Context: an optimization exercise on an open-source flow, tuned for small area. The choices shown serve that exercise and are no tape-out recipe. RTL that was checked went through simulation tests only; none was proved equivalent to the original. Some runs may be left out. An edit can pass the tests and still lose a function that they never use. Only the layout flow was run in runs 2 to 5, 8, 11 and 12; the RTL was not checked for function there.

File: design/flow/config.mk
export PLATFORM = sky130hd
export DESIGN_NAME = top
export DESIGN_NICKNAME = top
export VERILOG_FILES = /design/flow/design.v
export SDC_FILE = /design/flow/constraint.sdc
export NUM_CORES = 8
export LEC_CHECK = 0
export CAP_MARGIN = 20
export CORE_MARGIN = 2
export CORE_UTILIZATION = 40
export SLEW_MARGIN = 20
File: design/flow/constraint.sdc
create_clock -name core_clock -period 13.0 [get_ports {clk}]
set_input_delay 2.6000 -clock core_clock [delete_from_list [all_inputs] [get_ports {clk}]]
set_output_delay 2.6000 -clock core_clock [all_outputs]
set_load 0.01 [all_outputs]
File: design/flow/design.v
module top (
    input clk,
    input rst_n,
    input [7:0] pixel_in,
    input pixel_valid,
    output [6:0] hex,
    output finish,
    output signed [11:0] score0,
    output signed [11:0] score1
);
    integer i;
    reg [7:0] pr;
    reg vr;
    always @(posedge clk) pr <= pixel_in;
    always @(posedge clk or negedge rst_n) if (!rst_n) vr <= 1'b0; else vr <= pixel_valid;
    reg [4:0] col;
    reg [3:0] row;
    always @(posedge clk or negedge rst_n)
        if (!rst_n) begin col <= 5'd0; row <= 4'd0; end
        else if (vr) begin
            if (col == 5'd27) begin col <= 5'd0; if (row != 4'd15) row <= row + 4'd1; end
            else col <= col + 5'd1;
        end
    reg [447:0] sr;
    always @(posedge clk) if (vr && col != 5'd26) sr <= {sr[439:0], pr};
    wire [7:0] t20 = sr[15:8], t21 = sr[7:0], t22 = pr;
    wire [7:0] t10 = sr[231:224], t11 = sr[223:216], t12 = sr[215:208];
    wire m00 = (row == 4'd2) && (col == 5'd1);   
    wire [7:0] t00 = m00 ? 8'd0 : sr[447:440];
    wire [7:0] t01 = sr[439:432], t02 = sr[431:424];
    wire [7:0] u00 = t00 ^ 8'h80;
    wire [7:0] u01 = t01 ^ 8'h80;
    wire [7:0] u02 = t02 ^ 8'h80;
    wire [7:0] u10 = t10 ^ 8'h80;
    wire [7:0] u11 = t11 ^ 8'h80;
    wire [7:0] u12 = t12 ^ 8'h80;
    wire [7:0] u20 = t20 ^ 8'h80;
    wire [7:0] u21 = t21 ^ 8'h80;
    wire [7:0] u22 = t22 ^ 8'h80;
    wire [16:0] cs0 = ({9'd0, u00} << 0) + ({9'd0, u00} << 2) + ({9'd0, ~u00} << 5) + ({9'd0, u00} << 7) + ({9'd0, u01} << 0) + ({9'd0, u01} << 3) + ({9'd0, ~u02} << 0) + ({9'd0, u02} << 2) + ({9'd0, u02} << 6) + ({9'd0, u10} << 1) + ({9'd0, u10} << 4) + ({9'd0, ~u10} << 6) + ({9'd0, ~u11} << 2) + ({9'd0, u11} << 4) + ({9'd0, u12} << 1) + ({9'd0, ~u12} << 4) + ({9'd0, u12} << 6) + ({9'd0, u20} << 0) + ({9'd0, u20} << 2) + ({9'd0, u20} << 4) + ({9'd0, ~u20} << 7) + ({9'd0, ~u21} << 1) + ({9'd0, u21} << 3) + ({9'd0, ~u21} << 5) + ({9'd0, ~u22} << 4) + 17'd50215;
    wire [11:0] l1o0 = (!cs0[16] && (|cs0[15:0])) ? cs0[15:4] : 12'd0;
    wire [16:0] cs1 = ({9'd0, ~u00} << 0) + ({9'd0, ~u00} << 2) + ({9'd0, ~u00} << 4) + ({9'd0, u01} << 0) + ({9'd0, ~u01} << 2) + ({9'd0, ~u02} << 0) + ({9'd0, ~u02} << 2) + ({9'd0, u02} << 5) + ({9'd0, ~u10} << 2) + ({9'd0, ~u10} << 4) + ({9'd0, ~u11} << 1) + ({9'd0, ~u11} << 3) + ({9'd0, u12} << 0) + ({9'd0, u12} << 2) + ({9'd0, u12} << 4) + ({9'd0, u20} << 2) + ({9'd0, ~u20} << 4) + ({9'd0, ~u20} << 6) + ({9'd0, ~u21} << 1) + ({9'd0, ~u21} << 4) + ({9'd0, ~u21} << 6) + ({9'd0, u22} << 0) + ({9'd0, ~u22} << 7) + 17'd79070;
    wire [11:0] l1o1 = (!cs1[16] && (|cs1[15:0])) ? cs1[15:4] : 12'd0;
    wire [16:0] cs2 = ({9'd0, ~u00} << 4) + ({9'd0, u00} << 7) + ({9'd0, u01} << 3) + ({9'd0, ~u01} << 5) + ({9'd0, ~u02} << 1) + ({9'd0, ~u10} << 1) + ({9'd0, u10} << 4) + ({9'd0, u10} << 6) + ({9'd0, u11} << 0) + ({9'd0, u11} << 3) + ({9'd0, u11} << 5) + ({9'd0, u12} << 0) + ({9'd0, u12} << 4) + ({9'd0, ~u12} << 6) + ({9'd0, ~u20} << 0) + ({9'd0, u20} << 5) + ({9'd0, u21} << 3) + ({9'd0, u21} << 5) + ({9'd0, u22} << 0) + ({9'd0, u22} << 3) + 17'd70773;
    wire [11:0] l1o2 = (!cs2[16] && (|cs2[15:0])) ? cs2[15:4] : 12'd0;
    wire [35:0] l1v = {l1o2, l1o1, l1o0};
    wire l1ev = vr && !row[0] && (row >= 4'd2) && (row <= 4'd14) && col[0] && (col <= 5'd25);
    wire [2:0] eR = row[3:1] - 3'd1;
    wire [3:0] eC = col[4:1];
    function need_f(input [2:0] R, input [3:0] C);
        begin
            need_f = ({R, C} == 7'd0) | ({R, C} == 7'd1) | ({R, C} == 7'd2) | ({R, C} == 7'd3) | ({R, C} == 7'd4) | ({R, C} == 7'd5) | ({R, C} == 7'd7) | ({R, C} == 7'd8) | ({R, C} == 7'd9) | ({R, C} == 7'd10) | ({R, C} == 7'd11) | ({R, C} == 7'd12) | ({R, C} == 7'd16) | ({R, C} == 7'd17) | ({R, C} == 7'd18) | ({R, C} == 7'd19) | ({R, C} == 7'd20) | ({R, C} == 7'd21) | ({R, C} == 7'd23) | ({R, C} == 7'd24) | ({R, C} == 7'd25) | ({R, C} == 7'd26) | ({R, C} == 7'd27) | ({R, C} == 7'd28) | ({R, C} == 7'd32) | ({R, C} == 7'd33) | ({R, C} == 7'd34) | ({R, C} == 7'd35) | ({R, C} == 7'd36) | ({R, C} == 7'd37) | ({R, C} == 7'd38) | ({R, C} == 7'd39) | ({R, C} == 7'd40) | ({R, C} == 7'd41) | ({R, C} == 7'd42) | ({R, C} == 7'd43) | ({R, C} == 7'd44) | ({R, C} == 7'd48) | ({R, C} == 7'd49) | ({R, C} == 7'd50) | ({R, C} == 7'd51) | ({R, C} == 7'd53) | ({R, C} == 7'd54) | ({R, C} == 7'd55) | ({R, C} == 7'd56) | ({R, C} == 7'd57) | ({R, C} == 7'd58) | ({R, C} == 7'd59) | ({R, C} == 7'd60) | ({R, C} == 7'd64) | ({R, C} == 7'd65) | ({R, C} == 7'd66) | ({R, C} == 7'd67) | ({R, C} == 7'd68) | ({R, C} == 7'd69) | ({R, C} == 7'd70) | ({R, C} == 7'd71) | ({R, C} == 7'd72) | ({R, C} == 7'd73) | ({R, C} == 7'd74) | ({R, C} == 7'd75) | ({R, C} == 7'd76) | ({R, C} == 7'd80) | ({R, C} == 7'd81) | ({R, C} == 7'd83) | ({R, C} == 7'd84) | ({R, C} == 7'd85) | ({R, C} == 7'd86) | ({R, C} == 7'd87) | ({R, C} == 7'd88) | ({R, C} == 7'd89) | ({R, C} == 7'd92) | ({R, C} == 7'd96) | ({R, C} == 7'd97) | ({R, C} == 7'd99) | ({R, C} == 7'd100) | ({R, C} == 7'd101) | ({R, C} == 7'd102) | ({R, C} == 7'd103) | ({R, C} == 7'd104) | ({R, C} == 7'd105);
        end
    endfunction
    wire enq = l1ev && need_f(eR, eC);
    reg [35:0] q0;
    reg [35:0] q1;
    reg [35:0] q2;
    reg [35:0] q3;
    reg [35:0] q4;
    reg [2:0] wp, rp, cnt;
    always @(posedge clk) if (enq && wp == 3'd0) q0 <= l1v;
    always @(posedge clk) if (enq && wp == 3'd1) q1 <= l1v;
    always @(posedge clk) if (enq && wp == 3'd2) q2 <= l1v;
    always @(posedge clk) if (enq && wp == 3'd3) q3 <= l1v;
    always @(posedge clk) if (enq && wp == 3'd4) q4 <= l1v;
    reg [35:0] qh;
    always @* begin
        case (rp)
            3'd0: qh = q0;
            3'd1: qh = q1;
            3'd2: qh = q2;
            3'd3: qh = q3;
            3'd4: qh = q4;
            default: qh = 36'd0;
        endcase
    end
    reg [2:0] hR;
    reg [3:0] hC;
    reg started;
    reg [6:0] pend;
    reg [2:0] fst;   
    wire [6:0] hv = {hR, hC};
    wire [61:0] vtab = ({62{hv == 7'd0}} & 62'd1161928703878365185) | ({62{hv == 7'd1}} & 62'd3476778981083054082) | ({62{hv == 7'd2}} & 62'd1152922054379438083) | ({62{hv == 7'd3}} & 62'd3476779599558344708) | ({62{hv == 7'd4}} & 62'd1152922604135251973) | ({62{hv == 7'd5}} & 62'd1152922604152029191) | ({62{hv == 7'd7}} & 62'd2323857613881606152) | ({62{hv == 7'd8}} & 62'd1152923153891065865) | ({62{hv == 7'd9}} & 62'd3476780836508925962) | ({62{hv == 7'd10}} & 62'd1152923703646879755) | ({62{hv == 7'd11}} & 62'd1152923703663656972) | ({62{hv == 7'd12}} & 62'd576460753108729872) | ({62{hv == 7'd16}} & 62'd36028814198833169) | ({62{hv == 7'd17}} & 62'd612493969649041426) | ({62{hv == 7'd18}} & 62'd36063998570922003) | ({62{hv == 7'd19}} & 62'd612533552067641364) | ({62{hv == 7'd20}} & 62'd36099182943010837) | ({62{hv == 7'd21}} & 62'd36099187237978135) | ({62{hv == 7'd23}} & 62'd576473947248263192) | ({62{hv == 7'd24}} & 62'd36134367315099673) | ({62{hv == 7'd25}} & 62'd612612716904841242) | ({62{hv == 7'd26}} & 62'd36169551687188507) | ({62{hv == 7'd27}} & 62'd36169555982155804) | ({62{hv == 7'd28}} & 62'd2900318505234595872) | ({62{hv == 7'd32}} & 62'd1188953080486428705) | ({62{hv == 7'd33}} & 62'd4307137276456009890) | ({62{hv == 7'd34}} & 62'd1188985516079448099) | ({62{hv == 7'd35}} & 62'd1981627852512170148) | ({62{hv == 7'd36}} & 62'd36099195827912741) | ({62{hv == 7'd37}} & 62'd2504071864641396902) | ({62{hv == 7'd38}} & 62'd1152922054379438119) | ({62{hv == 7'd39}} & 62'd4053253547611914280) | ({62{hv == 7'd40}} & 62'd1189056984335253545) | ({62{hv == 7'd41}} & 62'd4451932718632206506) | ({62{hv == 7'd42}} & 62'd1189092718463156267) | ({62{hv == 7'd43}} & 62'd1693495881040671148) | ({62{hv == 7'd44}} & 62'd576482743341285424) | ({62{hv == 7'd48}} & 62'd36204736059277361) | ({62{hv == 7'd49}} & 62'd612665493462974514) | ({62{hv == 7'd50}} & 62'd36028814198833203) | ({62{hv == 7'd51}} & 62'd36028818493800501) | ({62{hv == 7'd53}} & 62'd576465151155241014) | ({62{hv == 7'd54}} & 62'd36063998570922039) | ({62{hv == 7'd55}} & 62'd612533552067641400) | ({62{hv == 7'd56}} & 62'd36099182943010873) | ({62{hv == 7'd57}} & 62'd612573134486241338) | ({62{hv == 7'd58}} & 62'd36134367315099707) | ({62{hv == 7'd59}} & 62'd36134371610067004) | ({62{hv == 7'd60}} & 62'd2900340426747674688) | ({62{hv == 7'd64}} & 62'd1189128452591059009) | ({62{hv == 7'd65}} & 62'd2269992369082680002) | ({62{hv == 7'd66}} & 62'd36028827083735107) | ({62{hv == 7'd67}} & 62'd2504001427177754820) | ({62{hv == 7'd68}} & 62'd1152921504623624261) | ({62{hv == 7'd69}} & 62'd4053244407921508422) | ({62{hv == 7'd70}} & 62'd1188988264858517575) | ({62{hv == 7'd71}} & 62'd4449603265810006984) | ({62{hv == 7'd72}} & 62'd1189021250207350857) | ({62{hv == 7'd73}} & 62'd2269898360838644938) | ({62{hv == 7'd74}} & 62'd36134380200001611) | ({62{hv == 7'd75}} & 62'd540537542761018828) | ({62{hv == 7'd76}} & 62'd576478345294774352) | ({62{hv == 7'd80}} & 62'd36169551687188561) | ({62{hv == 7'd81}} & 62'd36169555982155859) | ({62{hv == 7'd83}} & 62'd576460753108729940) | ({62{hv == 7'd84}} & 62'd36028814198833237) | ({62{hv == 7'd85}} & 62'd612511561835085910) | ({62{hv == 7'd86}} & 62'd36204736059277399) | ({62{hv == 7'd87}} & 62'd612669891509485656) | ({62{hv == 7'd88}} & 62'd36063998570922073) | ({62{hv == 7'd89}} & 62'd36064002865889372) | ({62{hv == 7'd92}} & 62'd576478346100080736) | ({62{hv == 7'd96}} & 62'd36169564572090465) | ({62{hv == 7'd97}} & 62'd180284756942946531) | ({62{hv == 7'd99}} & 62'd576460753914036324) | ({62{hv == 7'd100}} & 62'd36028827083735141) | ({62{hv == 7'd101}} & 62'd900741951677007590) | ({62{hv == 7'd102}} & 62'd36204748944179303) | ({62{hv == 7'd103}} & 62'd900900281351407592) | ({62{hv == 7'd104}} & 62'd36064011455823977) | ({62{hv == 7'd105}} & 62'd324294391902505088);
    wire [6:0] vmask = vtab[61:55];
    wire [6:0] c_init = vtab[54:48];
    wire [2:0] c_slot0 = vtab[47:45];
    wire [2:0] c_slot4 = vtab[44:42];
    wire [2:0] c_slot5 = vtab[41:39];
    wire [2:0] c_slot6 = vtab[38:36];
    wire [3:0] c_opk0 = vtab[35:32];
    wire [3:0] c_opk4 = vtab[31:28];
    wire [3:0] c_opk5 = vtab[27:24];
    wire [3:0] c_opk6 = vtab[23:20];
    wire [3:0] c_opk1 = vtab[19:16];
    wire [3:0] c_opk2 = vtab[15:12];
    wire [3:0] c_opk3 = vtab[11:8];
    wire [0:0] c_comp = vtab[7:7];
    wire [6:0] nxt = vtab[6:0];
    wire qne = (cnt != 3'd0);
    wire [6:0] wm = started ? pend : vmask;
    wire [6:0] low = wm & (~wm + 7'd1);
    wire [6:0] rest = wm & ~low;
    wire run = (fst == 3'd0);
    wire doop = qne && run;
    wire deq = doop && (rest == 7'd0);
    wire last = (hR == 3'd6) && (hC == 4'd9);
    always @(posedge clk or negedge rst_n)
        if (!rst_n) begin
            wp <= 3'd0; rp <= 3'd0; cnt <= 3'd0; hR <= 3'd0; hC <= 4'd0;
            started <= 1'b0; pend <= 7'd0; fst <= 3'd0;
        end else begin
            if (enq) wp <= (wp == 3'd4) ? 3'd0 : wp + 3'd1;
            if (deq) rp <= (rp == 3'd4) ? 3'd0 : rp + 3'd1;
            if (enq && !deq) cnt <= cnt + 3'd1;
            else if (deq && !enq) cnt <= cnt - 3'd1;
            if (doop) begin started <= (rest != 7'd0); pend <= rest; end
            if (deq) begin hR <= nxt[6:4]; hC <= nxt[3:0]; end
            if (deq && last) fst <= 3'd1;
            else if (fst != 3'd0 && fst != 3'd4) fst <= fst + 3'd1;
        end
    assign finish = (fst == 3'd4);
    wire isL2 = doop && (low[0] | low[4] | low[5] | low[6]);
    wire isL3 = doop && (low[1] | low[2] | low[3]);
    wire isMX = (fst == 3'd1) || (fst == 3'd2);
    wire isFC = (fst == 3'd3);
    wire [2:0] slot = ({3{low[0]}} & c_slot0) | ({3{low[4]}} & c_slot4) | ({3{low[5]}} & c_slot5) | ({3{low[6]}} & c_slot6);
    wire [3:0] opk2 = ({4{low[0]}} & c_opk0) | ({4{low[4]}} & c_opk4) | ({4{low[5]}} & c_opk5) | ({4{low[6]}} & c_opk6);
    wire [3:0] opk3 = ({4{low[1]}} & c_opk1) | ({4{low[2]}} & c_opk2) | ({4{low[3]}} & c_opk3);
    wire [4:0] opk = isL2 ? {1'b0, opk2} : isL3 ? (5'd9 + {1'b0, opk3}) : isFC ? 5'd18 : 5'd31;
    wire init = (doop && |(low & c_init)) || isFC;
    wire comp = doop && low[0] && c_comp;
    wire [3:0] rsel = isL2 ? {1'b0, slot} : isL3 ? (low[1] ? 4'd6 : low[2] ? 4'd7 : 4'd8) : (fst == 3'd1) ? 4'd7 : 4'd8;
    reg [35:0] l2o;
    wire [35:0] l3y;
    wire [35:0] xs = isL2 ? qh : isFC ? l3y : l2o;
    reg [21:0] s0_0, s0_1, s0_2, s0_3, s0_4, s0_5, a0_11, a0_12, a0_16;
    reg [21:0] rd0;
    always @* begin
        case (rsel)
            4'd0: rd0 = s0_0;
            4'd1: rd0 = s0_1;
            4'd2: rd0 = s0_2;
            4'd3: rd0 = s0_3;
            4'd4: rd0 = s0_4;
            4'd5: rd0 = s0_5;
            4'd6: rd0 = a0_11;
            4'd7: rd0 = a0_12;
            default: rd0 = a0_16;
        endcase
    end
    wire [21:0] ai0 = init ? 22'd0 : rd0;
    wire [21:0] o0;
    lane0 u0 (.opk(opk), .x0(xs[11:0]), .x1(xs[23:12]), .x2(xs[35:24]), .acc(ai0), .out(o0));
    wire signed [21:0] rs0 = rd0, as0 = a0_11;
    wire gt0 = rs0 > as0;
    always @(posedge clk) if (isL2 && slot == 3'd0) s0_0 <= o0;
    always @(posedge clk) if (isL2 && slot == 3'd1) s0_1 <= o0;
    always @(posedge clk) if (isL2 && slot == 3'd2) s0_2 <= o0;
    always @(posedge clk) if (isL2 && slot == 3'd3) s0_3 <= o0;
    always @(posedge clk) if (isL2 && slot == 3'd4) s0_4 <= o0;
    always @(posedge clk) if (isL2 && slot == 3'd5) s0_5 <= o0;
    always @(posedge clk) if ((isL3 && low[1]) || (isMX && gt0)) a0_11 <= o0;
    always @(posedge clk) if ((isL3 && low[2]) || isFC) a0_12 <= o0;
    always @(posedge clk) if (isL3 && low[3]) a0_16 <= o0;
    wire [11:0] r2_0 = (!o0[21] && (|o0[20:0])) ? o0[15:4] : 12'd0;
    assign l3y[11:0] = (!a0_11[21] && (|a0_11[20:0])) ? a0_11[18:7] : 12'd0;
    reg [22:0] s1_0, s1_1, s1_2, s1_3, s1_4, s1_5, a1_11, a1_12, a1_16;
    reg [22:0] rd1;
    always @* begin
        case (rsel)
            4'd0: rd1 = s1_0;
            4'd1: rd1 = s1_1;
            4'd2: rd1 = s1_2;
            4'd3: rd1 = s1_3;
            4'd4: rd1 = s1_4;
            4'd5: rd1 = s1_5;
            4'd6: rd1 = a1_11;
            4'd7: rd1 = a1_12;
            default: rd1 = a1_16;
        endcase
    end
    wire [22:0] ai1 = init ? 23'd0 : rd1;
    wire [22:0] o1;
    lane1 u1 (.opk(opk), .x0(xs[11:0]), .x1(xs[23:12]), .x2(xs[35:24]), .acc(ai1), .out(o1));
    wire signed [22:0] rs1 = rd1, as1 = a1_11;
    wire gt1 = rs1 > as1;
    always @(posedge clk) if (isL2 && slot == 3'd0) s1_0 <= o1;
    always @(posedge clk) if (isL2 && slot == 3'd1) s1_1 <= o1;
    always @(posedge clk) if (isL2 && slot == 3'd2) s1_2 <= o1;
    always @(posedge clk) if (isL2 && slot == 3'd3) s1_3 <= o1;
    always @(posedge clk) if (isL2 && slot == 3'd4) s1_4 <= o1;
    always @(posedge clk) if (isL2 && slot == 3'd5) s1_5 <= o1;
    always @(posedge clk) if ((isL3 && low[1]) || (isMX && gt1)) a1_11 <= o1;
    always @(posedge clk) if ((isL3 && low[2]) || isFC) a1_12 <= o1;
    always @(posedge clk) if (isL3 && low[3]) a1_16 <= o1;
    wire [11:0] r2_1 = (!o1[22] && (|o1[21:0])) ? o1[15:4] : 12'd0;
    assign l3y[23:12] = (!a1_11[22] && (|a1_11[21:0])) ? a1_11[18:7] : 12'd0;
    reg [22:0] s2_0, s2_1, s2_2, s2_3, s2_4, s2_5, a2_11, a2_12, a2_16;
    reg [22:0] rd2;
    always @* begin
        case (rsel)
            4'd0: rd2 = s2_0;
            4'd1: rd2 = s2_1;
            4'd2: rd2 = s2_2;
            4'd3: rd2 = s2_3;
            4'd4: rd2 = s2_4;
            4'd5: rd2 = s2_5;
            4'd6: rd2 = a2_11;
            4'd7: rd2 = a2_12;
            default: rd2 = a2_16;
        endcase
    end
    wire [22:0] ai2 = init ? 23'd0 : rd2;
    wire [22:0] o2;
    lane2 u2 (.opk(opk), .x0(xs[11:0]), .x1(xs[23:12]), .x2(xs[35:24]), .acc(ai2), .out(o2));
    wire signed [22:0] rs2 = rd2, as2 = a2_11;
    wire gt2 = rs2 > as2;
    always @(posedge clk) if (isL2 && slot == 3'd0) s2_0 <= o2;
    always @(posedge clk) if (isL2 && slot == 3'd1) s2_1 <= o2;
    always @(posedge clk) if (isL2 && slot == 3'd2) s2_2 <= o2;
    always @(posedge clk) if (isL2 && slot == 3'd3) s2_3 <= o2;
    always @(posedge clk) if (isL2 && slot == 3'd4) s2_4 <= o2;
    always @(posedge clk) if (isL2 && slot == 3'd5) s2_5 <= o2;
    always @(posedge clk) if ((isL3 && low[1]) || (isMX && gt2)) a2_11 <= o2;
    always @(posedge clk) if ((isL3 && low[2])) a2_12 <= o2;
    always @(posedge clk) if (isL3 && low[3]) a2_16 <= o2;
    wire [11:0] r2_2 = (!o2[22] && (|o2[21:0])) ? o2[15:4] : 12'd0;
    assign l3y[35:24] = (!a2_11[22] && (|a2_11[21:0])) ? a2_11[18:7] : 12'd0;
    always @(posedge clk) if (comp) l2o <= {r2_2, r2_1, r2_0};
    assign score0 = a0_12[18:7];
    assign score1 = a1_12[18:7];
    assign hex = !finish ? 7'h7F : (score1 > score0) ? 7'b1000000 : 7'b1111001;
endmodule
module lane0 (
    input [4:0] opk,
    input [11:0] x0, x1, x2,
    input [21:0] acc,
    output [21:0] out
);
    wire [23:0] wv = ({24{opk == 5'd0}} & 24'd1194668) | ({24{opk == 5'd1}} & 24'd15075282) | ({24{opk == 5'd2}} & 24'd13367752) | ({24{opk == 5'd3}} & 24'd1450416) | ({24{opk == 5'd4}} & 24'd912923) | ({24{opk == 5'd5}} & 24'd997907) | ({24{opk == 5'd6}} & 24'd516375) | ({24{opk == 5'd7}} & 24'd3799734) | ({24{opk == 5'd8}} & 24'd2555644) | ({24{opk == 5'd9}} & 24'd193847) | ({24{opk == 5'd10}} & 24'd7470598) | ({24{opk == 5'd11}} & 24'd3212824) | ({24{opk == 5'd12}} & 24'd7079703) | ({24{opk == 5'd13}} & 24'd5629202) | ({24{opk == 5'd14}} & 24'd2675429) | ({24{opk == 5'd15}} & 24'd16455423) | ({24{opk == 5'd16}} & 24'd1194059) | ({24{opk == 5'd17}} & 24'd15933556) | ({24{opk == 5'd18}} & 24'd1671102);
    wire [7:0] w0 = wv[7:0], w1 = wv[15:8], w2 = wv[23:16];
    wire [2:0] b00 = {w0[1], w0[0], 1'b0};
    wire n00 = b00[2] & ~(b00[1] & b00[0]);
    wire o00 = b00[1] ^ b00[0];
    wire t00 = (b00 == 3'b011) | (b00 == 3'b100);
    wire [12:0] m00 = ({13{o00}} & {x0[11], x0}) | ({13{t00}} & {x0, 1'b0});
    wire [12:0] r00 = m00 ^ {13{n00}};
    wire [2:0] b01 = {w0[3], w0[2], w0[1]};
    wire n01 = b01[2] & ~(b01[1] & b01[0]);
    wire o01 = b01[1] ^ b01[0];
    wire t01 = (b01 == 3'b011) | (b01 == 3'b100);
    wire [12:0] m01 = ({13{o01}} & {x0[11], x0}) | ({13{t01}} & {x0, 1'b0});
    wire [12:0] r01 = m01 ^ {13{n01}};
    wire [2:0] b02 = {w0[5], w0[4], w0[3]};
    wire n02 = b02[2] & ~(b02[1] & b02[0]);
    wire o02 = b02[1] ^ b02[0];
    wire t02 = (b02 == 3'b011) | (b02 == 3'b100);
    wire [12:0] m02 = ({13{o02}} & {x0[11], x0}) | ({13{t02}} & {x0, 1'b0});
    wire [12:0] r02 = m02 ^ {13{n02}};
    wire [2:0] b03 = {w0[7], w0[6], w0[5]};
    wire n03 = b03[2] & ~(b03[1] & b03[0]);
    wire o03 = b03[1] ^ b03[0];
    wire t03 = (b03 == 3'b011) | (b03 == 3'b100);
    wire [12:0] m03 = ({13{o03}} & {x0[11], x0}) | ({13{t03}} & {x0, 1'b0});
    wire [12:0] r03 = m03 ^ {13{n03}};
    wire [2:0] b10 = {w1[1], w1[0], 1'b0};
    wire n10 = b10[2] & ~(b10[1] & b10[0]);
    wire o10 = b10[1] ^ b10[0];
    wire t10 = (b10 == 3'b011) | (b10 == 3'b100);
    wire [12:0] m10 = ({13{o10}} & {x1[11], x1}) | ({13{t10}} & {x1, 1'b0});
    wire [12:0] r10 = m10 ^ {13{n10}};
    wire [2:0] b11 = {w1[3], w1[2], w1[1]};
    wire n11 = b11[2] & ~(b11[1] & b11[0]);
    wire o11 = b11[1] ^ b11[0];
    wire t11 = (b11 == 3'b011) | (b11 == 3'b100);
    wire [12:0] m11 = ({13{o11}} & {x1[11], x1}) | ({13{t11}} & {x1, 1'b0});
    wire [12:0] r11 = m11 ^ {13{n11}};
    wire [2:0] b12 = {w1[5], w1[4], w1[3]};
    wire n12 = b12[2] & ~(b12[1] & b12[0]);
    wire o12 = b12[1] ^ b12[0];
    wire t12 = (b12 == 3'b011) | (b12 == 3'b100);
    wire [12:0] m12 = ({13{o12}} & {x1[11], x1}) | ({13{t12}} & {x1, 1'b0});
    wire [12:0] r12 = m12 ^ {13{n12}};
    wire [2:0] b13 = {w1[7], w1[6], w1[5]};
    wire n13 = b13[2] & ~(b13[1] & b13[0]);
    wire o13 = b13[1] ^ b13[0];
    wire t13 = (b13 == 3'b011) | (b13 == 3'b100);
    wire [12:0] m13 = ({13{o13}} & {x1[11], x1}) | ({13{t13}} & {x1, 1'b0});
    wire [12:0] r13 = m13 ^ {13{n13}};
    wire [2:0] b20 = {w2[1], w2[0], 1'b0};
    wire n20 = b20[2] & ~(b20[1] & b20[0]);
    wire o20 = b20[1] ^ b20[0];
    wire t20 = (b20 == 3'b011) | (b20 == 3'b100);
    wire [12:0] m20 = ({13{o20}} & {x2[11], x2}) | ({13{t20}} & {x2, 1'b0});
    wire [12:0] r20 = m20 ^ {13{n20}};
    wire [2:0] b21 = {w2[3], w2[2], w2[1]};
    wire n21 = b21[2] & ~(b21[1] & b21[0]);
    wire o21 = b21[1] ^ b21[0];
    wire t21 = (b21 == 3'b011) | (b21 == 3'b100);
    wire [12:0] m21 = ({13{o21}} & {x2[11], x2}) | ({13{t21}} & {x2, 1'b0});
    wire [12:0] r21 = m21 ^ {13{n21}};
    wire [2:0] b22 = {w2[5], w2[4], w2[3]};
    wire n22 = b22[2] & ~(b22[1] & b22[0]);
    wire o22 = b22[1] ^ b22[0];
    wire t22 = (b22 == 3'b011) | (b22 == 3'b100);
    wire [12:0] m22 = ({13{o22}} & {x2[11], x2}) | ({13{t22}} & {x2, 1'b0});
    wire [12:0] r22 = m22 ^ {13{n22}};
    wire [2:0] b23 = {w2[7], w2[6], w2[5]};
    wire n23 = b23[2] & ~(b23[1] & b23[0]);
    wire o23 = b23[1] ^ b23[0];
    wire t23 = (b23 == 3'b011) | (b23 == 3'b100);
    wire [12:0] m23 = ({13{o23}} & {x2[11], x2}) | ({13{t23}} & {x2, 1'b0});
    wire [12:0] r23 = m23 ^ {13{n23}};
    assign out = acc + ({9'd0, ~r00[12], r00[11:0]} << 0) + ({21'd0, n00} << 0) + ({9'd0, ~r01[12], r01[11:0]} << 2) + ({21'd0, n01} << 2) + ({9'd0, ~r02[12], r02[11:0]} << 4) + ({21'd0, n02} << 4) + ({9'd0, ~r03[12], r03[11:0]} << 6) + ({21'd0, n03} << 6) + ({9'd0, ~r10[12], r10[11:0]} << 0) + ({21'd0, n10} << 0) + ({9'd0, ~r11[12], r11[11:0]} << 2) + ({21'd0, n11} << 2) + ({9'd0, ~r12[12], r12[11:0]} << 4) + ({21'd0, n12} << 4) + ({9'd0, ~r13[12], r13[11:0]} << 6) + ({21'd0, n13} << 6) + ({9'd0, ~r20[12], r20[11:0]} << 0) + ({21'd0, n20} << 0) + ({9'd0, ~r21[12], r21[11:0]} << 2) + ({21'd0, n21} << 2) + ({9'd0, ~r22[12], r22[11:0]} << 4) + ({21'd0, n22} << 4) + ({9'd0, ~r23[12], r23[11:0]} << 6) + ({21'd0, n23} << 6) + 22'd3149824;
endmodule
module lane1 (
    input [4:0] opk,
    input [11:0] x0, x1, x2,
    input [22:0] acc,
    output [22:0] out
);
    wire [23:0] wv = ({24{opk == 5'd0}} & 24'd8340741) | ({24{opk == 5'd1}} & 24'd16749263) | ({24{opk == 5'd2}} & 24'd1753868) | ({24{opk == 5'd3}} & 24'd5702916) | ({24{opk == 5'd4}} & 24'd13023783) | ({24{opk == 5'd5}} & 24'd15186976) | ({24{opk == 5'd6}} & 24'd2704363) | ({24{opk == 5'd7}} & 24'd534510) | ({24{opk == 5'd8}} & 24'd2800833) | ({24{opk == 5'd9}} & 24'd808437) | ({24{opk == 5'd10}} & 24'd13162545) | ({24{opk == 5'd11}} & 24'd16592883) | ({24{opk == 5'd12}} & 24'd144186) | ({24{opk == 5'd13}} & 24'd16121614) | ({24{opk == 5'd14}} & 24'd11537627) | ({24{opk == 5'd15}} & 24'd658179) | ({24{opk == 5'd16}} & 24'd2546420) | ({24{opk == 5'd17}} & 24'd6619349) | ({24{opk == 5'd18}} & 24'd13880339);
    wire [7:0] w0 = wv[7:0], w1 = wv[15:8], w2 = wv[23:16];
    wire [2:0] b00 = {w0[1], w0[0], 1'b0};
    wire n00 = b00[2] & ~(b00[1] & b00[0]);
    wire o00 = b00[1] ^ b00[0];
    wire t00 = (b00 == 3'b011) | (b00 == 3'b100);
    wire [12:0] m00 = ({13{o00}} & {x0[11], x0}) | ({13{t00}} & {x0, 1'b0});
    wire [12:0] r00 = m00 ^ {13{n00}};
    wire [2:0] b01 = {w0[3], w0[2], w0[1]};
    wire n01 = b01[2] & ~(b01[1] & b01[0]);
    wire o01 = b01[1] ^ b01[0];
    wire t01 = (b01 == 3'b011) | (b01 == 3'b100);
    wire [12:0] m01 = ({13{o01}} & {x0[11], x0}) | ({13{t01}} & {x0, 1'b0});
    wire [12:0] r01 = m01 ^ {13{n01}};
    wire [2:0] b02 = {w0[5], w0[4], w0[3]};
    wire n02 = b02[2] & ~(b02[1] & b02[0]);
    wire o02 = b02[1] ^ b02[0];
    wire t02 = (b02 == 3'b011) | (b02 == 3'b100);
    wire [12:0] m02 = ({13{o02}} & {x0[11], x0}) | ({13{t02}} & {x0, 1'b0});
    wire [12:0] r02 = m02 ^ {13{n02}};
    wire [2:0] b03 = {w0[7], w0[6], w0[5]};
    wire n03 = b03[2] & ~(b03[1] & b03[0]);
    wire o03 = b03[1] ^ b03[0];
    wire t03 = (b03 == 3'b011) | (b03 == 3'b100);
    wire [12:0] m03 = ({13{o03}} & {x0[11], x0}) | ({13{t03}} & {x0, 1'b0});
    wire [12:0] r03 = m03 ^ {13{n03}};
    wire [2:0] b10 = {w1[1], w1[0], 1'b0};
    wire n10 = b10[2] & ~(b10[1] & b10[0]);
    wire o10 = b10[1] ^ b10[0];
    wire t10 = (b10 == 3'b011) | (b10 == 3'b100);
    wire [12:0] m10 = ({13{o10}} & {x1[11], x1}) | ({13{t10}} & {x1, 1'b0});
    wire [12:0] r10 = m10 ^ {13{n10}};
    wire [2:0] b11 = {w1[3], w1[2], w1[1]};
    wire n11 = b11[2] & ~(b11[1] & b11[0]);
    wire o11 = b11[1] ^ b11[0];
    wire t11 = (b11 == 3'b011) | (b11 == 3'b100);
    wire [12:0] m11 = ({13{o11}} & {x1[11], x1}) | ({13{t11}} & {x1, 1'b0});
    wire [12:0] r11 = m11 ^ {13{n11}};
    wire [2:0] b12 = {w1[5], w1[4], w1[3]};
    wire n12 = b12[2] & ~(b12[1] & b12[0]);
    wire o12 = b12[1] ^ b12[0];
    wire t12 = (b12 == 3'b011) | (b12 == 3'b100);
    wire [12:0] m12 = ({13{o12}} & {x1[11], x1}) | ({13{t12}} & {x1, 1'b0});
    wire [12:0] r12 = m12 ^ {13{n12}};
    wire [2:0] b13 = {w1[7], w1[6], w1[5]};
    wire n13 = b13[2] & ~(b13[1] & b13[0]);
    wire o13 = b13[1] ^ b13[0];
    wire t13 = (b13 == 3'b011) | (b13 == 3'b100);
    wire [12:0] m13 = ({13{o13}} & {x1[11], x1}) | ({13{t13}} & {x1, 1'b0});
    wire [12:0] r13 = m13 ^ {13{n13}};
    wire [2:0] b20 = {w2[1], w2[0], 1'b0};
    wire n20 = b20[2] & ~(b20[1] & b20[0]);
    wire o20 = b20[1] ^ b20[0];
    wire t20 = (b20 == 3'b011) | (b20 == 3'b100);
    wire [12:0] m20 = ({13{o20}} & {x2[11], x2}) | ({13{t20}} & {x2, 1'b0});
    wire [12:0] r20 = m20 ^ {13{n20}};
    wire [2:0] b21 = {w2[3], w2[2], w2[1]};
    wire n21 = b21[2] & ~(b21[1] & b21[0]);
    wire o21 = b21[1] ^ b21[0];
    wire t21 = (b21 == 3'b011) | (b21 == 3'b100);
    wire [12:0] m21 = ({13{o21}} & {x2[11], x2}) | ({13{t21}} & {x2, 1'b0});
    wire [12:0] r21 = m21 ^ {13{n21}};
    wire [2:0] b22 = {w2[5], w2[4], w2[3]};
    wire n22 = b22[2] & ~(b22[1] & b22[0]);
    wire o22 = b22[1] ^ b22[0];
    wire t22 = (b22 == 3'b011) | (b22 == 3'b100);
    wire [12:0] m22 = ({13{o22}} & {x2[11], x2}) | ({13{t22}} & {x2, 1'b0});
    wire [12:0] r22 = m22 ^ {13{n22}};
    wire [2:0] b23 = {w2[7], w2[6], w2[5]};
    wire n23 = b23[2] & ~(b23[1] & b23[0]);
    wire o23 = b23[1] ^ b23[0];
    wire t23 = (b23 == 3'b011) | (b23 == 3'b100);
    wire [12:0] m23 = ({13{o23}} & {x2[11], x2}) | ({13{t23}} & {x2, 1'b0});
    wire [12:0] r23 = m23 ^ {13{n23}};
    assign out = acc + ({10'd0, ~r00[12], r00[11:0]} << 0) + ({22'd0, n00} << 0) + ({10'd0, ~r01[12], r01[11:0]} << 2) + ({22'd0, n01} << 2) + ({10'd0, ~r02[12], r02[11:0]} << 4) + ({22'd0, n02} << 4) + ({10'd0, ~r03[12], r03[11:0]} << 6) + ({22'd0, n03} << 6) + ({10'd0, ~r10[12], r10[11:0]} << 0) + ({22'd0, n10} << 0) + ({10'd0, ~r11[12], r11[11:0]} << 2) + ({22'd0, n11} << 2) + ({10'd0, ~r12[12], r12[11:0]} << 4) + ({22'd0, n12} << 4) + ({10'd0, ~r13[12], r13[11:0]} << 6) + ({22'd0, n13} << 6) + ({10'd0, ~r20[12], r20[11:0]} << 0) + ({22'd0, n20} << 0) + ({10'd0, ~r21[12], r21[11:0]} << 2) + ({22'd0, n21} << 2) + ({10'd0, ~r22[12], r22[11:0]} << 4) + ({22'd0, n22} << 4) + ({10'd0, ~r23[12], r23[11:0]} << 6) + ({22'd0, n23} << 6) + 23'd7344128;
endmodule
module lane2 (
    input [4:0] opk,
    input [11:0] x0, x1, x2,
    input [22:0] acc,
    output [22:0] out
);
    wire [23:0] wv = ({24{opk == 5'd0}} & 24'd4319348) | ({24{opk == 5'd1}} & 24'd14876169) | ({24{opk == 5'd2}} & 24'd16724015) | ({24{opk == 5'd3}} & 24'd15917061) | ({24{opk == 5'd4}} & 24'd14286815) | ({24{opk == 5'd5}} & 24'd12382183) | ({24{opk == 5'd6}} & 24'd12269800) | ({24{opk == 5'd7}} & 24'd3062) | ({24{opk == 5'd8}} & 24'd13832158) | ({24{opk == 5'd9}} & 24'd1909510) | ({24{opk == 5'd10}} & 24'd4916806) | ({24{opk == 5'd11}} & 24'd13394164) | ({24{opk == 5'd12}} & 24'd15779327) | ({24{opk == 5'd13}} & 24'd14798343) | ({24{opk == 5'd14}} & 24'd14292488) | ({24{opk == 5'd15}} & 24'd5151711) | ({24{opk == 5'd16}} & 24'd2143518) | ({24{opk == 5'd17}} & 24'd2882945) | ({24{opk == 5'd18}} & 24'd0);
    wire [7:0] w0 = wv[7:0], w1 = wv[15:8], w2 = wv[23:16];
    wire [2:0] b00 = {w0[1], w0[0], 1'b0};
    wire n00 = b00[2] & ~(b00[1] & b00[0]);
    wire o00 = b00[1] ^ b00[0];
    wire t00 = (b00 == 3'b011) | (b00 == 3'b100);
    wire [12:0] m00 = ({13{o00}} & {x0[11], x0}) | ({13{t00}} & {x0, 1'b0});
    wire [12:0] r00 = m00 ^ {13{n00}};
    wire [2:0] b01 = {w0[3], w0[2], w0[1]};
    wire n01 = b01[2] & ~(b01[1] & b01[0]);
    wire o01 = b01[1] ^ b01[0];
    wire t01 = (b01 == 3'b011) | (b01 == 3'b100);
    wire [12:0] m01 = ({13{o01}} & {x0[11], x0}) | ({13{t01}} & {x0, 1'b0});
    wire [12:0] r01 = m01 ^ {13{n01}};
    wire [2:0] b02 = {w0[5], w0[4], w0[3]};
    wire n02 = b02[2] & ~(b02[1] & b02[0]);
    wire o02 = b02[1] ^ b02[0];
    wire t02 = (b02 == 3'b011) | (b02 == 3'b100);
    wire [12:0] m02 = ({13{o02}} & {x0[11], x0}) | ({13{t02}} & {x0, 1'b0});
    wire [12:0] r02 = m02 ^ {13{n02}};
    wire [2:0] b03 = {w0[7], w0[6], w0[5]};
    wire n03 = b03[2] & ~(b03[1] & b03[0]);
    wire o03 = b03[1] ^ b03[0];
    wire t03 = (b03 == 3'b011) | (b03 == 3'b100);
    wire [12:0] m03 = ({13{o03}} & {x0[11], x0}) | ({13{t03}} & {x0, 1'b0});
    wire [12:0] r03 = m03 ^ {13{n03}};
    wire [2:0] b10 = {w1[1], w1[0], 1'b0};
    wire n10 = b10[2] & ~(b10[1] & b10[0]);
    wire o10 = b10[1] ^ b10[0];
    wire t10 = (b10 == 3'b011) | (b10 == 3'b100);
    wire [12:0] m10 = ({13{o10}} & {x1[11], x1}) | ({13{t10}} & {x1, 1'b0});
    wire [12:0] r10 = m10 ^ {13{n10}};
    wire [2:0] b11 = {w1[3], w1[2], w1[1]};
    wire n11 = b11[2] & ~(b11[1] & b11[0]);
    wire o11 = b11[1] ^ b11[0];
    wire t11 = (b11 == 3'b011) | (b11 == 3'b100);
    wire [12:0] m11 = ({13{o11}} & {x1[11], x1}) | ({13{t11}} & {x1, 1'b0});
    wire [12:0] r11 = m11 ^ {13{n11}};
    wire [2:0] b12 = {w1[5], w1[4], w1[3]};
    wire n12 = b12[2] & ~(b12[1] & b12[0]);
    wire o12 = b12[1] ^ b12[0];
    wire t12 = (b12 == 3'b011) | (b12 == 3'b100);
    wire [12:0] m12 = ({13{o12}} & {x1[11], x1}) | ({13{t12}} & {x1, 1'b0});
    wire [12:0] r12 = m12 ^ {13{n12}};
    wire [2:0] b13 = {w1[7], w1[6], w1[5]};
    wire n13 = b13[2] & ~(b13[1] & b13[0]);
    wire o13 = b13[1] ^ b13[0];
    wire t13 = (b13 == 3'b011) | (b13 == 3'b100);
    wire [12:0] m13 = ({13{o13}} & {x1[11], x1}) | ({13{t13}} & {x1, 1'b0});
    wire [12:0] r13 = m13 ^ {13{n13}};
    wire [2:0] b20 = {w2[1], w2[0], 1'b0};
    wire n20 = b20[2] & ~(b20[1] & b20[0]);
    wire o20 = b20[1] ^ b20[0];
    wire t20 = (b20 == 3'b011) | (b20 == 3'b100);
    wire [12:0] m20 = ({13{o20}} & {x2[11], x2}) | ({13{t20}} & {x2, 1'b0});
    wire [12:0] r20 = m20 ^ {13{n20}};
    wire [2:0] b21 = {w2[3], w2[2], w2[1]};
    wire n21 = b21[2] & ~(b21[1] & b21[0]);
    wire o21 = b21[1] ^ b21[0];
    wire t21 = (b21 == 3'b011) | (b21 == 3'b100);
    wire [12:0] m21 = ({13{o21}} & {x2[11], x2}) | ({13{t21}} & {x2, 1'b0});
    wire [12:0] r21 = m21 ^ {13{n21}};
    wire [2:0] b22 = {w2[5], w2[4], w2[3]};
    wire n22 = b22[2] & ~(b22[1] & b22[0]);
    wire o22 = b22[1] ^ b22[0];
    wire t22 = (b22 == 3'b011) | (b22 == 3'b100);
    wire [12:0] m22 = ({13{o22}} & {x2[11], x2}) | ({13{t22}} & {x2, 1'b0});
    wire [12:0] r22 = m22 ^ {13{n22}};
    wire [2:0] b23 = {w2[7], w2[6], w2[5]};
    wire n23 = b23[2] & ~(b23[1] & b23[0]);
    wire o23 = b23[1] ^ b23[0];
    wire t23 = (b23 == 3'b011) | (b23 == 3'b100);
    wire [12:0] m23 = ({13{o23}} & {x2[11], x2}) | ({13{t23}} & {x2, 1'b0});
    wire [12:0] r23 = m23 ^ {13{n23}};
    assign out = acc + ({10'd0, ~r00[12], r00[11:0]} << 0) + ({22'd0, n00} << 0) + ({10'd0, ~r01[12], r01[11:0]} << 2) + ({22'd0, n01} << 2) + ({10'd0, ~r02[12], r02[11:0]} << 4) + ({22'd0, n02} << 4) + ({10'd0, ~r03[12], r03[11:0]} << 6) + ({22'd0, n03} << 6) + ({10'd0, ~r10[12], r10[11:0]} << 0) + ({22'd0, n10} << 0) + ({10'd0, ~r11[12], r11[11:0]} << 2) + ({22'd0, n11} << 2) + ({10'd0, ~r12[12], r12[11:0]} << 4) + ({22'd0, n12} << 4) + ({10'd0, ~r13[12], r13[11:0]} << 6) + ({22'd0, n13} << 6) + ({10'd0, ~r20[12], r20[11:0]} << 0) + ({22'd0, n20} << 0) + ({10'd0, ~r21[12], r21[11:0]} << 2) + ({22'd0, n21} << 2) + ({10'd0, ~r22[12], r22[11:0]} << 4) + ({22'd0, n22} << 4) + ({10'd0, ~r23[12], r23[11:0]} << 6) + ({22'd0, n23} << 6) + 23'd7344128;
endmodule
File: design/flow/run.sh
#!/bin/bash
# synth_recipe.tcl (not shown) runs the flow's synth.tcl, then flattens the netlist and writes it again
# the make line also repeats each setting of config.mk as NAME=value (left out here)
make -C /OpenROAD-flow-scripts/flow DESIGN_CONFIG=/design/flow/config.mk WORK_HOME=/design/flow/orfs CLKGATE_MAP_FILE= SYNTH_SCRIPT=/design/flow/synth_recipe.tcl finish
==> out/results.txt, run 1 <==
arrival time worst endpoint = 12.92 ns
number of port buffers = 41
Yosys warning count = 1
Worst path slowest cell = fa_1
crit path from = hR[2]$_DFFE_PN0P_
measured slew at the worst slew-check pin = 1.17 ns
total die area = 244000 um^2
largest class = multi-input gates
placed cell area = 102000 um^2
Max FO, Critical Path = 20
average routed wire per standard cell = 27.1 um
highest clock rate = 80.5 MHz
first drt pass iteration count = 8
crit-path leading delay family = compound AO/OA/AOI/OAI gates
largest family of logic cells by synthesized area = adder cells
first-pass GRT wire length = 480000 um
grt total ovfl = 0
status = timing/DRC/antenna clean
register name with the most flops = sr
flip-flop count of the largest register after layout = 448
Worst EP required = 13.49 ns
RD Place Congestion = 1.01
Tapcells = 3167
R2R Path End = s0_3[20]$_DFFE_PP_
Setup crit start kind = flip-flop
Post-Synth Adder-Cell Area = 25.3%
Hold Crit Class = flip-flop to flip-flop
mux share of post-synthesis cell area = 1.07%
ANT cells = 7
CP Depth = 44
Detail Placement HPWL = 249000 um
Slew Limit Fails = 0
buffering overhead = 4.37%
worst-case clock buffer depth = 3
Clk Latency, worst-skew pair = 0.83 ns
Initial Util = 40.3%
CTS tree = done
critical setup path kind = flip-flop to flip-flop
Avg Inst Size Synth = 11.1 um^2
Clock Buffer Count = 161
IO Pins = 43
DRC violations left = 0
number of antenna violations at the first check in global routing = 9
multi-input combinational area share = 46.9%
Num CTS Buffers = 141
FP Rows = 179
fraction of area in registers = 36.7%
Yosys reg bits = 1320
commonest non-fill, non-tap cell in the layout = edfxtp_1
Die W = 493 um
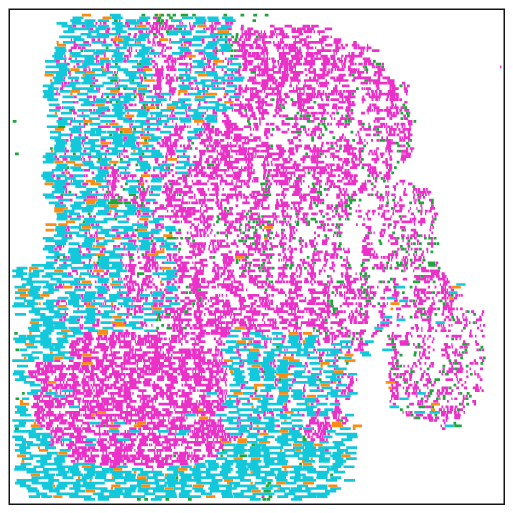
**Above:** run 1 (placed cells, one colour a class).
(1 px per um)
| class | colour | cells | share of their area |
|---|---|---|---|
| clock drivers and dummy loads | orange | 252 | 4.4% |
| sequential cells | cyan | 1320 | 38% |
| remaining logic cells | magenta | 6757 | 53% |
| remaining buffers and delay cells | green | 574 | 4.5% |
core area: 238000 um^2
fin area: 107000 um^2

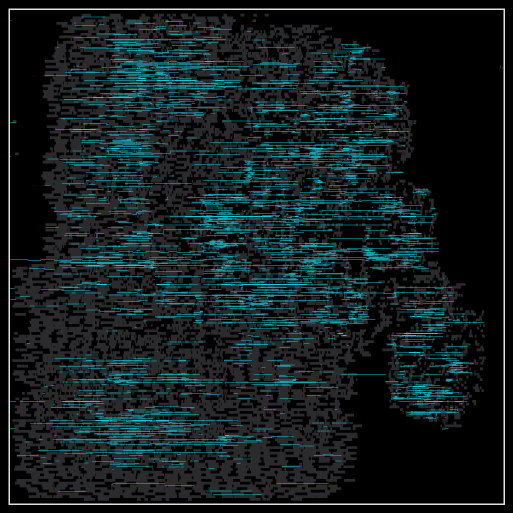
**Above:** run 1 (metal 3).
(1 px per um) Cells faint in the background.
share of all routed wire: 10%
longest straight run: 215 um
nets with wire on the layer: 1189
met3 usage in global routing: 5.02%
vias: 70722
WL final: 327000 um

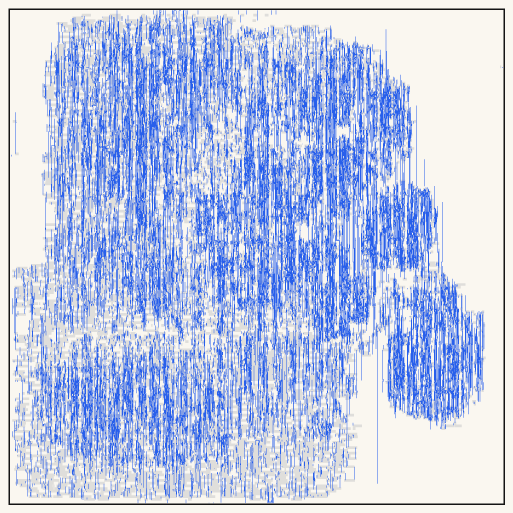
**Above:** run 1 (the metal 2 layer).
(1 px per um) Cells faint in the background.
wire length on this layer: 138 mm
nets with wire on the layer: 8453
longest straight run: 160 um
share of all routed wire: 42%
grt met2 use: 38.5%

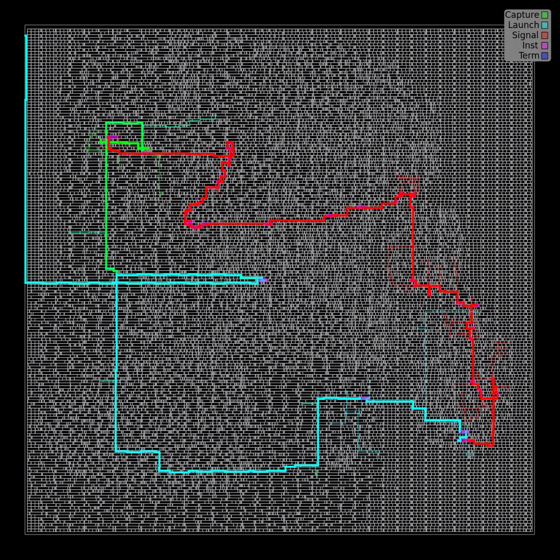
**Above:** run 1 (critical path on the layout).
setup_tns: 0 ns
Worst Slack Setup Final: 0.572 ns
Finished Core Util: 45.0%
Post-Layout Cell Count: 12077
crit path time final: 12.43 ns

--- run 2 (diff from run 1) ---
--- a/design/flow/design.v
+++ b/design/flow/design.v
@@ -30,18 +30,4 @@
     wire [7:0] t01 = sr[439:432], t02 = sr[431:424];
-    wire [7:0] u00 = t00 ^ 8'h80;
-    wire [7:0] u01 = t01 ^ 8'h80;
-    wire [7:0] u02 = t02 ^ 8'h80;
-    wire [7:0] u10 = t10 ^ 8'h80;
-    wire [7:0] u11 = t11 ^ 8'h80;
-    wire [7:0] u12 = t12 ^ 8'h80;
-    wire [7:0] u20 = t20 ^ 8'h80;
-    wire [7:0] u21 = t21 ^ 8'h80;
-    wire [7:0] u22 = t22 ^ 8'h80;
-    wire [16:0] cs0 = ({9'd0, u00} << 0) + ({9'd0, u00} << 2) + ({9'd0, ~u00} << 5) + ({9'd0, u00} << 7) + ({9'd0, u01} << 0) + ({9'd0, u01} << 3) + ({9'd0, ~u02} << 0) + ({9'd0, u02} << 2) + ({9'd0, u02} << 6) + ({9'd0, u10} << 1) + ({9'd0, u10} << 4) + ({9'd0, ~u10} << 6) + ({9'd0, ~u11} << 2) + ({9'd0, u11} << 4) + ({9'd0, u12} << 1) + ({9'd0, ~u12} << 4) + ({9'd0, u12} << 6) + ({9'd0, u20} << 0) + ({9'd0, u20} << 2) + ({9'd0, u20} << 4) + ({9'd0, ~u20} << 7) + ({9'd0, ~u21} << 1) + ({9'd0, u21} << 3) + ({9'd0, ~u21} << 5) + ({9'd0, ~u22} << 4) + 17'd50215;
-    wire [11:0] l1o0 = (!cs0[16] && (|cs0[15:0])) ? cs0[15:4] : 12'd0;
-    wire [16:0] cs1 = ({9'd0, ~u00} << 0) + ({9'd0, ~u00} << 2) + ({9'd0, ~u00} << 4) + ({9'd0, u01} << 0) + ({9'd0, ~u01} << 2) + ({9'd0, ~u02} << 0) + ({9'd0, ~u02} << 2) + ({9'd0, u02} << 5) + ({9'd0, ~u10} << 2) + ({9'd0, ~u10} << 4) + ({9'd0, ~u11} << 1) + ({9'd0, ~u11} << 3) + ({9'd0, u12} << 0) + ({9'd0, u12} << 2) + ({9'd0, u12} << 4) + ({9'd0, u20} << 2) + ({9'd0, ~u20} << 4) + ({9'd0, ~u20} << 6) + ({9'd0, ~u21} << 1) + ({9'd0, ~u21} << 4) + ({9'd0, ~u21} << 6) + ({9'd0, u22} << 0) + ({9'd0, ~u22} << 7) + 17'd79070;
-    wire [11:0] l1o1 = (!cs1[16] && (|cs1[15:0])) ? cs1[15:4] : 12'd0;
-    wire [16:0] cs2 = ({9'd0, ~u00} << 4) + ({9'd0, u00} << 7) + ({9'd0, u01} << 3) + ({9'd0, ~u01} << 5) + ({9'd0, ~u02} << 1) + ({9'd0, ~u10} << 1) + ({9'd0, u10} << 4) + ({9'd0, u10} << 6) + ({9'd0, u11} << 0) + ({9'd0, u11} << 3) + ({9'd0, u11} << 5) + ({9'd0, u12} << 0) + ({9'd0, u12} << 4) + ({9'd0, ~u12} << 6) + ({9'd0, ~u20} << 0) + ({9'd0, u20} << 5) + ({9'd0, u21} << 3) + ({9'd0, u21} << 5) + ({9'd0, u22} << 0) + ({9'd0, u22} << 3) + 17'd70773;
-    wire [11:0] l1o2 = (!cs2[16] && (|cs2[15:0])) ? cs2[15:4] : 12'd0;
-    wire [35:0] l1v = {l1o2, l1o1, l1o0};
+    wire [35:0] l1v;
+    l1eng le (.t00(t00), .t01(t01), .t02(t02), .t10(t10), .t11(t11), .t12(t12), .t20(t20), .t21(t21), .t22(t22), .l1v(l1v));
     wire l1ev = vr && !row[0] && (row >= 4'd2) && (row <= 4'd14) && col[0] && (col <= 5'd25);
@@ -49,8 +35,3 @@
     wire [3:0] eC = col[4:1];
-    function need_f(input [2:0] R, input [3:0] C);
-        begin
-            need_f = ({R, C} == 7'd0) | ({R, C} == 7'd1) | ({R, C} == 7'd2) | ({R, C} == 7'd3) | ({R, C} == 7'd4) | ({R, C} == 7'd5) | ({R, C} == 7'd7) | ({R, C} == 7'd8) | ({R, C} == 7'd9) | ({R, C} == 7'd10) | ({R, C} == 7'd11) | ({R, C} == 7'd12) | ({R, C} == 7'd16) | ({R, C} == 7'd17) | ({R, C} == 7'd18) | ({R, C} == 7'd19) | ({R, C} == 7'd20) | ({R, C} == 7'd21) | ({R, C} == 7'd23) | ({R, C} == 7'd24) | ({R, C} == 7'd25) | ({R, C} == 7'd26) | ({R, C} == 7'd27) | ({R, C} == 7'd28) | ({R, C} == 7'd32) | ({R, C} == 7'd33) | ({R, C} == 7'd34) | ({R, C} == 7'd35) | ({R, C} == 7'd36) | ({R, C} == 7'd37) | ({R, C} == 7'd38) | ({R, C} == 7'd39) | ({R, C} == 7'd40) | ({R, C} == 7'd41) | ({R, C} == 7'd42) | ({R, C} == 7'd43) | ({R, C} == 7'd44) | ({R, C} == 7'd48) | ({R, C} == 7'd49) | ({R, C} == 7'd50) | ({R, C} == 7'd51) | ({R, C} == 7'd53) | ({R, C} == 7'd54) | ({R, C} == 7'd55) | ({R, C} == 7'd56) | ({R, C} == 7'd57) | ({R, C} == 7'd58) | ({R, C} == 7'd59) | ({R, C} == 7'd60) | ({R, C} == 7'd64) | ({R, C} == 7'd65) | ({R, C} == 7'd66) | ({R, C} == 7'd67) | ({R, C} == 7'd68) | ({R, C} == 7'd69) | ({R, C} == 7'd70) | ({R, C} == 7'd71) | ({R, C} == 7'd72) | ({R, C} == 7'd73) | ({R, C} == 7'd74) | ({R, C} == 7'd75) | ({R, C} == 7'd76) | ({R, C} == 7'd80) | ({R, C} == 7'd81) | ({R, C} == 7'd83) | ({R, C} == 7'd84) | ({R, C} == 7'd85) | ({R, C} == 7'd86) | ({R, C} == 7'd87) | ({R, C} == 7'd88) | ({R, C} == 7'd89) | ({R, C} == 7'd92) | ({R, C} == 7'd96) | ({R, C} == 7'd97) | ({R, C} == 7'd99) | ({R, C} == 7'd100) | ({R, C} == 7'd101) | ({R, C} == 7'd102) | ({R, C} == 7'd103) | ({R, C} == 7'd104) | ({R, C} == 7'd105);
-        end
-    endfunction
-    wire enq = l1ev && need_f(eR, eC);
+    wire enq = l1ev;
     reg [35:0] q0;
@@ -82,19 +63,27 @@
     reg [2:0] fst;   
-    wire [6:0] hv = {hR, hC};
-    wire [61:0] vtab = ({62{hv == 7'd0}} & 62'd1161928703878365185) | ({62{hv == 7'd1}} & 62'd3476778981083054082) | ({62{hv == 7'd2}} & 62'd1152922054379438083) | ({62{hv == 7'd3}} & 62'd3476779599558344708) | ({62{hv == 7'd4}} & 62'd1152922604135251973) | ({62{hv == 7'd5}} & 62'd1152922604152029191) | ({62{hv == 7'd7}} & 62'd2323857613881606152) | ({62{hv == 7'd8}} & 62'd1152923153891065865) | ({62{hv == 7'd9}} & 62'd3476780836508925962) | ({62{hv == 7'd10}} & 62'd1152923703646879755) | ({62{hv == 7'd11}} & 62'd1152923703663656972) | ({62{hv == 7'd12}} & 62'd576460753108729872) | ({62{hv == 7'd16}} & 62'd36028814198833169) | ({62{hv == 7'd17}} & 62'd612493969649041426) | ({62{hv == 7'd18}} & 62'd36063998570922003) | ({62{hv == 7'd19}} & 62'd612533552067641364) | ({62{hv == 7'd20}} & 62'd36099182943010837) | ({62{hv == 7'd21}} & 62'd36099187237978135) | ({62{hv == 7'd23}} & 62'd576473947248263192) | ({62{hv == 7'd24}} & 62'd36134367315099673) | ({62{hv == 7'd25}} & 62'd612612716904841242) | ({62{hv == 7'd26}} & 62'd36169551687188507) | ({62{hv == 7'd27}} & 62'd36169555982155804) | ({62{hv == 7'd28}} & 62'd2900318505234595872) | ({62{hv == 7'd32}} & 62'd1188953080486428705) | ({62{hv == 7'd33}} & 62'd4307137276456009890) | ({62{hv == 7'd34}} & 62'd1188985516079448099) | ({62{hv == 7'd35}} & 62'd1981627852512170148) | ({62{hv == 7'd36}} & 62'd36099195827912741) | ({62{hv == 7'd37}} & 62'd2504071864641396902) | ({62{hv == 7'd38}} & 62'd1152922054379438119) | ({62{hv == 7'd39}} & 62'd4053253547611914280) | ({62{hv == 7'd40}} & 62'd1189056984335253545) | ({62{hv == 7'd41}} & 62'd4451932718632206506) | ({62{hv == 7'd42}} & 62'd1189092718463156267) | ({62{hv == 7'd43}} & 62'd1693495881040671148) | ({62{hv == 7'd44}} & 62'd576482743341285424) | ({62{hv == 7'd48}} & 62'd36204736059277361) | ({62{hv == 7'd49}} & 62'd612665493462974514) | ({62{hv == 7'd50}} & 62'd36028814198833203) | ({62{hv == 7'd51}} & 62'd36028818493800501) | ({62{hv == 7'd53}} & 62'd576465151155241014) | ({62{hv == 7'd54}} & 62'd36063998570922039) | ({62{hv == 7'd55}} & 62'd612533552067641400) | ({62{hv == 7'd56}} & 62'd36099182943010873) | ({62{hv == 7'd57}} & 62'd612573134486241338) | ({62{hv == 7'd58}} & 62'd36134367315099707) | ({62{hv == 7'd59}} & 62'd36134371610067004) | ({62{hv == 7'd60}} & 62'd2900340426747674688) | ({62{hv == 7'd64}} & 62'd1189128452591059009) | ({62{hv == 7'd65}} & 62'd2269992369082680002) | ({62{hv == 7'd66}} & 62'd36028827083735107) | ({62{hv == 7'd67}} & 62'd2504001427177754820) | ({62{hv == 7'd68}} & 62'd1152921504623624261) | ({62{hv == 7'd69}} & 62'd4053244407921508422) | ({62{hv == 7'd70}} & 62'd1188988264858517575) | ({62{hv == 7'd71}} & 62'd4449603265810006984) | ({62{hv == 7'd72}} & 62'd1189021250207350857) | ({62{hv == 7'd73}} & 62'd2269898360838644938) | ({62{hv == 7'd74}} & 62'd36134380200001611) | ({62{hv == 7'd75}} & 62'd540537542761018828) | ({62{hv == 7'd76}} & 62'd576478345294774352) | ({62{hv == 7'd80}} & 62'd36169551687188561) | ({62{hv == 7'd81}} & 62'd36169555982155859) | ({62{hv == 7'd83}} & 62'd576460753108729940) | ({62{hv == 7'd84}} & 62'd36028814198833237) | ({62{hv == 7'd85}} & 62'd612511561835085910) | ({62{hv == 7'd86}} & 62'd36204736059277399) | ({62{hv == 7'd87}} & 62'd612669891509485656) | ({62{hv == 7'd88}} & 62'd36063998570922073) | ({62{hv == 7'd89}} & 62'd36064002865889372) | ({62{hv == 7'd92}} & 62'd576478346100080736) | ({62{hv == 7'd96}} & 62'd36169564572090465) | ({62{hv == 7'd97}} & 62'd180284756942946531) | ({62{hv == 7'd99}} & 62'd576460753914036324) | ({62{hv == 7'd100}} & 62'd36028827083735141) | ({62{hv == 7'd101}} & 62'd900741951677007590) | ({62{hv == 7'd102}} & 62'd36204748944179303) | ({62{hv == 7'd103}} & 62'd900900281351407592) | ({62{hv == 7'd104}} & 62'd36064011455823977) | ({62{hv == 7'd105}} & 62'd324294391902505088);
-    wire [6:0] vmask = vtab[61:55];
-    wire [6:0] c_init = vtab[54:48];
-    wire [2:0] c_slot0 = vtab[47:45];
-    wire [2:0] c_slot4 = vtab[44:42];
-    wire [2:0] c_slot5 = vtab[41:39];
-    wire [2:0] c_slot6 = vtab[38:36];
-    wire [3:0] c_opk0 = vtab[35:32];
-    wire [3:0] c_opk4 = vtab[31:28];
-    wire [3:0] c_opk5 = vtab[27:24];
-    wire [3:0] c_opk6 = vtab[23:20];
-    wire [3:0] c_opk1 = vtab[19:16];
-    wire [3:0] c_opk2 = vtab[15:12];
-    wire [3:0] c_opk3 = vtab[11:8];
-    wire [0:0] c_comp = vtab[7:7];
-    wire [6:0] nxt = vtab[6:0];
+    wire cm1 = (hC == 4'd12);             
+    wire [2:0] Rp = hR + {2'd0, cm1};
+    wire reven = ~Rp[0];
+    wire codd = hC[0] | cm1;
+    wire [2:0] Rm1 = Rp - 3'd1;
+    wire [1:0] i2H = Rm1[2:1];
+    wire [1:0] i2L = Rp[2:1];
+    wire hvalid = (Rp != 3'd0);
+    wire [2:0] j2H = hC[3:1];
+    wire [2:0] j2L = cm1 ? 3'd0 : hC[3:1] + 3'd1;
+    wire [1:0] aH = reven ? 2'd2 : 2'd1;
+    wire [1:0] bH = codd ? 2'd2 : 2'd1;
+    function needw(input [1:0] i, input [2:0] j);
+        begin
+            needw = ({i, j} == 5'd0) | ({i, j} == 5'd1) | ({i, j} == 5'd2) | ({i, j} == 5'd4) | ({i, j} == 5'd5) | ({i, j} == 5'd8) | ({i, j} == 5'd9) | ({i, j} == 5'd11) | ({i, j} == 5'd12) | ({i, j} == 5'd13) | ({i, j} == 5'd16) | ({i, j} == 5'd18) | ({i, j} == 5'd19) | ({i, j} == 5'd20);
+        end
+    endfunction
+    wire m0 = hvalid & ~cm1 & needw(i2H, j2H);
+    wire m4 = hvalid & codd & needw(i2H, j2L);
+    wire m5 = reven & ~cm1 & needw(i2L, j2H);
+    wire m6 = reven & codd & needw(i2L, j2L);
+    wire cmp0 = m0 & reven & codd;   
+    wire [4:0] hij = {i2H, j2H};
+    wire [17:0] l3t = ({18{hij == 5'd0}} & 18'd2147) | ({18{hij == 5'd1}} & 18'd197) | ({18{hij == 5'd2}} & 18'd320) | ({18{hij == 5'd4}} & 18'd135175) | ({18{hij == 5'd5}} & 18'd12745) | ({18{hij == 5'd8}} & 18'd21067) | ({18{hij == 5'd9}} & 18'd704) | ({18{hij == 5'd11}} & 18'd28685) | ({18{hij == 5'd12}} & 18'd37711) | ({18{hij == 5'd13}} & 18'd46033) | ({18{hij == 5'd16}} & 18'd1088) | ({18{hij == 5'd18}} & 18'd53248) | ({18{hij == 5'd19}} & 18'd61440) | ({18{hij == 5'd20}} & 18'd69632);
+    wire [6:0] vmask = {m6, m5, m4, cmp0 & l3t[12], cmp0 & l3t[6], cmp0 & l3t[0], m0};
     wire qne = (cnt != 3'd0);
@@ -117,3 +106,3 @@
             if (doop) begin started <= (rest != 7'd0); pend <= rest; end
-            if (deq) begin hR <= nxt[6:4]; hC <= nxt[3:0]; end
+            if (deq) begin if (hC == 4'd12) begin hC <= 4'd0; hR <= hR + 3'd1; end else hC <= hC + 4'd1; end
             if (deq && last) fst <= 3'd1;
@@ -126,8 +115,17 @@
     wire isFC = (fst == 3'd3);
-    wire [2:0] slot = ({3{low[0]}} & c_slot0) | ({3{low[4]}} & c_slot4) | ({3{low[5]}} & c_slot5) | ({3{low[6]}} & c_slot6);
-    wire [3:0] opk2 = ({4{low[0]}} & c_opk0) | ({4{low[4]}} & c_opk4) | ({4{low[5]}} & c_opk5) | ({4{low[6]}} & c_opk6);
-    wire [3:0] opk3 = ({4{low[1]}} & c_opk1) | ({4{low[2]}} & c_opk2) | ({4{low[3]}} & c_opk3);
+    wire sH = low[0] | low[4];
+    wire sB = low[0] | low[5];
+    wire [1:0] oa = sH ? aH : 2'd0;
+    wire [1:0] oi = sH ? i2H : i2L;
+    wire [1:0] ob = sB ? bH : 2'd0;
+    wire [2:0] oj = sB ? j2H : j2L;
+    wire [4:0] oij = {oi, oj};
+    wire [2:0] slot = ({3{oij == 5'd1}} & 3'd1) | ({3{oij == 5'd2}} & 3'd2) | ({3{oij == 5'd4}} & 3'd3) | ({3{oij == 5'd5}} & 3'd4) | ({3{oij == 5'd8}} & 3'd5) | ({3{oij == 5'd11}} & 3'd1) | ({3{oij == 5'd12}} & 3'd2) | ({3{oij == 5'd13}} & 3'd3) | ({3{oij == 5'd16}} & 3'd4) | ({3{oij == 5'd19}} & 3'd5) | ({3{oij == 5'd20}} & 3'd1);
+    wire [3:0] opk2 = {oa, 1'b0} + {2'd0, oa} + {2'd0, ob};
+    wire [3:0] opk3 = ({4{low[1]}} & l3t[4:1]) | ({4{low[2]}} & l3t[10:7]) | ({4{low[3]}} & l3t[16:13]);
     wire [4:0] opk = isL2 ? {1'b0, opk2} : isL3 ? (5'd9 + {1'b0, opk3}) : isFC ? 5'd18 : 5'd31;
-    wire init = (doop && |(low & c_init)) || isFC;
-    wire comp = doop && low[0] && c_comp;
+    wire init2 = (oa == 2'd0) && ((ob == 2'd0) || ((ob == 2'd1) && (oij == 5'd0)));
+    wire init3 = (low[1] & l3t[5]) | (low[2] & l3t[11]) | (low[3] & l3t[17]);
+    wire init = (isL2 && init2) || (isL3 && init3) || isFC;
+    wire comp = doop && low[0] && cmp0;
     wire [3:0] rsel = isL2 ? {1'b0, slot} : isL3 ? (low[1] ? 4'd6 : low[2] ? 4'd7 : 4'd8) : (fst == 3'd1) ? 4'd7 : 4'd8;
@@ -480 +478,19 @@
 endmodule
+module l1eng (input [7:0] t00, t01, t02, t10, t11, t12, t20, t21, t22, output [35:0] l1v);
+    wire [7:0] u00 = t00 ^ 8'h80;
+    wire [7:0] u01 = t01 ^ 8'h80;
+    wire [7:0] u02 = t02 ^ 8'h80;
+    wire [7:0] u10 = t10 ^ 8'h80;
+    wire [7:0] u11 = t11 ^ 8'h80;
+    wire [7:0] u12 = t12 ^ 8'h80;
+    wire [7:0] u20 = t20 ^ 8'h80;
+    wire [7:0] u21 = t21 ^ 8'h80;
+    wire [7:0] u22 = t22 ^ 8'h80;
+    wire [16:0] cs0 = ({9'd0, u00} << 0) + ({9'd0, u00} << 2) + ({9'd0, ~u00} << 5) + ({9'd0, u00} << 7) + ({9'd0, u01} << 0) + ({9'd0, u01} << 3) + ({9'd0, ~u02} << 0) + ({9'd0, u02} << 2) + ({9'd0, u02} << 6) + ({9'd0, u10} << 1) + ({9'd0, u10} << 4) + ({9'd0, ~u10} << 6) + ({9'd0, ~u11} << 2) + ({9'd0, u11} << 4) + ({9'd0, u12} << 1) + ({9'd0, ~u12} << 4) + ({9'd0, u12} << 6) + ({9'd0, u20} << 0) + ({9'd0, u20} << 2) + ({9'd0, u20} << 4) + ({9'd0, ~u20} << 7) + ({9'd0, ~u21} << 1) + ({9'd0, u21} << 3) + ({9'd0, ~u21} << 5) + ({9'd0, ~u22} << 4) + 17'd50215;
+    wire [11:0] l1o0 = (!cs0[16] && (|cs0[15:0])) ? cs0[15:4] : 12'd0;
+    wire [16:0] cs1 = ({9'd0, ~u00} << 0) + ({9'd0, ~u00} << 2) + ({9'd0, ~u00} << 4) + ({9'd0, u01} << 0) + ({9'd0, ~u01} << 2) + ({9'd0, ~u02} << 0) + ({9'd0, ~u02} << 2) + ({9'd0, u02} << 5) + ({9'd0, ~u10} << 2) + ({9'd0, ~u10} << 4) + ({9'd0, ~u11} << 1) + ({9'd0, ~u11} << 3) + ({9'd0, u12} << 0) + ({9'd0, u12} << 2) + ({9'd0, u12} << 4) + ({9'd0, u20} << 2) + ({9'd0, ~u20} << 4) + ({9'd0, ~u20} << 6) + ({9'd0, ~u21} << 1) + ({9'd0, ~u21} << 4) + ({9'd0, ~u21} << 6) + ({9'd0, u22} << 0) + ({9'd0, ~u22} << 7) + 17'd79070;
+    wire [11:0] l1o1 = (!cs1[16] && (|cs1[15:0])) ? cs1[15:4] : 12'd0;
+    wire [16:0] cs2 = ({9'd0, ~u00} << 4) + ({9'd0, u00} << 7) + ({9'd0, u01} << 3) + ({9'd0, ~u01} << 5) + ({9'd0, ~u02} << 1) + ({9'd0, ~u10} << 1) + ({9'd0, u10} << 4) + ({9'd0, u10} << 6) + ({9'd0, u11} << 0) + ({9'd0, u11} << 3) + ({9'd0, u11} << 5) + ({9'd0, u12} << 0) + ({9'd0, u12} << 4) + ({9'd0, ~u12} << 6) + ({9'd0, ~u20} << 0) + ({9'd0, u20} << 5) + ({9'd0, u21} << 3) + ({9'd0, u21} << 5) + ({9'd0, u22} << 0) + ({9'd0, u22} << 3) + 17'd70773;
+    wire [11:0] l1o2 = (!cs2[16] && (|cs2[15:0])) ? cs2[15:4] : 12'd0;
+    assign l1v = {l1o2, l1o1, l1o0};
+endmodule
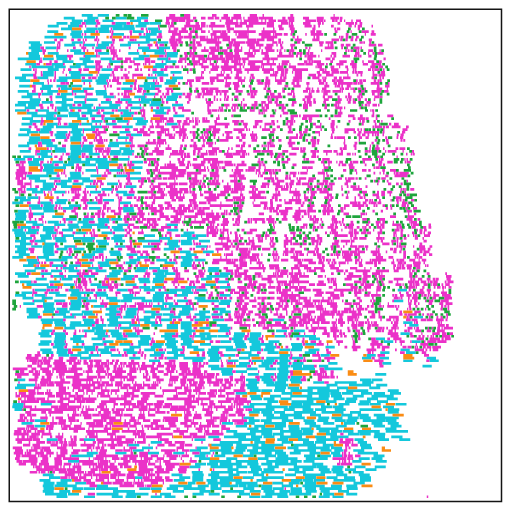
**Above:** run 2 (placed cells, one colour a class).
(1 px per um)
| class | colour | cells | share of their area |
|---|---|---|---|
| clock drivers and dummy loads | orange | 244 | 4.3% |
| sequential cells | cyan | 1320 | 37% |
| remaining buffers and delay cells | green | 929 | 7.3% |
| remaining logic cells | magenta | 6659 | 51% |
fraction of area in registers: 35.8%
fin area: 110000 um^2
core area: 235000 um^2
Finished Core Util: 46.7%
FP Rows: 178

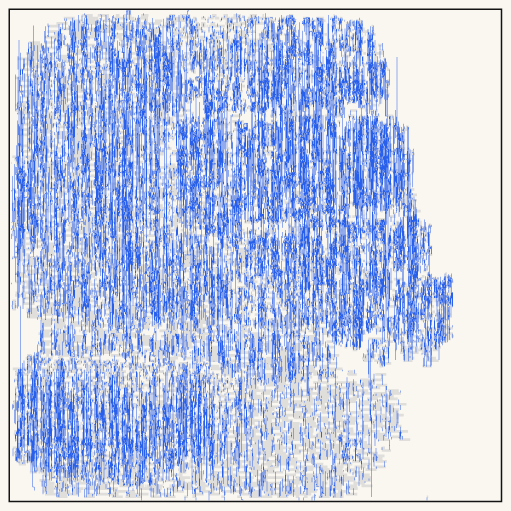
**Above:** run 2 (the metal 2 layer).
(1 px per um) Cells faint in the background.
nets with wire on the layer: 8676
wire length on this layer: 139 mm
share of all routed wire: 42%
main direction: vertical
grt met2 use: 38.7%
WL final: 328000 um
vias: 71000

==> run 2 against run 1 <==
Against the previous run: still clean; hold slack better by 0.027 ns; synthesized area is 1.1% lower; cell count up 1.9%.
==> out/results.txt, run 2 <==
Avg Inst Size Synth = 11.1 um^2 (+0.21%)
grt total ovfl = 0 (unchanged)
Synth Instances = 8534
first-pass GRT wire length = 479000 um (-0.33%)
most frequent cells in the layout = edfxtp_1 (1276), inv_1 (1096), fa_1 (874)
commonest non-fill, non-tap cell in the layout = edfxtp_1
total die area = 241000 um^2 (-1.1%)
Num CTS Buffers = 137 (-2.8%)
Post-Synth Adder-Cell Area = 25.7% (+0.44 points)
worst-case clock buffer depth = 3 (unchanged)
Post-Layout Cell Count = 12307 (+1.9%)
register name with the most flops = sr
top area cells in the synthesized netlist = edfxtp_1 (40%), fa_1 (19%), ha_1 (7.2%)
measured slew at the worst slew-check pin = 1.23 ns (+0.0645 ns)
critical setup path kind = flip-flop to flip-flop
gr busiest metal = met1
crit-path leading delay family = adder cells
Worst Slack Setup Final = 0.408 ns (-0.164 ns)
placed cell area = 105000 um^2 (+2.2%)
RD Place Congestion = 0.979 (-2.8%)
Max FO, Critical Path = 7 (-65%)
crit path from = hC[0]$_DFFE_PN0P_
CP Depth = 53 (+20%)
Synth async-reset ratio = 2.73%
Worst EP required = 13.54 ns (+0.05 ns)
highest clock rate = 79.4 MHz (-1.3%)
layout cells sized above 1 = 15.1%
number of port buffers = 41 (unchanged)
flip-flop count of the largest register after layout = 448 (unchanged)
average routed wire per standard cell = 26.7 um (-1.5%)
reg-to-reg slack, setup = 0.41 ns
Worst path slowest cell = o31ai_1
footprint of the multi-input gates = 50100 um^2
arrival time worst endpoint = 13.13 ns (+0.21 ns)
mux share of post-synthesis cell area = 1.37% (+0.30 points)
Hold Crit Class = flip-flop to flip-flop
Post-synth top cells = edfxtp_1 (1276), inv_1 (1098), fa_1 (877)
Detail Placement HPWL = 251000 um (+0.78%)
Yosys warning count = 1 (unchanged)
Yosys reg bits = 1320 (unchanged)
R2R Path End = l2o[20]$_SDFFCE_PN0P_
Clock Buffer Count = 166 (+3.1%)
Synth Net Count = 9968
Setup crit start kind = flip-flop
setup bufs post-CTS = 0
multi-input combinational area share = 45.6% (-1.3 points)
CTS tree = done
largest family of logic cells by synthesized area = adder cells
Initial Util = 40.3% (about the same)
largest class = multi-input gates
buffering overhead = 7.08% (+2.7 points)
status = timing/DRC/antenna clean
Non-clk invs = 1103
Die W = 491 um (-0.54%)
setup_tns = 0 ns (unchanged)
first drt pass iteration count = 6 (-2)
Slew Limit Fails = 0 (unchanged)
ANT cells = 5 (-2)
Tapcells = 3150 (-0.54%)
IO Pins = 43 (unchanged)
crit path time final = 12.59 ns (+0.164 ns)
worst flop-to-flop path startpoint = hC[0]$_DFFE_PN0P_
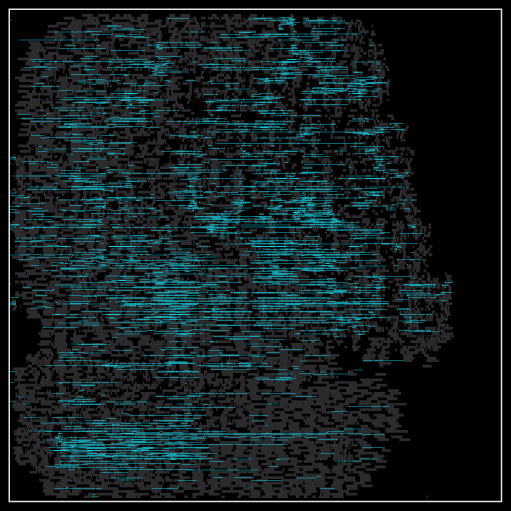
**Above:** run 2 (metal 3).
(1 px per um) Cells faint in the background.
longest straight run: 225 um
main direction: horizontal
wire length on this layer: 34.4 mm
nets with wire on the layer: 1073
met3 usage in global routing: 5.32%

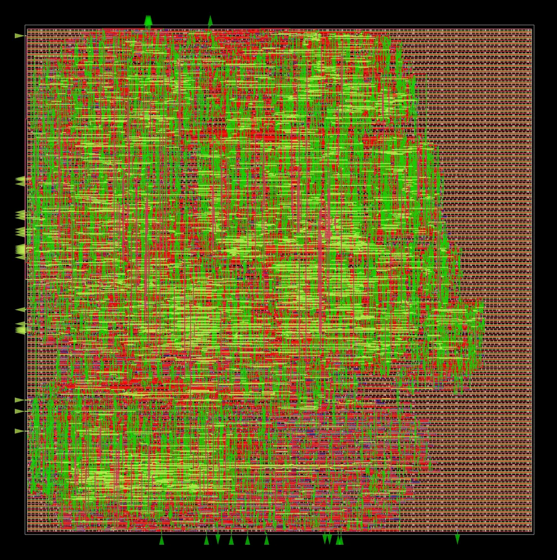
**Above:** run 2 (signal routing as the flow saved it).
met3 routed WL: 34400 um
routed wl met2: 139000 um
GRT Util Overall: 26.9%
met1 WL: 145000 um

--- run 3 (diff from run 2) ---
--- a/design/flow/config.mk
+++ b/design/flow/config.mk
@@ -7,2 +7,3 @@
 export LEC_CHECK = 0
+export ABC_AREA = 1
 export CAP_MARGIN = 20
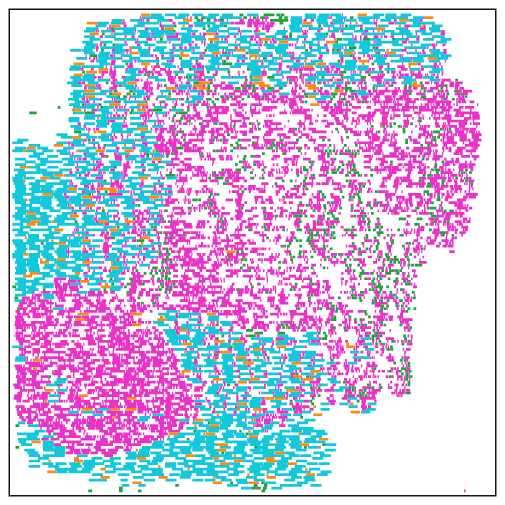
**Above:** run 3 (placed cells, one colour a class).
(1 px per um)
| class | colour | cells | share of their area |
|---|---|---|---|
| remaining buffers and delay cells | green | 867 | 6.7% |
| sequential cells | cyan | 1320 | 38% |
| clock drivers and dummy loads | orange | 251 | 4.4% |
| remaining logic cells | magenta | 7038 | 51% |
fin area: 107000 um^2
FP Rows: 176
Finished Core Util: 46.6%
fraction of area in registers: 36.7%

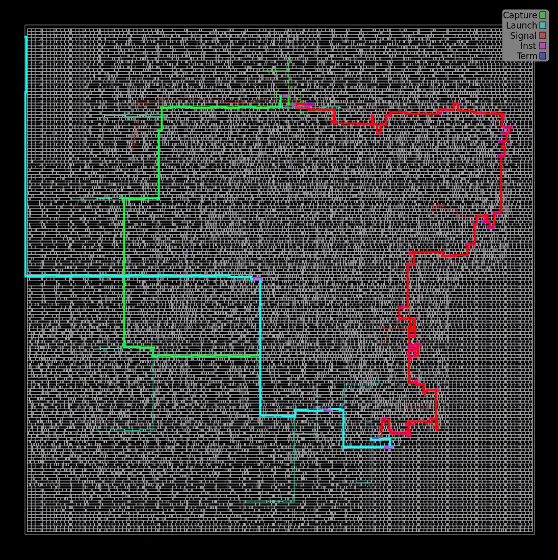
**Above:** run 3 (critical path on the layout).
Worst Slack Setup Final: 0.580 ns
Post-Layout Cell Count: 12503
crit path time final: 12.42 ns

==> run 3 against run 2 <==
Against the previous run: cell count increased by 1.6%; hold slack better by 0.0011 ns; non-clock buffer count is 62 lower; synthesized area decreased by 2.4%; wire length decreased by 7.8%; clock-buffer cell count decreased by 3; clock skew up 0.030 ns; still clean on timing, DRC and antenna; synthesized cell count is 1.7% higher.
==> out/results.txt, run 3 <==
core area = 230000 um^2 (-2.2%)
met1 WL = 133000 um (-8.3%)
number of port buffers = 41 (unchanged)
share of Yosys cell area claimed by the top area cell type = 41.4%
total die area = 235000 um^2 (-2.4%)
Initial Util = 40.2% (-0.054 points)
largest family of logic cells by synthesized area = adder cells
footprint of the multi-input gates = 46500 um^2 (-7.3%)
layout cells sized above 1 = 14.8% (-0.28 points)
Yosys reg bits = 1320 (unchanged)
Die W = 485 um (-1.2%)
CP Depth = 72 (+36%)
top area cells in the synthesized netlist = edfxtp_1 (41%), fa_1 (19%), ha_1 (7.4%)
multi-input combinational area share = 43.3% (-2.2 points)
R2R Path End = a1_11[22]$_DFFE_PP_
placed cell area = 102000 um^2 (-2.8%)
first drt pass iteration count = 6 (unchanged)
Hold Crit Class = flip-flop to flip-flop
critical setup path kind = flip-flop to flip-flop
crit path from = hC[1]$_DFFE_PN0P_
Cell variety after synth = 80
mux share of post-synthesis cell area = 0.0473% (-1.3 points)
IO Pins = 43 (unchanged)
measured slew at the worst slew-check pin = 1.15 ns (-0.0869 ns)
ANT cells = 1 (-4)
setup_tns = 0 ns (unchanged)
Setup crit start kind = flip-flop
buffering overhead = 6.46% (-0.62 points)
highest clock rate = 80.5 MHz (+1.4%)
arrival time worst endpoint = 12.93 ns (-0.20 ns)
Avg Inst Size Synth = 10.7 um^2 (-4.0%)
RD Place Congestion = 1.02 (+4.7%)
Detail Placement HPWL = 237000 um (-5.4%)
Post-synth top cells = inv_1 (1527), nand2_1 (1433), edfxtp_1 (1276)
gr busiest metal = met2
crit-path leading delay family = adder cells
routed wl met2 = 131000 um (-5.6%)
worst flop-to-flop path startpoint = hC[1]$_DFFE_PN0P_
Max FO, Critical Path = 12 (+5)
grt total ovfl = 0 (unchanged)
Worst EP required = 13.52 ns (-0.02 ns)
largest class = multi-input gates
Synth Instances = 8681 (+1.7%)
Num CTS Buffers = 137 (unchanged)
reg-to-reg slack, setup = 0.58 ns (+0.17 ns)
average routed wire per standard cell = 24.2 um (-9.2%)
Slew Limit Fails = 0 (unchanged)
Post-Synth Adder-Cell Area = 26.4% (+0.63 points)
Yosys warning count = 1 (unchanged)
CTS tree = done
Synth async-reset ratio = 2.73% (unchanged)
flip-flop count of the largest register after layout = 448 (unchanged)
met3 routed WL = 24300 um (-29%)
Clock Buffer Count = 163 (-1.8%)
post-synthesis compound-gate area fraction = 7.48%
Synth Net Count = 10115 (+1.5%)
Worst path slowest cell = fa_1
met1 GRT Util = 37.3%
register name with the most flops = sr
simple-gate portion of the synthesized area = 11.9%
most frequent cells in the layout = inv_1 (1512), nand2_1 (1412), edfxtp_1 (1276)
Iter 0 DRT Violations = 7206
commonest non-fill, non-tap cell in the layout = inv_1
status = timing/DRC/antenna clean
GRT Util Overall = 25.8% (-1.1 points)
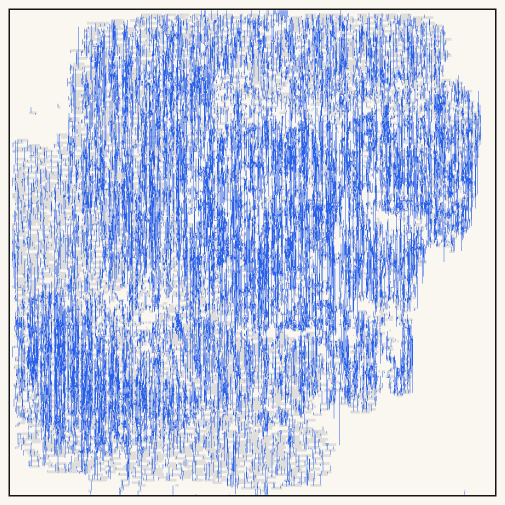
**Above:** run 3 (the metal 2 layer).
(1 px per um) Cells faint in the background.
share of all routed wire: 43%
wire length on this layer: 131 mm
vias: 66671
grt met2 use: 38.5%
WL final: 303000 um

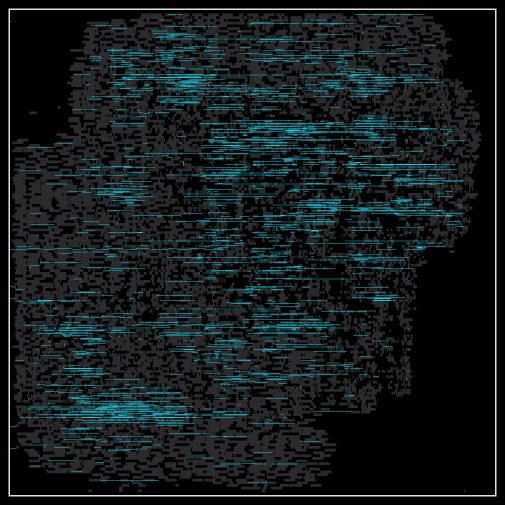
**Above:** run 3 (metal 3).
(1 px per um) Cells faint in the background.
share of all routed wire: 8.0%
wire length on this layer: 24.3 mm
nets with wire on the layer: 825
longest straight run: 164 um
met3 usage in global routing: 4.14%

--- run 4 (diff from run 3) ---
--- a/design/flow/config.mk
+++ b/design/flow/config.mk
@@ -11,2 +11,3 @@
 export CORE_UTILIZATION = 40
+export GPL_TIMING_DRIVEN = 0
 export SLEW_MARGIN = 20
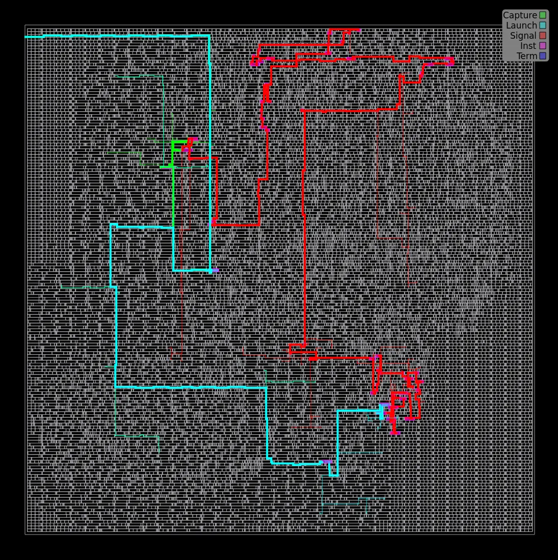
**Above:** run 4 (critical path on the layout).
Worst Slack Setup Final: -0.126 ns
crit path time final: 13.13 ns
setup_tns: -1.89 ns
Finished Core Util: 46.3%
Post-Layout Cell Count: 12212

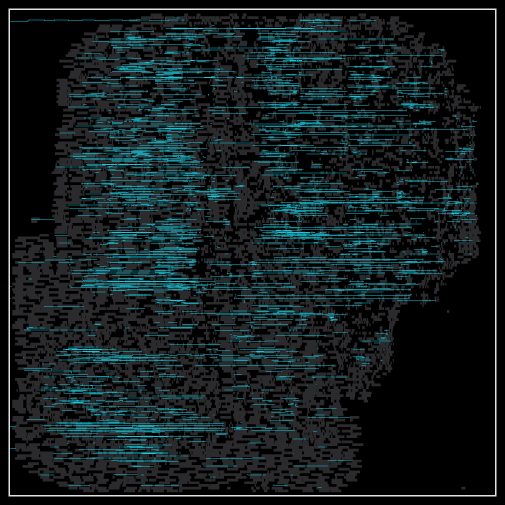
**Above:** run 4 (metal 3).
(1 px per um) Cells faint in the background.
wire length on this layer: 31.1 mm
longest straight run: 181 um
met3 usage in global routing: 5.50%
WL final: 332000 um
vias: 66986

==> run 4 against run 3 <==
Against the previous run: design area fell by 0.59%; highest routed layer is now met4; clock skew fell by 0.038 ns; die area did not move; the layout now fails its checks (negative setup slack); wire length rose by 9.6%; non-clock buffer count fell by 282; synthesized area did not move; synthesized cell count did not move; worst setup slack got worse by 0.71 ns; core utilization fell by 0.27 points; hold slack got worse by 0.0093 ns; first-iteration DRC count rose by 9.4%.
==> out/results.txt, run 4 <==
status = failed layout checks
Layout Check Fails = negative setup slack
commonest non-fill, non-tap cell in the layout = inv_1
Slew Limit Fails = 0 (unchanged)
placed cell area = 98300 um^2 (-3.3%)
buffering overhead = 4.67% (-1.8 points)
reg-to-reg slack, setup = -0.13 ns (-0.71 ns)
Num CTS Buffers = 131 (-4.4%)
Die W = 485 um (unchanged)
gr busiest metal = met2
average routed wire per standard cell = 27.2 um (+12%)
Worst Slack Setup Final = -0.126 ns (-0.707 ns)
Yosys warning count = 1 (unchanged)
IO Pins = 43 (unchanged)
first drt pass iteration count = 8 (+2)
Synth Instances = 8681 (unchanged)
endpoints failing setup = 19
met3 routed WL = 31100 um (+28%)
total die area = 235000 um^2 (unchanged)
Clock Buffer Count = 159 (-2.5%)
Cell variety after synth = 80 (unchanged)
highest clock rate = 76.2 MHz (-5.4%)
worst flop-to-flop path startpoint = hC[0]$_DFFE_PN0P_
GRT Util Overall = 28.0% (+2.3 points)
multi-input combinational area share = 45.0% (+1.6 points)
Hold Crit Class = flip-flop to flip-flop
Detail Placement HPWL = 260000 um (+9.6%)
ANT cells = 4 (+3)
Avg Inst Size Synth = 10.7 um^2 (unchanged)
Initial Util = 40.2% (unchanged)
Synth async-reset ratio = 2.73% (unchanged)
measured slew at the worst slew-check pin = 1.29 ns (+0.137 ns)
routed wl met2 = 145000 um (+11%)
R2R Path End = a1_11[22]$_DFFE_PP_
flip-flop count of the largest register after layout = 448 (unchanged)
Worst EP required = 13.53 ns (about the same)
simple-gate portion of the synthesized area = 11.9% (unchanged)
arrival time worst endpoint = 13.65 ns (+0.72 ns)
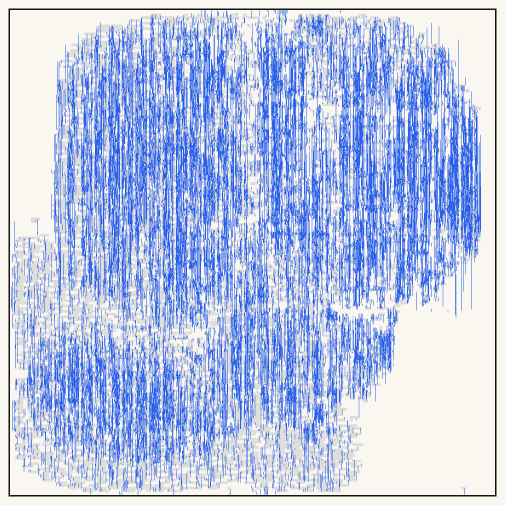
**Above:** run 4 (the metal 2 layer).
(1 px per um) Cells faint in the background.
wire length on this layer: 145 mm
main direction: vertical
longest straight run: 173 um
nets with wire on the layer: 8661
share of all routed wire: 44%
grt met2 use: 42.4%

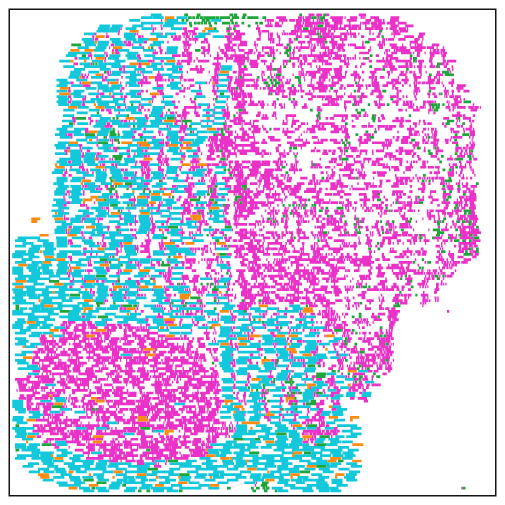
**Above:** run 4 (placed cells, one colour a class).
(1 px per um)
| class | colour | cells | share of their area |
|---|---|---|---|
| remaining buffers and delay cells | green | 585 | 4.8% |
| remaining logic cells | magenta | 7038 | 53% |
| sequential cells | cyan | 1320 | 38% |
| clock drivers and dummy loads | orange | 239 | 4.3% |
fraction of area in registers: 36.9%
core area: 230000 um^2
fin area: 107000 um^2

--- run 5 (diff from run 4) ---
--- a/design/flow/design.v
+++ b/design/flow/design.v
@@ -110,7 +110,4 @@
         end
-    assign finish = (fst == 3'd4);
     wire isL2 = doop && (low[0] | low[4] | low[5] | low[6]);
     wire isL3 = doop && (low[1] | low[2] | low[3]);
-    wire isMX = (fst == 3'd1) || (fst == 3'd2);
-    wire isFC = (fst == 3'd3);
     wire sH = low[0] | low[4];
@@ -125,11 +122,28 @@
     wire [3:0] opk3 = ({4{low[1]}} & l3t[4:1]) | ({4{low[2]}} & l3t[10:7]) | ({4{low[3]}} & l3t[16:13]);
-    wire [4:0] opk = isL2 ? {1'b0, opk2} : isL3 ? (5'd9 + {1'b0, opk3}) : isFC ? 5'd18 : 5'd31;
     wire init2 = (oa == 2'd0) && ((ob == 2'd0) || ((ob == 2'd1) && (oij == 5'd0)));
     wire init3 = (low[1] & l3t[5]) | (low[2] & l3t[11]) | (low[3] & l3t[17]);
-    wire init = (isL2 && init2) || (isL3 && init3) || isFC;
-    wire comp = doop && low[0] && cmp0;
-    wire [3:0] rsel = isL2 ? {1'b0, slot} : isL3 ? (low[1] ? 4'd6 : low[2] ? 4'd7 : 4'd8) : (fst == 3'd1) ? 4'd7 : 4'd8;
+    wire [3:0] l3sel = low[1] ? 4'd6 : low[2] ? 4'd7 : 4'd8;
+    reg e_l2, e_l3, e_mx, e_fc, e_cmp, e_init;
+    reg [3:0] e_sel;
+    reg [4:0] e_opk;
+    always @(posedge clk or negedge rst_n)
+        if (!rst_n) begin
+            e_l2 <= 1'b0; e_l3 <= 1'b0; e_mx <= 1'b0; e_fc <= 1'b0; e_cmp <= 1'b0;
+        end else begin
+            e_l2 <= isL2; e_l3 <= isL3;
+            e_mx <= (fst == 3'd1) || (fst == 3'd2);
+            e_fc <= (fst == 3'd3);
+            e_cmp <= doop && low[0] && cmp0;
+        end
+    always @(posedge clk) begin
+        e_init <= (isL2 && init2) || (isL3 && init3) || (fst == 3'd3);
+        e_sel <= isL2 ? {1'b0, slot} : isL3 ? l3sel : (fst == 3'd1) ? 4'd7 : 4'd8;
+        e_opk <= isL2 ? {1'b0, opk2} : isL3 ? (5'd9 + {1'b0, opk3}) : (fst == 3'd3) ? 5'd18 : 5'd31;
+    end
+    reg [35:0] qx;
+    always @(posedge clk) qx <= qh;   
     reg [35:0] l2o;
     wire [35:0] l3y;
-    wire [35:0] xs = isL2 ? qh : isFC ? l3y : l2o;
+    wire [35:0] xs = e_l2 ? qx : e_fc ? l3y : l2o;
+    wire e_acc = e_l2 | e_l3;
     reg [21:0] s0_0, s0_1, s0_2, s0_3, s0_4, s0_5, a0_11, a0_12, a0_16;
@@ -137,3 +151,3 @@
     always @* begin
-        case (rsel)
+        case (e_sel)
             4'd0: rd0 = s0_0;
@@ -149,16 +163,16 @@
     end
-    wire [21:0] ai0 = init ? 22'd0 : rd0;
+    wire [21:0] ai0 = e_init ? 22'd0 : rd0;
     wire [21:0] o0;
-    lane0 u0 (.opk(opk), .x0(xs[11:0]), .x1(xs[23:12]), .x2(xs[35:24]), .acc(ai0), .out(o0));
+    lane0 u0 (.opk(e_opk), .x0(xs[11:0]), .x1(xs[23:12]), .x2(xs[35:24]), .acc(ai0), .out(o0));
     wire signed [21:0] rs0 = rd0, as0 = a0_11;
     wire gt0 = rs0 > as0;
-    always @(posedge clk) if (isL2 && slot == 3'd0) s0_0 <= o0;
-    always @(posedge clk) if (isL2 && slot == 3'd1) s0_1 <= o0;
-    always @(posedge clk) if (isL2 && slot == 3'd2) s0_2 <= o0;
-    always @(posedge clk) if (isL2 && slot == 3'd3) s0_3 <= o0;
-    always @(posedge clk) if (isL2 && slot == 3'd4) s0_4 <= o0;
-    always @(posedge clk) if (isL2 && slot == 3'd5) s0_5 <= o0;
-    always @(posedge clk) if ((isL3 && low[1]) || (isMX && gt0)) a0_11 <= o0;
-    always @(posedge clk) if ((isL3 && low[2]) || isFC) a0_12 <= o0;
-    always @(posedge clk) if (isL3 && low[3]) a0_16 <= o0;
+    always @(posedge clk) if (e_acc && e_sel == 4'd0) s0_0 <= o0;
+    always @(posedge clk) if (e_acc && e_sel == 4'd1) s0_1 <= o0;
+    always @(posedge clk) if (e_acc && e_sel == 4'd2) s0_2 <= o0;
+    always @(posedge clk) if (e_acc && e_sel == 4'd3) s0_3 <= o0;
+    always @(posedge clk) if (e_acc && e_sel == 4'd4) s0_4 <= o0;
+    always @(posedge clk) if (e_acc && e_sel == 4'd5) s0_5 <= o0;
+    always @(posedge clk) if ((e_acc && e_sel == 4'd6) || (e_mx && gt0)) a0_11 <= o0;
+    always @(posedge clk) if ((e_acc && e_sel == 4'd7) || e_fc) a0_12 <= o0;
+    always @(posedge clk) if (e_acc && e_sel == 4'd8) a0_16 <= o0;
     wire [11:0] r2_0 = (!o0[21] && (|o0[20:0])) ? o0[15:4] : 12'd0;
@@ -168,3 +182,3 @@
     always @* begin
-        case (rsel)
+        case (e_sel)
             4'd0: rd1 = s1_0;
@@ -180,16 +194,16 @@
     end
-    wire [22:0] ai1 = init ? 23'd0 : rd1;
+    wire [22:0] ai1 = e_init ? 23'd0 : rd1;
     wire [22:0] o1;
-    lane1 u1 (.opk(opk), .x0(xs[11:0]), .x1(xs[23:12]), .x2(xs[35:24]), .acc(ai1), .out(o1));
+    lane1 u1 (.opk(e_opk), .x0(xs[11:0]), .x1(xs[23:12]), .x2(xs[35:24]), .acc(ai1), .out(o1));
     wire signed [22:0] rs1 = rd1, as1 = a1_11;
     wire gt1 = rs1 > as1;
-    always @(posedge clk) if (isL2 && slot == 3'd0) s1_0 <= o1;
-    always @(posedge clk) if (isL2 && slot == 3'd1) s1_1 <= o1;
-    always @(posedge clk) if (isL2 && slot == 3'd2) s1_2 <= o1;
-    always @(posedge clk) if (isL2 && slot == 3'd3) s1_3 <= o1;
-    always @(posedge clk) if (isL2 && slot == 3'd4) s1_4 <= o1;
-    always @(posedge clk) if (isL2 && slot == 3'd5) s1_5 <= o1;
-    always @(posedge clk) if ((isL3 && low[1]) || (isMX && gt1)) a1_11 <= o1;
-    always @(posedge clk) if ((isL3 && low[2]) || isFC) a1_12 <= o1;
-    always @(posedge clk) if (isL3 && low[3]) a1_16 <= o1;
+    always @(posedge clk) if (e_acc && e_sel == 4'd0) s1_0 <= o1;
+    always @(posedge clk) if (e_acc && e_sel == 4'd1) s1_1 <= o1;
+    always @(posedge clk) if (e_acc && e_sel == 4'd2) s1_2 <= o1;
+    always @(posedge clk) if (e_acc && e_sel == 4'd3) s1_3 <= o1;
+    always @(posedge clk) if (e_acc && e_sel == 4'd4) s1_4 <= o1;
+    always @(posedge clk) if (e_acc && e_sel == 4'd5) s1_5 <= o1;
+    always @(posedge clk) if ((e_acc && e_sel == 4'd6) || (e_mx && gt1)) a1_11 <= o1;
+    always @(posedge clk) if ((e_acc && e_sel == 4'd7) || e_fc) a1_12 <= o1;
+    always @(posedge clk) if (e_acc && e_sel == 4'd8) a1_16 <= o1;
     wire [11:0] r2_1 = (!o1[22] && (|o1[21:0])) ? o1[15:4] : 12'd0;
@@ -199,3 +213,3 @@
     always @* begin
-        case (rsel)
+        case (e_sel)
             4'd0: rd2 = s2_0;
@@ -211,19 +225,22 @@
     end
-    wire [22:0] ai2 = init ? 23'd0 : rd2;
+    wire [22:0] ai2 = e_init ? 23'd0 : rd2;
     wire [22:0] o2;
-    lane2 u2 (.opk(opk), .x0(xs[11:0]), .x1(xs[23:12]), .x2(xs[35:24]), .acc(ai2), .out(o2));
+    lane2 u2 (.opk(e_opk), .x0(xs[11:0]), .x1(xs[23:12]), .x2(xs[35:24]), .acc(ai2), .out(o2));
     wire signed [22:0] rs2 = rd2, as2 = a2_11;
     wire gt2 = rs2 > as2;
-    always @(posedge clk) if (isL2 && slot == 3'd0) s2_0 <= o2;
-    always @(posedge clk) if (isL2 && slot == 3'd1) s2_1 <= o2;
-    always @(posedge clk) if (isL2 && slot == 3'd2) s2_2 <= o2;
-    always @(posedge clk) if (isL2 && slot == 3'd3) s2_3 <= o2;
-    always @(posedge clk) if (isL2 && slot == 3'd4) s2_4 <= o2;
-    always @(posedge clk) if (isL2 && slot == 3'd5) s2_5 <= o2;
-    always @(posedge clk) if ((isL3 && low[1]) || (isMX && gt2)) a2_11 <= o2;
-    always @(posedge clk) if ((isL3 && low[2])) a2_12 <= o2;
-    always @(posedge clk) if (isL3 && low[3]) a2_16 <= o2;
+    always @(posedge clk) if (e_acc && e_sel == 4'd0) s2_0 <= o2;
+    always @(posedge clk) if (e_acc && e_sel == 4'd1) s2_1 <= o2;
+    always @(posedge clk) if (e_acc && e_sel == 4'd2) s2_2 <= o2;
+    always @(posedge clk) if (e_acc && e_sel == 4'd3) s2_3 <= o2;
+    always @(posedge clk) if (e_acc && e_sel == 4'd4) s2_4 <= o2;
+    always @(posedge clk) if (e_acc && e_sel == 4'd5) s2_5 <= o2;
+    always @(posedge clk) if ((e_acc && e_sel == 4'd6) || (e_mx && gt2)) a2_11 <= o2;
+    always @(posedge clk) if ((e_acc && e_sel == 4'd7)) a2_12 <= o2;
+    always @(posedge clk) if (e_acc && e_sel == 4'd8) a2_16 <= o2;
     wire [11:0] r2_2 = (!o2[22] && (|o2[21:0])) ? o2[15:4] : 12'd0;
     assign l3y[35:24] = (!a2_11[22] && (|a2_11[21:0])) ? a2_11[18:7] : 12'd0;
-    always @(posedge clk) if (comp) l2o <= {r2_2, r2_1, r2_0};
+    always @(posedge clk) if (e_cmp) l2o <= {r2_2, r2_1, r2_0};
+    reg fin;
+    always @(posedge clk or negedge rst_n) if (!rst_n) fin <= 1'b0; else if (e_fc) fin <= 1'b1;
+    assign finish = fin;
     assign score0 = a0_12[18:7];
--- a/design/flow/config.mk
+++ b/design/flow/config.mk
@@ -11,3 +11,2 @@
 export CORE_UTILIZATION = 40
-export GPL_TIMING_DRIVEN = 0
 export SLEW_MARGIN = 20
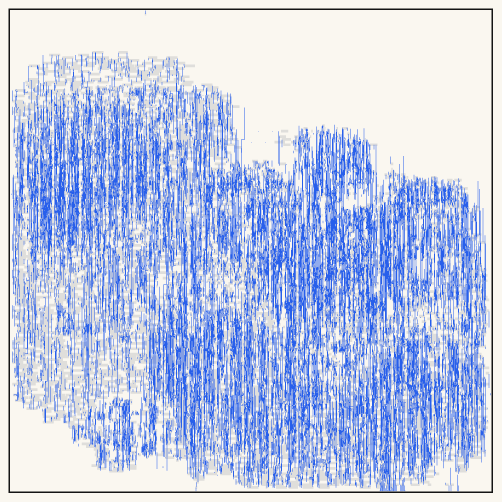
**Above:** run 5 (the metal 2 layer).
(1 px per um) Cells faint in the background.
main direction: vertical
share of all routed wire: 48%
longest straight run: 140 um
nets with wire on the layer: 7787
wire length on this layer: 129 mm
grt met2 use: 38.1%
WL final: 267000 um
vias: 59498

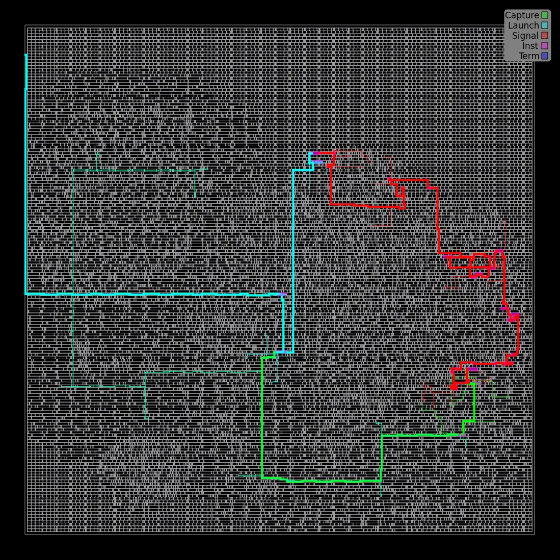
**Above:** run 5 (critical path on the layout).
Finished Core Util: 44.1%
crit path time final: 10.56 ns
setup_tns: 0 ns
Worst Slack Setup Final: 2.44 ns

==> run 5 against run 4 <==
Against the previous run: now clean on timing, DRC and antenna; design area is 6.1% lower; clock-buffer cell count rose by 26; fmax rose by 24%; core utilization is 2.2 points lower; hold slack gained 0.0082 ns; sequential share of layout area is 3.5 points higher; largest cell class unchanged; flip-flop and latch count grew 52; clock skew decreased by 0.0038 ns.
==> out/results.txt, run 5 <==
status = timing/DRC/antenna clean
mux share of post-synthesis cell area = 0.213%
Post-Layout Cell Count = 11018 (-9.8%)
ANT cells = 1 (-3)
Non-clk invs = 1512
Seq Cell Count = 1372
arrival time worst endpoint = 11.22 ns (-2.43 ns)
Max FO, Critical Path = 14
CP peak stage delay = 0.65 ns
Clock Buffer Count = 185 (+16%)
core area = 227000 um^2 (-1.3%)
layout cells sized above 1 = 6.46%
Cell variety after synth = 74 (-7.5%)
measured slew at the worst slew-check pin = 1.24 ns (-0.0420 ns)
simple-gate portion of the synthesized area = 7.17% (-4.7 points)
Hold Crit Class = flip-flop to flip-flop
placed cell count = 10753
buffering overhead = 1.34% (-3.3 points)
Worst setup endpoint = l2o[8]$_SDFFCE_PN0P_
placed cell area = 95300 um^2 (-3.1%)
Detail Placement HPWL = 198000 um (-24%)
worst flop-to-flop path startpoint = e_opk[0]$_DFF_P_
Synth Instances = 7886 (-9.2%)
Synth async-reset ratio = 3.06% (+0.33 points)
area grow syn2layout = 9.71%
Slew Limit Fails = 0 (unchanged)
IO Pins = 43 (unchanged)
crit path from = e_opk[0]$_DFF_P_
Initial Util = 40.2% (-0.041 points)
share of Yosys cell area claimed by the top area cell type = 42.0%
commonest non-fill, non-tap cell in the layout = inv_1
pre-CTS WS = 2.60 ns
largest class = multi-input gates
endpoints failing setup = 0 (-19)
reg-to-reg slack, setup = 2.44 ns (+2.57 ns)
CTS H-tree lvls = 4
fraction of area in registers = 40.4% (+3.5 points)
count of non-CTS buffers in the layout = 162
gr busiest metal = met2
fin area = 100000 um^2 (-6.1%)
highest routed metal layer = met5
Post-Synth Adder-Cell Area = 26.8%
multi-input combinational area share = 44.0% (-0.94 points)
Hold Path Cell Cnt = 0
total die area = 232000 um^2 (-1.4%)
FP Rows = 175
first drt pass iteration count = 6 (-2)
pin count of the biggest net entering global routing = 162
RSZ-0062 raised after global routing = no
Final #Nets = 9326
Num CTS Buffers = 144 (+9.9%)
register name with the most flops = sr
R2R Path End = l2o[8]$_SDFFCE_PN0P_
Die W = 482 um (-0.71%)
hold buffer count at CTS = 0
Avg Inst Size Synth = 11.6 um^2 (+8.5%)
worst-case clock buffer depth = 3
crit path buf inv count = 11
Worst EP required = 13.66 ns (+0.13 ns)
flip-flop count of the largest register after layout = 448 (unchanged)
largest family of logic cells by synthesized area = adder cells
top-count cell post-synth = inv_1
first-pass GRT wire length = 397000 um
highest clock rate = 94.7 MHz (+24%)
Yosys warning count = 1 (unchanged)
CTS tree = done
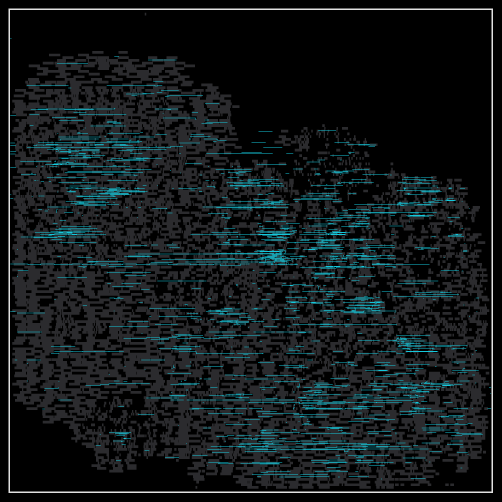
**Above:** run 5 (metal 3).
(1 px per um) Cells faint in the background.
nets with wire on the layer: 669
share of all routed wire: 6.5%
wire length on this layer: 17400 um
met3 usage in global routing: 3.37%

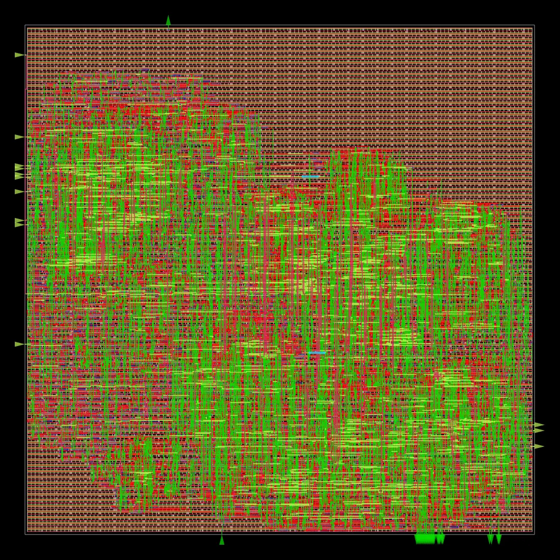
**Above:** run 5 (signal routing as the flow saved it).
routed wl met2: 129000 um
GRT Util Overall: 23.1%
met3 routed WL: 17400 um
met1 WL: 108000 um
average routed wire per standard cell: 24.2 um

==> run 6: too many edits to list; what changed since run 5 <==
design/flow/design.v: 513 -> 1600 lines; modules unchanged: 3
  top: edited, 249 -> 213 lines
  l1eng: edited, 18 -> 1141 lines
==> module top as of run 6 <==
module top (
    input clk,
    input rst_n,
    input [7:0] pixel_in,
    input pixel_valid,
    output [6:0] hex,
    output finish,
    output signed [11:0] score0,
    output signed [11:0] score1
);
    integer i;
    reg [7:0] pr;
    reg vr;
    always @(posedge clk) pr <= pixel_in;
    always @(posedge clk or negedge rst_n) if (!rst_n) vr <= 1'b0; else vr <= pixel_valid;
    reg [4:0] col;
    reg [3:0] row;
    always @(posedge clk or negedge rst_n)
        if (!rst_n) begin col <= 5'd0; row <= 4'd0; end
        else if (vr) begin
            if (col == 5'd27) begin col <= 5'd0; if (row != 4'd15) row <= row + 4'd1; end
            else col <= col + 5'd1;
        end
    reg [447:0] sr;
    always @(posedge clk) if (vr && col != 5'd26) sr <= {sr[439:0], pr};
    wire [7:0] t20 = sr[15:8], t21 = sr[7:0], t22 = pr;
    wire [7:0] t10 = sr[231:224], t11 = sr[223:216], t12 = sr[215:208];
    wire m00 = (row == 4'd2) && (col == 5'd1);   
    wire [7:0] t00 = m00 ? 8'd0 : sr[447:440];
    wire [7:0] t01 = sr[439:432], t02 = sr[431:424];
    wire [35:0] l1v;
    l1eng le (.t00(t00), .t01(t01), .t02(t02), .t10(t10), .t11(t11), .t12(t12), .t20(t20), .t21(t21), .t22(t22), .l1v(l1v));
    wire l1ev = vr && !row[0] && (row >= 4'd2) && (row <= 4'd14) && col[0] && (col <= 5'd25);
    wire [2:0] eR = row[3:1] - 3'd1;
    wire [3:0] eC = col[4:1];
    wire enq = l1ev;
    reg [35:0] q0;
    reg [35:0] q1;
    reg [35:0] q2;
    reg [35:0] q3;
    reg [35:0] q4;
    reg [2:0] wp, rp, cnt;
    always @(posedge clk) if (enq && wp == 3'd0) q0 <= l1v;
    always @(posedge clk) if (enq && wp == 3'd1) q1 <= l1v;
    always @(posedge clk) if (enq && wp == 3'd2) q2 <= l1v;
    always @(posedge clk) if (enq && wp == 3'd3) q3 <= l1v;
    always @(posedge clk) if (enq && wp == 3'd4) q4 <= l1v;
    reg [35:0] qh;
    always @* begin
        case (rp)
            3'd0: qh = q0;
            3'd1: qh = q1;
            3'd2: qh = q2;
            3'd3: qh = q3;
            3'd4: qh = q4;
            default: qh = 36'd0;
        endcase
    end
    reg [2:0] hR;
    reg [3:0] hC;
    reg started;
    reg [6:0] pend;
    reg [2:0] fst;   
    wire cm1 = (hC == 4'd12);             
    wire [2:0] Rp = hR + {2'd0, cm1};
    wire reven = ~Rp[0];
    wire codd = hC[0] | cm1;
    wire [2:0] Rm1 = Rp - 3'd1;
    wire [1:0] i2H = Rm1[2:1];
    wire [1:0] i2L = Rp[2:1];
    wire hvalid = (Rp != 3'd0);
    wire [2:0] j2H = hC[3:1];
    wire [2:0] j2L = cm1 ? 3'd0 : hC[3:1] + 3'd1;
    wire [1:0] aH = reven ? 2'd2 : 2'd1;
    wire [1:0] bH = codd ? 2'd2 : 2'd1;
    function needw(input [1:0] i, input [2:0] j);
        begin
            needw = ({i, j} == 5'd0) | ({i, j} == 5'd1) | ({i, j} == 5'd2) | ({i, j} == 5'd4) | ({i, j} == 5'd5) | ({i, j} == 5'd8) | ({i, j} == 5'd9) | ({i, j} == 5'd11) | ({i, j} == 5'd12) | ({i, j} == 5'd13) | ({i, j} == 5'd16) | ({i, j} == 5'd18) | ({i, j} == 5'd19) | ({i, j} == 5'd20);
        end
    endfunction
    wire m0 = hvalid & ~cm1 & needw(i2H, j2H);
    wire m4 = hvalid & codd & needw(i2H, j2L);
    wire m5 = reven & ~cm1 & needw(i2L, j2H);
    wire m6 = reven & codd & needw(i2L, j2L);
    wire cmp0 = m0 & reven & codd;   
    wire [4:0] hij = {i2H, j2H};
    wire [17:0] l3t = ({18{hij == 5'd0}} & 18'd2147) | ({18{hij == 5'd1}} & 18'd197) | ({18{hij == 5'd2}} & 18'd320) | ({18{hij == 5'd4}} & 18'd135175) | ({18{hij == 5'd5}} & 18'd12745) | ({18{hij == 5'd8}} & 18'd21067) | ({18{hij == 5'd9}} & 18'd704) | ({18{hij == 5'd11}} & 18'd28685) | ({18{hij == 5'd12}} & 18'd37711) | ({18{hij == 5'd13}} & 18'd46033) | ({18{hij == 5'd16}} & 18'd1088) | ({18{hij == 5'd18}} & 18'd53248) | ({18{hij == 5'd19}} & 18'd61440) | ({18{hij == 5'd20}} & 18'd69632);
    wire [6:0] vmask = {m6, m5, m4, cmp0 & l3t[12], cmp0 & l3t[6], cmp0 & l3t[0], m0};
    wire qne = (cnt != 3'd0);
    wire [6:0] wm = started ? pend : vmask;
    wire [6:0] low = wm & (~wm + 7'd1);
    wire [6:0] rest = wm & ~low;
    wire run = (fst == 3'd0);
    wire doop = qne && run;
    wire deq = doop && (rest == 7'd0);
    wire last = (hR == 3'd6) && (hC == 4'd9);
    always @(posedge clk or negedge rst_n)
        if (!rst_n) begin
            wp <= 3'd0; rp <= 3'd0; cnt <= 3'd0; hR <= 3'd0; hC <= 4'd0;
            started <= 1'b0; pend <= 7'd0; fst <= 3'd0;
        end else begin
            if (enq) wp <= (wp == 3'd4) ? 3'd0 : wp + 3'd1;
            if (deq) rp <= (rp == 3'd4) ? 3'd0 : rp + 3'd1;
            if (enq && !deq) cnt <= cnt + 3'd1;
            else if (deq && !enq) cnt <= cnt - 3'd1;
            if (doop) begin started <= (rest != 7'd0); pend <= rest; end
            if (deq) begin if (hC == 4'd12) begin hC <= 4'd0; hR <= hR + 3'd1; end else hC <= hC + 4'd1; end
            if (deq && last) fst <= 3'd1;
            else if (fst != 3'd0 && fst != 3'd4) fst <= fst + 3'd1;
        end
    wire isL2 = doop && (low[0] | low[4] | low[5] | low[6]);
    wire isL3 = doop && (low[1] | low[2] | low[3]);
    wire sH = low[0] | low[4];
    wire sB = low[0] | low[5];
    wire [1:0] oa = sH ? aH : 2'd0;
    wire [1:0] oi = sH ? i2H : i2L;
    wire [1:0] ob = sB ? bH : 2'd0;
    wire [2:0] oj = sB ? j2H : j2L;
    wire [4:0] oij = {oi, oj};
    wire [2:0] slot = ({3{oij == 5'd1}} & 3'd1) | ({3{oij == 5'd2}} & 3'd2) | ({3{oij == 5'd4}} & 3'd3) | ({3{oij == 5'd5}} & 3'd4) | ({3{oij == 5'd8}} & 3'd5) | ({3{oij == 5'd11}} & 3'd1) | ({3{oij == 5'd12}} & 3'd2) | ({3{oij == 5'd13}} & 3'd3) | ({3{oij == 5'd16}} & 3'd4) | ({3{oij == 5'd19}} & 3'd5) | ({3{oij == 5'd20}} & 3'd1);
    wire [3:0] opk2 = {oa, 1'b0} + {2'd0, oa} + {2'd0, ob};
    wire [3:0] opk3 = ({4{low[1]}} & l3t[4:1]) | ({4{low[2]}} & l3t[10:7]) | ({4{low[3]}} & l3t[16:13]);
    wire init2 = (oa == 2'd0) && ((ob == 2'd0) || ((ob == 2'd1) && (oij == 5'd0)));
    wire init3 = (low[1] & l3t[5]) | (low[2] & l3t[11]) | (low[3] & l3t[17]);
    wire [3:0] l3sel = low[1] ? 4'd6 : low[2] ? 4'd7 : 4'd8;
    reg e_l2, e_l3, e_mx, e_fc, e_cmp, e_init;
    reg [8:0] e_sel;   
    reg [4:0] e_opk;
    reg [8:0] e_wr;
    always @(posedge clk or negedge rst_n)
        if (!rst_n) begin
            e_l2 <= 1'b0; e_l3 <= 1'b0; e_mx <= 1'b0; e_fc <= 1'b0; e_cmp <= 1'b0;
        end else begin
            e_l2 <= isL2; e_l3 <= isL3;
            e_mx <= (fst == 3'd1) || (fst == 3'd2);
            e_fc <= (fst == 3'd3);
            e_cmp <= doop && low[0] && cmp0;
        end
    always @(posedge clk) begin
        e_init <= (isL2 && init2) || (isL3 && init3) || (fst == 3'd3);
        e_sel <= (isL2 && !init2) ? (9'd1 << slot) : (isL3 && !init3) ? (9'd1 << l3sel) : (fst == 3'd1) ? 9'd128 : (fst == 3'd2) ? 9'd256 : 9'd0;
        e_wr <= isL2 ? (9'd1 << slot) : isL3 ? (9'd1 << l3sel) : 9'd0;
        e_opk <= isL2 ? {1'b0, opk2} : isL3 ? (5'd9 + {1'b0, opk3}) : (fst == 3'd3) ? 5'd18 : 5'd31;
    end
    reg [35:0] qx;
    always @(posedge clk) if (e_cmp) qx <= {r2_2, r2_1, r2_0}; else if (isL2) qx <= qh;
    wire [35:0] l3y;
    wire [35:0] xs = e_fc ? l3y : qx;
    wire e_acc = e_l2 | e_l3;
    reg [21:0] s0_0, s0_1, s0_2, s0_3, s0_4, s0_5;
    reg [21:0] a0_11, a0_12, a0_16;
    wire [21:0] ai0 = ({22{e_sel[0]}} & s0_0) | ({22{e_sel[1]}} & s0_1) | ({22{e_sel[2]}} & s0_2) | ({22{e_sel[3]}} & s0_3) | ({22{e_sel[4]}} & s0_4) | ({22{e_sel[5]}} & s0_5) | ({22{e_sel[6]}} & a0_11) | ({22{e_sel[7]}} & a0_12) | ({22{e_sel[8]}} & a0_16);
    wire [21:0] rd0 = ai0;
    wire [21:0] o0;
    lane0 u0 (.opk(e_opk), .x0(xs[11:0]), .x1(xs[23:12]), .x2(xs[35:24]), .acc(ai0), .out(o0));
    wire signed [21:0] rs0 = rd0, as0 = a0_11;
    wire gt0 = rs0 > as0;
    always @(posedge clk) if (e_wr[0]) s0_0 <= o0[21:0];
    always @(posedge clk) if (e_wr[1]) s0_1 <= o0[21:0];
    always @(posedge clk) if (e_wr[2]) s0_2 <= o0[21:0];
    always @(posedge clk) if (e_wr[3]) s0_3 <= o0[21:0];
    always @(posedge clk) if (e_wr[4]) s0_4 <= o0[21:0];
    always @(posedge clk) if (e_wr[5]) s0_5 <= o0[21:0];
    always @(posedge clk) if (e_wr[6] || (e_mx && gt0)) a0_11 <= o0[21:0];
    always @(posedge clk) if (e_wr[7] || e_fc) a0_12 <= o0[21:0];
    always @(posedge clk) if (e_wr[8]) a0_16 <= o0[21:0];
    wire [11:0] r2_0 = (!o0[21] && (|o0[20:0])) ? o0[15:4] : 12'd0;
    assign l3y[11:0] = (!a0_11[21] && (|a0_11[20:0])) ? a0_11[18:7] : 12'd0;
    reg [22:0] s1_0, s1_1, s1_2, s1_3, s1_4, s1_5;
    reg [21:0] a1_11, a1_12, a1_16;
    wire [22:0] ai1 = ({23{e_sel[0]}} & s1_0) | ({23{e_sel[1]}} & s1_1) | ({23{e_sel[2]}} & s1_2) | ({23{e_sel[3]}} & s1_3) | ({23{e_sel[4]}} & s1_4) | ({23{e_sel[5]}} & s1_5) | ({23{e_sel[6]}} & {{1{a1_11[21]}}, a1_11}) | ({23{e_sel[7]}} & {{1{a1_12[21]}}, a1_12}) | ({23{e_sel[8]}} & {{1{a1_16[21]}}, a1_16});
    wire [22:0] rd1 = ai1;
    wire [22:0] o1;
    lane1 u1 (.opk(e_opk), .x0(xs[11:0]), .x1(xs[23:12]), .x2(xs[35:24]), .acc(ai1), .out(o1));
    wire signed [22:0] rs1 = rd1, as1 = {{1{a1_11[21]}}, a1_11};
    wire gt1 = rs1 > as1;
    always @(posedge clk) if (e_wr[0]) s1_0 <= o1[22:0];
    always @(posedge clk) if (e_wr[1]) s1_1 <= o1[22:0];
    always @(posedge clk) if (e_wr[2]) s1_2 <= o1[22:0];
    always @(posedge clk) if (e_wr[3]) s1_3 <= o1[22:0];
    always @(posedge clk) if (e_wr[4]) s1_4 <= o1[22:0];
    always @(posedge clk) if (e_wr[5]) s1_5 <= o1[22:0];
    always @(posedge clk) if (e_wr[6] || (e_mx && gt1)) a1_11 <= o1[21:0];
    always @(posedge clk) if (e_wr[7] || e_fc) a1_12 <= o1[21:0];
    always @(posedge clk) if (e_wr[8]) a1_16 <= o1[21:0];
    wire [11:0] r2_1 = (!o1[22] && (|o1[21:0])) ? o1[15:4] : 12'd0;
    assign l3y[23:12] = (!a1_11[21] && (|a1_11[20:0])) ? a1_11[18:7] : 12'd0;
    reg [21:0] s2_0, s2_1, s2_2, s2_3, s2_4, s2_5;
    reg [22:0] a2_11, a2_12, a2_16;
    wire [22:0] ai2 = ({23{e_sel[0]}} & {{1{s2_0[21]}}, s2_0}) | ({23{e_sel[1]}} & {{1{s2_1[21]}}, s2_1}) | ({23{e_sel[2]}} & {{1{s2_2[21]}}, s2_2}) | ({23{e_sel[3]}} & {{1{s2_3[21]}}, s2_3}) | ({23{e_sel[4]}} & {{1{s2_4[21]}}, s2_4}) | ({23{e_sel[5]}} & {{1{s2_5[21]}}, s2_5}) | ({23{e_sel[6]}} & a2_11) | ({23{e_sel[7]}} & a2_12) | ({23{e_sel[8]}} & a2_16);
    wire [22:0] rd2 = ai2;
    wire [22:0] o2;
    lane2 u2 (.opk(e_opk), .x0(xs[11:0]), .x1(xs[23:12]), .x2(xs[35:24]), .acc(ai2), .out(o2));
    wire signed [22:0] rs2 = rd2, as2 = a2_11;
    wire gt2 = rs2 > as2;
    always @(posedge clk) if (e_wr[0]) s2_0 <= o2[21:0];
    always @(posedge clk) if (e_wr[1]) s2_1 <= o2[21:0];
    always @(posedge clk) if (e_wr[2]) s2_2 <= o2[21:0];
    always @(posedge clk) if (e_wr[3]) s2_3 <= o2[21:0];
    always @(posedge clk) if (e_wr[4]) s2_4 <= o2[21:0];
    always @(posedge clk) if (e_wr[5]) s2_5 <= o2[21:0];
    always @(posedge clk) if (e_wr[6] || (e_mx && gt2)) a2_11 <= o2[22:0];
    always @(posedge clk) if (e_wr[7]) a2_12 <= o2[22:0];
    always @(posedge clk) if (e_wr[8]) a2_16 <= o2[22:0];
    wire [11:0] r2_2 = (!o2[22] && (|o2[21:0])) ? o2[15:4] : 12'd0;
    assign l3y[35:24] = (!a2_11[22] && (|a2_11[21:0])) ? a2_11[18:7] : 12'd0;
    reg fin;
    always @(posedge clk or negedge rst_n) if (!rst_n) fin <= 1'b0; else if (e_fc) fin <= 1'b1;
    assign finish = fin;
    assign score0 = a0_12[18:7];
    assign score1 = a1_12[18:7];
    assign hex = !finish ? 7'h7F : (score1 > score0) ? 7'b1000000 : 7'b1111001;
endmodule
--- a/design/flow/config.mk
+++ b/design/flow/config.mk
@@ -10,3 +10,6 @@
 export CORE_MARGIN = 2
 export CORE_UTILIZATION = 40
+export CTS_BUF_LIST = sky130_fd_sc_hd__clkbuf_4 sky130_fd_sc_hd__clkbuf_16
+export CTS_CLUSTER_DIAMETER = 70
+export CTS_CLUSTER_SIZE = 10
 export SLEW_MARGIN = 20
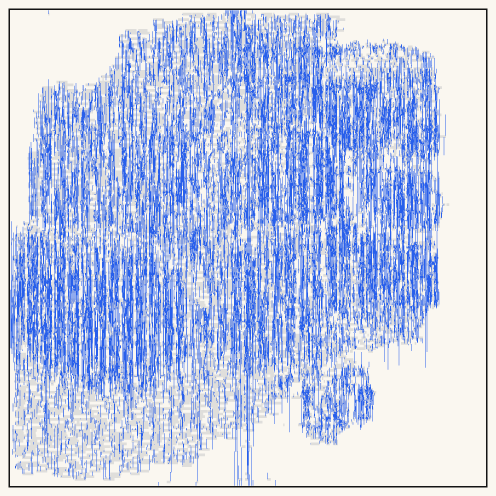
**Above:** run 6 (the metal 2 layer).
(1 px per um) Cells faint in the background.
longest straight run: 141 um
wire length on this layer: 128 mm
nets with wire on the layer: 7602
grt met2 use: 39.1%
WL final: 277000 um
vias: 58665

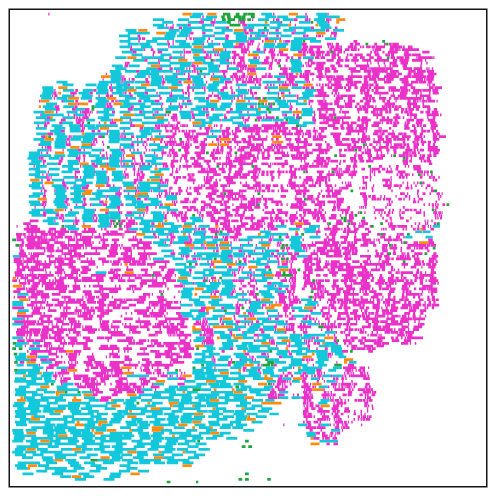
**Above:** run 6 (placed cells, one colour a class).
(1 px per um)
| class | colour | cells | share of their area |
|---|---|---|---|
| remaining logic cells | magenta | 6195 | 51% |
| remaining buffers and delay cells | green | 173 | 1.6% |
| sequential cells | cyan | 1338 | 42% |
| clock drivers and dummy loads | orange | 254 | 5.3% |
fraction of area in registers: 40.4%
fin area: 98300 um^2
core area: 222000 um^2
Finished Core Util: 44.3%
FP Rows: 173

==> run 6 against run 5 <==
Against the previous run: global-route usage up 1.7 points; hold slack worse by 0.033 ns; clock-buffer cell count up 38; clock skew up 0.035 ns.
==> out/results.txt, run 6 <==
total die area = 227000 um^2 (-2.3%)
hold path endpoint = sr[337]$_DFFE_PP_
Die H = 476 um
most frequent cells in the layout = inv_1 (1507), edfxtp_1 (1267), nand2_1 (1049)
CTS tree = done
CP Depth = 36
crit path from = e_opk[3]$_DFF_P_
first-pass GRT wire length = 408000 um (+2.8%)
number of port buffers = 41
endpoints failing setup = 0 (unchanged)
RSZ-0062 raised after global routing = no
multi-input combinational area share = 43.2% (-0.80 points)
crit path buf inv count = 8 (-3)
Avg Inst Size Synth = 11.4 um^2 (-1.6%)
arrival time worst endpoint = 11.30 ns (+0.08 ns)
pin count of the biggest net entering global routing = 211 (+30%)
Worst EP required = 13.66 ns (about the same)
Num CTS Buffers = 161 (+12%)
share of Yosys cell area claimed by the top area cell type = 42.7% (+0.68 points)
Synth async-reset ratio = 2.99% (-0.072 points)
average routed wire per standard cell = 25.3 um (+4.4%)
Non-clk invs = 1558 (+3.0%)
CTS H-tree lvls = 4 (unchanged)
Clock Buffer Count = 223 (+21%)
highest clock rate = 93.9 MHz (-0.79%)
setup bufs post-CTS = 0
top-count cell post-synth = inv_1
Post-Synth Adder-Cell Area = 26.8% (+0.040 points)
post-cts resize count = 0
measured slew at the worst slew-check pin = 1.12 ns (-0.126 ns)
Initial Util = 40.2% (about the same)
worst-case clock buffer depth = 3 (unchanged)
CP peak stage delay = 0.77 ns (+0.12 ns)
Cell variety after synth = 67 (-9.5%)
R2R depth = 36
area grow syn2layout = 10.3%
Synth Instances = 7828 (-0.74%)
Tapcells = 2975
Die W = 476 um (-1.1%)
first drt pass iteration count = 6 (unchanged)
Seq Cell Count = 1338 (-2.5%)
Worst Slack Setup Final = 2.36 ns (-0.0842 ns)
Detail Placement HPWL = 209000 um (+5.6%)
Worst Setup End Kind = flip-flop
ANT cells = 4 (+3)
dominant cell type by area after synthesis = edfxtp_1
Yosys warning count = 1 (unchanged)
Slew Limit Fails = 0 (unchanged)
mux share of post-synthesis cell area = 0.157% (-0.055 points)
vias in the first global route = 60222
footprint of the multi-input gates = 42500 um^2
Yosys reg bits = 1338
Final #Nets = 9237 (-0.95%)
flip-flop count of the largest register after layout = 448 (unchanged)
Post-synth EDFFs = 1267
IO Pins = 43 (unchanged)
R2R Path End = qx[20]$_DFFE_PP_
largest class = multi-input gates
Clk Latency, worst-skew pair = 0.83 ns
Worst setup endpoint = qx[20]$_DFFE_PP_
# fillers = 20467
number of antenna violations at the first check in global routing = 7
hold_ws = 0.372 ns
buffering overhead = 1.51% (+0.17 points)
Max-slew headroom = 25.0%
RD Place Congestion = 0.992
status = timing/DRC/antenna clean
Post-Layout Cell Count = 10939 (-0.72%)
worst flop-to-flop path startpoint = e_opk[3]$_DFF_P_
hold buffer count at CTS = 0 (unchanged)
commonest non-fill, non-tap cell in the layout = inv_1
Final Hold Fails = 0
setup_tns = 0 ns (unchanged)
crit-path leading delay family = adder cells
vias per cell = 5.36
simple-gate portion of the synthesized area = 9.27% (+2.1 points)
placed cell area = 93200 um^2 (-2.2%)
crit path time final = 10.64 ns (+0.0842 ns)
Hold Crit Class = flip-flop to flip-flop
grt total ovfl = 0
Post-Syn Area = 89100 um^2
pre-CTS WS = 2.66 ns (+0.0572 ns)
register name with the most flops = sr
reg-to-reg slack, setup = 2.36 ns (-0.08 ns)
gr busiest metal = met2
placed cell count = 10678 (-0.70%)
Hold Path Cell Cnt = 0 (unchanged)
Max FO, Critical Path = 12 (-2)
count of non-CTS buffers in the layout = 173 (+6.8%)
Setup Skew = 0.0750 ns
largest family of logic cells by synthesized area = adder cells
layout cells sized above 1 = 6.93% (+0.48 points)
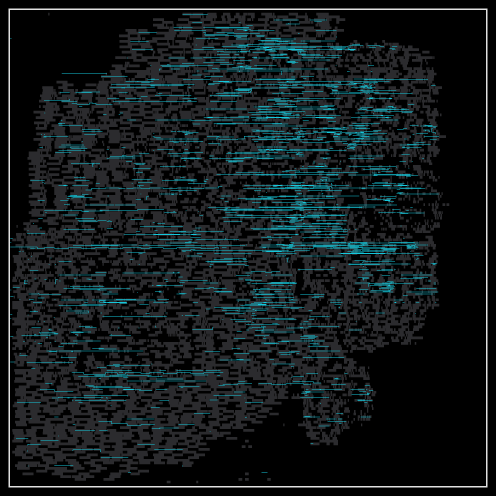
**Above:** run 6 (metal 3).
(1 px per um) Cells faint in the background.
main direction: horizontal
nets with wire on the layer: 753
share of all routed wire: 7.2%
longest straight run: 127 um
wire length on this layer: 20.0 mm
met3 usage in global routing: 3.91%

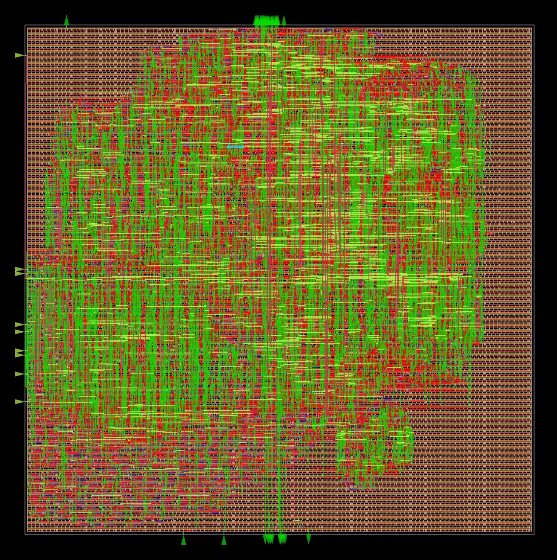
**Above:** run 6 (signal routing as the flow saved it).
highest routed metal layer: met5
GRT Util Overall: 24.7%
met3 routed WL: 20000 um
routed wl met2: 128000 um
met1 WL: 118000 um

--- run 7 (diff from run 6) ---
--- a/design/flow/config.mk
+++ b/design/flow/config.mk
@@ -11,5 +11,5 @@
 export CORE_UTILIZATION = 40
-export CTS_BUF_LIST = sky130_fd_sc_hd__clkbuf_4 sky130_fd_sc_hd__clkbuf_16
-export CTS_CLUSTER_DIAMETER = 70
-export CTS_CLUSTER_SIZE = 10
+export CTS_BUF_LIST = sky130_fd_sc_hd__clkbuf_8
+export CTS_CLUSTER_DIAMETER = 80
+export CTS_CLUSTER_SIZE = 12
 export SLEW_MARGIN = 20
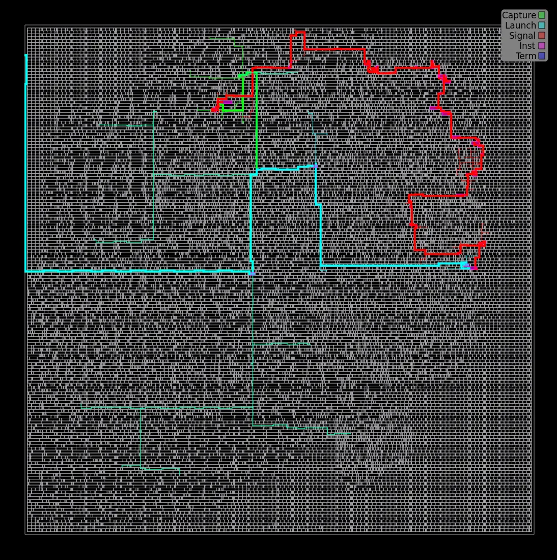
**Above:** run 7 (critical path on the layout).
Post-Layout Cell Count: 10896
crit path time final: 10.61 ns
Worst Slack Setup Final: 2.39 ns
Finished Core Util: 43.1%

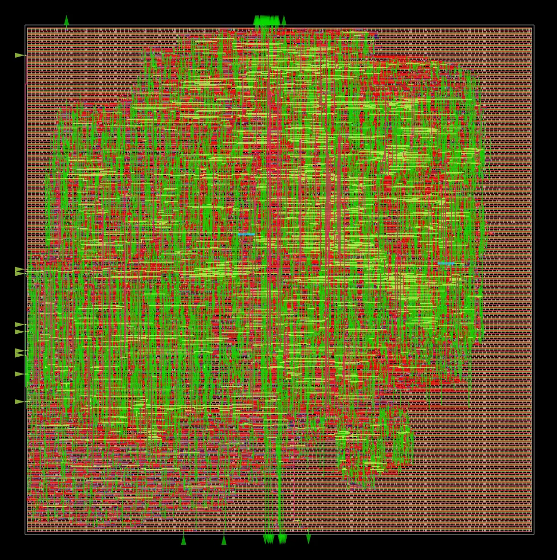
**Above:** run 7 (signal routing as the flow saved it).
WL final: 276000 um
average routed wire per standard cell: 25.3 um
vias: 58516
met3 routed WL: 20500 um
routed wl met2: 127000 um

==> run 7 against run 6 <==
Against the previous run: highest routed layer unchanged; global-route usage fell by 0.071 points; flip-flop and latch count unchanged; register-to-register slack improved by 0.03 ns; critical path type unchanged; fmax rose by 0.28%; still clean.
==> out/results.txt, run 7 <==
worst flop-to-flop path startpoint = e_opk[3]$_DFF_P_
arrival time worst endpoint = 11.25 ns (-0.05 ns)
crit path from = e_opk[3]$_DFF_P_
reg-to-reg slack, setup = 2.39 ns (+0.03 ns)
Die W = 476 um (unchanged)
CP Depth = 40 (+11%)
Worst Setup End Kind = flip-flop
placed cell count = 10678 (unchanged)
Avg Inst Size Synth = 11.4 um^2 (unchanged)
highest routed metal layer = met5
met1 WL = 117000 um (-0.75%)
measured slew at the worst slew-check pin = 1.16 ns (+0.0418 ns)
register name with the most flops = sr
first drt pass iteration count = 6 (unchanged)
Max-slew headroom = 22.0% (-3.0 points)
RD Place Congestion = 0.992 (unchanged)
vias per cell = 5.37 (+0.14%)
endpoints failing setup = 0 (unchanged)
GRT Util Overall = 24.7% (-0.071 points)
status = timing/DRC/antenna clean
Clock Buffer Count = 138 (-38%)
Synth async-reset ratio = 2.99% (unchanged)
Num CTS Buffers = 136 (-16%)
R2R Path End = qx[20]$_DFFE_PP_
Setup Skew = 0.0748 ns (-0.000203 ns)
simple-gate portion of the synthesized area = 9.27% (unchanged)
pin count of the biggest net entering global routing = 211 (unchanged)
placed cell area = 93200 um^2 (unchanged)
Hold Crit Class = flip-flop to flip-flop
Worst EP required = 13.64 ns (-0.02 ns)
Yosys reg bits = 1338 (unchanged)
most frequent cells in the layout = inv_1 (1557), edfxtp_1 (1267), nand2_1 (1049)
Slew Limit Fails = 0 (unchanged)
first-pass GRT wire length = 407000 um (-0.30%)
CTS H-tree lvls = 4 (unchanged)
R2R depth = 40 (+11%)
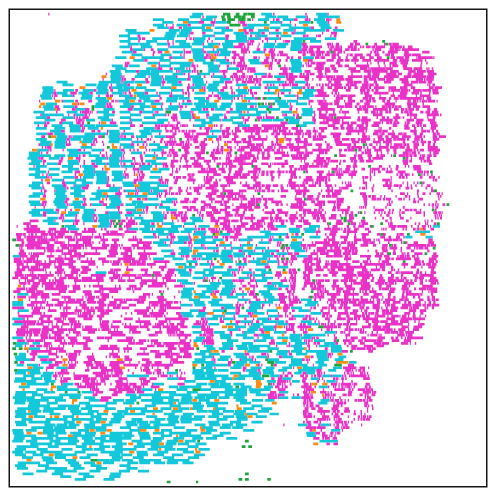
**Above:** run 7 (placed cells, one colour a class).
(1 px per um)
| class | colour | cells | share of their area |
|---|---|---|---|
| remaining logic cells | magenta | 6195 | 53% |
| clock drivers and dummy loads | orange | 212 | 2.6% |
| remaining buffers and delay cells | green | 172 | 1.6% |
| sequential cells | cyan | 1338 | 43% |
fraction of area in registers: 41.5%
fin area: 95600 um^2

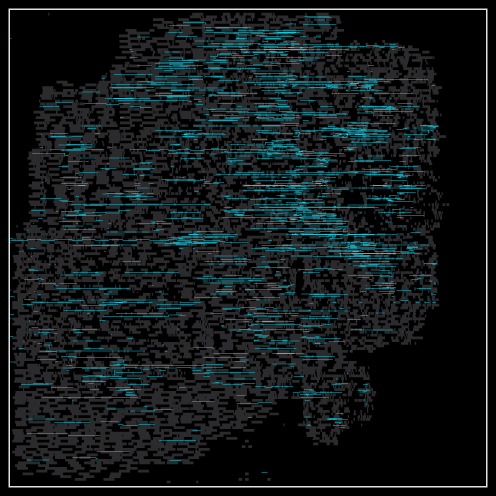
**Above:** run 7 (metal 3).
(1 px per um) Cells faint in the background.
wire length on this layer: 20.5 mm
main direction: horizontal
met3 usage in global routing: 3.71%

--- run 8 (diff from run 7) ---
--- a/design/flow/design.v
+++ b/design/flow/design.v
@@ -127,3 +127,3 @@
     reg [8:0] e_sel;   
-    reg [4:0] e_opk;
+    reg [18:0] e_opk;   
     reg [8:0] e_wr;
@@ -142,3 +142,3 @@
         e_wr <= isL2 ? (9'd1 << slot) : isL3 ? (9'd1 << l3sel) : 9'd0;
-        e_opk <= isL2 ? {1'b0, opk2} : isL3 ? (5'd9 + {1'b0, opk3}) : (fst == 3'd3) ? 5'd18 : 5'd31;
+        e_opk <= isL2 ? (19'd1 << opk2) : isL3 ? (19'd512 << opk3) : (fst == 3'd3) ? 19'd262144 : 19'd0;
     end
@@ -214,3 +214,3 @@
 module lane0 (
-    input [4:0] opk,
+    input [18:0] opk,
     input [11:0] x0, x1, x2,
@@ -219,74 +219,60 @@
 );
-    wire [23:0] wv = ({24{opk == 5'd0}} & 24'd1194668) | ({24{opk == 5'd1}} & 24'd15075282) | ({24{opk == 5'd2}} & 24'd13367752) | ({24{opk == 5'd3}} & 24'd1450416) | ({24{opk == 5'd4}} & 24'd912923) | ({24{opk == 5'd5}} & 24'd997907) | ({24{opk == 5'd6}} & 24'd516375) | ({24{opk == 5'd7}} & 24'd3799734) | ({24{opk == 5'd8}} & 24'd2555644) | ({24{opk == 5'd9}} & 24'd193847) | ({24{opk == 5'd10}} & 24'd7470598) | ({24{opk == 5'd11}} & 24'd3212824) | ({24{opk == 5'd12}} & 24'd7079703) | ({24{opk == 5'd13}} & 24'd5629202) | ({24{opk == 5'd14}} & 24'd2675429) | ({24{opk == 5'd15}} & 24'd16455423) | ({24{opk == 5'd16}} & 24'd1194059) | ({24{opk == 5'd17}} & 24'd15933556) | ({24{opk == 5'd18}} & 24'd1671102);
-    wire [7:0] w0 = wv[7:0], w1 = wv[15:8], w2 = wv[23:16];
-    wire [2:0] b00 = {w0[1], w0[0], 1'b0};
-    wire n00 = b00[2] & ~(b00[1] & b00[0]);
-    wire o00 = b00[1] ^ b00[0];
-    wire t00 = (b00 == 3'b011) | (b00 == 3'b100);
+    wire o00 = opk[4] | opk[5] | opk[6] | opk[9] | opk[12] | opk[14] | opk[15] | opk[16];
+    wire t00 = opk[1] | opk[7] | opk[10] | opk[13] | opk[18];
+    wire n00 = opk[1] | opk[4] | opk[5] | opk[6] | opk[7] | opk[9] | opk[10] | opk[12] | opk[13] | opk[15] | opk[16] | opk[18];
     wire [12:0] m00 = ({13{o00}} & {x0[11], x0}) | ({13{t00}} & {x0, 1'b0});
     wire [12:0] r00 = m00 ^ {13{n00}};
-    wire [2:0] b01 = {w0[3], w0[2], w0[1]};
-    wire n01 = b01[2] & ~(b01[1] & b01[0]);
-    wire o01 = b01[1] ^ b01[0];
-    wire t01 = (b01 == 3'b011) | (b01 == 3'b100);
+    wire o01 = opk[0] | opk[1] | opk[4] | opk[5] | opk[8] | opk[13] | opk[14] | opk[16] | opk[17];
+    wire t01 = opk[2] | opk[6] | opk[7] | opk[9] | opk[10] | opk[11] | opk[12];
+    wire n01 = opk[0] | opk[2] | opk[4] | opk[8] | opk[11] | opk[16];
     wire [12:0] m01 = ({13{o01}} & {x0[11], x0}) | ({13{t01}} & {x0, 1'b0});
     wire [12:0] r01 = m01 ^ {13{n01}};
-    wire [2:0] b02 = {w0[5], w0[4], w0[3]};
-    wire n02 = b02[2] & ~(b02[1] & b02[0]);
-    wire o02 = b02[1] ^ b02[0];
-    wire t02 = (b02 == 3'b011) | (b02 == 3'b100);
+    wire o02 = opk[0] | opk[1] | opk[2] | opk[3] | opk[5] | opk[6] | opk[7] | opk[9] | opk[12] | opk[13] | opk[16] | opk[17];
+    wire t02 = opk[4] | opk[11] | opk[14];
+    wire n02 = opk[0] | opk[3] | opk[7] | opk[9] | opk[14] | opk[17];
     wire [12:0] m02 = ({13{o02}} & {x0[11], x0}) | ({13{t02}} & {x0, 1'b0});
     wire [12:0] r02 = m02 ^ {13{n02}};
-    wire [2:0] b03 = {w0[7], w0[6], w0[5]};
-    wire n03 = b03[2] & ~(b03[1] & b03[0]);
-    wire o03 = b03[1] ^ b03[0];
-    wire t03 = (b03 == 3'b011) | (b03 == 3'b100);
+    wire o03 = opk[0] | opk[1] | opk[2] | opk[3] | opk[7] | opk[9] | opk[16] | opk[18];
+    wire t03 = opk[17];
+    wire n03 = opk[0] | opk[1] | opk[2] | opk[3] | opk[7] | opk[18];
     wire [12:0] m03 = ({13{o03}} & {x0[11], x0}) | ({13{t03}} & {x0, 1'b0});
     wire [12:0] r03 = m03 ^ {13{n03}};
-    wire [2:0] b10 = {w1[1], w1[0], 1'b0};
-    wire n10 = b10[2] & ~(b10[1] & b10[0]);
-    wire o10 = b10[1] ^ b10[0];
-    wire t10 = (b10 == 3'b011) | (b10 == 3'b100);
+    wire o10 = opk[1] | opk[2] | opk[3] | opk[6] | opk[9] | opk[12] | opk[13] | opk[18];
+    wire t10 = opk[0] | opk[4] | opk[5] | opk[7] | opk[8] | opk[10] | opk[11] | opk[14] | opk[15];
+    wire n10 = opk[0] | opk[1] | opk[4] | opk[5] | opk[7] | opk[8] | opk[10] | opk[11] | opk[12] | opk[14] | opk[15] | opk[18];
     wire [12:0] m10 = ({13{o10}} & {x1[11], x1}) | ({13{t10}} & {x1, 1'b0});
     wire [12:0] r10 = m10 ^ {13{n10}};
-    wire [2:0] b11 = {w1[3], w1[2], w1[1]};
-    wire n11 = b11[2] & ~(b11[1] & b11[0]);
-    wire o11 = b11[1] ^ b11[0];
-    wire t11 = (b11 == 3'b011) | (b11 == 3'b100);
+    wire o11 = opk[0] | opk[5] | opk[7] | opk[9] | opk[13] | opk[14];
+    wire t11 = opk[1] | opk[2] | opk[11] | opk[12] | opk[15] | opk[16];
+    wire n11 = opk[0] | opk[2] | opk[5] | opk[7] | opk[16];
     wire [12:0] m11 = ({13{o11}} & {x1[11], x1}) | ({13{t11}} & {x1, 1'b0});
     wire [12:0] r11 = m11 ^ {13{n11}};
-    wire [2:0] b12 = {w1[5], w1[4], w1[3]};
-    wire n12 = b12[2] & ~(b12[1] & b12[0]);
-    wire o12 = b12[1] ^ b12[0];
-    wire t12 = (b12 == 3'b011) | (b12 == 3'b100);
+    wire o12 = opk[4] | opk[9] | opk[14] | opk[15];
+    wire t12 = opk[3] | opk[6] | opk[13] | opk[17];
+    wire n12 = opk[3] | opk[4] | opk[6] | opk[9] | opk[13] | opk[17];
     wire [12:0] m12 = ({13{o12}} & {x1[11], x1}) | ({13{t12}} & {x1, 1'b0});
     wire [12:0] r12 = m12 ^ {13{n12}};
-    wire [2:0] b13 = {w1[7], w1[6], w1[5]};
-    wire n13 = b13[2] & ~(b13[1] & b13[0]);
-    wire o13 = b13[1] ^ b13[0];
-    wire t13 = (b13 == 3'b011) | (b13 == 3'b100);
+    wire o13 = opk[0] | opk[3] | opk[5] | opk[14] | opk[16] | opk[17];
+    wire t13 = opk[18];
+    wire n13 = opk[14];
     wire [12:0] m13 = ({13{o13}} & {x1[11], x1}) | ({13{t13}} & {x1, 1'b0});
     wire [12:0] r13 = m13 ^ {13{n13}};
-    wire [2:0] b20 = {w2[1], w2[0], 1'b0};
-    wire n20 = b20[2] & ~(b20[1] & b20[0]);
-    wire o20 = b20[1] ^ b20[0];
-    wire t20 = (b20 == 3'b011) | (b20 == 3'b100);
+    wire o20 = opk[2] | opk[4] | opk[5] | opk[6] | opk[7] | opk[10] | opk[11] | opk[13] | opk[15] | opk[17] | opk[18];
+    wire t20 = opk[0] | opk[1] | opk[3] | opk[8] | opk[9] | opk[16];
+    wire n20 = opk[0] | opk[1] | opk[2] | opk[3] | opk[5] | opk[6] | opk[8] | opk[9] | opk[15] | opk[16] | opk[17];
     wire [12:0] m20 = ({13{o20}} & {x2[11], x2}) | ({13{t20}} & {x2, 1'b0});
     wire [12:0] r20 = m20 ^ {13{n20}};
-    wire [2:0] b21 = {w2[3], w2[2], w2[1]};
-    wire n21 = b21[2] & ~(b21[1] & b21[0]);
-    wire o21 = b21[1] ^ b21[0];
-    wire t21 = (b21 == 3'b011) | (b21 == 3'b100);
+    wire o21 = opk[0] | opk[2] | opk[4] | opk[9] | opk[12] | opk[13] | opk[15] | opk[16] | opk[17];
+    wire t21 = opk[1] | opk[3] | opk[6] | opk[7] | opk[8] | opk[14] | opk[18];
+    wire n21 = opk[2] | opk[4] | opk[7] | opk[12] | opk[14] | opk[15] | opk[18];
     wire [12:0] m21 = ({13{o21}} & {x2[11], x2}) | ({13{t21}} & {x2, 1'b0});
     wire [12:0] r21 = m21 ^ {13{n21}};
-    wire [2:0] b22 = {w2[5], w2[4], w2[3]};
-    wire n22 = b22[2] & ~(b22[1] & b22[0]);
-    wire o22 = b22[1] ^ b22[0];
-    wire t22 = (b22 == 3'b011) | (b22 == 3'b100);
+    wire o22 = opk[0] | opk[2] | opk[3] | opk[4] | opk[5] | opk[10] | opk[11] | opk[12] | opk[13] | opk[14] | opk[16] | opk[17];
+    wire t22 = opk[1] | opk[8] | opk[18];
+    wire n22 = opk[1] | opk[8] | opk[10] | opk[11] | opk[12] | opk[14] | opk[17];
     wire [12:0] m22 = ({13{o22}} & {x2[11], x2}) | ({13{t22}} & {x2, 1'b0});
     wire [12:0] r22 = m22 ^ {13{n22}};
-    wire [2:0] b23 = {w2[7], w2[6], w2[5]};
-    wire n23 = b23[2] & ~(b23[1] & b23[0]);
-    wire o23 = b23[1] ^ b23[0];
-    wire t23 = (b23 == 3'b011) | (b23 == 3'b100);
+    wire o23 = opk[2] | opk[7] | opk[8] | opk[11] | opk[13] | opk[14];
+    wire t23 = opk[10] | opk[12];
+    wire n23 = opk[2];
     wire [12:0] m23 = ({13{o23}} & {x2[11], x2}) | ({13{t23}} & {x2, 1'b0});
@@ -296,3 +282,3 @@
 module lane1 (
-    input [4:0] opk,
+    input [18:0] opk,
     input [11:0] x0, x1, x2,
@@ -301,74 +287,60 @@
 );
-    wire [23:0] wv = ({24{opk == 5'd0}} & 24'd8340741) | ({24{opk == 5'd1}} & 24'd16749263) | ({24{opk == 5'd2}} & 24'd1753868) | ({24{opk == 5'd3}} & 24'd5702916) | ({24{opk == 5'd4}} & 24'd13023783) | ({24{opk == 5'd5}} & 24'd15186976) | ({24{opk == 5'd6}} & 24'd2704363) | ({24{opk == 5'd7}} & 24'd534510) | ({24{opk == 5'd8}} & 24'd2800833) | ({24{opk == 5'd9}} & 24'd808437) | ({24{opk == 5'd10}} & 24'd13162545) | ({24{opk == 5'd11}} & 24'd16592883) | ({24{opk == 5'd12}} & 24'd144186) | ({24{opk == 5'd13}} & 24'd16121614) | ({24{opk == 5'd14}} & 24'd11537627) | ({24{opk == 5'd15}} & 24'd658179) | ({24{opk == 5'd16}} & 24'd2546420) | ({24{opk == 5'd17}} & 24'd6619349) | ({24{opk == 5'd18}} & 24'd13880339);
-    wire [7:0] w0 = wv[7:0], w1 = wv[15:8], w2 = wv[23:16];
-    wire [2:0] b00 = {w0[1], w0[0], 1'b0};
-    wire n00 = b00[2] & ~(b00[1] & b00[0]);
-    wire o00 = b00[1] ^ b00[0];
-    wire t00 = (b00 == 3'b011) | (b00 == 3'b100);
+    wire o00 = opk[0] | opk[1] | opk[4] | opk[6] | opk[8] | opk[9] | opk[10] | opk[11] | opk[14] | opk[15] | opk[17] | opk[18];
+    wire t00 = opk[7] | opk[12] | opk[13];
+    wire n00 = opk[1] | opk[4] | opk[6] | opk[7] | opk[11] | opk[12] | opk[13] | opk[14] | opk[15] | opk[18];
     wire [12:0] m00 = ({13{o00}} & {x0[11], x0}) | ({13{t00}} & {x0, 1'b0});
     wire [12:0] r00 = m00 ^ {13{n00}};
-    wire [2:0] b01 = {w0[3], w0[2], w0[1]};
-    wire n01 = b01[2] & ~(b01[1] & b01[0]);
-    wire o01 = b01[1] ^ b01[0];
-    wire t01 = (b01 == 3'b011) | (b01 == 3'b100);
+    wire o01 = opk[0] | opk[2] | opk[3] | opk[6] | opk[9] | opk[11] | opk[12] | opk[14] | opk[15] | opk[16] | opk[17] | opk[18];
+    wire t01 = opk[4];
+    wire n01 = opk[2] | opk[6] | opk[12] | opk[14];
     wire [12:0] m01 = ({13{o01}} & {x0[11], x0}) | ({13{t01}} & {x0, 1'b0});
     wire [12:0] r01 = m01 ^ {13{n01}};
-    wire [2:0] b02 = {w0[5], w0[4], w0[3]};
-    wire n02 = b02[2] & ~(b02[1] & b02[0]);
-    wire o02 = b02[1] ^ b02[0];
-    wire t02 = (b02 == 3'b011) | (b02 == 3'b100);
+    wire o02 = opk[1] | opk[2] | opk[6] | opk[7] | opk[9] | opk[10] | opk[11] | opk[13] | opk[16] | opk[17] | opk[18];
+    wire t02 = opk[4] | opk[5] | opk[14];
+    wire n02 = opk[4] | opk[5] | opk[6] | opk[7] | opk[9] | opk[10] | opk[11] | opk[16];
     wire [12:0] m02 = ({13{o02}} & {x0[11], x0}) | ({13{t02}} & {x0, 1'b0});
     wire [12:0] r02 = m02 ^ {13{n02}};
-    wire [2:0] b03 = {w0[7], w0[6], w0[5]};
-    wire n03 = b03[2] & ~(b03[1] & b03[0]);
-    wire o03 = b03[1] ^ b03[0];
-    wire t03 = (b03 == 3'b011) | (b03 == 3'b100);
+    wire o03 = opk[1] | opk[4] | opk[5] | opk[8] | opk[10] | opk[12] | opk[14] | opk[17];
+    wire t03 = 1'b0;
+    wire n03 = opk[1] | opk[8] | opk[14] | opk[17];
     wire [12:0] m03 = ({13{o03}} & {x0[11], x0}) | ({13{t03}} & {x0, 1'b0});
     wire [12:0] r03 = m03 ^ {13{n03}};
-    wire [2:0] b10 = {w1[1], w1[0], 1'b0};
-    wire n10 = b10[2] & ~(b10[1] & b10[0]);
-    wire o10 = b10[1] ^ b10[0];
-    wire t10 = (b10 == 3'b011) | (b10 == 3'b100);
+    wire o10 = opk[0] | opk[2] | opk[3] | opk[6] | opk[7] | opk[9] | opk[11] | opk[12] | opk[13] | opk[15];
+    wire t10 = opk[1] | opk[4] | opk[16];
+    wire n10 = opk[1] | opk[2] | opk[4] | opk[6] | opk[7] | opk[11] | opk[12] | opk[13] | opk[15] | opk[16];
     wire [12:0] m10 = ({13{o10}} & {x1[11], x1}) | ({13{t10}} & {x1, 1'b0});
     wire [12:0] r10 = m10 ^ {13{n10}};
-    wire [2:0] b11 = {w1[3], w1[2], w1[1]};
-    wire n11 = b11[2] & ~(b11[1] & b11[0]);
-    wire o11 = b11[1] ^ b11[0];
-    wire t11 = (b11 == 3'b011) | (b11 == 3'b100);
+    wire o11 = opk[0] | opk[1] | opk[2] | opk[3] | opk[4] | opk[5] | opk[6] | opk[8] | opk[9] | opk[12] | opk[14] | opk[15] | opk[16] | opk[18];
+    wire t11 = opk[7] | opk[10];
+    wire n11 = opk[4] | opk[5] | opk[8] | opk[10] | opk[14] | opk[15] | opk[16] | opk[18];
     wire [12:0] m11 = ({13{o11}} & {x1[11], x1}) | ({13{t11}} & {x1, 1'b0});
     wire [12:0] r11 = m11 ^ {13{n11}};
-    wire [2:0] b12 = {w1[5], w1[4], w1[3]};
-    wire n12 = b12[2] & ~(b12[1] & b12[0]);
-    wire o12 = b12[1] ^ b12[0];
-    wire t12 = (b12 == 3'b011) | (b12 == 3'b100);
+    wire o12 = opk[1] | opk[9] | opk[11] | opk[12] | opk[14] | opk[15] | opk[18];
+    wire t12 = opk[7] | opk[10] | opk[16];
+    wire n12 = opk[7] | opk[11] | opk[12];
     wire [12:0] m12 = ({13{o12}} & {x1[11], x1}) | ({13{t12}} & {x1, 1'b0});
     wire [12:0] r12 = m12 ^ {13{n12}};
-    wire [2:0] b13 = {w1[7], w1[6], w1[5]};
-    wire n13 = b13[2] & ~(b13[1] & b13[0]);
-    wire o13 = b13[1] ^ b13[0];
-    wire t13 = (b13 == 3'b011) | (b13 == 3'b100);
+    wire o13 = opk[0] | opk[2] | opk[4] | opk[5] | opk[6] | opk[7] | opk[8] | opk[9] | opk[10] | opk[11] | opk[12] | opk[16] | opk[18];
+    wire t13 = opk[1];
+    wire n13 = opk[1] | opk[2] | opk[4] | opk[5] | opk[8] | opk[10] | opk[16] | opk[18];
     wire [12:0] m13 = ({13{o13}} & {x1[11], x1}) | ({13{t13}} & {x1, 1'b0});
     wire [12:0] r13 = m13 ^ {13{n13}};
-    wire [2:0] b20 = {w2[1], w2[0], 1'b0};
-    wire n20 = b20[2] & ~(b20[1] & b20[0]);
-    wire o20 = b20[1] ^ b20[0];
-    wire t20 = (b20 == 3'b011) | (b20 == 3'b100);
+    wire o20 = opk[0] | opk[1] | opk[3] | opk[5] | opk[6] | opk[11] | opk[13] | opk[17] | opk[18];
+    wire t20 = opk[2] | opk[4] | opk[8] | opk[12] | opk[15] | opk[16];
+    wire n20 = opk[0] | opk[1] | opk[2] | opk[3] | opk[4] | opk[5] | opk[8] | opk[12] | opk[15] | opk[16] | opk[18];
     wire [12:0] m20 = ({13{o20}} & {x2[11], x2}) | ({13{t20}} & {x2, 1'b0});
     wire [12:0] r20 = m20 ^ {13{n20}};
-    wire [2:0] b21 = {w2[3], w2[2], w2[1]};
-    wire n21 = b21[2] & ~(b21[1] & b21[0]);
-    wire o21 = b21[1] ^ b21[0];
-    wire t21 = (b21 == 3'b011) | (b21 == 3'b100);
+    wire o21 = opk[2] | opk[8] | opk[9] | opk[11] | opk[12] | opk[13] | opk[15] | opk[17] | opk[18];
+    wire t21 = opk[3] | opk[4] | opk[5] | opk[6] | opk[7] | opk[10] | opk[16];
+    wire n21 = opk[2] | opk[6] | opk[7] | opk[8] | opk[9] | opk[10] | opk[11] | opk[15];
     wire [12:0] m21 = ({13{o21}} & {x2[11], x2}) | ({13{t21}} & {x2, 1'b0});
     wire [12:0] r21 = m21 ^ {13{n21}};
-    wire [2:0] b22 = {w2[5], w2[4], w2[3]};
-    wire n22 = b22[2] & ~(b22[1] & b22[0]);
-    wire o22 = b22[1] ^ b22[0];
-    wire t22 = (b22 == 3'b011) | (b22 == 3'b100);
+    wire o22 = opk[3] | opk[6] | opk[7] | opk[8] | opk[9] | opk[10] | opk[13] | opk[14] | opk[15] | opk[18];
+    wire t22 = opk[2] | opk[5] | opk[16] | opk[17];
+    wire n22 = opk[5] | opk[6] | opk[8] | opk[13] | opk[14] | opk[16] | opk[17];
     wire [12:0] m22 = ({13{o22}} & {x2[11], x2}) | ({13{t22}} & {x2, 1'b0});
     wire [12:0] r22 = m22 ^ {13{n22}};
-    wire [2:0] b23 = {w2[7], w2[6], w2[5]};
-    wire n23 = b23[2] & ~(b23[1] & b23[0]);
-    wire o23 = b23[1] ^ b23[0];
-    wire t23 = (b23 == 3'b011) | (b23 == 3'b100);
+    wire o23 = opk[3] | opk[4] | opk[6] | opk[8] | opk[10] | opk[14] | opk[16] | opk[18];
+    wire t23 = opk[0] | opk[17];
+    wire n23 = opk[4] | opk[10] | opk[14] | opk[18];
     wire [12:0] m23 = ({13{o23}} & {x2[11], x2}) | ({13{t23}} & {x2, 1'b0});
@@ -378,3 +350,3 @@
 module lane2 (
-    input [4:0] opk,
+    input [18:0] opk,
     input [11:0] x0, x1, x2,
@@ -383,74 +355,60 @@
 );
-    wire [23:0] wv = ({24{opk == 5'd0}} & 24'd4319348) | ({24{opk == 5'd1}} & 24'd14876169) | ({24{opk == 5'd2}} & 24'd16724015) | ({24{opk == 5'd3}} & 24'd15917061) | ({24{opk == 5'd4}} & 24'd14286815) | ({24{opk == 5'd5}} & 24'd12382183) | ({24{opk == 5'd6}} & 24'd12269800) | ({24{opk == 5'd7}} & 24'd3062) | ({24{opk == 5'd8}} & 24'd13832158) | ({24{opk == 5'd9}} & 24'd1909510) | ({24{opk == 5'd10}} & 24'd4916806) | ({24{opk == 5'd11}} & 24'd13394164) | ({24{opk == 5'd12}} & 24'd15779327) | ({24{opk == 5'd13}} & 24'd14798343) | ({24{opk == 5'd14}} & 24'd14292488) | ({24{opk == 5'd15}} & 24'd5151711) | ({24{opk == 5'd16}} & 24'd2143518) | ({24{opk == 5'd17}} & 24'd2882945) | ({24{opk == 5'd18}} & 24'd0);
-    wire [7:0] w0 = wv[7:0], w1 = wv[15:8], w2 = wv[23:16];
-    wire [2:0] b00 = {w0[1], w0[0], 1'b0};
-    wire n00 = b00[2] & ~(b00[1] & b00[0]);
-    wire o00 = b00[1] ^ b00[0];
-    wire t00 = (b00 == 3'b011) | (b00 == 3'b100);
+    wire o00 = opk[1] | opk[2] | opk[3] | opk[4] | opk[5] | opk[12] | opk[13] | opk[15] | opk[17];
+    wire t00 = opk[7] | opk[8] | opk[9] | opk[10] | opk[16];
+    wire n00 = opk[2] | opk[4] | opk[5] | opk[7] | opk[8] | opk[9] | opk[10] | opk[12] | opk[13] | opk[15] | opk[16];
     wire [12:0] m00 = ({13{o00}} & {x0[11], x0}) | ({13{t00}} & {x0, 1'b0});
     wire [12:0] r00 = m00 ^ {13{n00}};
-    wire [2:0] b01 = {w0[3], w0[2], w0[1]};
-    wire n01 = b01[2] & ~(b01[1] & b01[0]);
-    wire o01 = b01[1] ^ b01[0];
-    wire t01 = (b01 == 3'b011) | (b01 == 3'b100);
+    wire o01 = opk[0] | opk[3] | opk[11];
+    wire t01 = opk[1] | opk[5] | opk[6] | opk[7] | opk[9] | opk[10] | opk[13] | opk[14];
+    wire n01 = opk[1] | opk[6] | opk[14];
     wire [12:0] m01 = ({13{o01}} & {x0[11], x0}) | ({13{t01}} & {x0, 1'b0});
     wire [12:0] r01 = m01 ^ {13{n01}};
-    wire [2:0] b02 = {w0[5], w0[4], w0[3]};
-    wire n02 = b02[2] & ~(b02[1] & b02[0]);
-    wire o02 = b02[1] ^ b02[0];
-    wire t02 = (b02 == 3'b011) | (b02 == 3'b100);
+    wire o02 = opk[0] | opk[1] | opk[2] | opk[6] | opk[7] | opk[11] | opk[14];
+    wire t02 = opk[4] | opk[5] | opk[8] | opk[15] | opk[16];
+    wire n02 = opk[0] | opk[2] | opk[5] | opk[6] | opk[7] | opk[11];
     wire [12:0] m02 = ({13{o02}} & {x0[11], x0}) | ({13{t02}} & {x0, 1'b0});
     wire [12:0] r02 = m02 ^ {13{n02}};
-    wire [2:0] b03 = {w0[7], w0[6], w0[5]};
-    wire n03 = b03[2] & ~(b03[1] & b03[0]);
-    wire o03 = b03[1] ^ b03[0];
-    wire t03 = (b03 == 3'b011) | (b03 == 3'b100);
+    wire o03 = opk[2] | opk[4] | opk[8] | opk[10] | opk[15];
+    wire t03 = opk[0] | opk[17];
+    wire n03 = opk[4] | opk[8] | opk[15] | opk[17];
     wire [12:0] m03 = ({13{o03}} & {x0[11], x0}) | ({13{t03}} & {x0, 1'b0});
     wire [12:0] r03 = m03 ^ {13{n03}};
-    wire [2:0] b10 = {w1[1], w1[0], 1'b0};
-    wire n10 = b10[2] & ~(b10[1] & b10[0]);
-    wire o10 = b10[1] ^ b10[0];
-    wire t10 = (b10 == 3'b011) | (b10 == 3'b100);
+    wire o10 = opk[4] | opk[5] | opk[7] | opk[8] | opk[9] | opk[12] | opk[15] | opk[16] | opk[17];
+    wire t10 = opk[1] | opk[10] | opk[13] | opk[14];
+    wire n10 = opk[1] | opk[4] | opk[5] | opk[7] | opk[8] | opk[9] | opk[10] | opk[13] | opk[14] | opk[15];
     wire [12:0] m10 = ({13{o10}} & {x1[11], x1}) | ({13{t10}} & {x1, 1'b0});
     wire [12:0] r10 = m10 ^ {13{n10}};
-    wire [2:0] b11 = {w1[3], w1[2], w1[1]};
-    wire n11 = b11[2] & ~(b11[1] & b11[0]);
-    wire o11 = b11[1] ^ b11[0];
-    wire t11 = (b11 == 3'b011) | (b11 == 3'b100);
+    wire o11 = opk[7] | opk[9] | opk[12] | opk[15] | opk[16] | opk[17];
+    wire t11 = opk[0] | opk[6] | opk[10] | opk[14];
+    wire n11 = opk[0] | opk[6] | opk[7] | opk[15] | opk[17];
     wire [12:0] m11 = ({13{o11}} & {x1[11], x1}) | ({13{t11}} & {x1, 1'b0});
     wire [12:0] r11 = m11 ^ {13{n11}};
-    wire [2:0] b12 = {w1[5], w1[4], w1[3]};
-    wire n12 = b12[2] & ~(b12[1] & b12[0]);
-    wire o12 = b12[1] ^ b12[0];
-    wire t12 = (b12 == 3'b011) | (b12 == 3'b100);
+    wire o12 = opk[0] | opk[2] | opk[5] | opk[7] | opk[8] | opk[13] | opk[14] | opk[16];
+    wire t12 = opk[3] | opk[9] | opk[11] | opk[15];
+    wire n12 = opk[0] | opk[2] | opk[3] | opk[5] | opk[9] | opk[11] | opk[16];
     wire [12:0] m12 = ({13{o12}} & {x1[11], x1}) | ({13{t12}} & {x1, 1'b0});
     wire [12:0] r12 = m12 ^ {13{n12}};
-    wire [2:0] b13 = {w1[7], w1[6], w1[5]};
-    wire n13 = b13[2] & ~(b13[1] & b13[0]);
-    wire o13 = b13[1] ^ b13[0];
-    wire t13 = (b13 == 3'b011) | (b13 == 3'b100);
+    wire o13 = opk[2] | opk[6] | opk[9] | opk[12] | opk[13] | opk[16];
+    wire t13 = opk[11] | opk[15];
+    wire n13 = opk[12] | opk[13] | opk[15] | opk[16];
     wire [12:0] m13 = ({13{o13}} & {x1[11], x1}) | ({13{t13}} & {x1, 1'b0});
     wire [12:0] r13 = m13 ^ {13{n13}};
-    wire [2:0] b20 = {w2[1], w2[0], 1'b0};
-    wire n20 = b20[2] & ~(b20[1] & b20[0]);
-    wire o20 = b20[1] ^ b20[0];
-    wire t20 = (b20 == 3'b011) | (b20 == 3'b100);
+    wire o20 = opk[0] | opk[2] | opk[4] | opk[6] | opk[8] | opk[9] | opk[10] | opk[13] | opk[17];
+    wire t20 = opk[1] | opk[3] | opk[14] | opk[15];
+    wire n20 = opk[1] | opk[2] | opk[3] | opk[6] | opk[8] | opk[10] | opk[14] | opk[15] | opk[17];
     wire [12:0] m20 = ({13{o20}} & {x2[11], x2}) | ({13{t20}} & {x2, 1'b0});
     wire [12:0] r20 = m20 ^ {13{n20}};
-    wire [2:0] b21 = {w2[3], w2[2], w2[1]};
-    wire n21 = b21[2] & ~(b21[1] & b21[0]);
-    wire o21 = b21[1] ^ b21[0];
-    wire t21 = (b21 == 3'b011) | (b21 == 3'b100);
+    wire o21 = opk[1] | opk[3] | opk[5] | opk[6] | opk[8] | opk[9] | opk[10] | opk[11] | opk[14] | opk[17];
+    wire t21 = opk[4];
+    wire n21 = opk[4] | opk[5] | opk[6] | opk[9] | opk[10] | opk[11] | opk[14] | opk[17];
     wire [12:0] m21 = ({13{o21}} & {x2[11], x2}) | ({13{t21}} & {x2, 1'b0});
     wire [12:0] r21 = m21 ^ {13{n21}};
-    wire [2:0] b22 = {w2[5], w2[4], w2[3]};
-    wire n22 = b22[2] & ~(b22[1] & b22[0]);
-    wire o22 = b22[1] ^ b22[0];
-    wire t22 = (b22 == 3'b011) | (b22 == 3'b100);
+    wire o22 = opk[3] | opk[8] | opk[10] | opk[11] | opk[12] | opk[15] | opk[17];
+    wire t22 = opk[1] | opk[4] | opk[9] | opk[13] | opk[14] | opk[16];
+    wire n22 = opk[1] | opk[3] | opk[12] | opk[13] | opk[16] | opk[17];
     wire [12:0] m22 = ({13{o22}} & {x2[11], x2}) | ({13{t22}} & {x2, 1'b0});
     wire [12:0] r22 = m22 ^ {13{n22}};
-    wire [2:0] b23 = {w2[7], w2[6], w2[5]};
-    wire n23 = b23[2] & ~(b23[1] & b23[0]);
-    wire o23 = b23[1] ^ b23[0];
-    wire t23 = (b23 == 3'b011) | (b23 == 3'b100);
+    wire o23 = opk[0] | opk[4] | opk[5] | opk[6] | opk[8] | opk[10] | opk[11] | opk[14] | opk[15] | opk[16] | opk[17];
+    wire t23 = 1'b0;
+    wire n23 = opk[4] | opk[5] | opk[6] | opk[8] | opk[11] | opk[14];
     wire [12:0] m23 = ({13{o23}} & {x2[11], x2}) | ({13{t23}} & {x2, 1'b0});
--- a/design/flow/config.mk
+++ b/design/flow/config.mk
@@ -11,5 +11,5 @@
 export CORE_UTILIZATION = 40
-export CTS_BUF_LIST = sky130_fd_sc_hd__clkbuf_8
-export CTS_CLUSTER_DIAMETER = 80
-export CTS_CLUSTER_SIZE = 12
+export CTS_BUF_LIST = sky130_fd_sc_hd__clkbuf_16
+export CTS_CLUSTER_DIAMETER = 100
+export CTS_CLUSTER_SIZE = 24
 export SLEW_MARGIN = 20
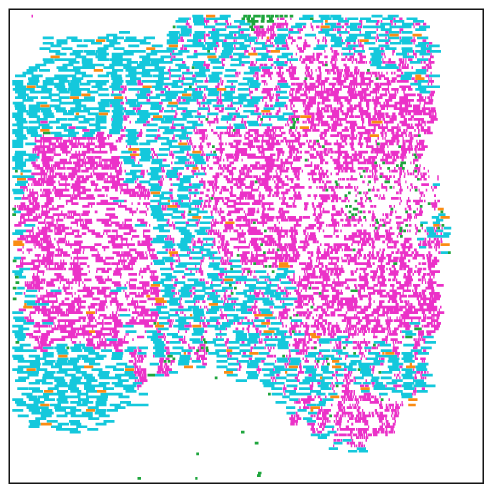
**Above:** run 8 (placed cells, one colour a class).
(1 px per um)
| class | colour | cells | share of their area |
|---|---|---|---|
| remaining buffers and delay cells | green | 187 | 1.7% |
| remaining logic cells | magenta | 5893 | 52% |
| clock drivers and dummy loads | orange | 106 | 2.5% |
| sequential cells | cyan | 1352 | 44% |
FP Rows: 171
core area: 218000 um^2
fraction of area in registers: 42.4%
Finished Core Util: 43.3%
fin area: 94300 um^2

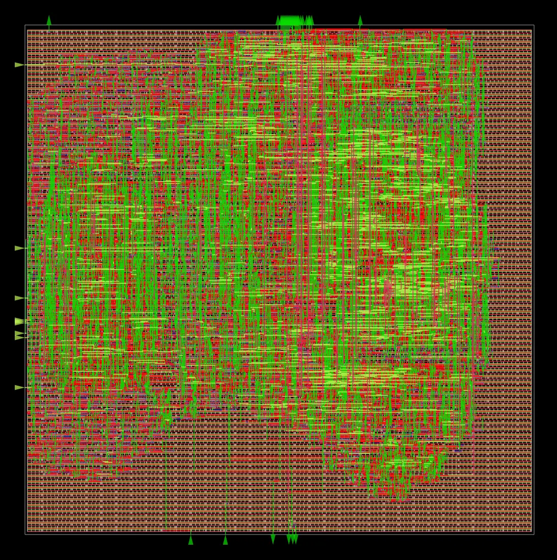
**Above:** run 8 (signal routing as the flow saved it).
met1 WL: 109000 um
vias: 56537
routed wl met2: 123000 um

==> run 8 against run 7 <==
Against the previous run: global-route usage shrank 0.86 points; cell count shrank 4.6%; still clean; highest routed layer is now met4; hold slack gained 0.026 ns; clock skew shrank 0.021 ns; fmax grew 1.9%; wire length shrank 4.3%; core utilization grew 0.23 points; register-to-register slack gained 0.20 ns; largest cell class unchanged; critical path depth shrank 7.
==> out/results.txt, run 8 <==
status = timing/DRC/antenna clean
Setup crit start kind = flip-flop
highest routed metal layer = met4
count of non-CTS buffers in the layout = 187
antenna viol nets, final = 0
grt met2 use = 38.2%
largest family of logic cells by synthesized area = adder cells
endpoints failing setup = 0 (unchanged)
R2R Path End = q2[16]$_DFFE_PP_
number of port buffers = 41
Hold Crit Class = flip-flop to flip-flop
critical setup path kind = flip-flop to flip-flop
R2R depth = 33 (-18%)
vias per cell = 5.44 (+1.3%)
Die H = 473 um
RSZ-0062 raised after global routing = no
number of max-cap violations = 0
arrival time worst endpoint = 10.86 ns (-0.39 ns)
CTS H-tree lvls = 3 (-1)
Post-synth EDFFs = 1267
top area cells in the synthesized netlist = edfxtp_1 (43%), fa_1 (21%), inv_1 (6.1%)
RD Place Congestion = 0.983 (-0.89%)
Iter 0 DRT Violations = 5924
Avg Inst Size Synth = 11.6 um^2 (+1.9%)
Worst path slowest cell = fa_1
Final #Nets = 8821
multi-input gates = 4444
CP Depth = 33 (-18%)
Max-slew headroom = 19.9% (-2.1 points)
first drt pass iteration count = 6 (unchanged)
Final Hold Fails = 0
Clock Buffer Count = 73 (-47%)
ANT cells = 4
crit path from = col[1]$_DFFE_PN0P_
Final period util = 80.1%
Hold Path Cell Cnt = 0
pre-CTS WS = 2.57 ns
DRC violations left = 0
Num CTS Buffers = 73 (-46%)
crit-path most repeated cell = fa_1
Synth Instances = 7564
Tapcells = 2854
measured slew at the worst slew-check pin = 1.20 ns (+0.0385 ns)
footprint of the multi-input gates = 41400 um^2
gr busiest metal = met2
crit-path leading delay family = adder cells
Yosys reg bits = 1352 (+1.0%)
Worst Setup End Kind = flip-flop
met1 GRT Util = 32.6%
CP peak stage delay = 0.58 ns
hold_ws = 0.405 ns
Post-Syn Area = 87800 um^2
first-pass GRT wire length = 392000 um (-3.6%)
Non-clk invs = 1449
reg-to-reg slack, setup = 2.58 ns (+0.20 ns)
Worst setup endpoint = q2[16]$_DFFE_PP_
highest clock rate = 96.0 MHz
register name with the most flops = sr
post-synthesis compound-gate area fraction = 6.40%
IO Pins = 43
vias in the first global route = 57755
placed cell area = 91900 um^2 (-1.4%)
Yosys warning count = 1
top-count cell post-synth = inv_1
GRT Util Overall = 23.8% (-0.86 points)
average routed wire per standard cell = 25.4 um (+0.27%)
ClkCell Share = 2.44%
Slew Limit Fails = 0 (unchanged)
Die W = 473 um (-0.75%)
most frequent cells in the layout = inv_1 (1424), edfxtp_1 (1267), nand2_1 (955)
Post-synth top cells = inv_1 (1417), edfxtp_1 (1267), nand2_1 (955)
worst hold path startpoint = sr[415]$_DFFE_PP_
area grow syn2layout = 7.35%
Setup Skew = 0.0538 ns (-0.0210 ns)
Initial Util = 40.4%
worst flop-to-flop path startpoint = col[1]$_DFFE_PN0P_
post-cts resize count = 0
crit path buf inv count = 8
largest class = multi-input gates
Post-Layout Cell Count = 10396 (-4.6%)
simple-gate portion of the synthesized area = 8.56% (-0.71 points)
Cell variety after synth = 71
# fillers = 19997
Synth async-reset ratio = 2.96% (-0.031 points)
pin count of the biggest net entering global routing = 200 (-5.2%)
placed cell count = 10284 (-3.7%)
commonest non-fill, non-tap cell in the layout = inv_1
grt total ovfl = 0
Sink Count = 1352
Worst EP required = 13.45 ns (-0.19 ns)
met3 routed WL = 19800 um (-3.2%)
XOR/XNOR share of the synthesized area = 5.30%
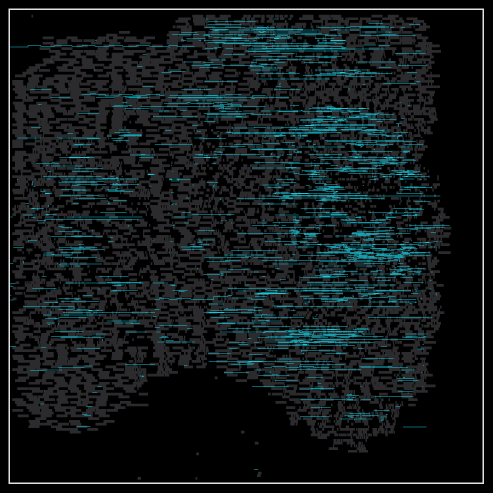
**Above:** run 8 (metal 3).
(1 px per um) Cells faint in the background.
main direction: horizontal
nets with wire on the layer: 678
longest straight run: 125 um
share of all routed wire: 7.5%
WL final: 264000 um
met3 usage in global routing: 3.55%

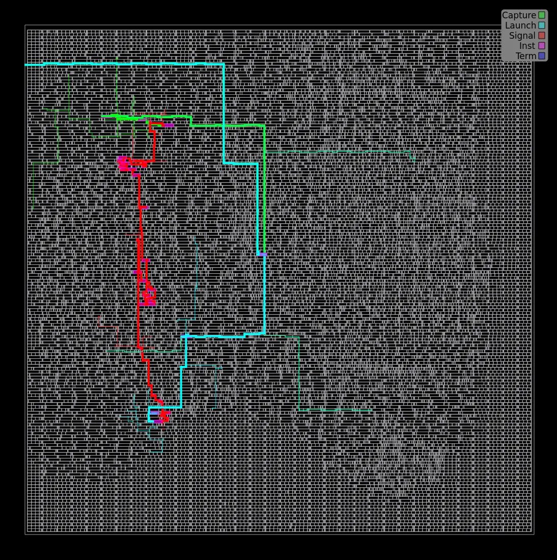
**Above:** run 8 (critical path on the layout).
Worst Slack Setup Final: 2.58 ns
crit path time final: 10.42 ns

--- run 9: outline of the changes from run 8 ---
design/flow/design.v: 1558 -> 2552 lines; modules unchanged: 2
  lane0: edited, 68 -> 398 lines
  lane1: edited, 68 -> 400 lines
  lane2: edited, 68 -> 400 lines
--- a/design/flow/config.mk
+++ b/design/flow/config.mk
@@ -6,10 +6,9 @@
 export NUM_CORES = 8
 export LEC_CHECK = 0
-export ABC_AREA = 1
 export CAP_MARGIN = 20
 export CORE_MARGIN = 2
 export CORE_UTILIZATION = 40
 export CTS_BUF_LIST = sky130_fd_sc_hd__clkbuf_16
-export CTS_CLUSTER_DIAMETER = 100
-export CTS_CLUSTER_SIZE = 24
+export CTS_CLUSTER_DIAMETER = 110
+export CTS_CLUSTER_SIZE = 28
 export SLEW_MARGIN = 20
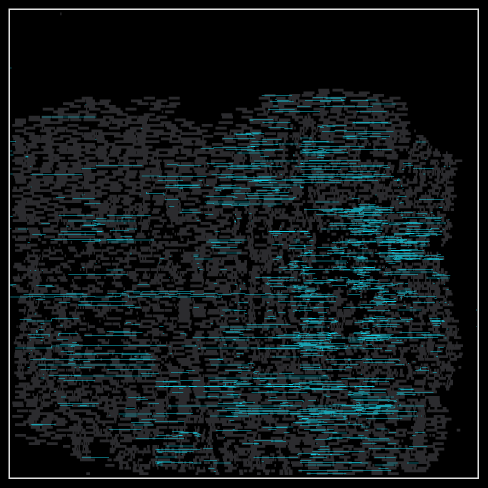
**Above:** run 9 (metal 3).
(1 px per um) Cells faint in the background.
main direction: horizontal
longest straight run: 139 um
share of all routed wire: 7.4%
met3 usage in global routing: 3.25%
WL final: 257000 um
vias: 53527

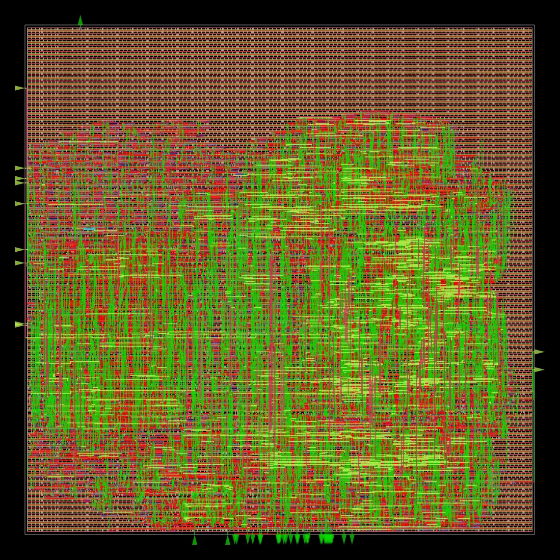
**Above:** run 9 (signal routing as the flow saved it).
met1 WL: 107000 um
routed wl met2: 122000 um
met3 routed WL: 19000 um
GRT Util Overall: 23.4%

==> run 9 against run 8 <==
Against the previous run: still clean on timing, DRC and antenna; synthesized cell count decreased by 12%; design area down 2.8%; critical endpoint is now q2[17]$_DFFE_PP_; clock-buffer cell count shrank 16; highest routed layer is now met5.
==> out/results.txt, run 9 <==
footprint of the multi-input gates = 40600 um^2 (-1.9%)
core area = 214000 um^2 (-1.6%)
Die W = 468 um (-1.0%)
commonest non-fill, non-tap cell in the layout = edfxtp_1
gr busiest metal = met2
largest family of logic cells by synthesized area = adder cells
count of non-CTS buffers in the layout = 182 (-2.7%)
Post-synth EDFFs = 1267 (unchanged)
Worst setup endpoint = q2[17]$_DFFE_PP_
top-count cell post-synth = edfxtp_1
Non-clk invs = 1124 (-22%)
Synth Instances = 6671 (-12%)
most frequent cells in the layout = edfxtp_1 (1267), inv_1 (1149), fa_1 (937)
worst flop-to-flop path startpoint = col[1]$_DFFE_PN0P_
Yosys reg bits = 1352 (unchanged)
Final period util = 84.2% (+4.1 points)
Sink Count = 1352 (unchanged)
post-cts resize count = 0 (unchanged)
critical setup path kind = flip-flop to flip-flop
Hold Path Cell Cnt = 0 (unchanged)
pre-CTS WS = 2.02 ns (-0.552 ns)
endpoints failing setup = 0 (unchanged)
crit path from = col[1]$_DFFE_PN0P_
Clock Buffer Count = 57 (-22%)
XOR/XNOR share of the synthesized area = 5.11% (-0.18 points)
DRC violations left = 0 (unchanged)
Worst Setup End Kind = flip-flop
fin area = 91600 um^2 (-2.8%)
vias in the first global route = 55127 (-4.6%)
Yosys warning count = 1 (unchanged)
reg-to-reg slack, setup = 2.05 ns (-0.53 ns)
crit-path most repeated cell = fa_1
largest class = multi-input gates
measured slew at the worst slew-check pin = 1.32 ns (+0.121 ns)
Tapcells = 2838 (-0.56%)
first-pass GRT wire length = 378000 um (-3.7%)
multi-input gates = 3831 (-14%)
Cell variety after synth = 94 (+32%)
number of port buffers = 41 (unchanged)
post-synthesis compound-gate area fraction = 10.5% (+4.1 points)
Post-Syn Area = 86000 um^2 (-2.1%)
area grow syn2layout = 6.58%
R2R depth = 28 (-15%)
top area cells in the synthesized netlist = edfxtp_1 (44%), fa_1 (22%), inv_1 (4.9%)
RD Place Congestion = 0.958 (-2.6%)
ClkCell Share = 1.92% (-0.52 points)
hold_ws = 0.397 ns (-0.00770 ns)
Worst path slowest cell = nand2_1
Setup Skew = 0.0649 ns (+0.0111 ns)
placed cell count = 9325 (-9.3%)
vias per cell = 5.68 (+4.4%)
fraction of area in registers = 43.6% (+1.2 points)
grt total ovfl = 0 (unchanged)
Num CTS Buffers = 57 (-22%)
Initial Util = 40.1% (-0.21 points)
Synth async-reset ratio = 2.96% (unchanged)
FP Rows = 170 (-0.58%)
Worst EP required = 13.47 ns (+0.02 ns)
CTS H-tree lvls = 2 (-1)
number of max-cap violations = 0 (unchanged)
# fillers = 19607 (-2.0%)
crit-path leading delay family = adder cells
ANT cells = 2 (-2)
simple-gate portion of the synthesized area = 5.01% (-3.6 points)
status = timing/DRC/antenna clean
first drt pass iteration count = 6 (unchanged)
Max-slew headroom = 11.2% (-8.7 points)
arrival time worst endpoint = 11.42 ns (+0.56 ns)
R2R Path End = q2[17]$_DFFE_PP_
RSZ-0062 raised after global routing = no
Avg Inst Size Synth = 12.9 um^2 (+11%)
Iter 0 DRT Violations = 6303 (+6.4%)
Hold Crit Class = flip-flop to flip-flop
Slew Limit Fails = 0 (unchanged)
average routed wire per standard cell = 27.2 um (+7.2%)
Final Hold Fails = 0 (unchanged)
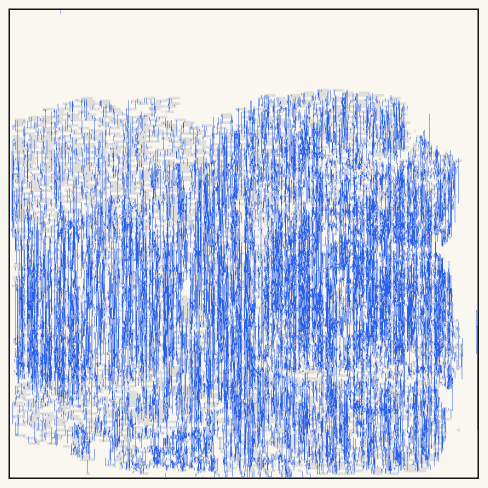
**Above:** run 9 (the metal 2 layer).
(1 px per um) Cells faint in the background.
wire length on this layer: 122 mm
main direction: vertical
longest straight run: 147 um
nets with wire on the layer: 6554
share of all routed wire: 48%
grt met2 use: 38.2%

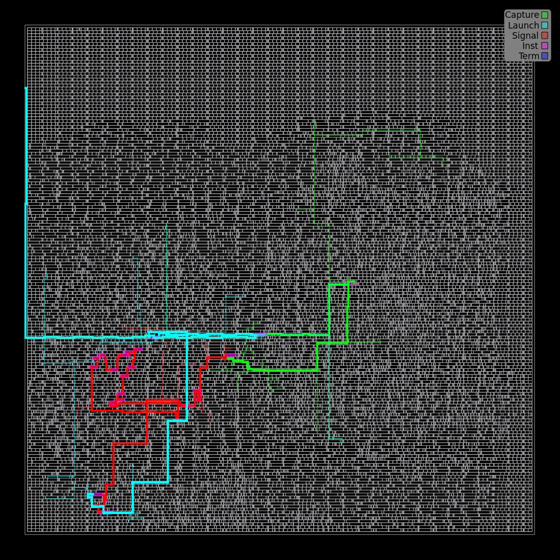
**Above:** run 9 (critical path on the layout).
crit path time final: 10.95 ns
Finished Core Util: 42.8%
Post-Layout Cell Count: 9432
Worst Slack Setup Final: 2.05 ns

--- run 10 (diff from run 9) ---
--- a/design/flow/config.mk
+++ b/design/flow/config.mk
@@ -11,4 +11,4 @@
 export CTS_BUF_LIST = sky130_fd_sc_hd__clkbuf_16
-export CTS_CLUSTER_DIAMETER = 110
-export CTS_CLUSTER_SIZE = 28
+export CTS_CLUSTER_DIAMETER = 100
+export CTS_CLUSTER_SIZE = 24
 export SLEW_MARGIN = 20
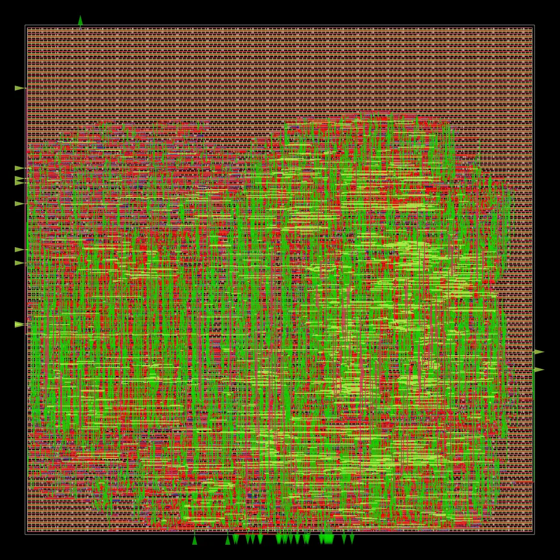
**Above:** run 10 (signal routing as the flow saved it).
GRT Util Overall: 23.5%
WL final: 257000 um

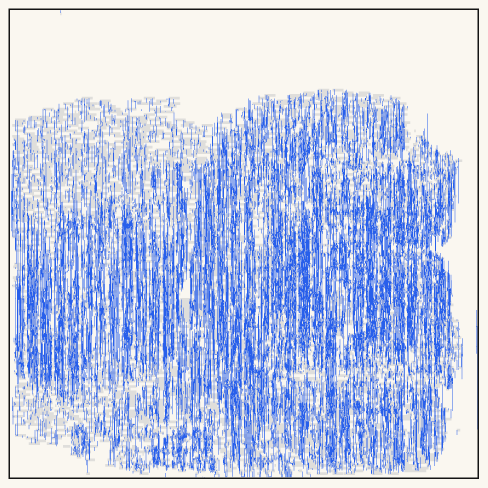
**Above:** run 10 (the metal 2 layer).
(1 px per um) Cells faint in the background.
main direction: vertical
share of all routed wire: 48%
longest straight run: 147 um
vias: 53587
grt met2 use: 38.5%

==> run 10 against run 9 <==
Against the previous run: synthesized area stayed put; die area stayed put; hold slack worse by 0.0096 ns; still clean; clock-buffer cell count is 15 higher; design area is 0.45% higher; sequential share of layout area is 0.20 points lower; register-to-register slack hardly changed; first-iteration DRC count is 2.5% higher; critical path type unchanged; flip-flop and latch count stayed put.
==> out/results.txt, run 10 <==
Slew Limit Fails = 0 (unchanged)
critical setup path kind = flip-flop to flip-flop
crit-path leading delay family = adder cells
largest class = multi-input gates
Hold Path Cell Cnt = 0 (unchanged)
Final period util = 84.3% (about the same)
Num CTS Buffers = 71 (+25%)
Synth Instances = 6671 (unchanged)
Avg Inst Size Synth = 12.9 um^2 (unchanged)
crit path from = col[1]$_DFFE_PN0P_
grt total ovfl = 0 (unchanged)
Iter 0 DRT Violations = 6458 (+2.5%)
Worst Setup End Kind = flip-flop
Sink Count = 1352 (unchanged)
Cell variety after synth = 94 (unchanged)
Worst Slack Setup Final = 2.04 ns (-0.00752 ns)
hold_ws = 0.388 ns (-0.00961 ns)
crit-path most repeated cell = fa_1
post-cts resize count = 0 (unchanged)
RD Place Congestion = 0.958 (unchanged)
Yosys reg bits = 1352 (unchanged)
Worst EP required = 13.45 ns (-0.02 ns)
Setup Skew = 0.0494 ns (-0.0155 ns)
endpoints failing setup = 0 (unchanged)
most frequent cells in the layout = edfxtp_1 (1267), inv_1 (1138), fa_1 (937)
Synth async-reset ratio = 2.96% (unchanged)
first drt pass iteration count = 7 (+1)
top-count cell post-synth = edfxtp_1
Tapcells = 2838 (unchanged)
area grow syn2layout = 7.07%
Post-Layout Cell Count = 9439 (+0.074%)
met3 routed WL = 20100 um (+6.0%)
Die W = 468 um (unchanged)
status = timing/DRC/antenna clean
worst flop-to-flop path startpoint = col[1]$_DFFE_PN0P_
Post-Syn Area = 86000 um^2 (unchanged)
Post-synth EDFFs = 1267 (unchanged)
largest family of logic cells by synthesized area = adder cells
routed wl met2 = 123000 um (+0.47%)
measured slew at the worst slew-check pin = 1.21 ns (-0.104 ns)
commonest non-fill, non-tap cell in the layout = edfxtp_1
# fillers = 19546 (-0.31%)
RSZ-0062 raised after global routing = no
post-synthesis compound-gate area fraction = 10.5% (unchanged)
Worst path slowest cell = nand2_1
placed cell count = 9325 (unchanged)
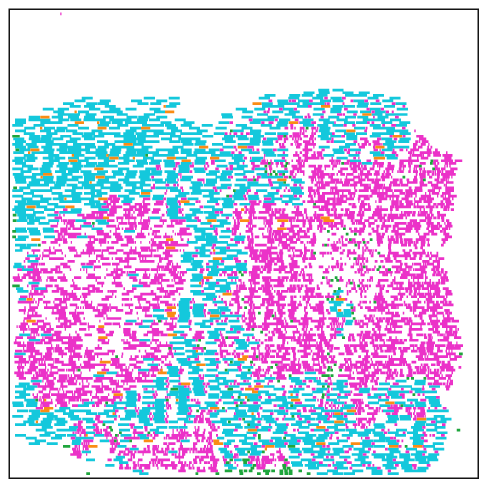
**Above:** run 10 (placed cells, one colour a class).
(1 px per um)
| class | colour | cells | share of their area |
|---|---|---|---|
| sequential cells | cyan | 1352 | 45% |
| remaining logic cells | magenta | 4955 | 51% |
| remaining buffers and delay cells | green | 181 | 1.7% |
| clock drivers and dummy loads | orange | 111 | 2.5% |
fraction of area in registers: 43.4%
core area: 214000 um^2
Finished Core Util: 43.0%

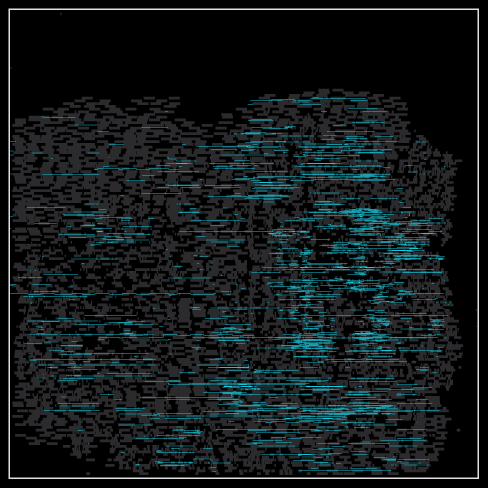
**Above:** run 10 (metal 3).
(1 px per um) Cells faint in the background.
nets with wire on the layer: 561
share of all routed wire: 7.8%
longest straight run: 155 um
main direction: horizontal
met3 usage in global routing: 3.57%

--- run 11 (diff from run 10) ---
--- a/design/flow/design.v
+++ b/design/flow/design.v
@@ -58,4 +58,4 @@
     end
-    reg [2:0] hR;
-    reg [3:0] hC;
+    reg [2:0] hr;
+    reg [3:0] hu;
     reg started;
@@ -63,14 +63,10 @@
     reg [2:0] fst;   
-    wire cm1 = (hC == 4'd12);             
-    wire [2:0] Rp = hR + {2'd0, cm1};
-    wire reven = ~Rp[0];
-    wire codd = hC[0] | cm1;
-    wire [2:0] Rm1 = Rp - 3'd1;
-    wire [1:0] i2H = Rm1[2:1];
-    wire [1:0] i2L = Rp[2:1];
-    wire hvalid = (Rp != 3'd0);
-    wire [2:0] j2H = hC[3:1];
-    wire [2:0] j2L = cm1 ? 3'd0 : hC[3:1] + 3'd1;
-    wire [1:0] aH = reven ? 2'd2 : 2'd1;
-    wire [1:0] bH = codd ? 2'd2 : 2'd1;
+    wire cm1 = (hu == 4'd0);
+    wire reven = ~hr[0];
+    wire codd = ~hu[0];
+    wire [1:0] i2L = hr[2:1];
+    wire [1:0] i2H = hr[0] ? hr[2:1] : hr[2:1] - 2'd1;
+    wire hvalid = (hr != 3'd0);
+    wire [2:0] j2L = hu[3:1];
+    wire [2:0] j2H = hu[0] ? hu[3:1] : hu[3:1] - 3'd1;
     function needw(input [1:0] i, input [2:0] j);
@@ -86,4 +82,4 @@
     wire [4:0] hij = {i2H, j2H};
-    wire [17:0] l3t = ({18{hij == 5'd0}} & 18'd2147) | ({18{hij == 5'd1}} & 18'd197) | ({18{hij == 5'd2}} & 18'd320) | ({18{hij == 5'd4}} & 18'd135175) | ({18{hij == 5'd5}} & 18'd12745) | ({18{hij == 5'd8}} & 18'd21067) | ({18{hij == 5'd9}} & 18'd704) | ({18{hij == 5'd11}} & 18'd28685) | ({18{hij == 5'd12}} & 18'd37711) | ({18{hij == 5'd13}} & 18'd46033) | ({18{hij == 5'd16}} & 18'd1088) | ({18{hij == 5'd18}} & 18'd53248) | ({18{hij == 5'd19}} & 18'd61440) | ({18{hij == 5'd20}} & 18'd69632);
-    wire [6:0] vmask = {m6, m5, m4, cmp0 & l3t[12], cmp0 & l3t[6], cmp0 & l3t[0], m0};
+    wire [32:0] l3t = ({33{hij == 5'd0}} & 33'd10492933) | ({33{hij == 5'd1}} & 33'd8398857) | ({33{hij == 5'd2}} & 33'd8407042) | ({33{hij == 5'd4}} & 33'd4307554321) | ({33{hij == 5'd5}} & 33'd21006369) | ({33{hij == 5'd8}} & 33'd37816385) | ({33{hij == 5'd9}} & 33'd8521730) | ({33{hij == 5'd11}} & 33'd71307393) | ({33{hij == 5'd12}} & 33'd138676481) | ({33{hij == 5'd13}} & 33'd273156609) | ({33{hij == 5'd16}} & 33'd9439234) | ({33{hij == 5'd18}} & 33'd541069314) | ({33{hij == 5'd19}} & 33'd1077940226) | ({33{hij == 5'd20}} & 33'd2151682050);
+    wire [6:0] vmask = {m6, m5, m4, cmp0 & l3t[22], cmp0 & l3t[11], cmp0 & l3t[0], m0};
     wire qne = (cnt != 3'd0);
@@ -95,6 +91,6 @@
     wire deq = doop && (rest == 7'd0);
-    wire last = (hR == 3'd6) && (hC == 4'd9);
+    wire last = (hr == 3'd6) && (hu == 4'd10);
     always @(posedge clk or negedge rst_n)
         if (!rst_n) begin
-            wp <= 3'd0; rp <= 3'd0; cnt <= 3'd0; hR <= 3'd0; hC <= 4'd0;
+            wp <= 3'd0; rp <= 3'd0; cnt <= 3'd0; hr <= 3'd0; hu <= 4'd1;
             started <= 1'b0; pend <= 7'd0; fst <= 3'd0;
@@ -106,3 +102,3 @@
             if (doop) begin started <= (rest != 7'd0); pend <= rest; end
-            if (deq) begin if (hC == 4'd12) begin hC <= 4'd0; hR <= hR + 3'd1; end else hC <= hC + 4'd1; end
+            if (deq) begin if (hu == 4'd12) begin hu <= 4'd0; hr <= hr + 3'd1; end else hu <= hu + 4'd1; end
             if (deq && last) fst <= 3'd1;
@@ -114,13 +110,12 @@
     wire sB = low[0] | low[5];
-    wire [1:0] oa = sH ? aH : 2'd0;
     wire [1:0] oi = sH ? i2H : i2L;
-    wire [1:0] ob = sB ? bH : 2'd0;
     wire [2:0] oj = sB ? j2H : j2L;
     wire [4:0] oij = {oi, oj};
-    wire [2:0] slot = ({3{oij == 5'd1}} & 3'd1) | ({3{oij == 5'd2}} & 3'd2) | ({3{oij == 5'd4}} & 3'd3) | ({3{oij == 5'd5}} & 3'd4) | ({3{oij == 5'd8}} & 3'd5) | ({3{oij == 5'd11}} & 3'd1) | ({3{oij == 5'd12}} & 3'd2) | ({3{oij == 5'd13}} & 3'd3) | ({3{oij == 5'd16}} & 3'd4) | ({3{oij == 5'd19}} & 3'd5) | ({3{oij == 5'd20}} & 3'd1);
-    wire [3:0] opk2 = {oa, 1'b0} + {2'd0, oa} + {2'd0, ob};
-    wire [3:0] opk3 = ({4{low[1]}} & l3t[4:1]) | ({4{low[2]}} & l3t[10:7]) | ({4{low[3]}} & l3t[16:13]);
-    wire init2 = (oa == 2'd0) && ((ob == 2'd0) || ((ob == 2'd1) && (oij == 5'd0)));
-    wire init3 = (low[1] & l3t[5]) | (low[2] & l3t[11]) | (low[3] & l3t[17]);
-    wire [3:0] l3sel = low[1] ? 4'd6 : low[2] ? 4'd7 : 4'd8;
+    wire [2:0] ah = {sH & reven, sH & ~reven, ~sH};
+    wire [2:0] bh = {sB & codd, sB & ~codd, ~sB};
+    wire [5:0] sloth = ({6{oij == 5'd0}} & 6'd1) | ({6{oij == 5'd1}} & 6'd2) | ({6{oij == 5'd2}} & 6'd4) | ({6{oij == 5'd4}} & 6'd8) | ({6{oij == 5'd5}} & 6'd16) | ({6{oij == 5'd8}} & 6'd32) | ({6{oij == 5'd9}} & 6'd1) | ({6{oij == 5'd11}} & 6'd2) | ({6{oij == 5'd12}} & 6'd4) | ({6{oij == 5'd13}} & 6'd8) | ({6{oij == 5'd16}} & 6'd16) | ({6{oij == 5'd18}} & 6'd1) | ({6{oij == 5'd19}} & 6'd32) | ({6{oij == 5'd20}} & 6'd2);
+    wire [8:0] p3 = ({9{low[1]}} & l3t[9:1]) | ({9{low[2]}} & l3t[20:12]) | ({9{low[3]}} & l3t[31:23]);
+    wire init2 = ah[0] && (bh[0] || (bh[1] && (oij == 5'd0)));
+    wire init3 = (low[1] & l3t[10]) | (low[2] & l3t[21]) | (low[3] & l3t[32]);
+    wire [2:0] l3h = low[3:1];
     reg e_l2, e_l3, e_mx, e_fc, e_cmp, e_init;
@@ -140,5 +135,5 @@
         e_init <= (isL2 && init2) || (isL3 && init3) || (fst == 3'd3);
-        e_sel <= (isL2 && !init2) ? (9'd1 << slot) : (isL3 && !init3) ? (9'd1 << l3sel) : (fst == 3'd1) ? 9'd128 : (fst == 3'd2) ? 9'd256 : 9'd0;
-        e_wr <= isL2 ? (9'd1 << slot) : isL3 ? (9'd1 << l3sel) : 9'd0;
-        e_opk <= isL2 ? (19'd1 << opk2) : isL3 ? (19'd512 << opk3) : (fst == 3'd3) ? 19'd262144 : 19'd0;
+        e_sel <= {(fst == 3'd2), (fst == 3'd1), 7'd0} | ({9{isL2 && !init2}} & {3'd0, sloth}) | ({9{isL3 && !init3}} & {l3h, 6'd0});
+        e_wr <= ({9{isL2}} & {3'd0, sloth}) | ({9{isL3}} & {l3h, 6'd0});
+        e_opk <= {(fst == 3'd3), {9{isL3}} & p3, {9{isL2}} & {ah[2] & bh[2] , ah[2] & bh[1] , ah[2] & bh[0] , ah[1] & bh[2] , ah[1] & bh[1] , ah[1] & bh[0] , ah[0] & bh[2] , ah[0] & bh[1] , ah[0] & bh[0]}};
     end
--- a/design/flow/config.mk
+++ b/design/flow/config.mk
@@ -9,3 +9,3 @@
 export CORE_MARGIN = 2
-export CORE_UTILIZATION = 40
+export CORE_UTILIZATION = 65
 export CTS_BUF_LIST = sky130_fd_sc_hd__clkbuf_16
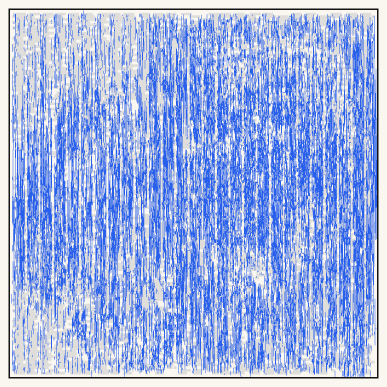
**Above:** run 11 (the metal 2 layer).
(1 px per um) Cells faint in the background.
nets with wire on the layer: 6570
longest straight run: 138 um
WL final: 250000 um
vias: 54538
grt met2 use: 60.0%

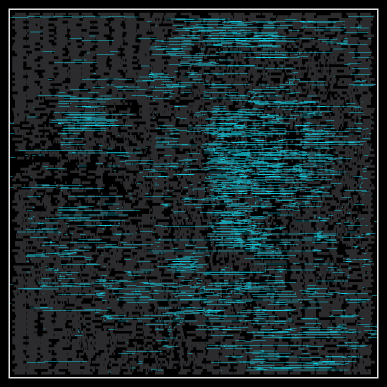
**Above:** run 11 (metal 3).
(1 px per um) Cells faint in the background.
main direction: horizontal
wire length on this layer: 23.6 mm
longest straight run: 182 um
share of all routed wire: 9.4%
met3 usage in global routing: 7.26%

==> run 11 against run 10 <==
Against the previous run: sequential share of layout area grew 0.78 points; non-clock buffer count shrank 4; global-route usage grew 14 points; worst setup slack gained 0.14 ns; design area shrank 1.7%; register-to-register slack gained 0.14 ns; cell count shrank 12%; flip-flop and latch count is the same; critical path type unchanged; core utilization grew 26 points.
==> out/results.txt, run 11 <==
area grow syn2layout = 5.55%
Num CTS Buffers = 71 (unchanged)
top-count cell post-synth = edfxtp_1
worst flop-to-flop path startpoint = col[1]$_DFFE_PN0P_
share of Yosys cell area claimed by the top area cell type = 44.4%
Post-synth EDFFs = 1267 (unchanged)
Worst EP required = 13.43 ns (-0.02 ns)
CTS tree = done
grt total ovfl = 0 (unchanged)
first drt pass iteration count = 7 (unchanged)
crit-path leading delay family = adder cells
Cell variety after synth = 87 (-7.4%)
crit path buf inv count = 7
Synth async-reset ratio = 2.96% (unchanged)
# fillers = 9402 (-52%)
placed cell count = 8212 (-12%)
met1 GRT Util = 49.5%
critical setup path kind = flip-flop to flip-flop
Post-Layout Cell Count = 8329 (-12%)
Iter 0 DRT Violations = 7419 (+15%)
top area cells in the synthesized netlist = edfxtp_1 (44%), fa_1 (22%), inv_1 (4.9%)
crit path from = col[1]$_DFFE_PN0P_
Max FO, Critical Path = 9
number of port buffers = 41
IO Pins = 43
Synth Instances = 6656 (-0.22%)
Yosys reg bits = 1352 (unchanged)
Slew Limit Fails = 0 (unchanged)
post-synthesis compound-gate area fraction = 10.2% (-0.21 points)
Setup Skew = 0.0442 ns (-0.00523 ns)
multi-input gates = 3803
total die area = 135000 um^2
Worst path slowest cell = and2_1
most frequent cells in the layout = edfxtp_1 (1267), inv_1 (1146), fa_1 (935)
vias per cell = 6.55
Non-clk invs = 1129
measured slew at the worst slew-check pin = 1.19 ns (-0.0213 ns)
Hold Crit Class = flip-flop to flip-flop
crit-path most repeated cell = fa_1
register area = 40000 um^2
top_reg_cell synth = edfxtp_1
largest class = multi-input gates
arrival time worst endpoint = 11.24 ns
placed cell area = 88200 um^2
CP peak stage delay = 0.71 ns
RD Place Congestion = 1.01 (+5.1%)
Hold Path Cell Cnt = 0 (unchanged)
commonest non-fill, non-tap cell in the layout = edfxtp_1
Tapcells = 1755 (-38%)
post-cts resize count = 0 (unchanged)
Die H = 367 um
status = timing/DRC/antenna clean
Worst Slack Setup Final = 2.19 ns (+0.143 ns)
RSZ-0062 raised after global routing = no
endpoints failing setup = 0 (unchanged)
average routed wire per standard cell = 30.0 um
Final #Nets = 7760
Worst Setup End Kind = flip-flop
Final period util = 83.2% (-1.1 points)
largest family of logic cells by synthesized area = adder cells
Avg Inst Size Synth = 12.9 um^2 (about the same)
hold buffer count at CTS = 0
Post-Syn Area = 85700 um^2 (-0.32%)
Max-slew headroom = 19.9%
Sink Count = 1352 (unchanged)
clock-pin slew on the worst setup and hold paths = 0.09 ns
Final Hold Fails = 0
hold_ws = 0.413 ns (+0.0251 ns)
Setup crit start kind = flip-flop
Die W = 367 um (-21%)
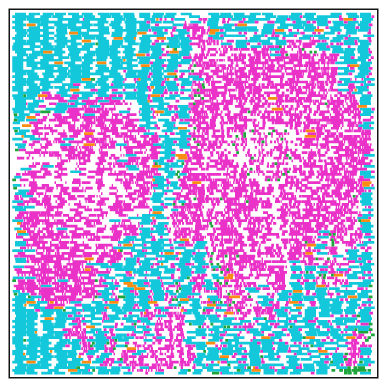
**Above:** run 11 (placed cells, one colour a class).
(1 px per um)
| class | colour | cells | share of their area |
|---|---|---|---|
| clock drivers and dummy loads | orange | 112 | 2.5% |
| remaining logic cells | magenta | 4932 | 51% |
| remaining buffers and delay cells | green | 177 | 1.7% |
| sequential cells | cyan | 1352 | 45% |
core area: 131000 um^2
Finished Core Util: 69.0%
fraction of area in registers: 44.2%
FP Rows: 133
fin area: 90500 um^2

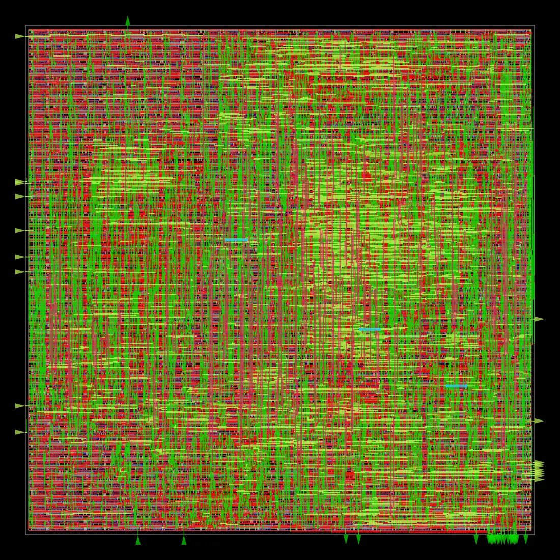
**Above:** run 11 (signal routing as the flow saved it).
met3 routed WL: 23600 um
met1 WL: 92500 um
routed wl met2: 118000 um
GRT Util Overall: 37.5%

--- run 12 (diff from run 11) ---
--- a/design/flow/config.mk
+++ b/design/flow/config.mk
@@ -9,3 +9,3 @@
 export CORE_MARGIN = 2
-export CORE_UTILIZATION = 65
+export CORE_UTILIZATION = 40
 export CTS_BUF_LIST = sky130_fd_sc_hd__clkbuf_16
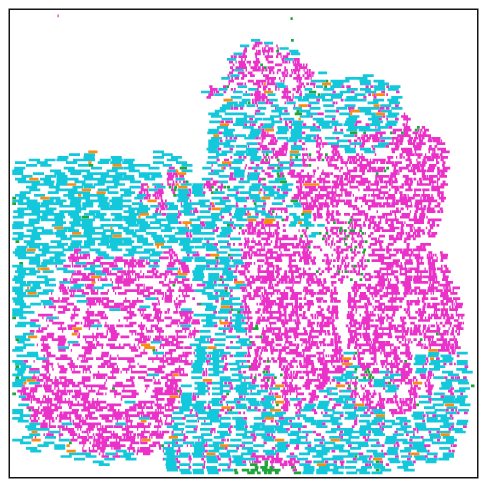
**Above:** run 12 (placed cells, one colour a class).
(1 px per um)
| class | colour | cells | share of their area |
|---|---|---|---|
| remaining buffers and delay cells | green | 176 | 1.7% |
| clock drivers and dummy loads | orange | 112 | 2.5% |
| remaining logic cells | magenta | 4932 | 51% |
| sequential cells | cyan | 1352 | 45% |
Finished Core Util: 43.2%
fraction of area in registers: 43.5%
FP Rows: 169
fin area: 91900 um^2
core area: 213000 um^2

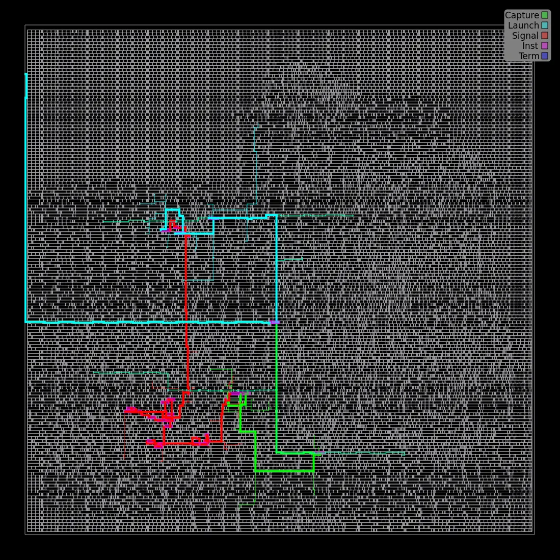
**Above:** run 12 (critical path on the layout).
crit path time final: 10.55 ns
Post-Layout Cell Count: 9395

==> run 12 against run 11 <==
Against the previous run: critical endpoint is now q0[15]$_DFFE_PP_; clock skew rose by 0.0070 ns; still clean on timing, DRC and antenna; cell count rose by 13%; sequential share of layout area is 0.69 points lower; global-route usage fell by 14 points.
==> out/results.txt, run 12 <==
layout cells sized above 1 = 5.48%
Hold Crit Class = flip-flop to flip-flop
average routed wire per standard cell = 27.3 um (-9.1%)
commonest non-fill, non-tap cell in the layout = edfxtp_1
CP peak stage delay = 0.72 ns (about the same)
worst hold path startpoint = sr[116]$_DFFE_PP_
most frequent cells in the layout = edfxtp_1 (1267), inv_1 (1140), fa_1 (935)
Cell variety after synth = 87 (unchanged)
top area cells in the synthesized netlist = edfxtp_1 (44%), fa_1 (22%), inv_1 (4.9%)
multi-input gates = 3803 (unchanged)
Avg Inst Size Synth = 12.9 um^2 (unchanged)
hold buffer count at CTS = 0 (unchanged)
share of Yosys cell area claimed by the top area cell type = 44.4% (unchanged)
Setup Skew = 0.0512 ns (+0.00700 ns)
Worst Slack Setup Final = 2.45 ns (+0.267 ns)
met3 routed WL = 19800 um (-16%)
placed cell count = 9281 (+13%)
RD Place Congestion = 0.945 (-6.2%)
Synth Instances = 6656 (unchanged)
Iter 0 DRT Violations = 6285 (-15%)
arrival time worst endpoint = 11.00 ns (-0.24 ns)
DRC violations left = 0
Setup crit start kind = flip-flop
first drt pass iteration count = 6 (-1)
Num CTS Buffers = 72 (+1.4%)
Synth async-reset ratio = 2.96% (unchanged)
worst-case clock buffer depth = 3
routed wl met2 = 121000 um (+2.7%)
measured slew at the worst slew-check pin = 1.19 ns (-0.000286 ns)
post-cts resize count = 0 (unchanged)
Worst EP required = 13.46 ns (+0.03 ns)
largest class = multi-input gates
Final #Nets = 7760 (unchanged)
endpoints failing setup = 0 (unchanged)
crit-path leading delay family = adder cells
Hold Path Cell Cnt = 0 (unchanged)
Post-synth EDFFs = 1267 (unchanged)
GRT Util Overall = 23.5% (-14 points)
hold_ws = 0.404 ns (-0.00884 ns)
Yosys reg bits = 1352 (unchanged)
met1 WL = 104000 um (+13%)
area grow syn2layout = 7.19%
Die W = 467 um (+27%)
post-synthesis compound-gate area fraction = 10.2% (unchanged)
sequential area share after synthesis = 46.6%
# fillers = 19355 (+110%)
clock-pin slew on the worst setup and hold paths = 0.09 ns (about the same)
worst flop-to-flop path startpoint = col[1]$_DFFE_PN0P_
crit path from = col[1]$_DFFE_PN0P_
top-count cell post-synth = edfxtp_1
total die area = 218000 um^2 (+62%)
number of port buffers = 41 (unchanged)
Tapcells = 2821 (+61%)
largest family of logic cells by synthesized area = adder cells
Post-Syn Area = 85700 um^2 (unchanged)
Final period util = 81.1% (-2.1 points)
Non-clk invs = 1129 (unchanged)
buffering overhead = 1.64%
placed cell area = 89600 um^2 (+1.6%)
IO Pins = 43 (unchanged)
Worst path slowest cell = nand2_1
status = timing/DRC/antenna clean
vias per cell = 5.72 (-13%)
Sink Count = 1352 (unchanged)
register area = 40000 um^2 (about the same)
Max FO, Critical Path = 9 (unchanged)
Max-slew headroom = 20.3% (+0.37 points)
grt total ovfl = 0 (unchanged)
RSZ-0062 raised after global routing = no
Slew Limit Fails = 0 (unchanged)
top_reg_cell synth = edfxtp_1
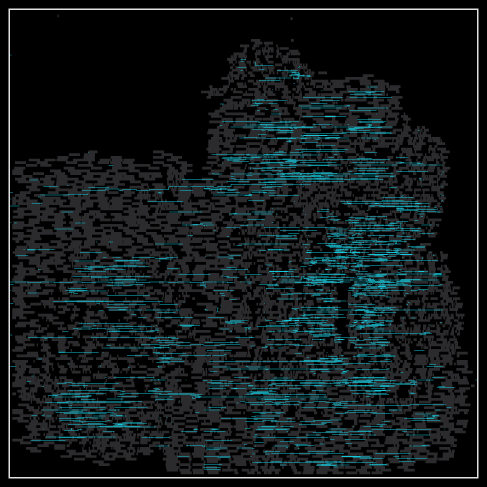
**Above:** run 12 (metal 3).
(1 px per um) Cells faint in the background.
nets with wire on the layer: 655
main direction: horizontal
share of all routed wire: 7.7%
vias: 53705
met3 usage in global routing: 3.59%

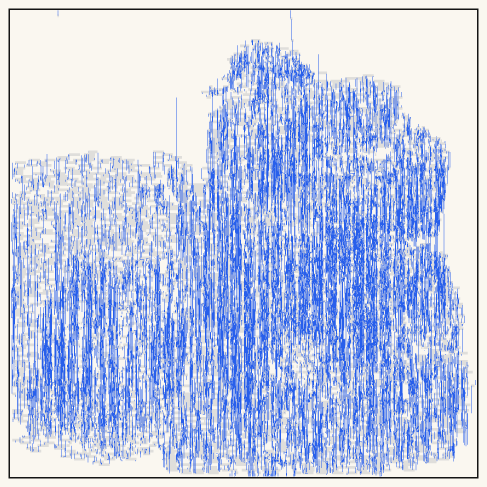
**Above:** run 12 (the metal 2 layer).
(1 px per um) Cells faint in the background.
share of all routed wire: 47%
wire length on this layer: 121 mm
main direction: vertical
grt met2 use: 38.1%
WL final: 256000 um

--- run 13 (diff from run 12) ---
--- a/design/flow/design.v
+++ b/design/flow/design.v
@@ -150,3 +150,3 @@
     lane0 u0 (.opk(e_opk), .x0(xs[11:0]), .x1(xs[23:12]), .x2(xs[35:24]), .acc(ai0), .out(o0));
-    wire signed [21:0] rs0 = rd0, as0 = a0_11;
+    wire signed [14:0] rs0 = rd0[21:7], as0 = a0_11[21:7];
     wire gt0 = rs0 > as0;
@@ -161,4 +161,4 @@
     always @(posedge clk) if (e_wr[8]) a0_16 <= o0[21:0];
-    wire [11:0] r2_0 = (!o0[21] && (|o0[20:0])) ? o0[15:4] : 12'd0;
-    assign l3y[11:0] = (!a0_11[21] && (|a0_11[20:0])) ? a0_11[18:7] : 12'd0;
+    wire [11:0] r2_0 = o0[21] ? 12'd0 : o0[15:4];   
+    assign l3y[11:0] = a0_11[21] ? 12'd0 : a0_11[18:7];
     reg [22:0] s1_0, s1_1, s1_2, s1_3, s1_4, s1_5;
@@ -169,3 +169,3 @@
     lane1 u1 (.opk(e_opk), .x0(xs[11:0]), .x1(xs[23:12]), .x2(xs[35:24]), .acc(ai1), .out(o1));
-    wire signed [22:0] rs1 = rd1, as1 = {{1{a1_11[21]}}, a1_11};
+    wire signed [15:0] rs1 = rd1[22:7], as1 = {{1{a1_11[21]}}, a1_11[21:7]};
     wire gt1 = rs1 > as1;
@@ -180,4 +180,4 @@
     always @(posedge clk) if (e_wr[8]) a1_16 <= o1[21:0];
-    wire [11:0] r2_1 = (!o1[22] && (|o1[21:0])) ? o1[15:4] : 12'd0;
-    assign l3y[23:12] = (!a1_11[21] && (|a1_11[20:0])) ? a1_11[18:7] : 12'd0;
+    wire [11:0] r2_1 = o1[22] ? 12'd0 : o1[15:4];   
+    assign l3y[23:12] = a1_11[21] ? 12'd0 : a1_11[18:7];
     reg [21:0] s2_0, s2_1, s2_2, s2_3, s2_4, s2_5;
@@ -188,3 +188,3 @@
     lane2 u2 (.opk(e_opk), .x0(xs[11:0]), .x1(xs[23:12]), .x2(xs[35:24]), .acc(ai2), .out(o2));
-    wire signed [22:0] rs2 = rd2, as2 = a2_11;
+    wire signed [15:0] rs2 = rd2[22:7], as2 = a2_11[22:7];
     wire gt2 = rs2 > as2;
@@ -199,4 +199,4 @@
     always @(posedge clk) if (e_wr[8]) a2_16 <= o2[22:0];
-    wire [11:0] r2_2 = (!o2[22] && (|o2[21:0])) ? o2[15:4] : 12'd0;
-    assign l3y[35:24] = (!a2_11[22] && (|a2_11[21:0])) ? a2_11[18:7] : 12'd0;
+    wire [11:0] r2_2 = o2[22] ? 12'd0 : o2[15:4];   
+    assign l3y[35:24] = a2_11[22] ? 12'd0 : a2_11[18:7];
     reg fin;
@@ -1820,3 +1820,3 @@
     wire [16:0] cs0 = {l411, l409, l407, l405, l403, l401, l399, l397, l395, l393, l391, l389, l387, l385, l383, l381, l379};
-    wire [11:0] l1o0 = (!cs0[16] && (|cs0[15:0])) ? cs0[15:4] : 12'd0;
+    wire [11:0] l1o0 = cs0[16] ? 12'd0 : cs0[15:4];
     wire l413 = 1'b1 ^ t22[4];
@@ -2208,3 +2208,3 @@
     wire [16:0] cs1 = {l797, l795, l793, l791, l789, l787, l785, l783, l781, l779, l777, l775, l773, l771, l769, l767, l765};
-    wire [11:0] l1o1 = (!cs1[16] && (|cs1[15:0])) ? cs1[15:4] : 12'd0;
+    wire [11:0] l1o1 = cs1[16] ? 12'd0 : cs1[15:4];
     wire l799 = 1'b1 ^ t22[3];
@@ -2544,3 +2544,3 @@
     wire [16:0] cs2 = {l1131, l1129, l1127, l1125, l1123, l1121, l1119, l1117, l1115, l1113, l1111, l1109, l1107, l1105, l1103, l1101, l1099};
-    wire [11:0] l1o2 = (!cs2[16] && (|cs2[15:0])) ? cs2[15:4] : 12'd0;
+    wire [11:0] l1o2 = cs2[16] ? 12'd0 : cs2[15:4];
     assign l1v = {l1o2, l1o1, l1o0};
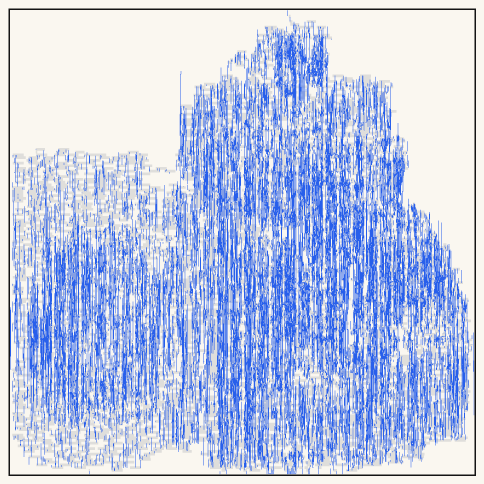
**Above:** run 13 (the metal 2 layer).
(1 px per um) Cells faint in the background.
nets with wire on the layer: 6456
share of all routed wire: 47%
wire length on this layer: 123 mm
longest straight run: 131 um
WL final: 260000 um
grt met2 use: 38.9%
vias: 53012

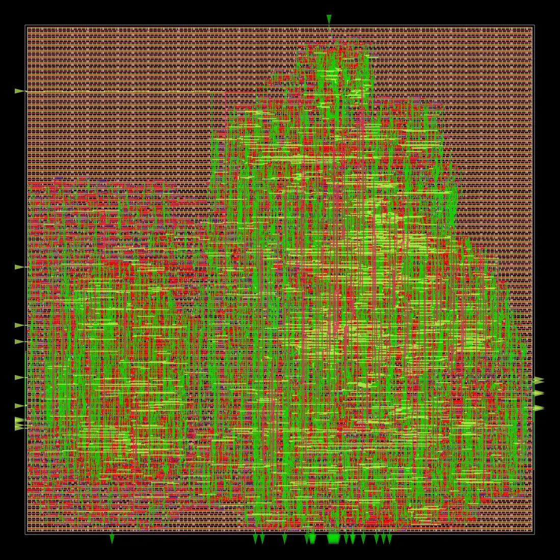
**Above:** run 13 (signal routing as the flow saved it).
met3 routed WL: 19100 um
average routed wire per standard cell: 27.9 um
highest routed metal layer: met4

==> run 13 against run 12 <==
Against the previous run: still clean; register-to-register slack improved by 0.55 ns; fmax grew 5.5%; global-route usage rose by 0.40 points; synthesized area shrank 1.0%; clock-buffer cell count rose by 3.
==> out/results.txt, run 13 <==
RD Place Congestion = 0.988 (+4.5%)
Worst Setup End Kind = flip-flop
top_reg_cell synth = edfxtp_1
ClkCell Share = 2.59%
number of antenna violations at the first check in global routing = 6
Tapcells = 2821 (unchanged)
Die W = 464 um (-0.52%)
Sink Count = 1352 (unchanged)
reg-to-reg slack, setup = 3.00 ns
hold buffer count at CTS = 0 (unchanged)
met1 WL = 105000 um (+0.76%)
crit-path leading delay family = adder cells
largest class = registers
Final Hold Fails = 0
largest family of logic cells by synthesized area = adder cells
IO Pins = 43 (unchanged)
Detail Placement HPWL = 189000 um
Hold Crit Class = flip-flop to flip-flop
Setup Skew = 0.0693 ns (+0.0181 ns)
# fillers = 19539 (+0.95%)
grt total ovfl = 0 (unchanged)
Num CTS Buffers = 74 (+2.8%)
Synth Instances = 6545 (-1.7%)
crit-path most repeated cell = fa_1
post-synthesis compound-gate area fraction = 10.6% (+0.35 points)
critical setup path kind = flip-flop to flip-flop
gr busiest metal = met2
met1 GRT Util = 32.1%
footprint of the multi-input gates = 39500 um^2
multi-input gates = 3734 (-1.8%)
XOR/XNOR share of the synthesized area = 5.22%
fin area = 91300 um^2 (-0.67%)
R2R depth = 28
pin count of the biggest net entering global routing = 209
CP Depth = 28
top-count cell post-synth = edfxtp_1
commonest non-fill, non-tap cell in the layout = edfxtp_1
sequential area share after synthesis = 47.1% (+0.49 points)
Final period util = 76.9% (-4.2 points)
first drt pass iteration count = 9 (+3)
Max FO, Critical Path = 12 (+3)
layout cells sized above 1 = 5.72% (+0.24 points)
Slew Limit Fails = 0 (unchanged)
FP Rows = 169 (unchanged)
RSZ-0062 raised after global routing = no
worst flop-to-flop path startpoint = col[1]$_DFFE_PN0P_
buffering overhead = 1.87% (+0.22 points)
Post-synth EDFFs = 1267 (unchanged)
CP peak stage delay = 0.66 ns (-0.06 ns)
core area = 211000 um^2 (-0.50%)
R2R Path End = q0[0]$_DFFE_PP_
Synth Net Count = 7738
Iter 0 DRT Violations = 6182 (-1.6%)
measured slew at the worst slew-check pin = 1.25 ns (+0.0555 ns)
Cell variety after synth = 97 (+11%)
area grow syn2layout = 7.60%
Hold Path Cell Cnt = 0 (unchanged)
Worst EP required = 13.53 ns (+0.07 ns)
Max-slew headroom = 16.2% (-4.1 points)
hold path endpoint = sr[122]$_DFFE_PP_
most frequent cells in the layout = edfxtp_1 (1267), inv_1 (1112), fa_1 (926)
placed cell area = 88800 um^2 (-0.90%)
Final #Nets = 7647 (-1.5%)
setup_tns = 0 ns
highest clock rate = 100 MHz
Yosys reg bits = 1352 (unchanged)
worst hold path startpoint = sr[114]$_DFFE_PP_
share of Yosys cell area claimed by the top area cell type = 44.9% (+0.47 points)
Setup crit start kind = flip-flop
Post-Syn Area = 84800 um^2 (-1.0%)
first-pass GRT wire length = 379000 um
GRT Util Overall = 23.9% (+0.40 points)
Synth async-reset ratio = 2.96% (unchanged)
fraction of area in registers = 43.8% (+0.30 points)
Avg Inst Size Synth = 13.0 um^2 (+0.63%)
hold_ws = 0.399 ns (-0.00502 ns)
number of port buffers = 41 (unchanged)
placed cell count = 9196 (-0.92%)
register area = 40000 um^2 (about the same)
Non-clk invs = 1095 (-3.0%)
status = timing/DRC/antenna clean
vias per cell = 5.68 (-0.62%)
post-cts resize count = 0 (unchanged)
routed wl met2 = 123000 um (+1.8%)
clock-pin slew on the worst setup and hold paths = 0.09 ns (about the same)
Worst path slowest cell = and2_1
arrival time worst endpoint = 10.53 ns (-0.47 ns)
Clk Latency, worst-skew pair = 0.75 ns
Clock Root Buffer = clkbuf_16
number of max-cap violations = 0
DRC violations left = 0 (unchanged)
total die area = 216000 um^2 (-1.0%)
endpoints failing setup = 0 (unchanged)
worst-case clock buffer depth = 3 (unchanged)
top area cells in the synthesized netlist = edfxtp_1 (45%), fa_1 (22%), inv_1 (4.8%)
crit path from = col[1]$_DFFE_PN0P_
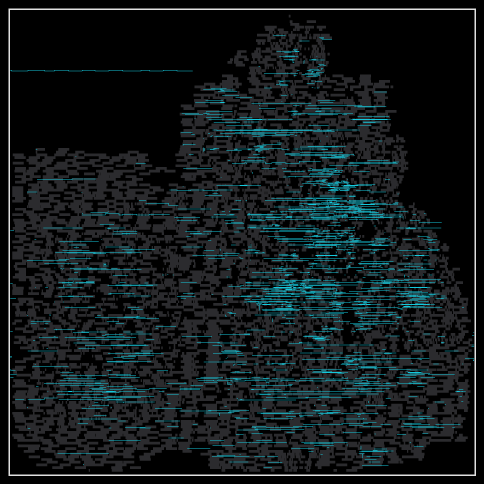
**Above:** run 13 (metal 3).
(1 px per um) Cells faint in the background.
share of all routed wire: 7.3%
wire length on this layer: 19100 um
longest straight run: 124 um
main direction: horizontal
nets with wire on the layer: 640
met3 usage in global routing: 3.57%

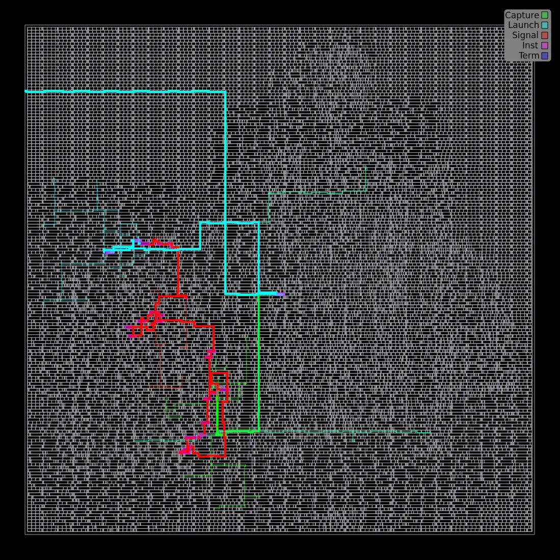
**Above:** run 13 (critical path on the layout).
Finished Core Util: 43.2%
crit path time final: 10.0 ns
Worst Slack Setup Final: 3.00 ns
Post-Layout Cell Count: 9332

--- run 14 (diff from run 13) ---
==> design/flow/flow/run.sh (new file) <==
#!/bin/bash
# Standard layout, with one netlist clean-up between synthesis and floorplan:
# flow/fixinv.py flips full adders (FA is self-dual) so that fewer inverters are
# needed between them. Registers, ports and all other cells are left unchanged.
set -e
bash standard.sh synth > synth.log 2>&1
R=orfs/results/$FLOW_PLATFORM/top/base
cp $R/1_2_yosys.v 1_2_yosys.standard.v
python3 flow/fixinv.py 1_2_yosys.standard.v 1_2_yosys.fixinv.v > fixinv.log 2>&1
cp 1_2_yosys.fixinv.v $R/1_2_yosys.v
rm -f $R/1_synth.odb $R/1_synth.sdc
bash standard.sh finish > layout.log 2>&1
ls -la $R > results_listing.log 2>&1
==> design/flow/flow/fixinv.py (new file) <==
#!/usr/bin/env python3
"""Remove inverters between full adders in a flat sky130 netlist.

A full adder is self-dual: FA(~a, ~b, ~c) = (~cout, ~sum). Flipping an adder (feeding it the
complements of its inputs, so that its outputs carry complements) changes which of its
neighbours need an inverter. A local search picks the set of adders to flip that needs the
fewest inverters, then the netlist is rewritten. Registers, ports and all other cells stay
as they are.

usage: fixinv.py IN.v OUT.v
"""
import re, sys, random
from collections import defaultdict

FA = 'sky130_fd_sc_hd__fa_1'
INV = 'sky130_fd_sc_hd__inv_1'
OUTPINS = {'X', 'Y', 'Q', 'Q_N', 'COUT', 'SUM', 'HI', 'LO'}
CELL_RE = re.compile(r'^\s*(sky130_fd_sc_hd__\w+)\s+(\S+)\s*\((.*?)\);\s*$', re.S | re.M)

def main(src, dst):
    text = open(src).read()
    cells = []
    for m in CELL_RE.finditer(text):
        pins = [(pm.group(1), pm.group(2).strip()) for pm in re.finditer(r'\.(\w+)\(([^()]*)\)', m.group(3))]
        cells.append({'type': m.group(1), 'name': m.group(2), 'pins': pins, 'span': (m.start(), m.end())})
    first, last = cells[0]['span'][0], cells[-1]['span'][1]
    head, tail = text[:first], text[last:]
    outs = set(m.group(2) for m in re.finditer(r'^\s*output\s+(\[[^\]]*\]\s*)?(\w+);', head, re.M))
    def is_port(net): return net.split('[')[0].strip() in outs

    driver = {}
    for i, c in enumerate(cells):
        for pin, net in c['pins']:
            if pin in OUTPINS: driver[net] = (i, pin)
    inv_of = {}
    for i, c in enumerate(cells):
        if c['type'] == INV:
            p = dict(c['pins'])
            if not is_port(p['Y']): inv_of[p['Y']] = (p['A'], i)
    removable = set(i for (_, i) in inv_of.values())
    def base(net):
        pol = 0
        while net in inv_of:
            net = inv_of[net][0]; pol ^= 1
        return net, pol
    # sinks of each class: (cell, pin index, polarity wanted relative to the base net)
    classes = defaultdict(list)
    for i, c in enumerate(cells):
        if i in removable: continue
        for k, (pin, net) in enumerate(c['pins']):
            if pin in OUTPINS: continue
            b, pol = base(net)
            classes[b].append((i, k, pol))
    # nets that are output ports read the base net with fixed polarity
    portsink = defaultdict(set)
    for net in list(driver.keys()):
        if is_port(net):
            b, pol = base(net)
            portsink[b].add(pol)
    fa_ids = [i for i, c in enumerate(cells) if c['type'] == FA]
    fidx = {i: k for k, i in enumerate(fa_ids)}
    flip = [0] * len(fa_ids)
    def dpol(b):
        d = driver.get(b)
        return flip[fidx[d[0]]] if d and d[0] in fidx else 0
    def want(i, pol):
        return pol ^ flip[fidx[i]] if i in fidx else pol
    def cost(b):
        dp = dpol(b)
        ws = set(want(i, pol) for (i, k, pol) in classes[b]) | portsink.get(b, set())
        return 1 if any(w != dp for w in ws) else 0
    allb = set(classes) | set(portsink)
    touch = defaultdict(set)
    for b in allb:
        d = driver.get(b)
        if d and d[0] in fidx: touch[fidx[d[0]]].add(b)
        for (i, k, pol) in classes.get(b, []):
            if i in fidx: touch[fidx[i]].add(b)
    total = sum(cost(b) for b in allb)
    ninv0 = sum(1 for c in cells if c['type'] == INV)
    print(f'inverters {ninv0}, model {total}', file=sys.stderr)
    rnd = random.Random(1)
    best = total; best_flip = flip[:]
    T = 0.6
    for it in range(60):
        order = list(range(len(fa_ids))); rnd.shuffle(order)
        for k in order:
            bs = touch[k]
            before = sum(cost(b) for b in bs)
            flip[k] ^= 1
            after = sum(cost(b) for b in bs)
            d = after - before
            if d < 0 or (d == 0 and rnd.random() < 0.3) or (T > 0 and d > 0 and rnd.random() < pow(2.718, -d / T)):
                total += d
            else:
                flip[k] ^= 1
        T *= 0.85
        if T < 0.02: T = 0
        if total < best: best, best_flip = total, flip[:]
    flip[:] = best_flip
    total = sum(cost(b) for b in allb)
    print(f'after search: {total}', file=sys.stderr)
    # rewrite
    newcells = []
    extra_wires = []
    invnet = {}
    def get_inv(b):
        if b not in invnet:
            n = f'_fixinv{len(invnet)}_'
            invnet[b] = n
            extra_wires.append(n)
            newcells.append({'type': INV, 'name': f'_fixinv_cell{len(invnet)}_', 'pins': [('A', b), ('Y', n)]})
        return invnet[b]
    for i, c in enumerate(cells):
        if i in removable: continue
        pins = list(c['pins'])
        for k, (pin, net) in enumerate(pins):
            if pin in OUTPINS: continue
            b, pol = base(net)
            w = want(i, pol)
            pins[k] = (pin, b if w == dpol(b) else get_inv(b))
        newcells.append({'type': c['type'], 'name': c['name'], 'pins': pins})
    # output ports driven through the base net: a flipped driver needs an inverter onto the port
    # (only possible if an adder drives a port directly); handled by renaming the adder output
    for b, pols in portsink.items():
        if dpol(b) != 0 or any(p != 0 for p in pols):
            # port net is b itself (pol 0) or an inverter output kept as a port driver
            if dpol(b) != 0:
                raise SystemExit(f'adder driving port net {b} was flipped; refusing')
    body = []
    for c in newcells:
        esc = lambda n: n + ' ' if n.startswith('\\') else n
        body.append(f"  {c['type']} {esc(c['name'])} (\n" + ',\n'.join(f"    .{p}({esc(n)})" for p, n in c['pins']) + '\n  );\n')
    head2 = head.rstrip() + '\n' + ''.join(f'  wire {w};\n' for w in extra_wires)
    open(dst, 'w').write(head2 + ''.join(body) + tail.lstrip('\n') if tail.strip().startswith('endmodule') else head2 + ''.join(body) + tail)
    ninv1 = sum(1 for c in newcells if c['type'] == INV)
    print(f'inverters now {ninv1}', file=sys.stderr)

if __name__ == '__main__':
    main(sys.argv[1], sys.argv[2])
==> design/flow/standard.sh (new file) <==
#!/bin/bash
# synth_recipe.tcl (not shown) runs the flow's synth.tcl, then flattens the netlist and writes it again
# the make line also repeats each setting of config.mk as NAME=value (left out here)
make -C /OpenROAD-flow-scripts/flow DESIGN_CONFIG=/design/flow/config.mk WORK_HOME=/design/flow/orfs CLKGATE_MAP_FILE= SYNTH_SCRIPT=/design/flow/synth_recipe.tcl "${@:-finish}"
removed: design/flow/run.sh
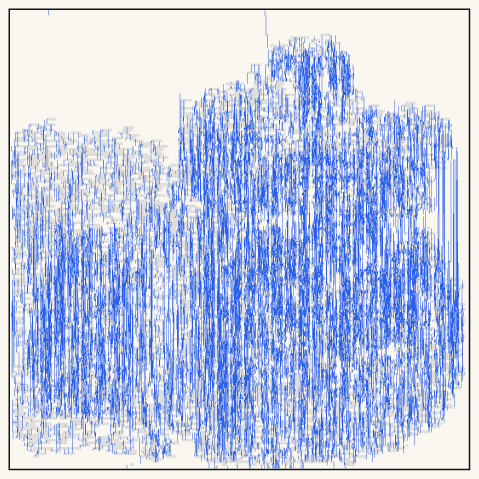
**Above:** run 14 (the metal 2 layer).
(1 px per um) Cells faint in the background.
share of all routed wire: 47%
nets with wire on the layer: 6009
longest straight run: 180 um
main direction: vertical
wire length on this layer: 122 mm
vias: 51208
WL final: 258000 um

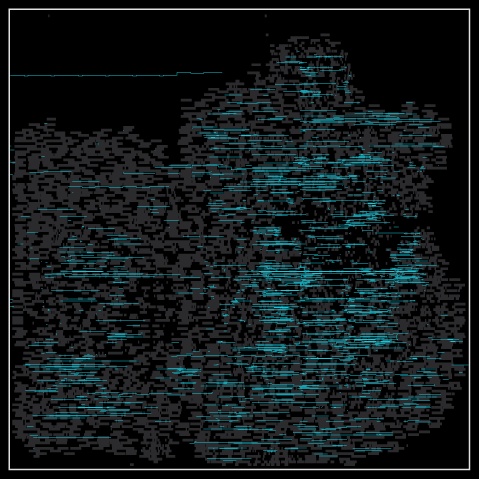
**Above:** run 14 (metal 3).
(1 px per um) Cells faint in the background.
longest straight run: 141 um
wire length on this layer: 19400 um
met3 usage in global routing: 3.81%

==> run 14 against run 13 <==
Against the previous run: highest routed layer is now met5; core utilization rose by 0.28 points; design area fell by 2.4%; wire length fell by 0.96%; die area fell by 2.5%; register-to-register slack barely moved; hold slack improved by 0.0037 ns.
==> out/results.txt, run 14 <==
most frequent cells in the layout = edfxtp_1 (1267), fa_1 (926), inv_1 (556)
Worst path slowest cell = fa_1
gr busiest metal = met2
area grow syn2layout = 7.68% (about the same)
arrival time worst endpoint = 10.46 ns (-0.07 ns)
Synth Instances = 5981 (-8.6%)
Post-Syn Area = 82700 um^2 (-2.5%)
post-cts resize count = 0 (unchanged)
Setup Skew = 0.0771 ns (+0.00777 ns)
first drt pass iteration count = 7 (-2)
Max-slew headroom = 17.2% (+0.99 points)
core area = 205000 um^2 (-3.1%)
Worst Setup End Kind = flip-flop
Avg Inst Size Synth = 13.8 um^2 (+6.7%)
R2R depth = 25 (-11%)
RSZ-0062 raised after global routing = no
Die W = 459 um (-1.2%)
Synth Net Count = 7174 (-7.3%)
number of antenna violations at the first check in global routing = 1 (-5)
grt total ovfl = 0 (unchanged)
# fillers = 18350 (-6.1%)
Slew Limit Fails = 0 (unchanged)
Setup crit start kind = flip-flop
Worst EP required = 13.45 ns (-0.08 ns)
pin count of the biggest net entering global routing = 97 (-54%)
clock-pin slew on the worst setup and hold paths = 0.09 ns (about the same)
Hold Path Cell Cnt = 0 (unchanged)
commonest non-fill, non-tap cell in the layout = edfxtp_1
Clock Root Buffer = clkbuf_16
Final period util = 77.0% (+0.091 points)
crit-path leading delay family = adder cells
setup_tns = 0 ns (unchanged)
DRC violations left = 0 (unchanged)
Detail Placement HPWL = 187000 um (-1.1%)
number of max-cap violations = 0 (unchanged)
buffering overhead = 2.03% (+0.16 points)
placed cell area = 86600 um^2 (-2.5%)
reg-to-reg slack, setup = 2.99 ns (about the same)
status = timing/DRC/antenna clean
hold path endpoint = sr[327]$_DFFE_PP_
fin area = 89000 um^2 (-2.4%)
measured slew at the worst slew-check pin = 1.24 ns (-0.00584 ns)
Final Hold Fails = 0 (unchanged)
Non-clk invs = 531 (-52%)
hold buffer count at CTS = 0 (unchanged)
worst-case clock buffer depth = 3 (unchanged)
highest clock rate = 99.9 MHz (-0.12%)
vias per cell = 5.91 (+4.1%)
worst flop-to-flop path startpoint = col[1]$_DFFE_PN0P_
R2R Path End = q0[12]$_DFFE_PP_
grt met2 use = 39.9% (+1.0 points)
hold_ws = 0.403 ns (+0.00374 ns)
first-pass GRT wire length = 375000 um (-1.1%)
layout cells sized above 1 = 6.61% (+0.89 points)
IO Pins = 43 (unchanged)
FP Rows = 166 (-1.8%)
RD Place Congestion = 0.977 (-1.1%)
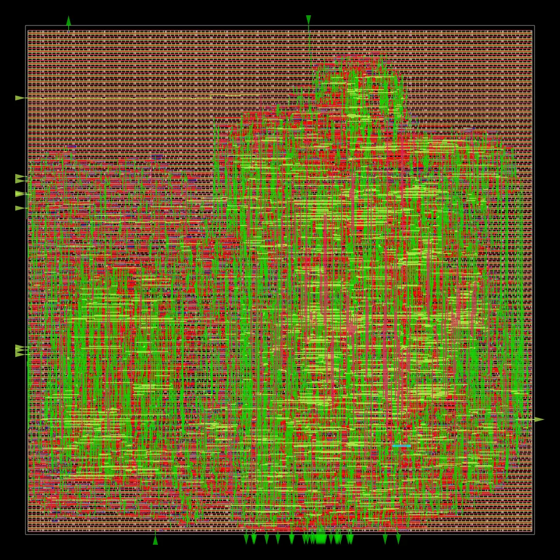
**Above:** run 14 (signal routing as the flow saved it).
highest routed metal layer: met5
met1 WL: 104000 um
GRT Util Overall: 24.5%
routed wl met2: 122000 um
met3 routed WL: 19400 um

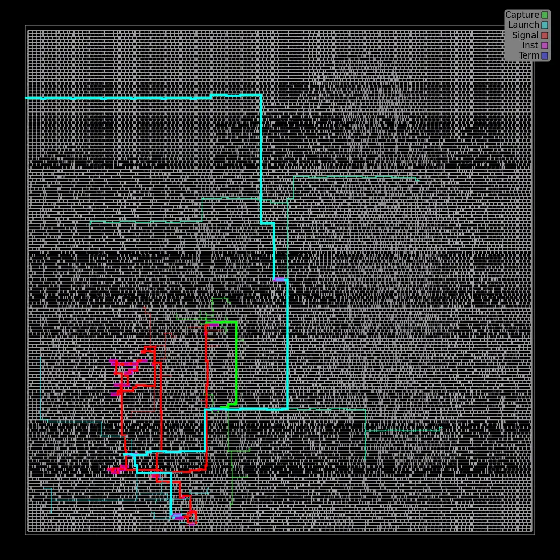
**Above:** run 14 (critical path on the layout).
crit path time final: 10.01 ns
Post-Layout Cell Count: 8661
Worst Slack Setup Final: 2.99 ns

--- run 15 (diff from run 14) ---
==> design/flow/flow/run.sh (replaced) <==
#!/bin/bash
# Standard layout, with one netlist clean-up between synthesis and floorplan:
# flow/fixinv.py chooses the polarity of adder and simple two-input cells so that fewer
# inverters are needed (see its header). Registers, ports and all other cells are kept.
set -e
bash standard.sh synth > synth.log 2>&1
R=orfs/results/$FLOW_PLATFORM/top/base
cp $R/1_2_yosys.v 1_2_yosys.standard.v
python3 flow/fixinv.py 1_2_yosys.standard.v 1_2_yosys.fixinv.v > fixinv.log 2>&1
cp 1_2_yosys.fixinv.v $R/1_2_yosys.v
rm -f $R/1_synth.odb $R/1_synth.sdc
bash standard.sh finish > layout.log 2>&1
==> design/flow/flow/fixinv.py (replaced) <==
#!/usr/bin/env python3
"""Netlist clean-up between synthesis and floorplan: fewer inverters.

Yosys maps adders to full/half-adder cells with inverters between them wherever the two
sides disagree on polarity. Many of those inverters can go:
  * a full adder is self-dual, FA(~a,~b,~c) = (~cout,~sum), so it can be "flipped";
  * an XOR/XNOR gate can take any input or output complemented (swap xor2 <-> xnor2);
  * a two-input AND/OR-type gate can take any polarity by choosing among
    and2/nand2/or2/nor2/nor2b/nand2b;
  * a half adder can be rebuilt from an XOR/XNOR gate and such a two-input gate.
Simulated annealing picks the polarities that minimise total cell area (inverters plus the
area of the chosen cells), then the netlist is rewritten. Registers, ports and all other
cells are kept as they are; the result is logically identical.

usage: fixinv4.py IN.v OUT.v
"""
import re, sys, random, math
from collections import defaultdict

P = 'sky130_fd_sc_hd__'
A_INV = 3.7536
OUTPINS = {'X', 'Y', 'Q', 'Q_N', 'COUT', 'SUM', 'HI', 'LO'}
CELL_RE = re.compile(r'^\s*(sky130_fd_sc_hd__\w+)\s+(\S+)\s*\((.*?)\);\s*$', re.S | re.M)
RESTARTS, SWEEPS = 6, 300
# AND-family: function = ((a^pa) & (b^pb)) ^ po
AND_IMPL = {
    (0, 0, 0): ('and2_1', 6.256, [('A', 'a'), ('B', 'b')], 'X'),
    (0, 0, 1): ('nand2_1', 3.7536, [('A', 'a'), ('B', 'b')], 'Y'),
    (1, 1, 0): ('nor2_1', 3.7536, [('A', 'a'), ('B', 'b')], 'Y'),
    (1, 1, 1): ('or2_1', 6.256, [('A', 'a'), ('B', 'b')], 'X'),
    (1, 0, 0): ('nor2b_1', 6.256, [('A', 'a'), ('B_N', 'b')], 'Y'),
    (0, 1, 0): ('nor2b_1', 6.256, [('A', 'b'), ('B_N', 'a')], 'Y'),
    (1, 0, 1): ('nand2b_1', 6.256, [('A_N', 'a'), ('B', 'b')], 'Y'),
    (0, 1, 1): ('nand2b_1', 6.256, [('A_N', 'b'), ('B', 'a')], 'Y'),
}
# original AND-family cells: (pin a, pin b, out pin, (pa, pb, po), area)
AND_CELLS = {
    'and2_0': ('A', 'B', 'X', (0, 0, 0), 6.256), 'and2_1': ('A', 'B', 'X', (0, 0, 0), 6.256),
    'nand2_1': ('A', 'B', 'Y', (0, 0, 1), 3.7536),
    'or2_0': ('A', 'B', 'X', (1, 1, 1), 6.256), 'or2_1': ('A', 'B', 'X', (1, 1, 1), 6.256),
    'nor2_1': ('A', 'B', 'Y', (1, 1, 0), 3.7536),
    'nor2b_1': ('A', 'B_N', 'Y', (1, 0, 0), 6.256), 'and2b_1': ('A_N', 'B', 'X', (1, 0, 0), 7.5072),
    'nand2b_1': ('A_N', 'B', 'Y', (1, 0, 1), 6.256), 'or2b_1': ('A', 'B_N', 'X', (1, 0, 1), 7.5072),
}
XOR_CELLS = {'xor2_1': ('A', 'B', 'X', 0), 'xnor2_1': ('A', 'B', 'Y', 1)}

def main(src, dst):
    text = open(src).read()
    cells = []
    for m in CELL_RE.finditer(text):
        pins = [(pm.group(1), pm.group(2).strip()) for pm in re.finditer(r'\.(\w+)\(([^()]*)\)', m.group(3))]
        cells.append({'type': m.group(1), 'name': m.group(2), 'pins': pins, 'span': (m.start(), m.end())})
    head, tail = text[:cells[0]['span'][0]], text[cells[-1]['span'][1]:]
    outs = set(m.group(2) for m in re.finditer(r'^\s*output\s+(\[[^\]]*\]\s*)?(\w+);', head, re.M))
    def is_port(net): return net.split('[')[0].strip() in outs
    driver = {}
    for i, c in enumerate(cells):
        for pin, net in c['pins']:
            if pin in OUTPINS: driver[net] = (i, pin)
    inv_of = {}
    for i, c in enumerate(cells):
        if c['type'] == P + 'inv_1':
            p = dict(c['pins'])
            if not is_port(p['Y']): inv_of[p['Y']] = (p['A'], i)
    removable = set(i for (_, i) in inv_of.values())
    def base(net):
        pol = 0
        while net in inv_of:
            net = inv_of[net][0]; pol ^= 1
        return net, pol
    # ---- nodes ----
    nv = 0
    in_var = {}    # (cell, pin) -> var   (pin receives complement when var = 1)
    out_var = {}   # (cell, pin) -> var   (output carries complement when var = 1)
    node_vars = {}
    kind = {}
    for i, c in enumerate(cells):
        t = c['type'][len(P):]
        if i in removable: continue
        if t == 'fa_1':
            v = nv; nv += 1
            for pin in ('A', 'B', 'CIN'): in_var[(i, pin)] = v
            for pin in ('COUT', 'SUM'): out_var[(i, pin)] = v
            kind[i] = 'fa'; node_vars[i] = [v]
        elif t == 'ha_1':
            va, vb, vs, vc = nv, nv + 1, nv + 2, nv + 3; nv += 4
            in_var[(i, 'A')] = va; in_var[(i, 'B')] = vb
            out_var[(i, 'SUM')] = vs; out_var[(i, 'COUT')] = vc
            kind[i] = 'ha'; node_vars[i] = [va, vb, vs, vc]
        elif t in XOR_CELLS:
            pa, pb, po, _ = XOR_CELLS[t]
            va, vb, vo = nv, nv + 1, nv + 2; nv += 3
            in_var[(i, pa)] = va; in_var[(i, pb)] = vb; out_var[(i, po)] = vo
            kind[i] = 'xor'; node_vars[i] = [va, vb, vo]
        elif t in AND_CELLS:
            pa, pb, po, pol, area = AND_CELLS[t]
            va, vb, vo = nv, nv + 1, nv + 2; nv += 3
            in_var[(i, pa)] = va; in_var[(i, pb)] = vb; out_var[(i, po)] = vo
            kind[i] = 'and'; node_vars[i] = [va, vb, vo]
    x = [0] * nv
    def node_cost(i):
        k = kind[i]
        if k == 'fa' or k == 'xor': return 0.0
        vs = [x[v] for v in node_vars[i]]
        if k == 'ha':
            if vs == [0, 0, 0, 0]: return 12.512
            return 8.7584 + AND_IMPL[(vs[0], vs[1], vs[3])][1]
        t = cells[i]['type'][len(P):]
        pa, pb, po, pol, area = AND_CELLS[t]
        if vs == [0, 0, 0]: return area
        return AND_IMPL[(pol[0] ^ vs[0], pol[1] ^ vs[1], pol[2] ^ vs[2])][1]
    # ---- classes ----
    cls_drv = {}; cls_sinks = defaultdict(list); cls_fixed = defaultdict(set)
    for i, c in enumerate(cells):
        if i in removable: continue
        for pin, net in c['pins']:
            if pin in OUTPINS: continue
            b, pol = base(net)
            v = in_var.get((i, pin), -1)
            if v < 0: cls_fixed[b].add(pol)
            else: cls_sinks[b].append((v, pol))
    for net in list(driver.keys()):
        if is_port(net):
            b, pol = base(net); cls_fixed[b].add(pol)
    blist = sorted(set(cls_sinks) | set(cls_fixed))
    C_drv = []
    for b in blist:
        d = driver.get(b)
        C_drv.append(out_var.get(d, -1) if d else -1)
    C_sinks = [cls_sinks[b] for b in blist]
    C_fixed = [cls_fixed[b] for b in blist]
    bidx = {b: k for k, b in enumerate(blist)}
    touch = defaultdict(list)
    for k, b in enumerate(blist):
        vs = set([C_drv[k]] if C_drv[k] >= 0 else []) | set(v for v, _ in C_sinks[k])
        for v in vs: touch[v].append(k)
    var_node = {}
    for i, vs in node_vars.items():
        for v in vs: var_node[v] = i
    def ccost(k):
        dv = C_drv[k]; dp = x[dv] if dv >= 0 else 0
        for w in C_fixed[k]:
            if w != dp: return A_INV
        for (v, pol) in C_sinks[k]:
            if (pol ^ x[v]) != dp: return A_INV
        return 0.0
    def total_cost():
        return sum(ccost(k) for k in range(len(blist))) + sum(node_cost(i) for i in node_vars)
    t0 = total_cost()
    print(f'inverters {sum(1 for c in cells if c["type"] == P + "inv_1")}, model {t0:.1f}', file=sys.stderr)
    best, best_x = t0, x[:]
    for seed in range(RESTARTS):
        rnd = random.Random(seed + 1)
        x[:] = [0] * nv
        tot = total_cost()
        for it in range(SWEEPS):
            T = 8.0 * (0.08 / 8.0) ** (it / (SWEEPS - 1)) if it < SWEEPS - 20 else 0.0
            order = list(range(nv)); rnd.shuffle(order)
            for v in order:
                ks = touch[v]; ni = var_node[v]
                before = sum(ccost(k) for k in ks) + node_cost(ni)
                x[v] ^= 1
                d = sum(ccost(k) for k in ks) + node_cost(ni) - before
                if d <= 1e-9 or (T > 0 and rnd.random() < math.exp(-d / T)):
                    tot += d
                else:
                    x[v] ^= 1
            if tot < best - 1e-9: best, best_x = tot, x[:]
        print(f'restart {seed}: {tot:.1f} (best {best:.1f})', file=sys.stderr)
    x[:] = best_x
    # ---- rewrite ----
    newcells, extra_wires, invnet = [], [], {}
    def get_inv(b):
        if b not in invnet:
            n = f'_fixinv{len(invnet)}_'
            invnet[b] = n; extra_wires.append(n)
            newcells.append({'type': P + 'inv_1', 'name': f'_fixinv_cell{len(invnet)}_', 'pins': [('A', b), ('Y', n)]})
        return invnet[b]
    def dpol(b):
        k = bidx.get(b)
        if k is None: return 0
        dv = C_drv[k]
        return x[dv] if dv >= 0 else 0
    def actual(net, want_rel):
        b, pol = base(net)
        return b if (pol ^ want_rel) == dpol(b) else get_inv(b)
    changed = 0
    for i, c in enumerate(cells):
        if i in removable: continue
        k = kind.get(i); p = dict(c['pins'])
        if k is None:
            newcells.append({'type': c['type'], 'name': c['name'],
                             'pins': [(pin, net if pin in OUTPINS else actual(net, 0)) for pin, net in c['pins']]})
        elif k == 'fa':
            f = x[node_vars[i][0]]
            newcells.append({'type': c['type'], 'name': c['name'],
                             'pins': [(pin, net if pin in OUTPINS else actual(net, f)) for pin, net in c['pins']]})
        elif k == 'ha':
            na, nb, ns, nc = [x[v] for v in node_vars[i]]
            a = actual(p['A'], na); b = actual(p['B'], nb)
            if [na, nb, ns, nc] == [0, 0, 0, 0]:
                newcells.append({'type': c['type'], 'name': c['name'], 'pins': [('A', a), ('B', b), ('COUT', p['COUT']), ('SUM', p['SUM'])]})
            else:
                changed += 1
                sx = na ^ nb ^ ns
                newcells.append({'type': P + ('xnor2_1' if sx else 'xor2_1'), 'name': c['name'] + '_s',
                                 'pins': [('A', a), ('B', b), ('Y' if sx else 'X', p['SUM'])]})
                cell, area, pm, op = AND_IMPL[(na, nb, nc)]
                newcells.append({'type': P + cell, 'name': c['name'] + '_c',
                                 'pins': [(pn, a if s_ == 'a' else b) for pn, s_ in pm] + [(op, p['COUT'])]})
        elif k == 'xor':
            t = c['type'][len(P):]
            pa, pb, po, inv0 = XOR_CELLS[t]
            na, nb, no = [x[v] for v in node_vars[i]]
            a = actual(p[pa], na); b = actual(p[pb], nb)
            sx = inv0 ^ na ^ nb ^ no
            if (na, nb, no) != (0, 0, 0): changed += 1
            newcells.append({'type': P + ('xnor2_1' if sx else 'xor2_1'), 'name': c['name'],
                             'pins': [('A', a), ('B', b), ('Y' if sx else 'X', p[po])]})
        else:
            t = c['type'][len(P):]
            pa, pb, po, pol, area = AND_CELLS[t]
            na, nb, no = [x[v] for v in node_vars[i]]
            a = actual(p[pa], na); b = actual(p[pb], nb)
            if (na, nb, no) == (0, 0, 0):
                newcells.append({'type': c['type'], 'name': c['name'],
                                 'pins': [(pin, net if pin in OUTPINS else actual(net, 0)) for pin, net in c['pins']]})
            else:
                changed += 1
                cell, area2, pm, op = AND_IMPL[(pol[0] ^ na, pol[1] ^ nb, pol[2] ^ no)]
                newcells.append({'type': P + cell, 'name': c['name'],
                                 'pins': [(pn, a if s_ == 'a' else b) for pn, s_ in pm] + [(op, p[po])]})
    for net in list(driver.keys()):
        if is_port(net):
            b, pol = base(net)
            if b == net and dpol(b) != 0: raise SystemExit(f'port net {net} would carry a complement')
    esc = lambda n: n + ' ' if n.startswith('\\') else n
    body = ''.join(f"  {c['type']} {esc(c['name'])} (\n" + ',\n'.join(f"    .{pp}({esc(n)})" for pp, n in c['pins']) + '\n  );\n' for c in newcells)
    open(dst, 'w').write(head.rstrip() + '\n' + ''.join(f'  wire {w};\n' for w in extra_wires) + body + tail)
    print(f'inverters now {sum(1 for c in newcells if c["type"] == P + "inv_1")}, cells changed {changed}', file=sys.stderr)

if __name__ == '__main__':
    main(sys.argv[1], sys.argv[2])
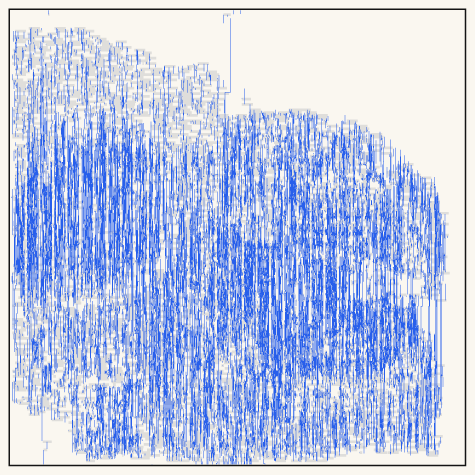
**Above:** run 15 (the metal 2 layer).
(1 px per um) Cells faint in the background.
wire length on this layer: 122 mm
main direction: vertical
longest straight run: 126 um
nets with wire on the layer: 5769
vias: 50497
WL final: 261000 um
grt met2 use: 40.1%

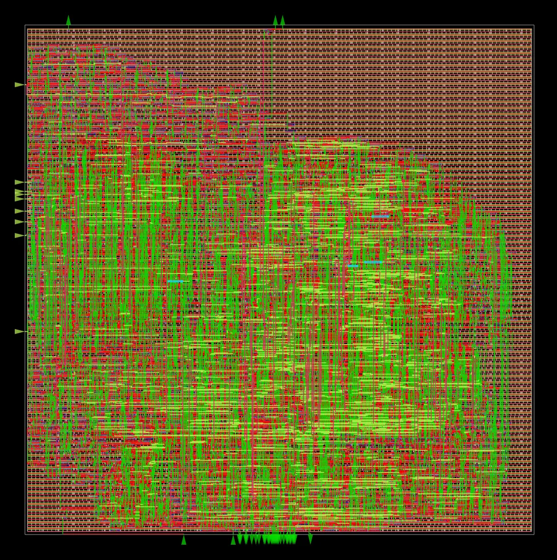
**Above:** run 15 (signal routing as the flow saved it).
GRT Util Overall: 25.2%
met3 routed WL: 21400 um
routed wl met2: 122000 um

==> run 15 against run 14 <==
Against the previous run: hold slack gained 0.013 ns; die area shrank 1.7%; wire length grew 1.1%; core utilization shrank 0.17 points; first-iteration DRC count grew 3.6%; via count shrank 1.4%; sequential share of layout area grew 0.82 points; global-route usage grew 0.71 points; critical path type unchanged.
==> out/results.txt, run 15 <==
met1 WL = 106000 um (+1.3%)
Setup Skew = 0.0491 ns (-0.0279 ns)
# fillers = 18138 (-1.2%)
core area = 202000 um^2 (-1.4%)
Worst EP required = 13.54 ns (+0.09 ns)
RSZ-0062 raised after global routing = no
FP Rows = 165 (-0.60%)
Die W = 455 um (-0.83%)
crit-path leading delay family = adder cells
CTS H-tree lvls = 3
DRC violations left = 0 (unchanged)
Max FO, Critical Path = 12
reg-to-reg slack, setup = 2.93 ns (-0.06 ns)
placed cell area = 85100 um^2 (-1.6%)
status = timing/DRC/antenna clean
Worst Setup End Kind = flip-flop
highest clock rate = 99.3 MHz (-0.60%)
post-cts resize count = 0 (unchanged)
layout cells sized above 1 = 6.61% (-0.0077 points)
worst flop-to-flop path startpoint = col[1]$_DFFE_PN0P_
highest routed metal layer = met5
area grow syn2layout = 7.56%
gr busiest metal = met2
worst-case clock buffer depth = 3 (unchanged)
vias per cell = 5.98 (+1.2%)
buffering overhead = 1.96% (-0.069 points)
measured slew at the worst slew-check pin = 1.29 ns (+0.0506 ns)
Slew Limit Fails = 0 (unchanged)
RD Place Congestion = 1.02 (+4.6%)
arrival time worst endpoint = 10.61 ns (+0.15 ns)
grt total ovfl = 0 (unchanged)
first drt pass iteration count = 8 (+1)
clock-pin slew on the worst setup and hold paths = 0.09 ns (about the same)
number of port buffers = 41
Final Hold Fails = 0 (unchanged)
Post-Syn Area = 81300 um^2 (-1.7%)
Clock Root Buffer = clkbuf_16
Setup crit start kind = flip-flop
crit-path most repeated cell = fa_1
Synth Net Count = 6811 (-5.1%)
R2R Path End = q3[21]$_DFFE_PP_
first-pass GRT wire length = 374000 um (-0.13%)
hold_ws = 0.416 ns (+0.0132 ns)
Synth Instances = 5809 (-2.9%)
IO Pins = 43 (unchanged)
pin count of the biggest net entering global routing = 168 (+73%)
Final period util = 77.5% (+0.47 points)
R2R depth = 23 (-8.0%)
number of max-cap violations = 0 (unchanged)
setup_tns = 0 ns (unchanged)
Non-clk invs = 199 (-63%)
most frequent cells in the layout = edfxtp_1 (1267), fa_1 (926), a22oi_1 (386)
Hold Path Cell Cnt = 0 (unchanged)
Worst path slowest cell = nand2_1
Detail Placement HPWL = 192000 um (+2.3%)
hold buffer count at CTS = 0 (unchanged)
hold path endpoint = sr[86]$_DFFE_PP_
Avg Inst Size Synth = 14.0 um^2 (+1.2%)
commonest non-fill, non-tap cell in the layout = edfxtp_1
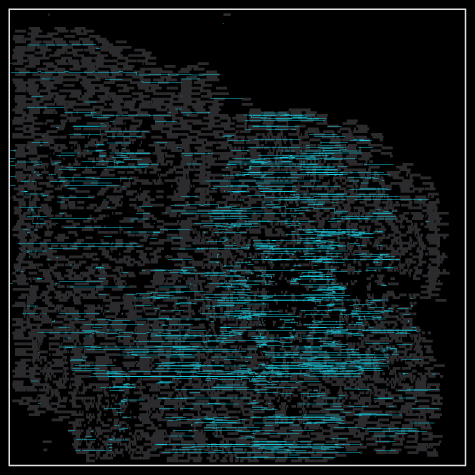
**Above:** run 15 (metal 3).
(1 px per um) Cells faint in the background.
longest straight run: 198 um
nets with wire on the layer: 596
share of all routed wire: 8.2%
main direction: horizontal
wire length on this layer: 21.4 mm
met3 usage in global routing: 4.79%

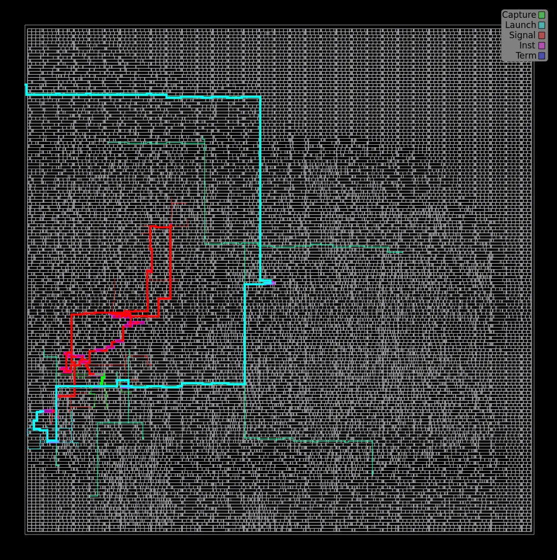
**Above:** run 15 (critical path on the layout).
crit path time final: 10.07 ns
Post-Layout Cell Count: 8443
Worst Slack Setup Final: 2.93 ns
Finished Core Util: 43.3%


==> screenshots <==
Placed cells, one colour a class.
(1 px per um)
panel A
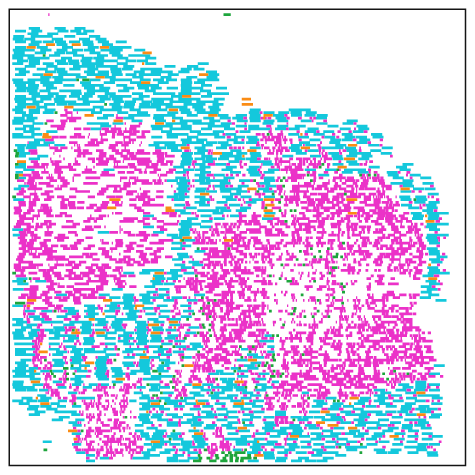
panel B
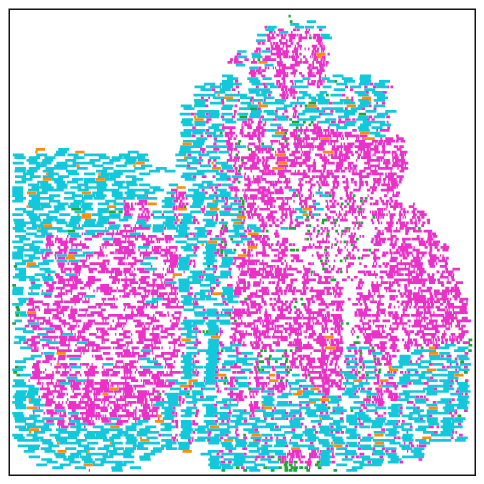
panel C
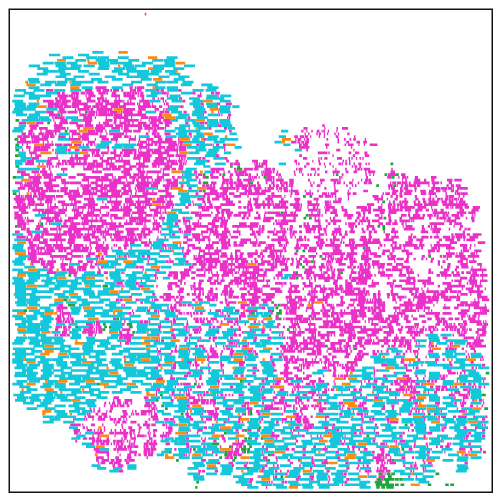
panel D
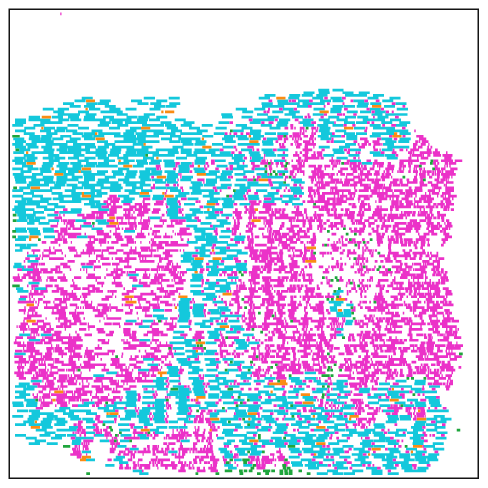
For run 13, see panel B.
For run 9, see panel D.
For run 15, see panel A.
For run 5, see panel C.


==> screenshots <==
Signal routing as the flow saved it.
Plate I
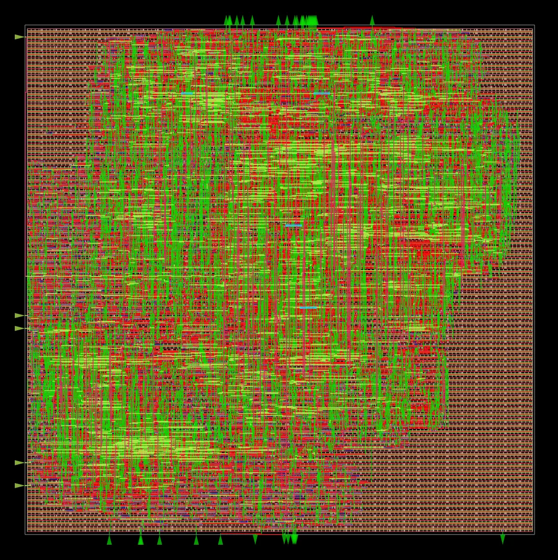
Plate II
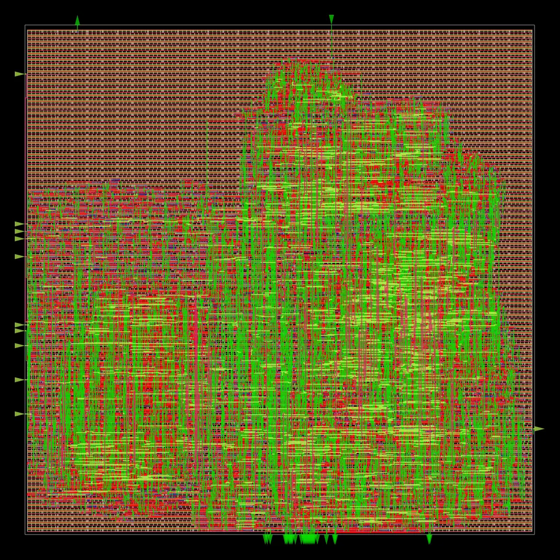
Plate III
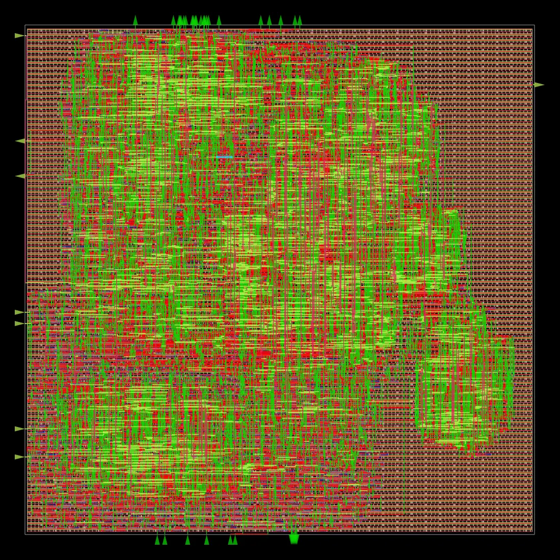
- run 3 = Plate I
- run 1 = Plate III
- run 12 = Plate II
The one with the least wire is Plate II.

==> afterwards: timing with drivers on the ports <==
In the flow no input, the clock included, has a driving cell. The finished layouts below were timed again as built, in two steps. Step 1: set_driving_cell puts a clkbuf_16 on clk and a buf_2 on each other input, an assumption about the parent block. Step 2 moves the port delays by t, midway between the first and last clock arrival at a register: inputs arrive t later, outputs are due t later. That takes back most of the time a late clock gives input paths. Slacks: ideal ports / drivers / drivers and shift; pairs: ideal ports / drivers.
run | shift t [ns] | setup WS [ns] | slew at the worst register clock pin (ns) | worst data-port slew with drivers (ns) | cell pins on the clock port's net
run 1 | 0.870 | 0.572 / 0.572 / 0.572 | 0.10 / 0.10 | 0.08 | 1
run 2 | 0.855 | 0.408 / 0.408 / 0.408 | 0.07 / 0.07 | 0.03 | 1
run 3 | 0.879 | 0.580 / 0.580 / 0.580 | 0.07 / 0.07 | 0.08 | 1
run 4 | 0.872 | -0.126 / -0.126 / -0.126 | 0.08 / 0.08 | 0.05 | 1
run 5 | 0.891 | 2.439 / 2.439 / 2.439 | 0.07 / 0.07 | 0.04 | 1
run 6 | 0.881 | 2.355 / 2.355 / 2.355 | 0.06 / 0.06 | 0.06 | 1
run 7 | 1.003 | 2.385 / 2.385 / 2.385 | 0.10 / 0.10 | 0.06 | 1
run 8 | 0.815 | 2.585 / 2.585 / 2.585 | 0.10 / 0.10 | 0.06 | 1
run 9 | 0.835 | 2.052 / 2.052 / 2.052 | 0.12 / 0.12 | 0.08 | 1
run 10 | 0.799 | 2.044 / 2.044 / 2.044 | 0.10 / 0.10 | 0.08 | 1
run 11 | 0.791 | 2.187 / 2.187 / 2.187 | 0.10 / 0.10 | 0.07 | 1
run 12 | 0.809 | 2.454 / 2.454 / 2.454 | 0.10 / 0.10 | 0.09 | 1
run 13 | 0.802 | 3.002 / 3.002 / 3.002 | 0.11 / 0.11 | 0.06 | 1
run 14 | 0.806 | 2.990 / 2.990 / 2.990 | 0.10 / 0.10 | 0.07 | 1
run 15 | 0.801 | 2.930 / 2.930 / 2.930 | 0.10 / 0.10 | 0.07 | 1
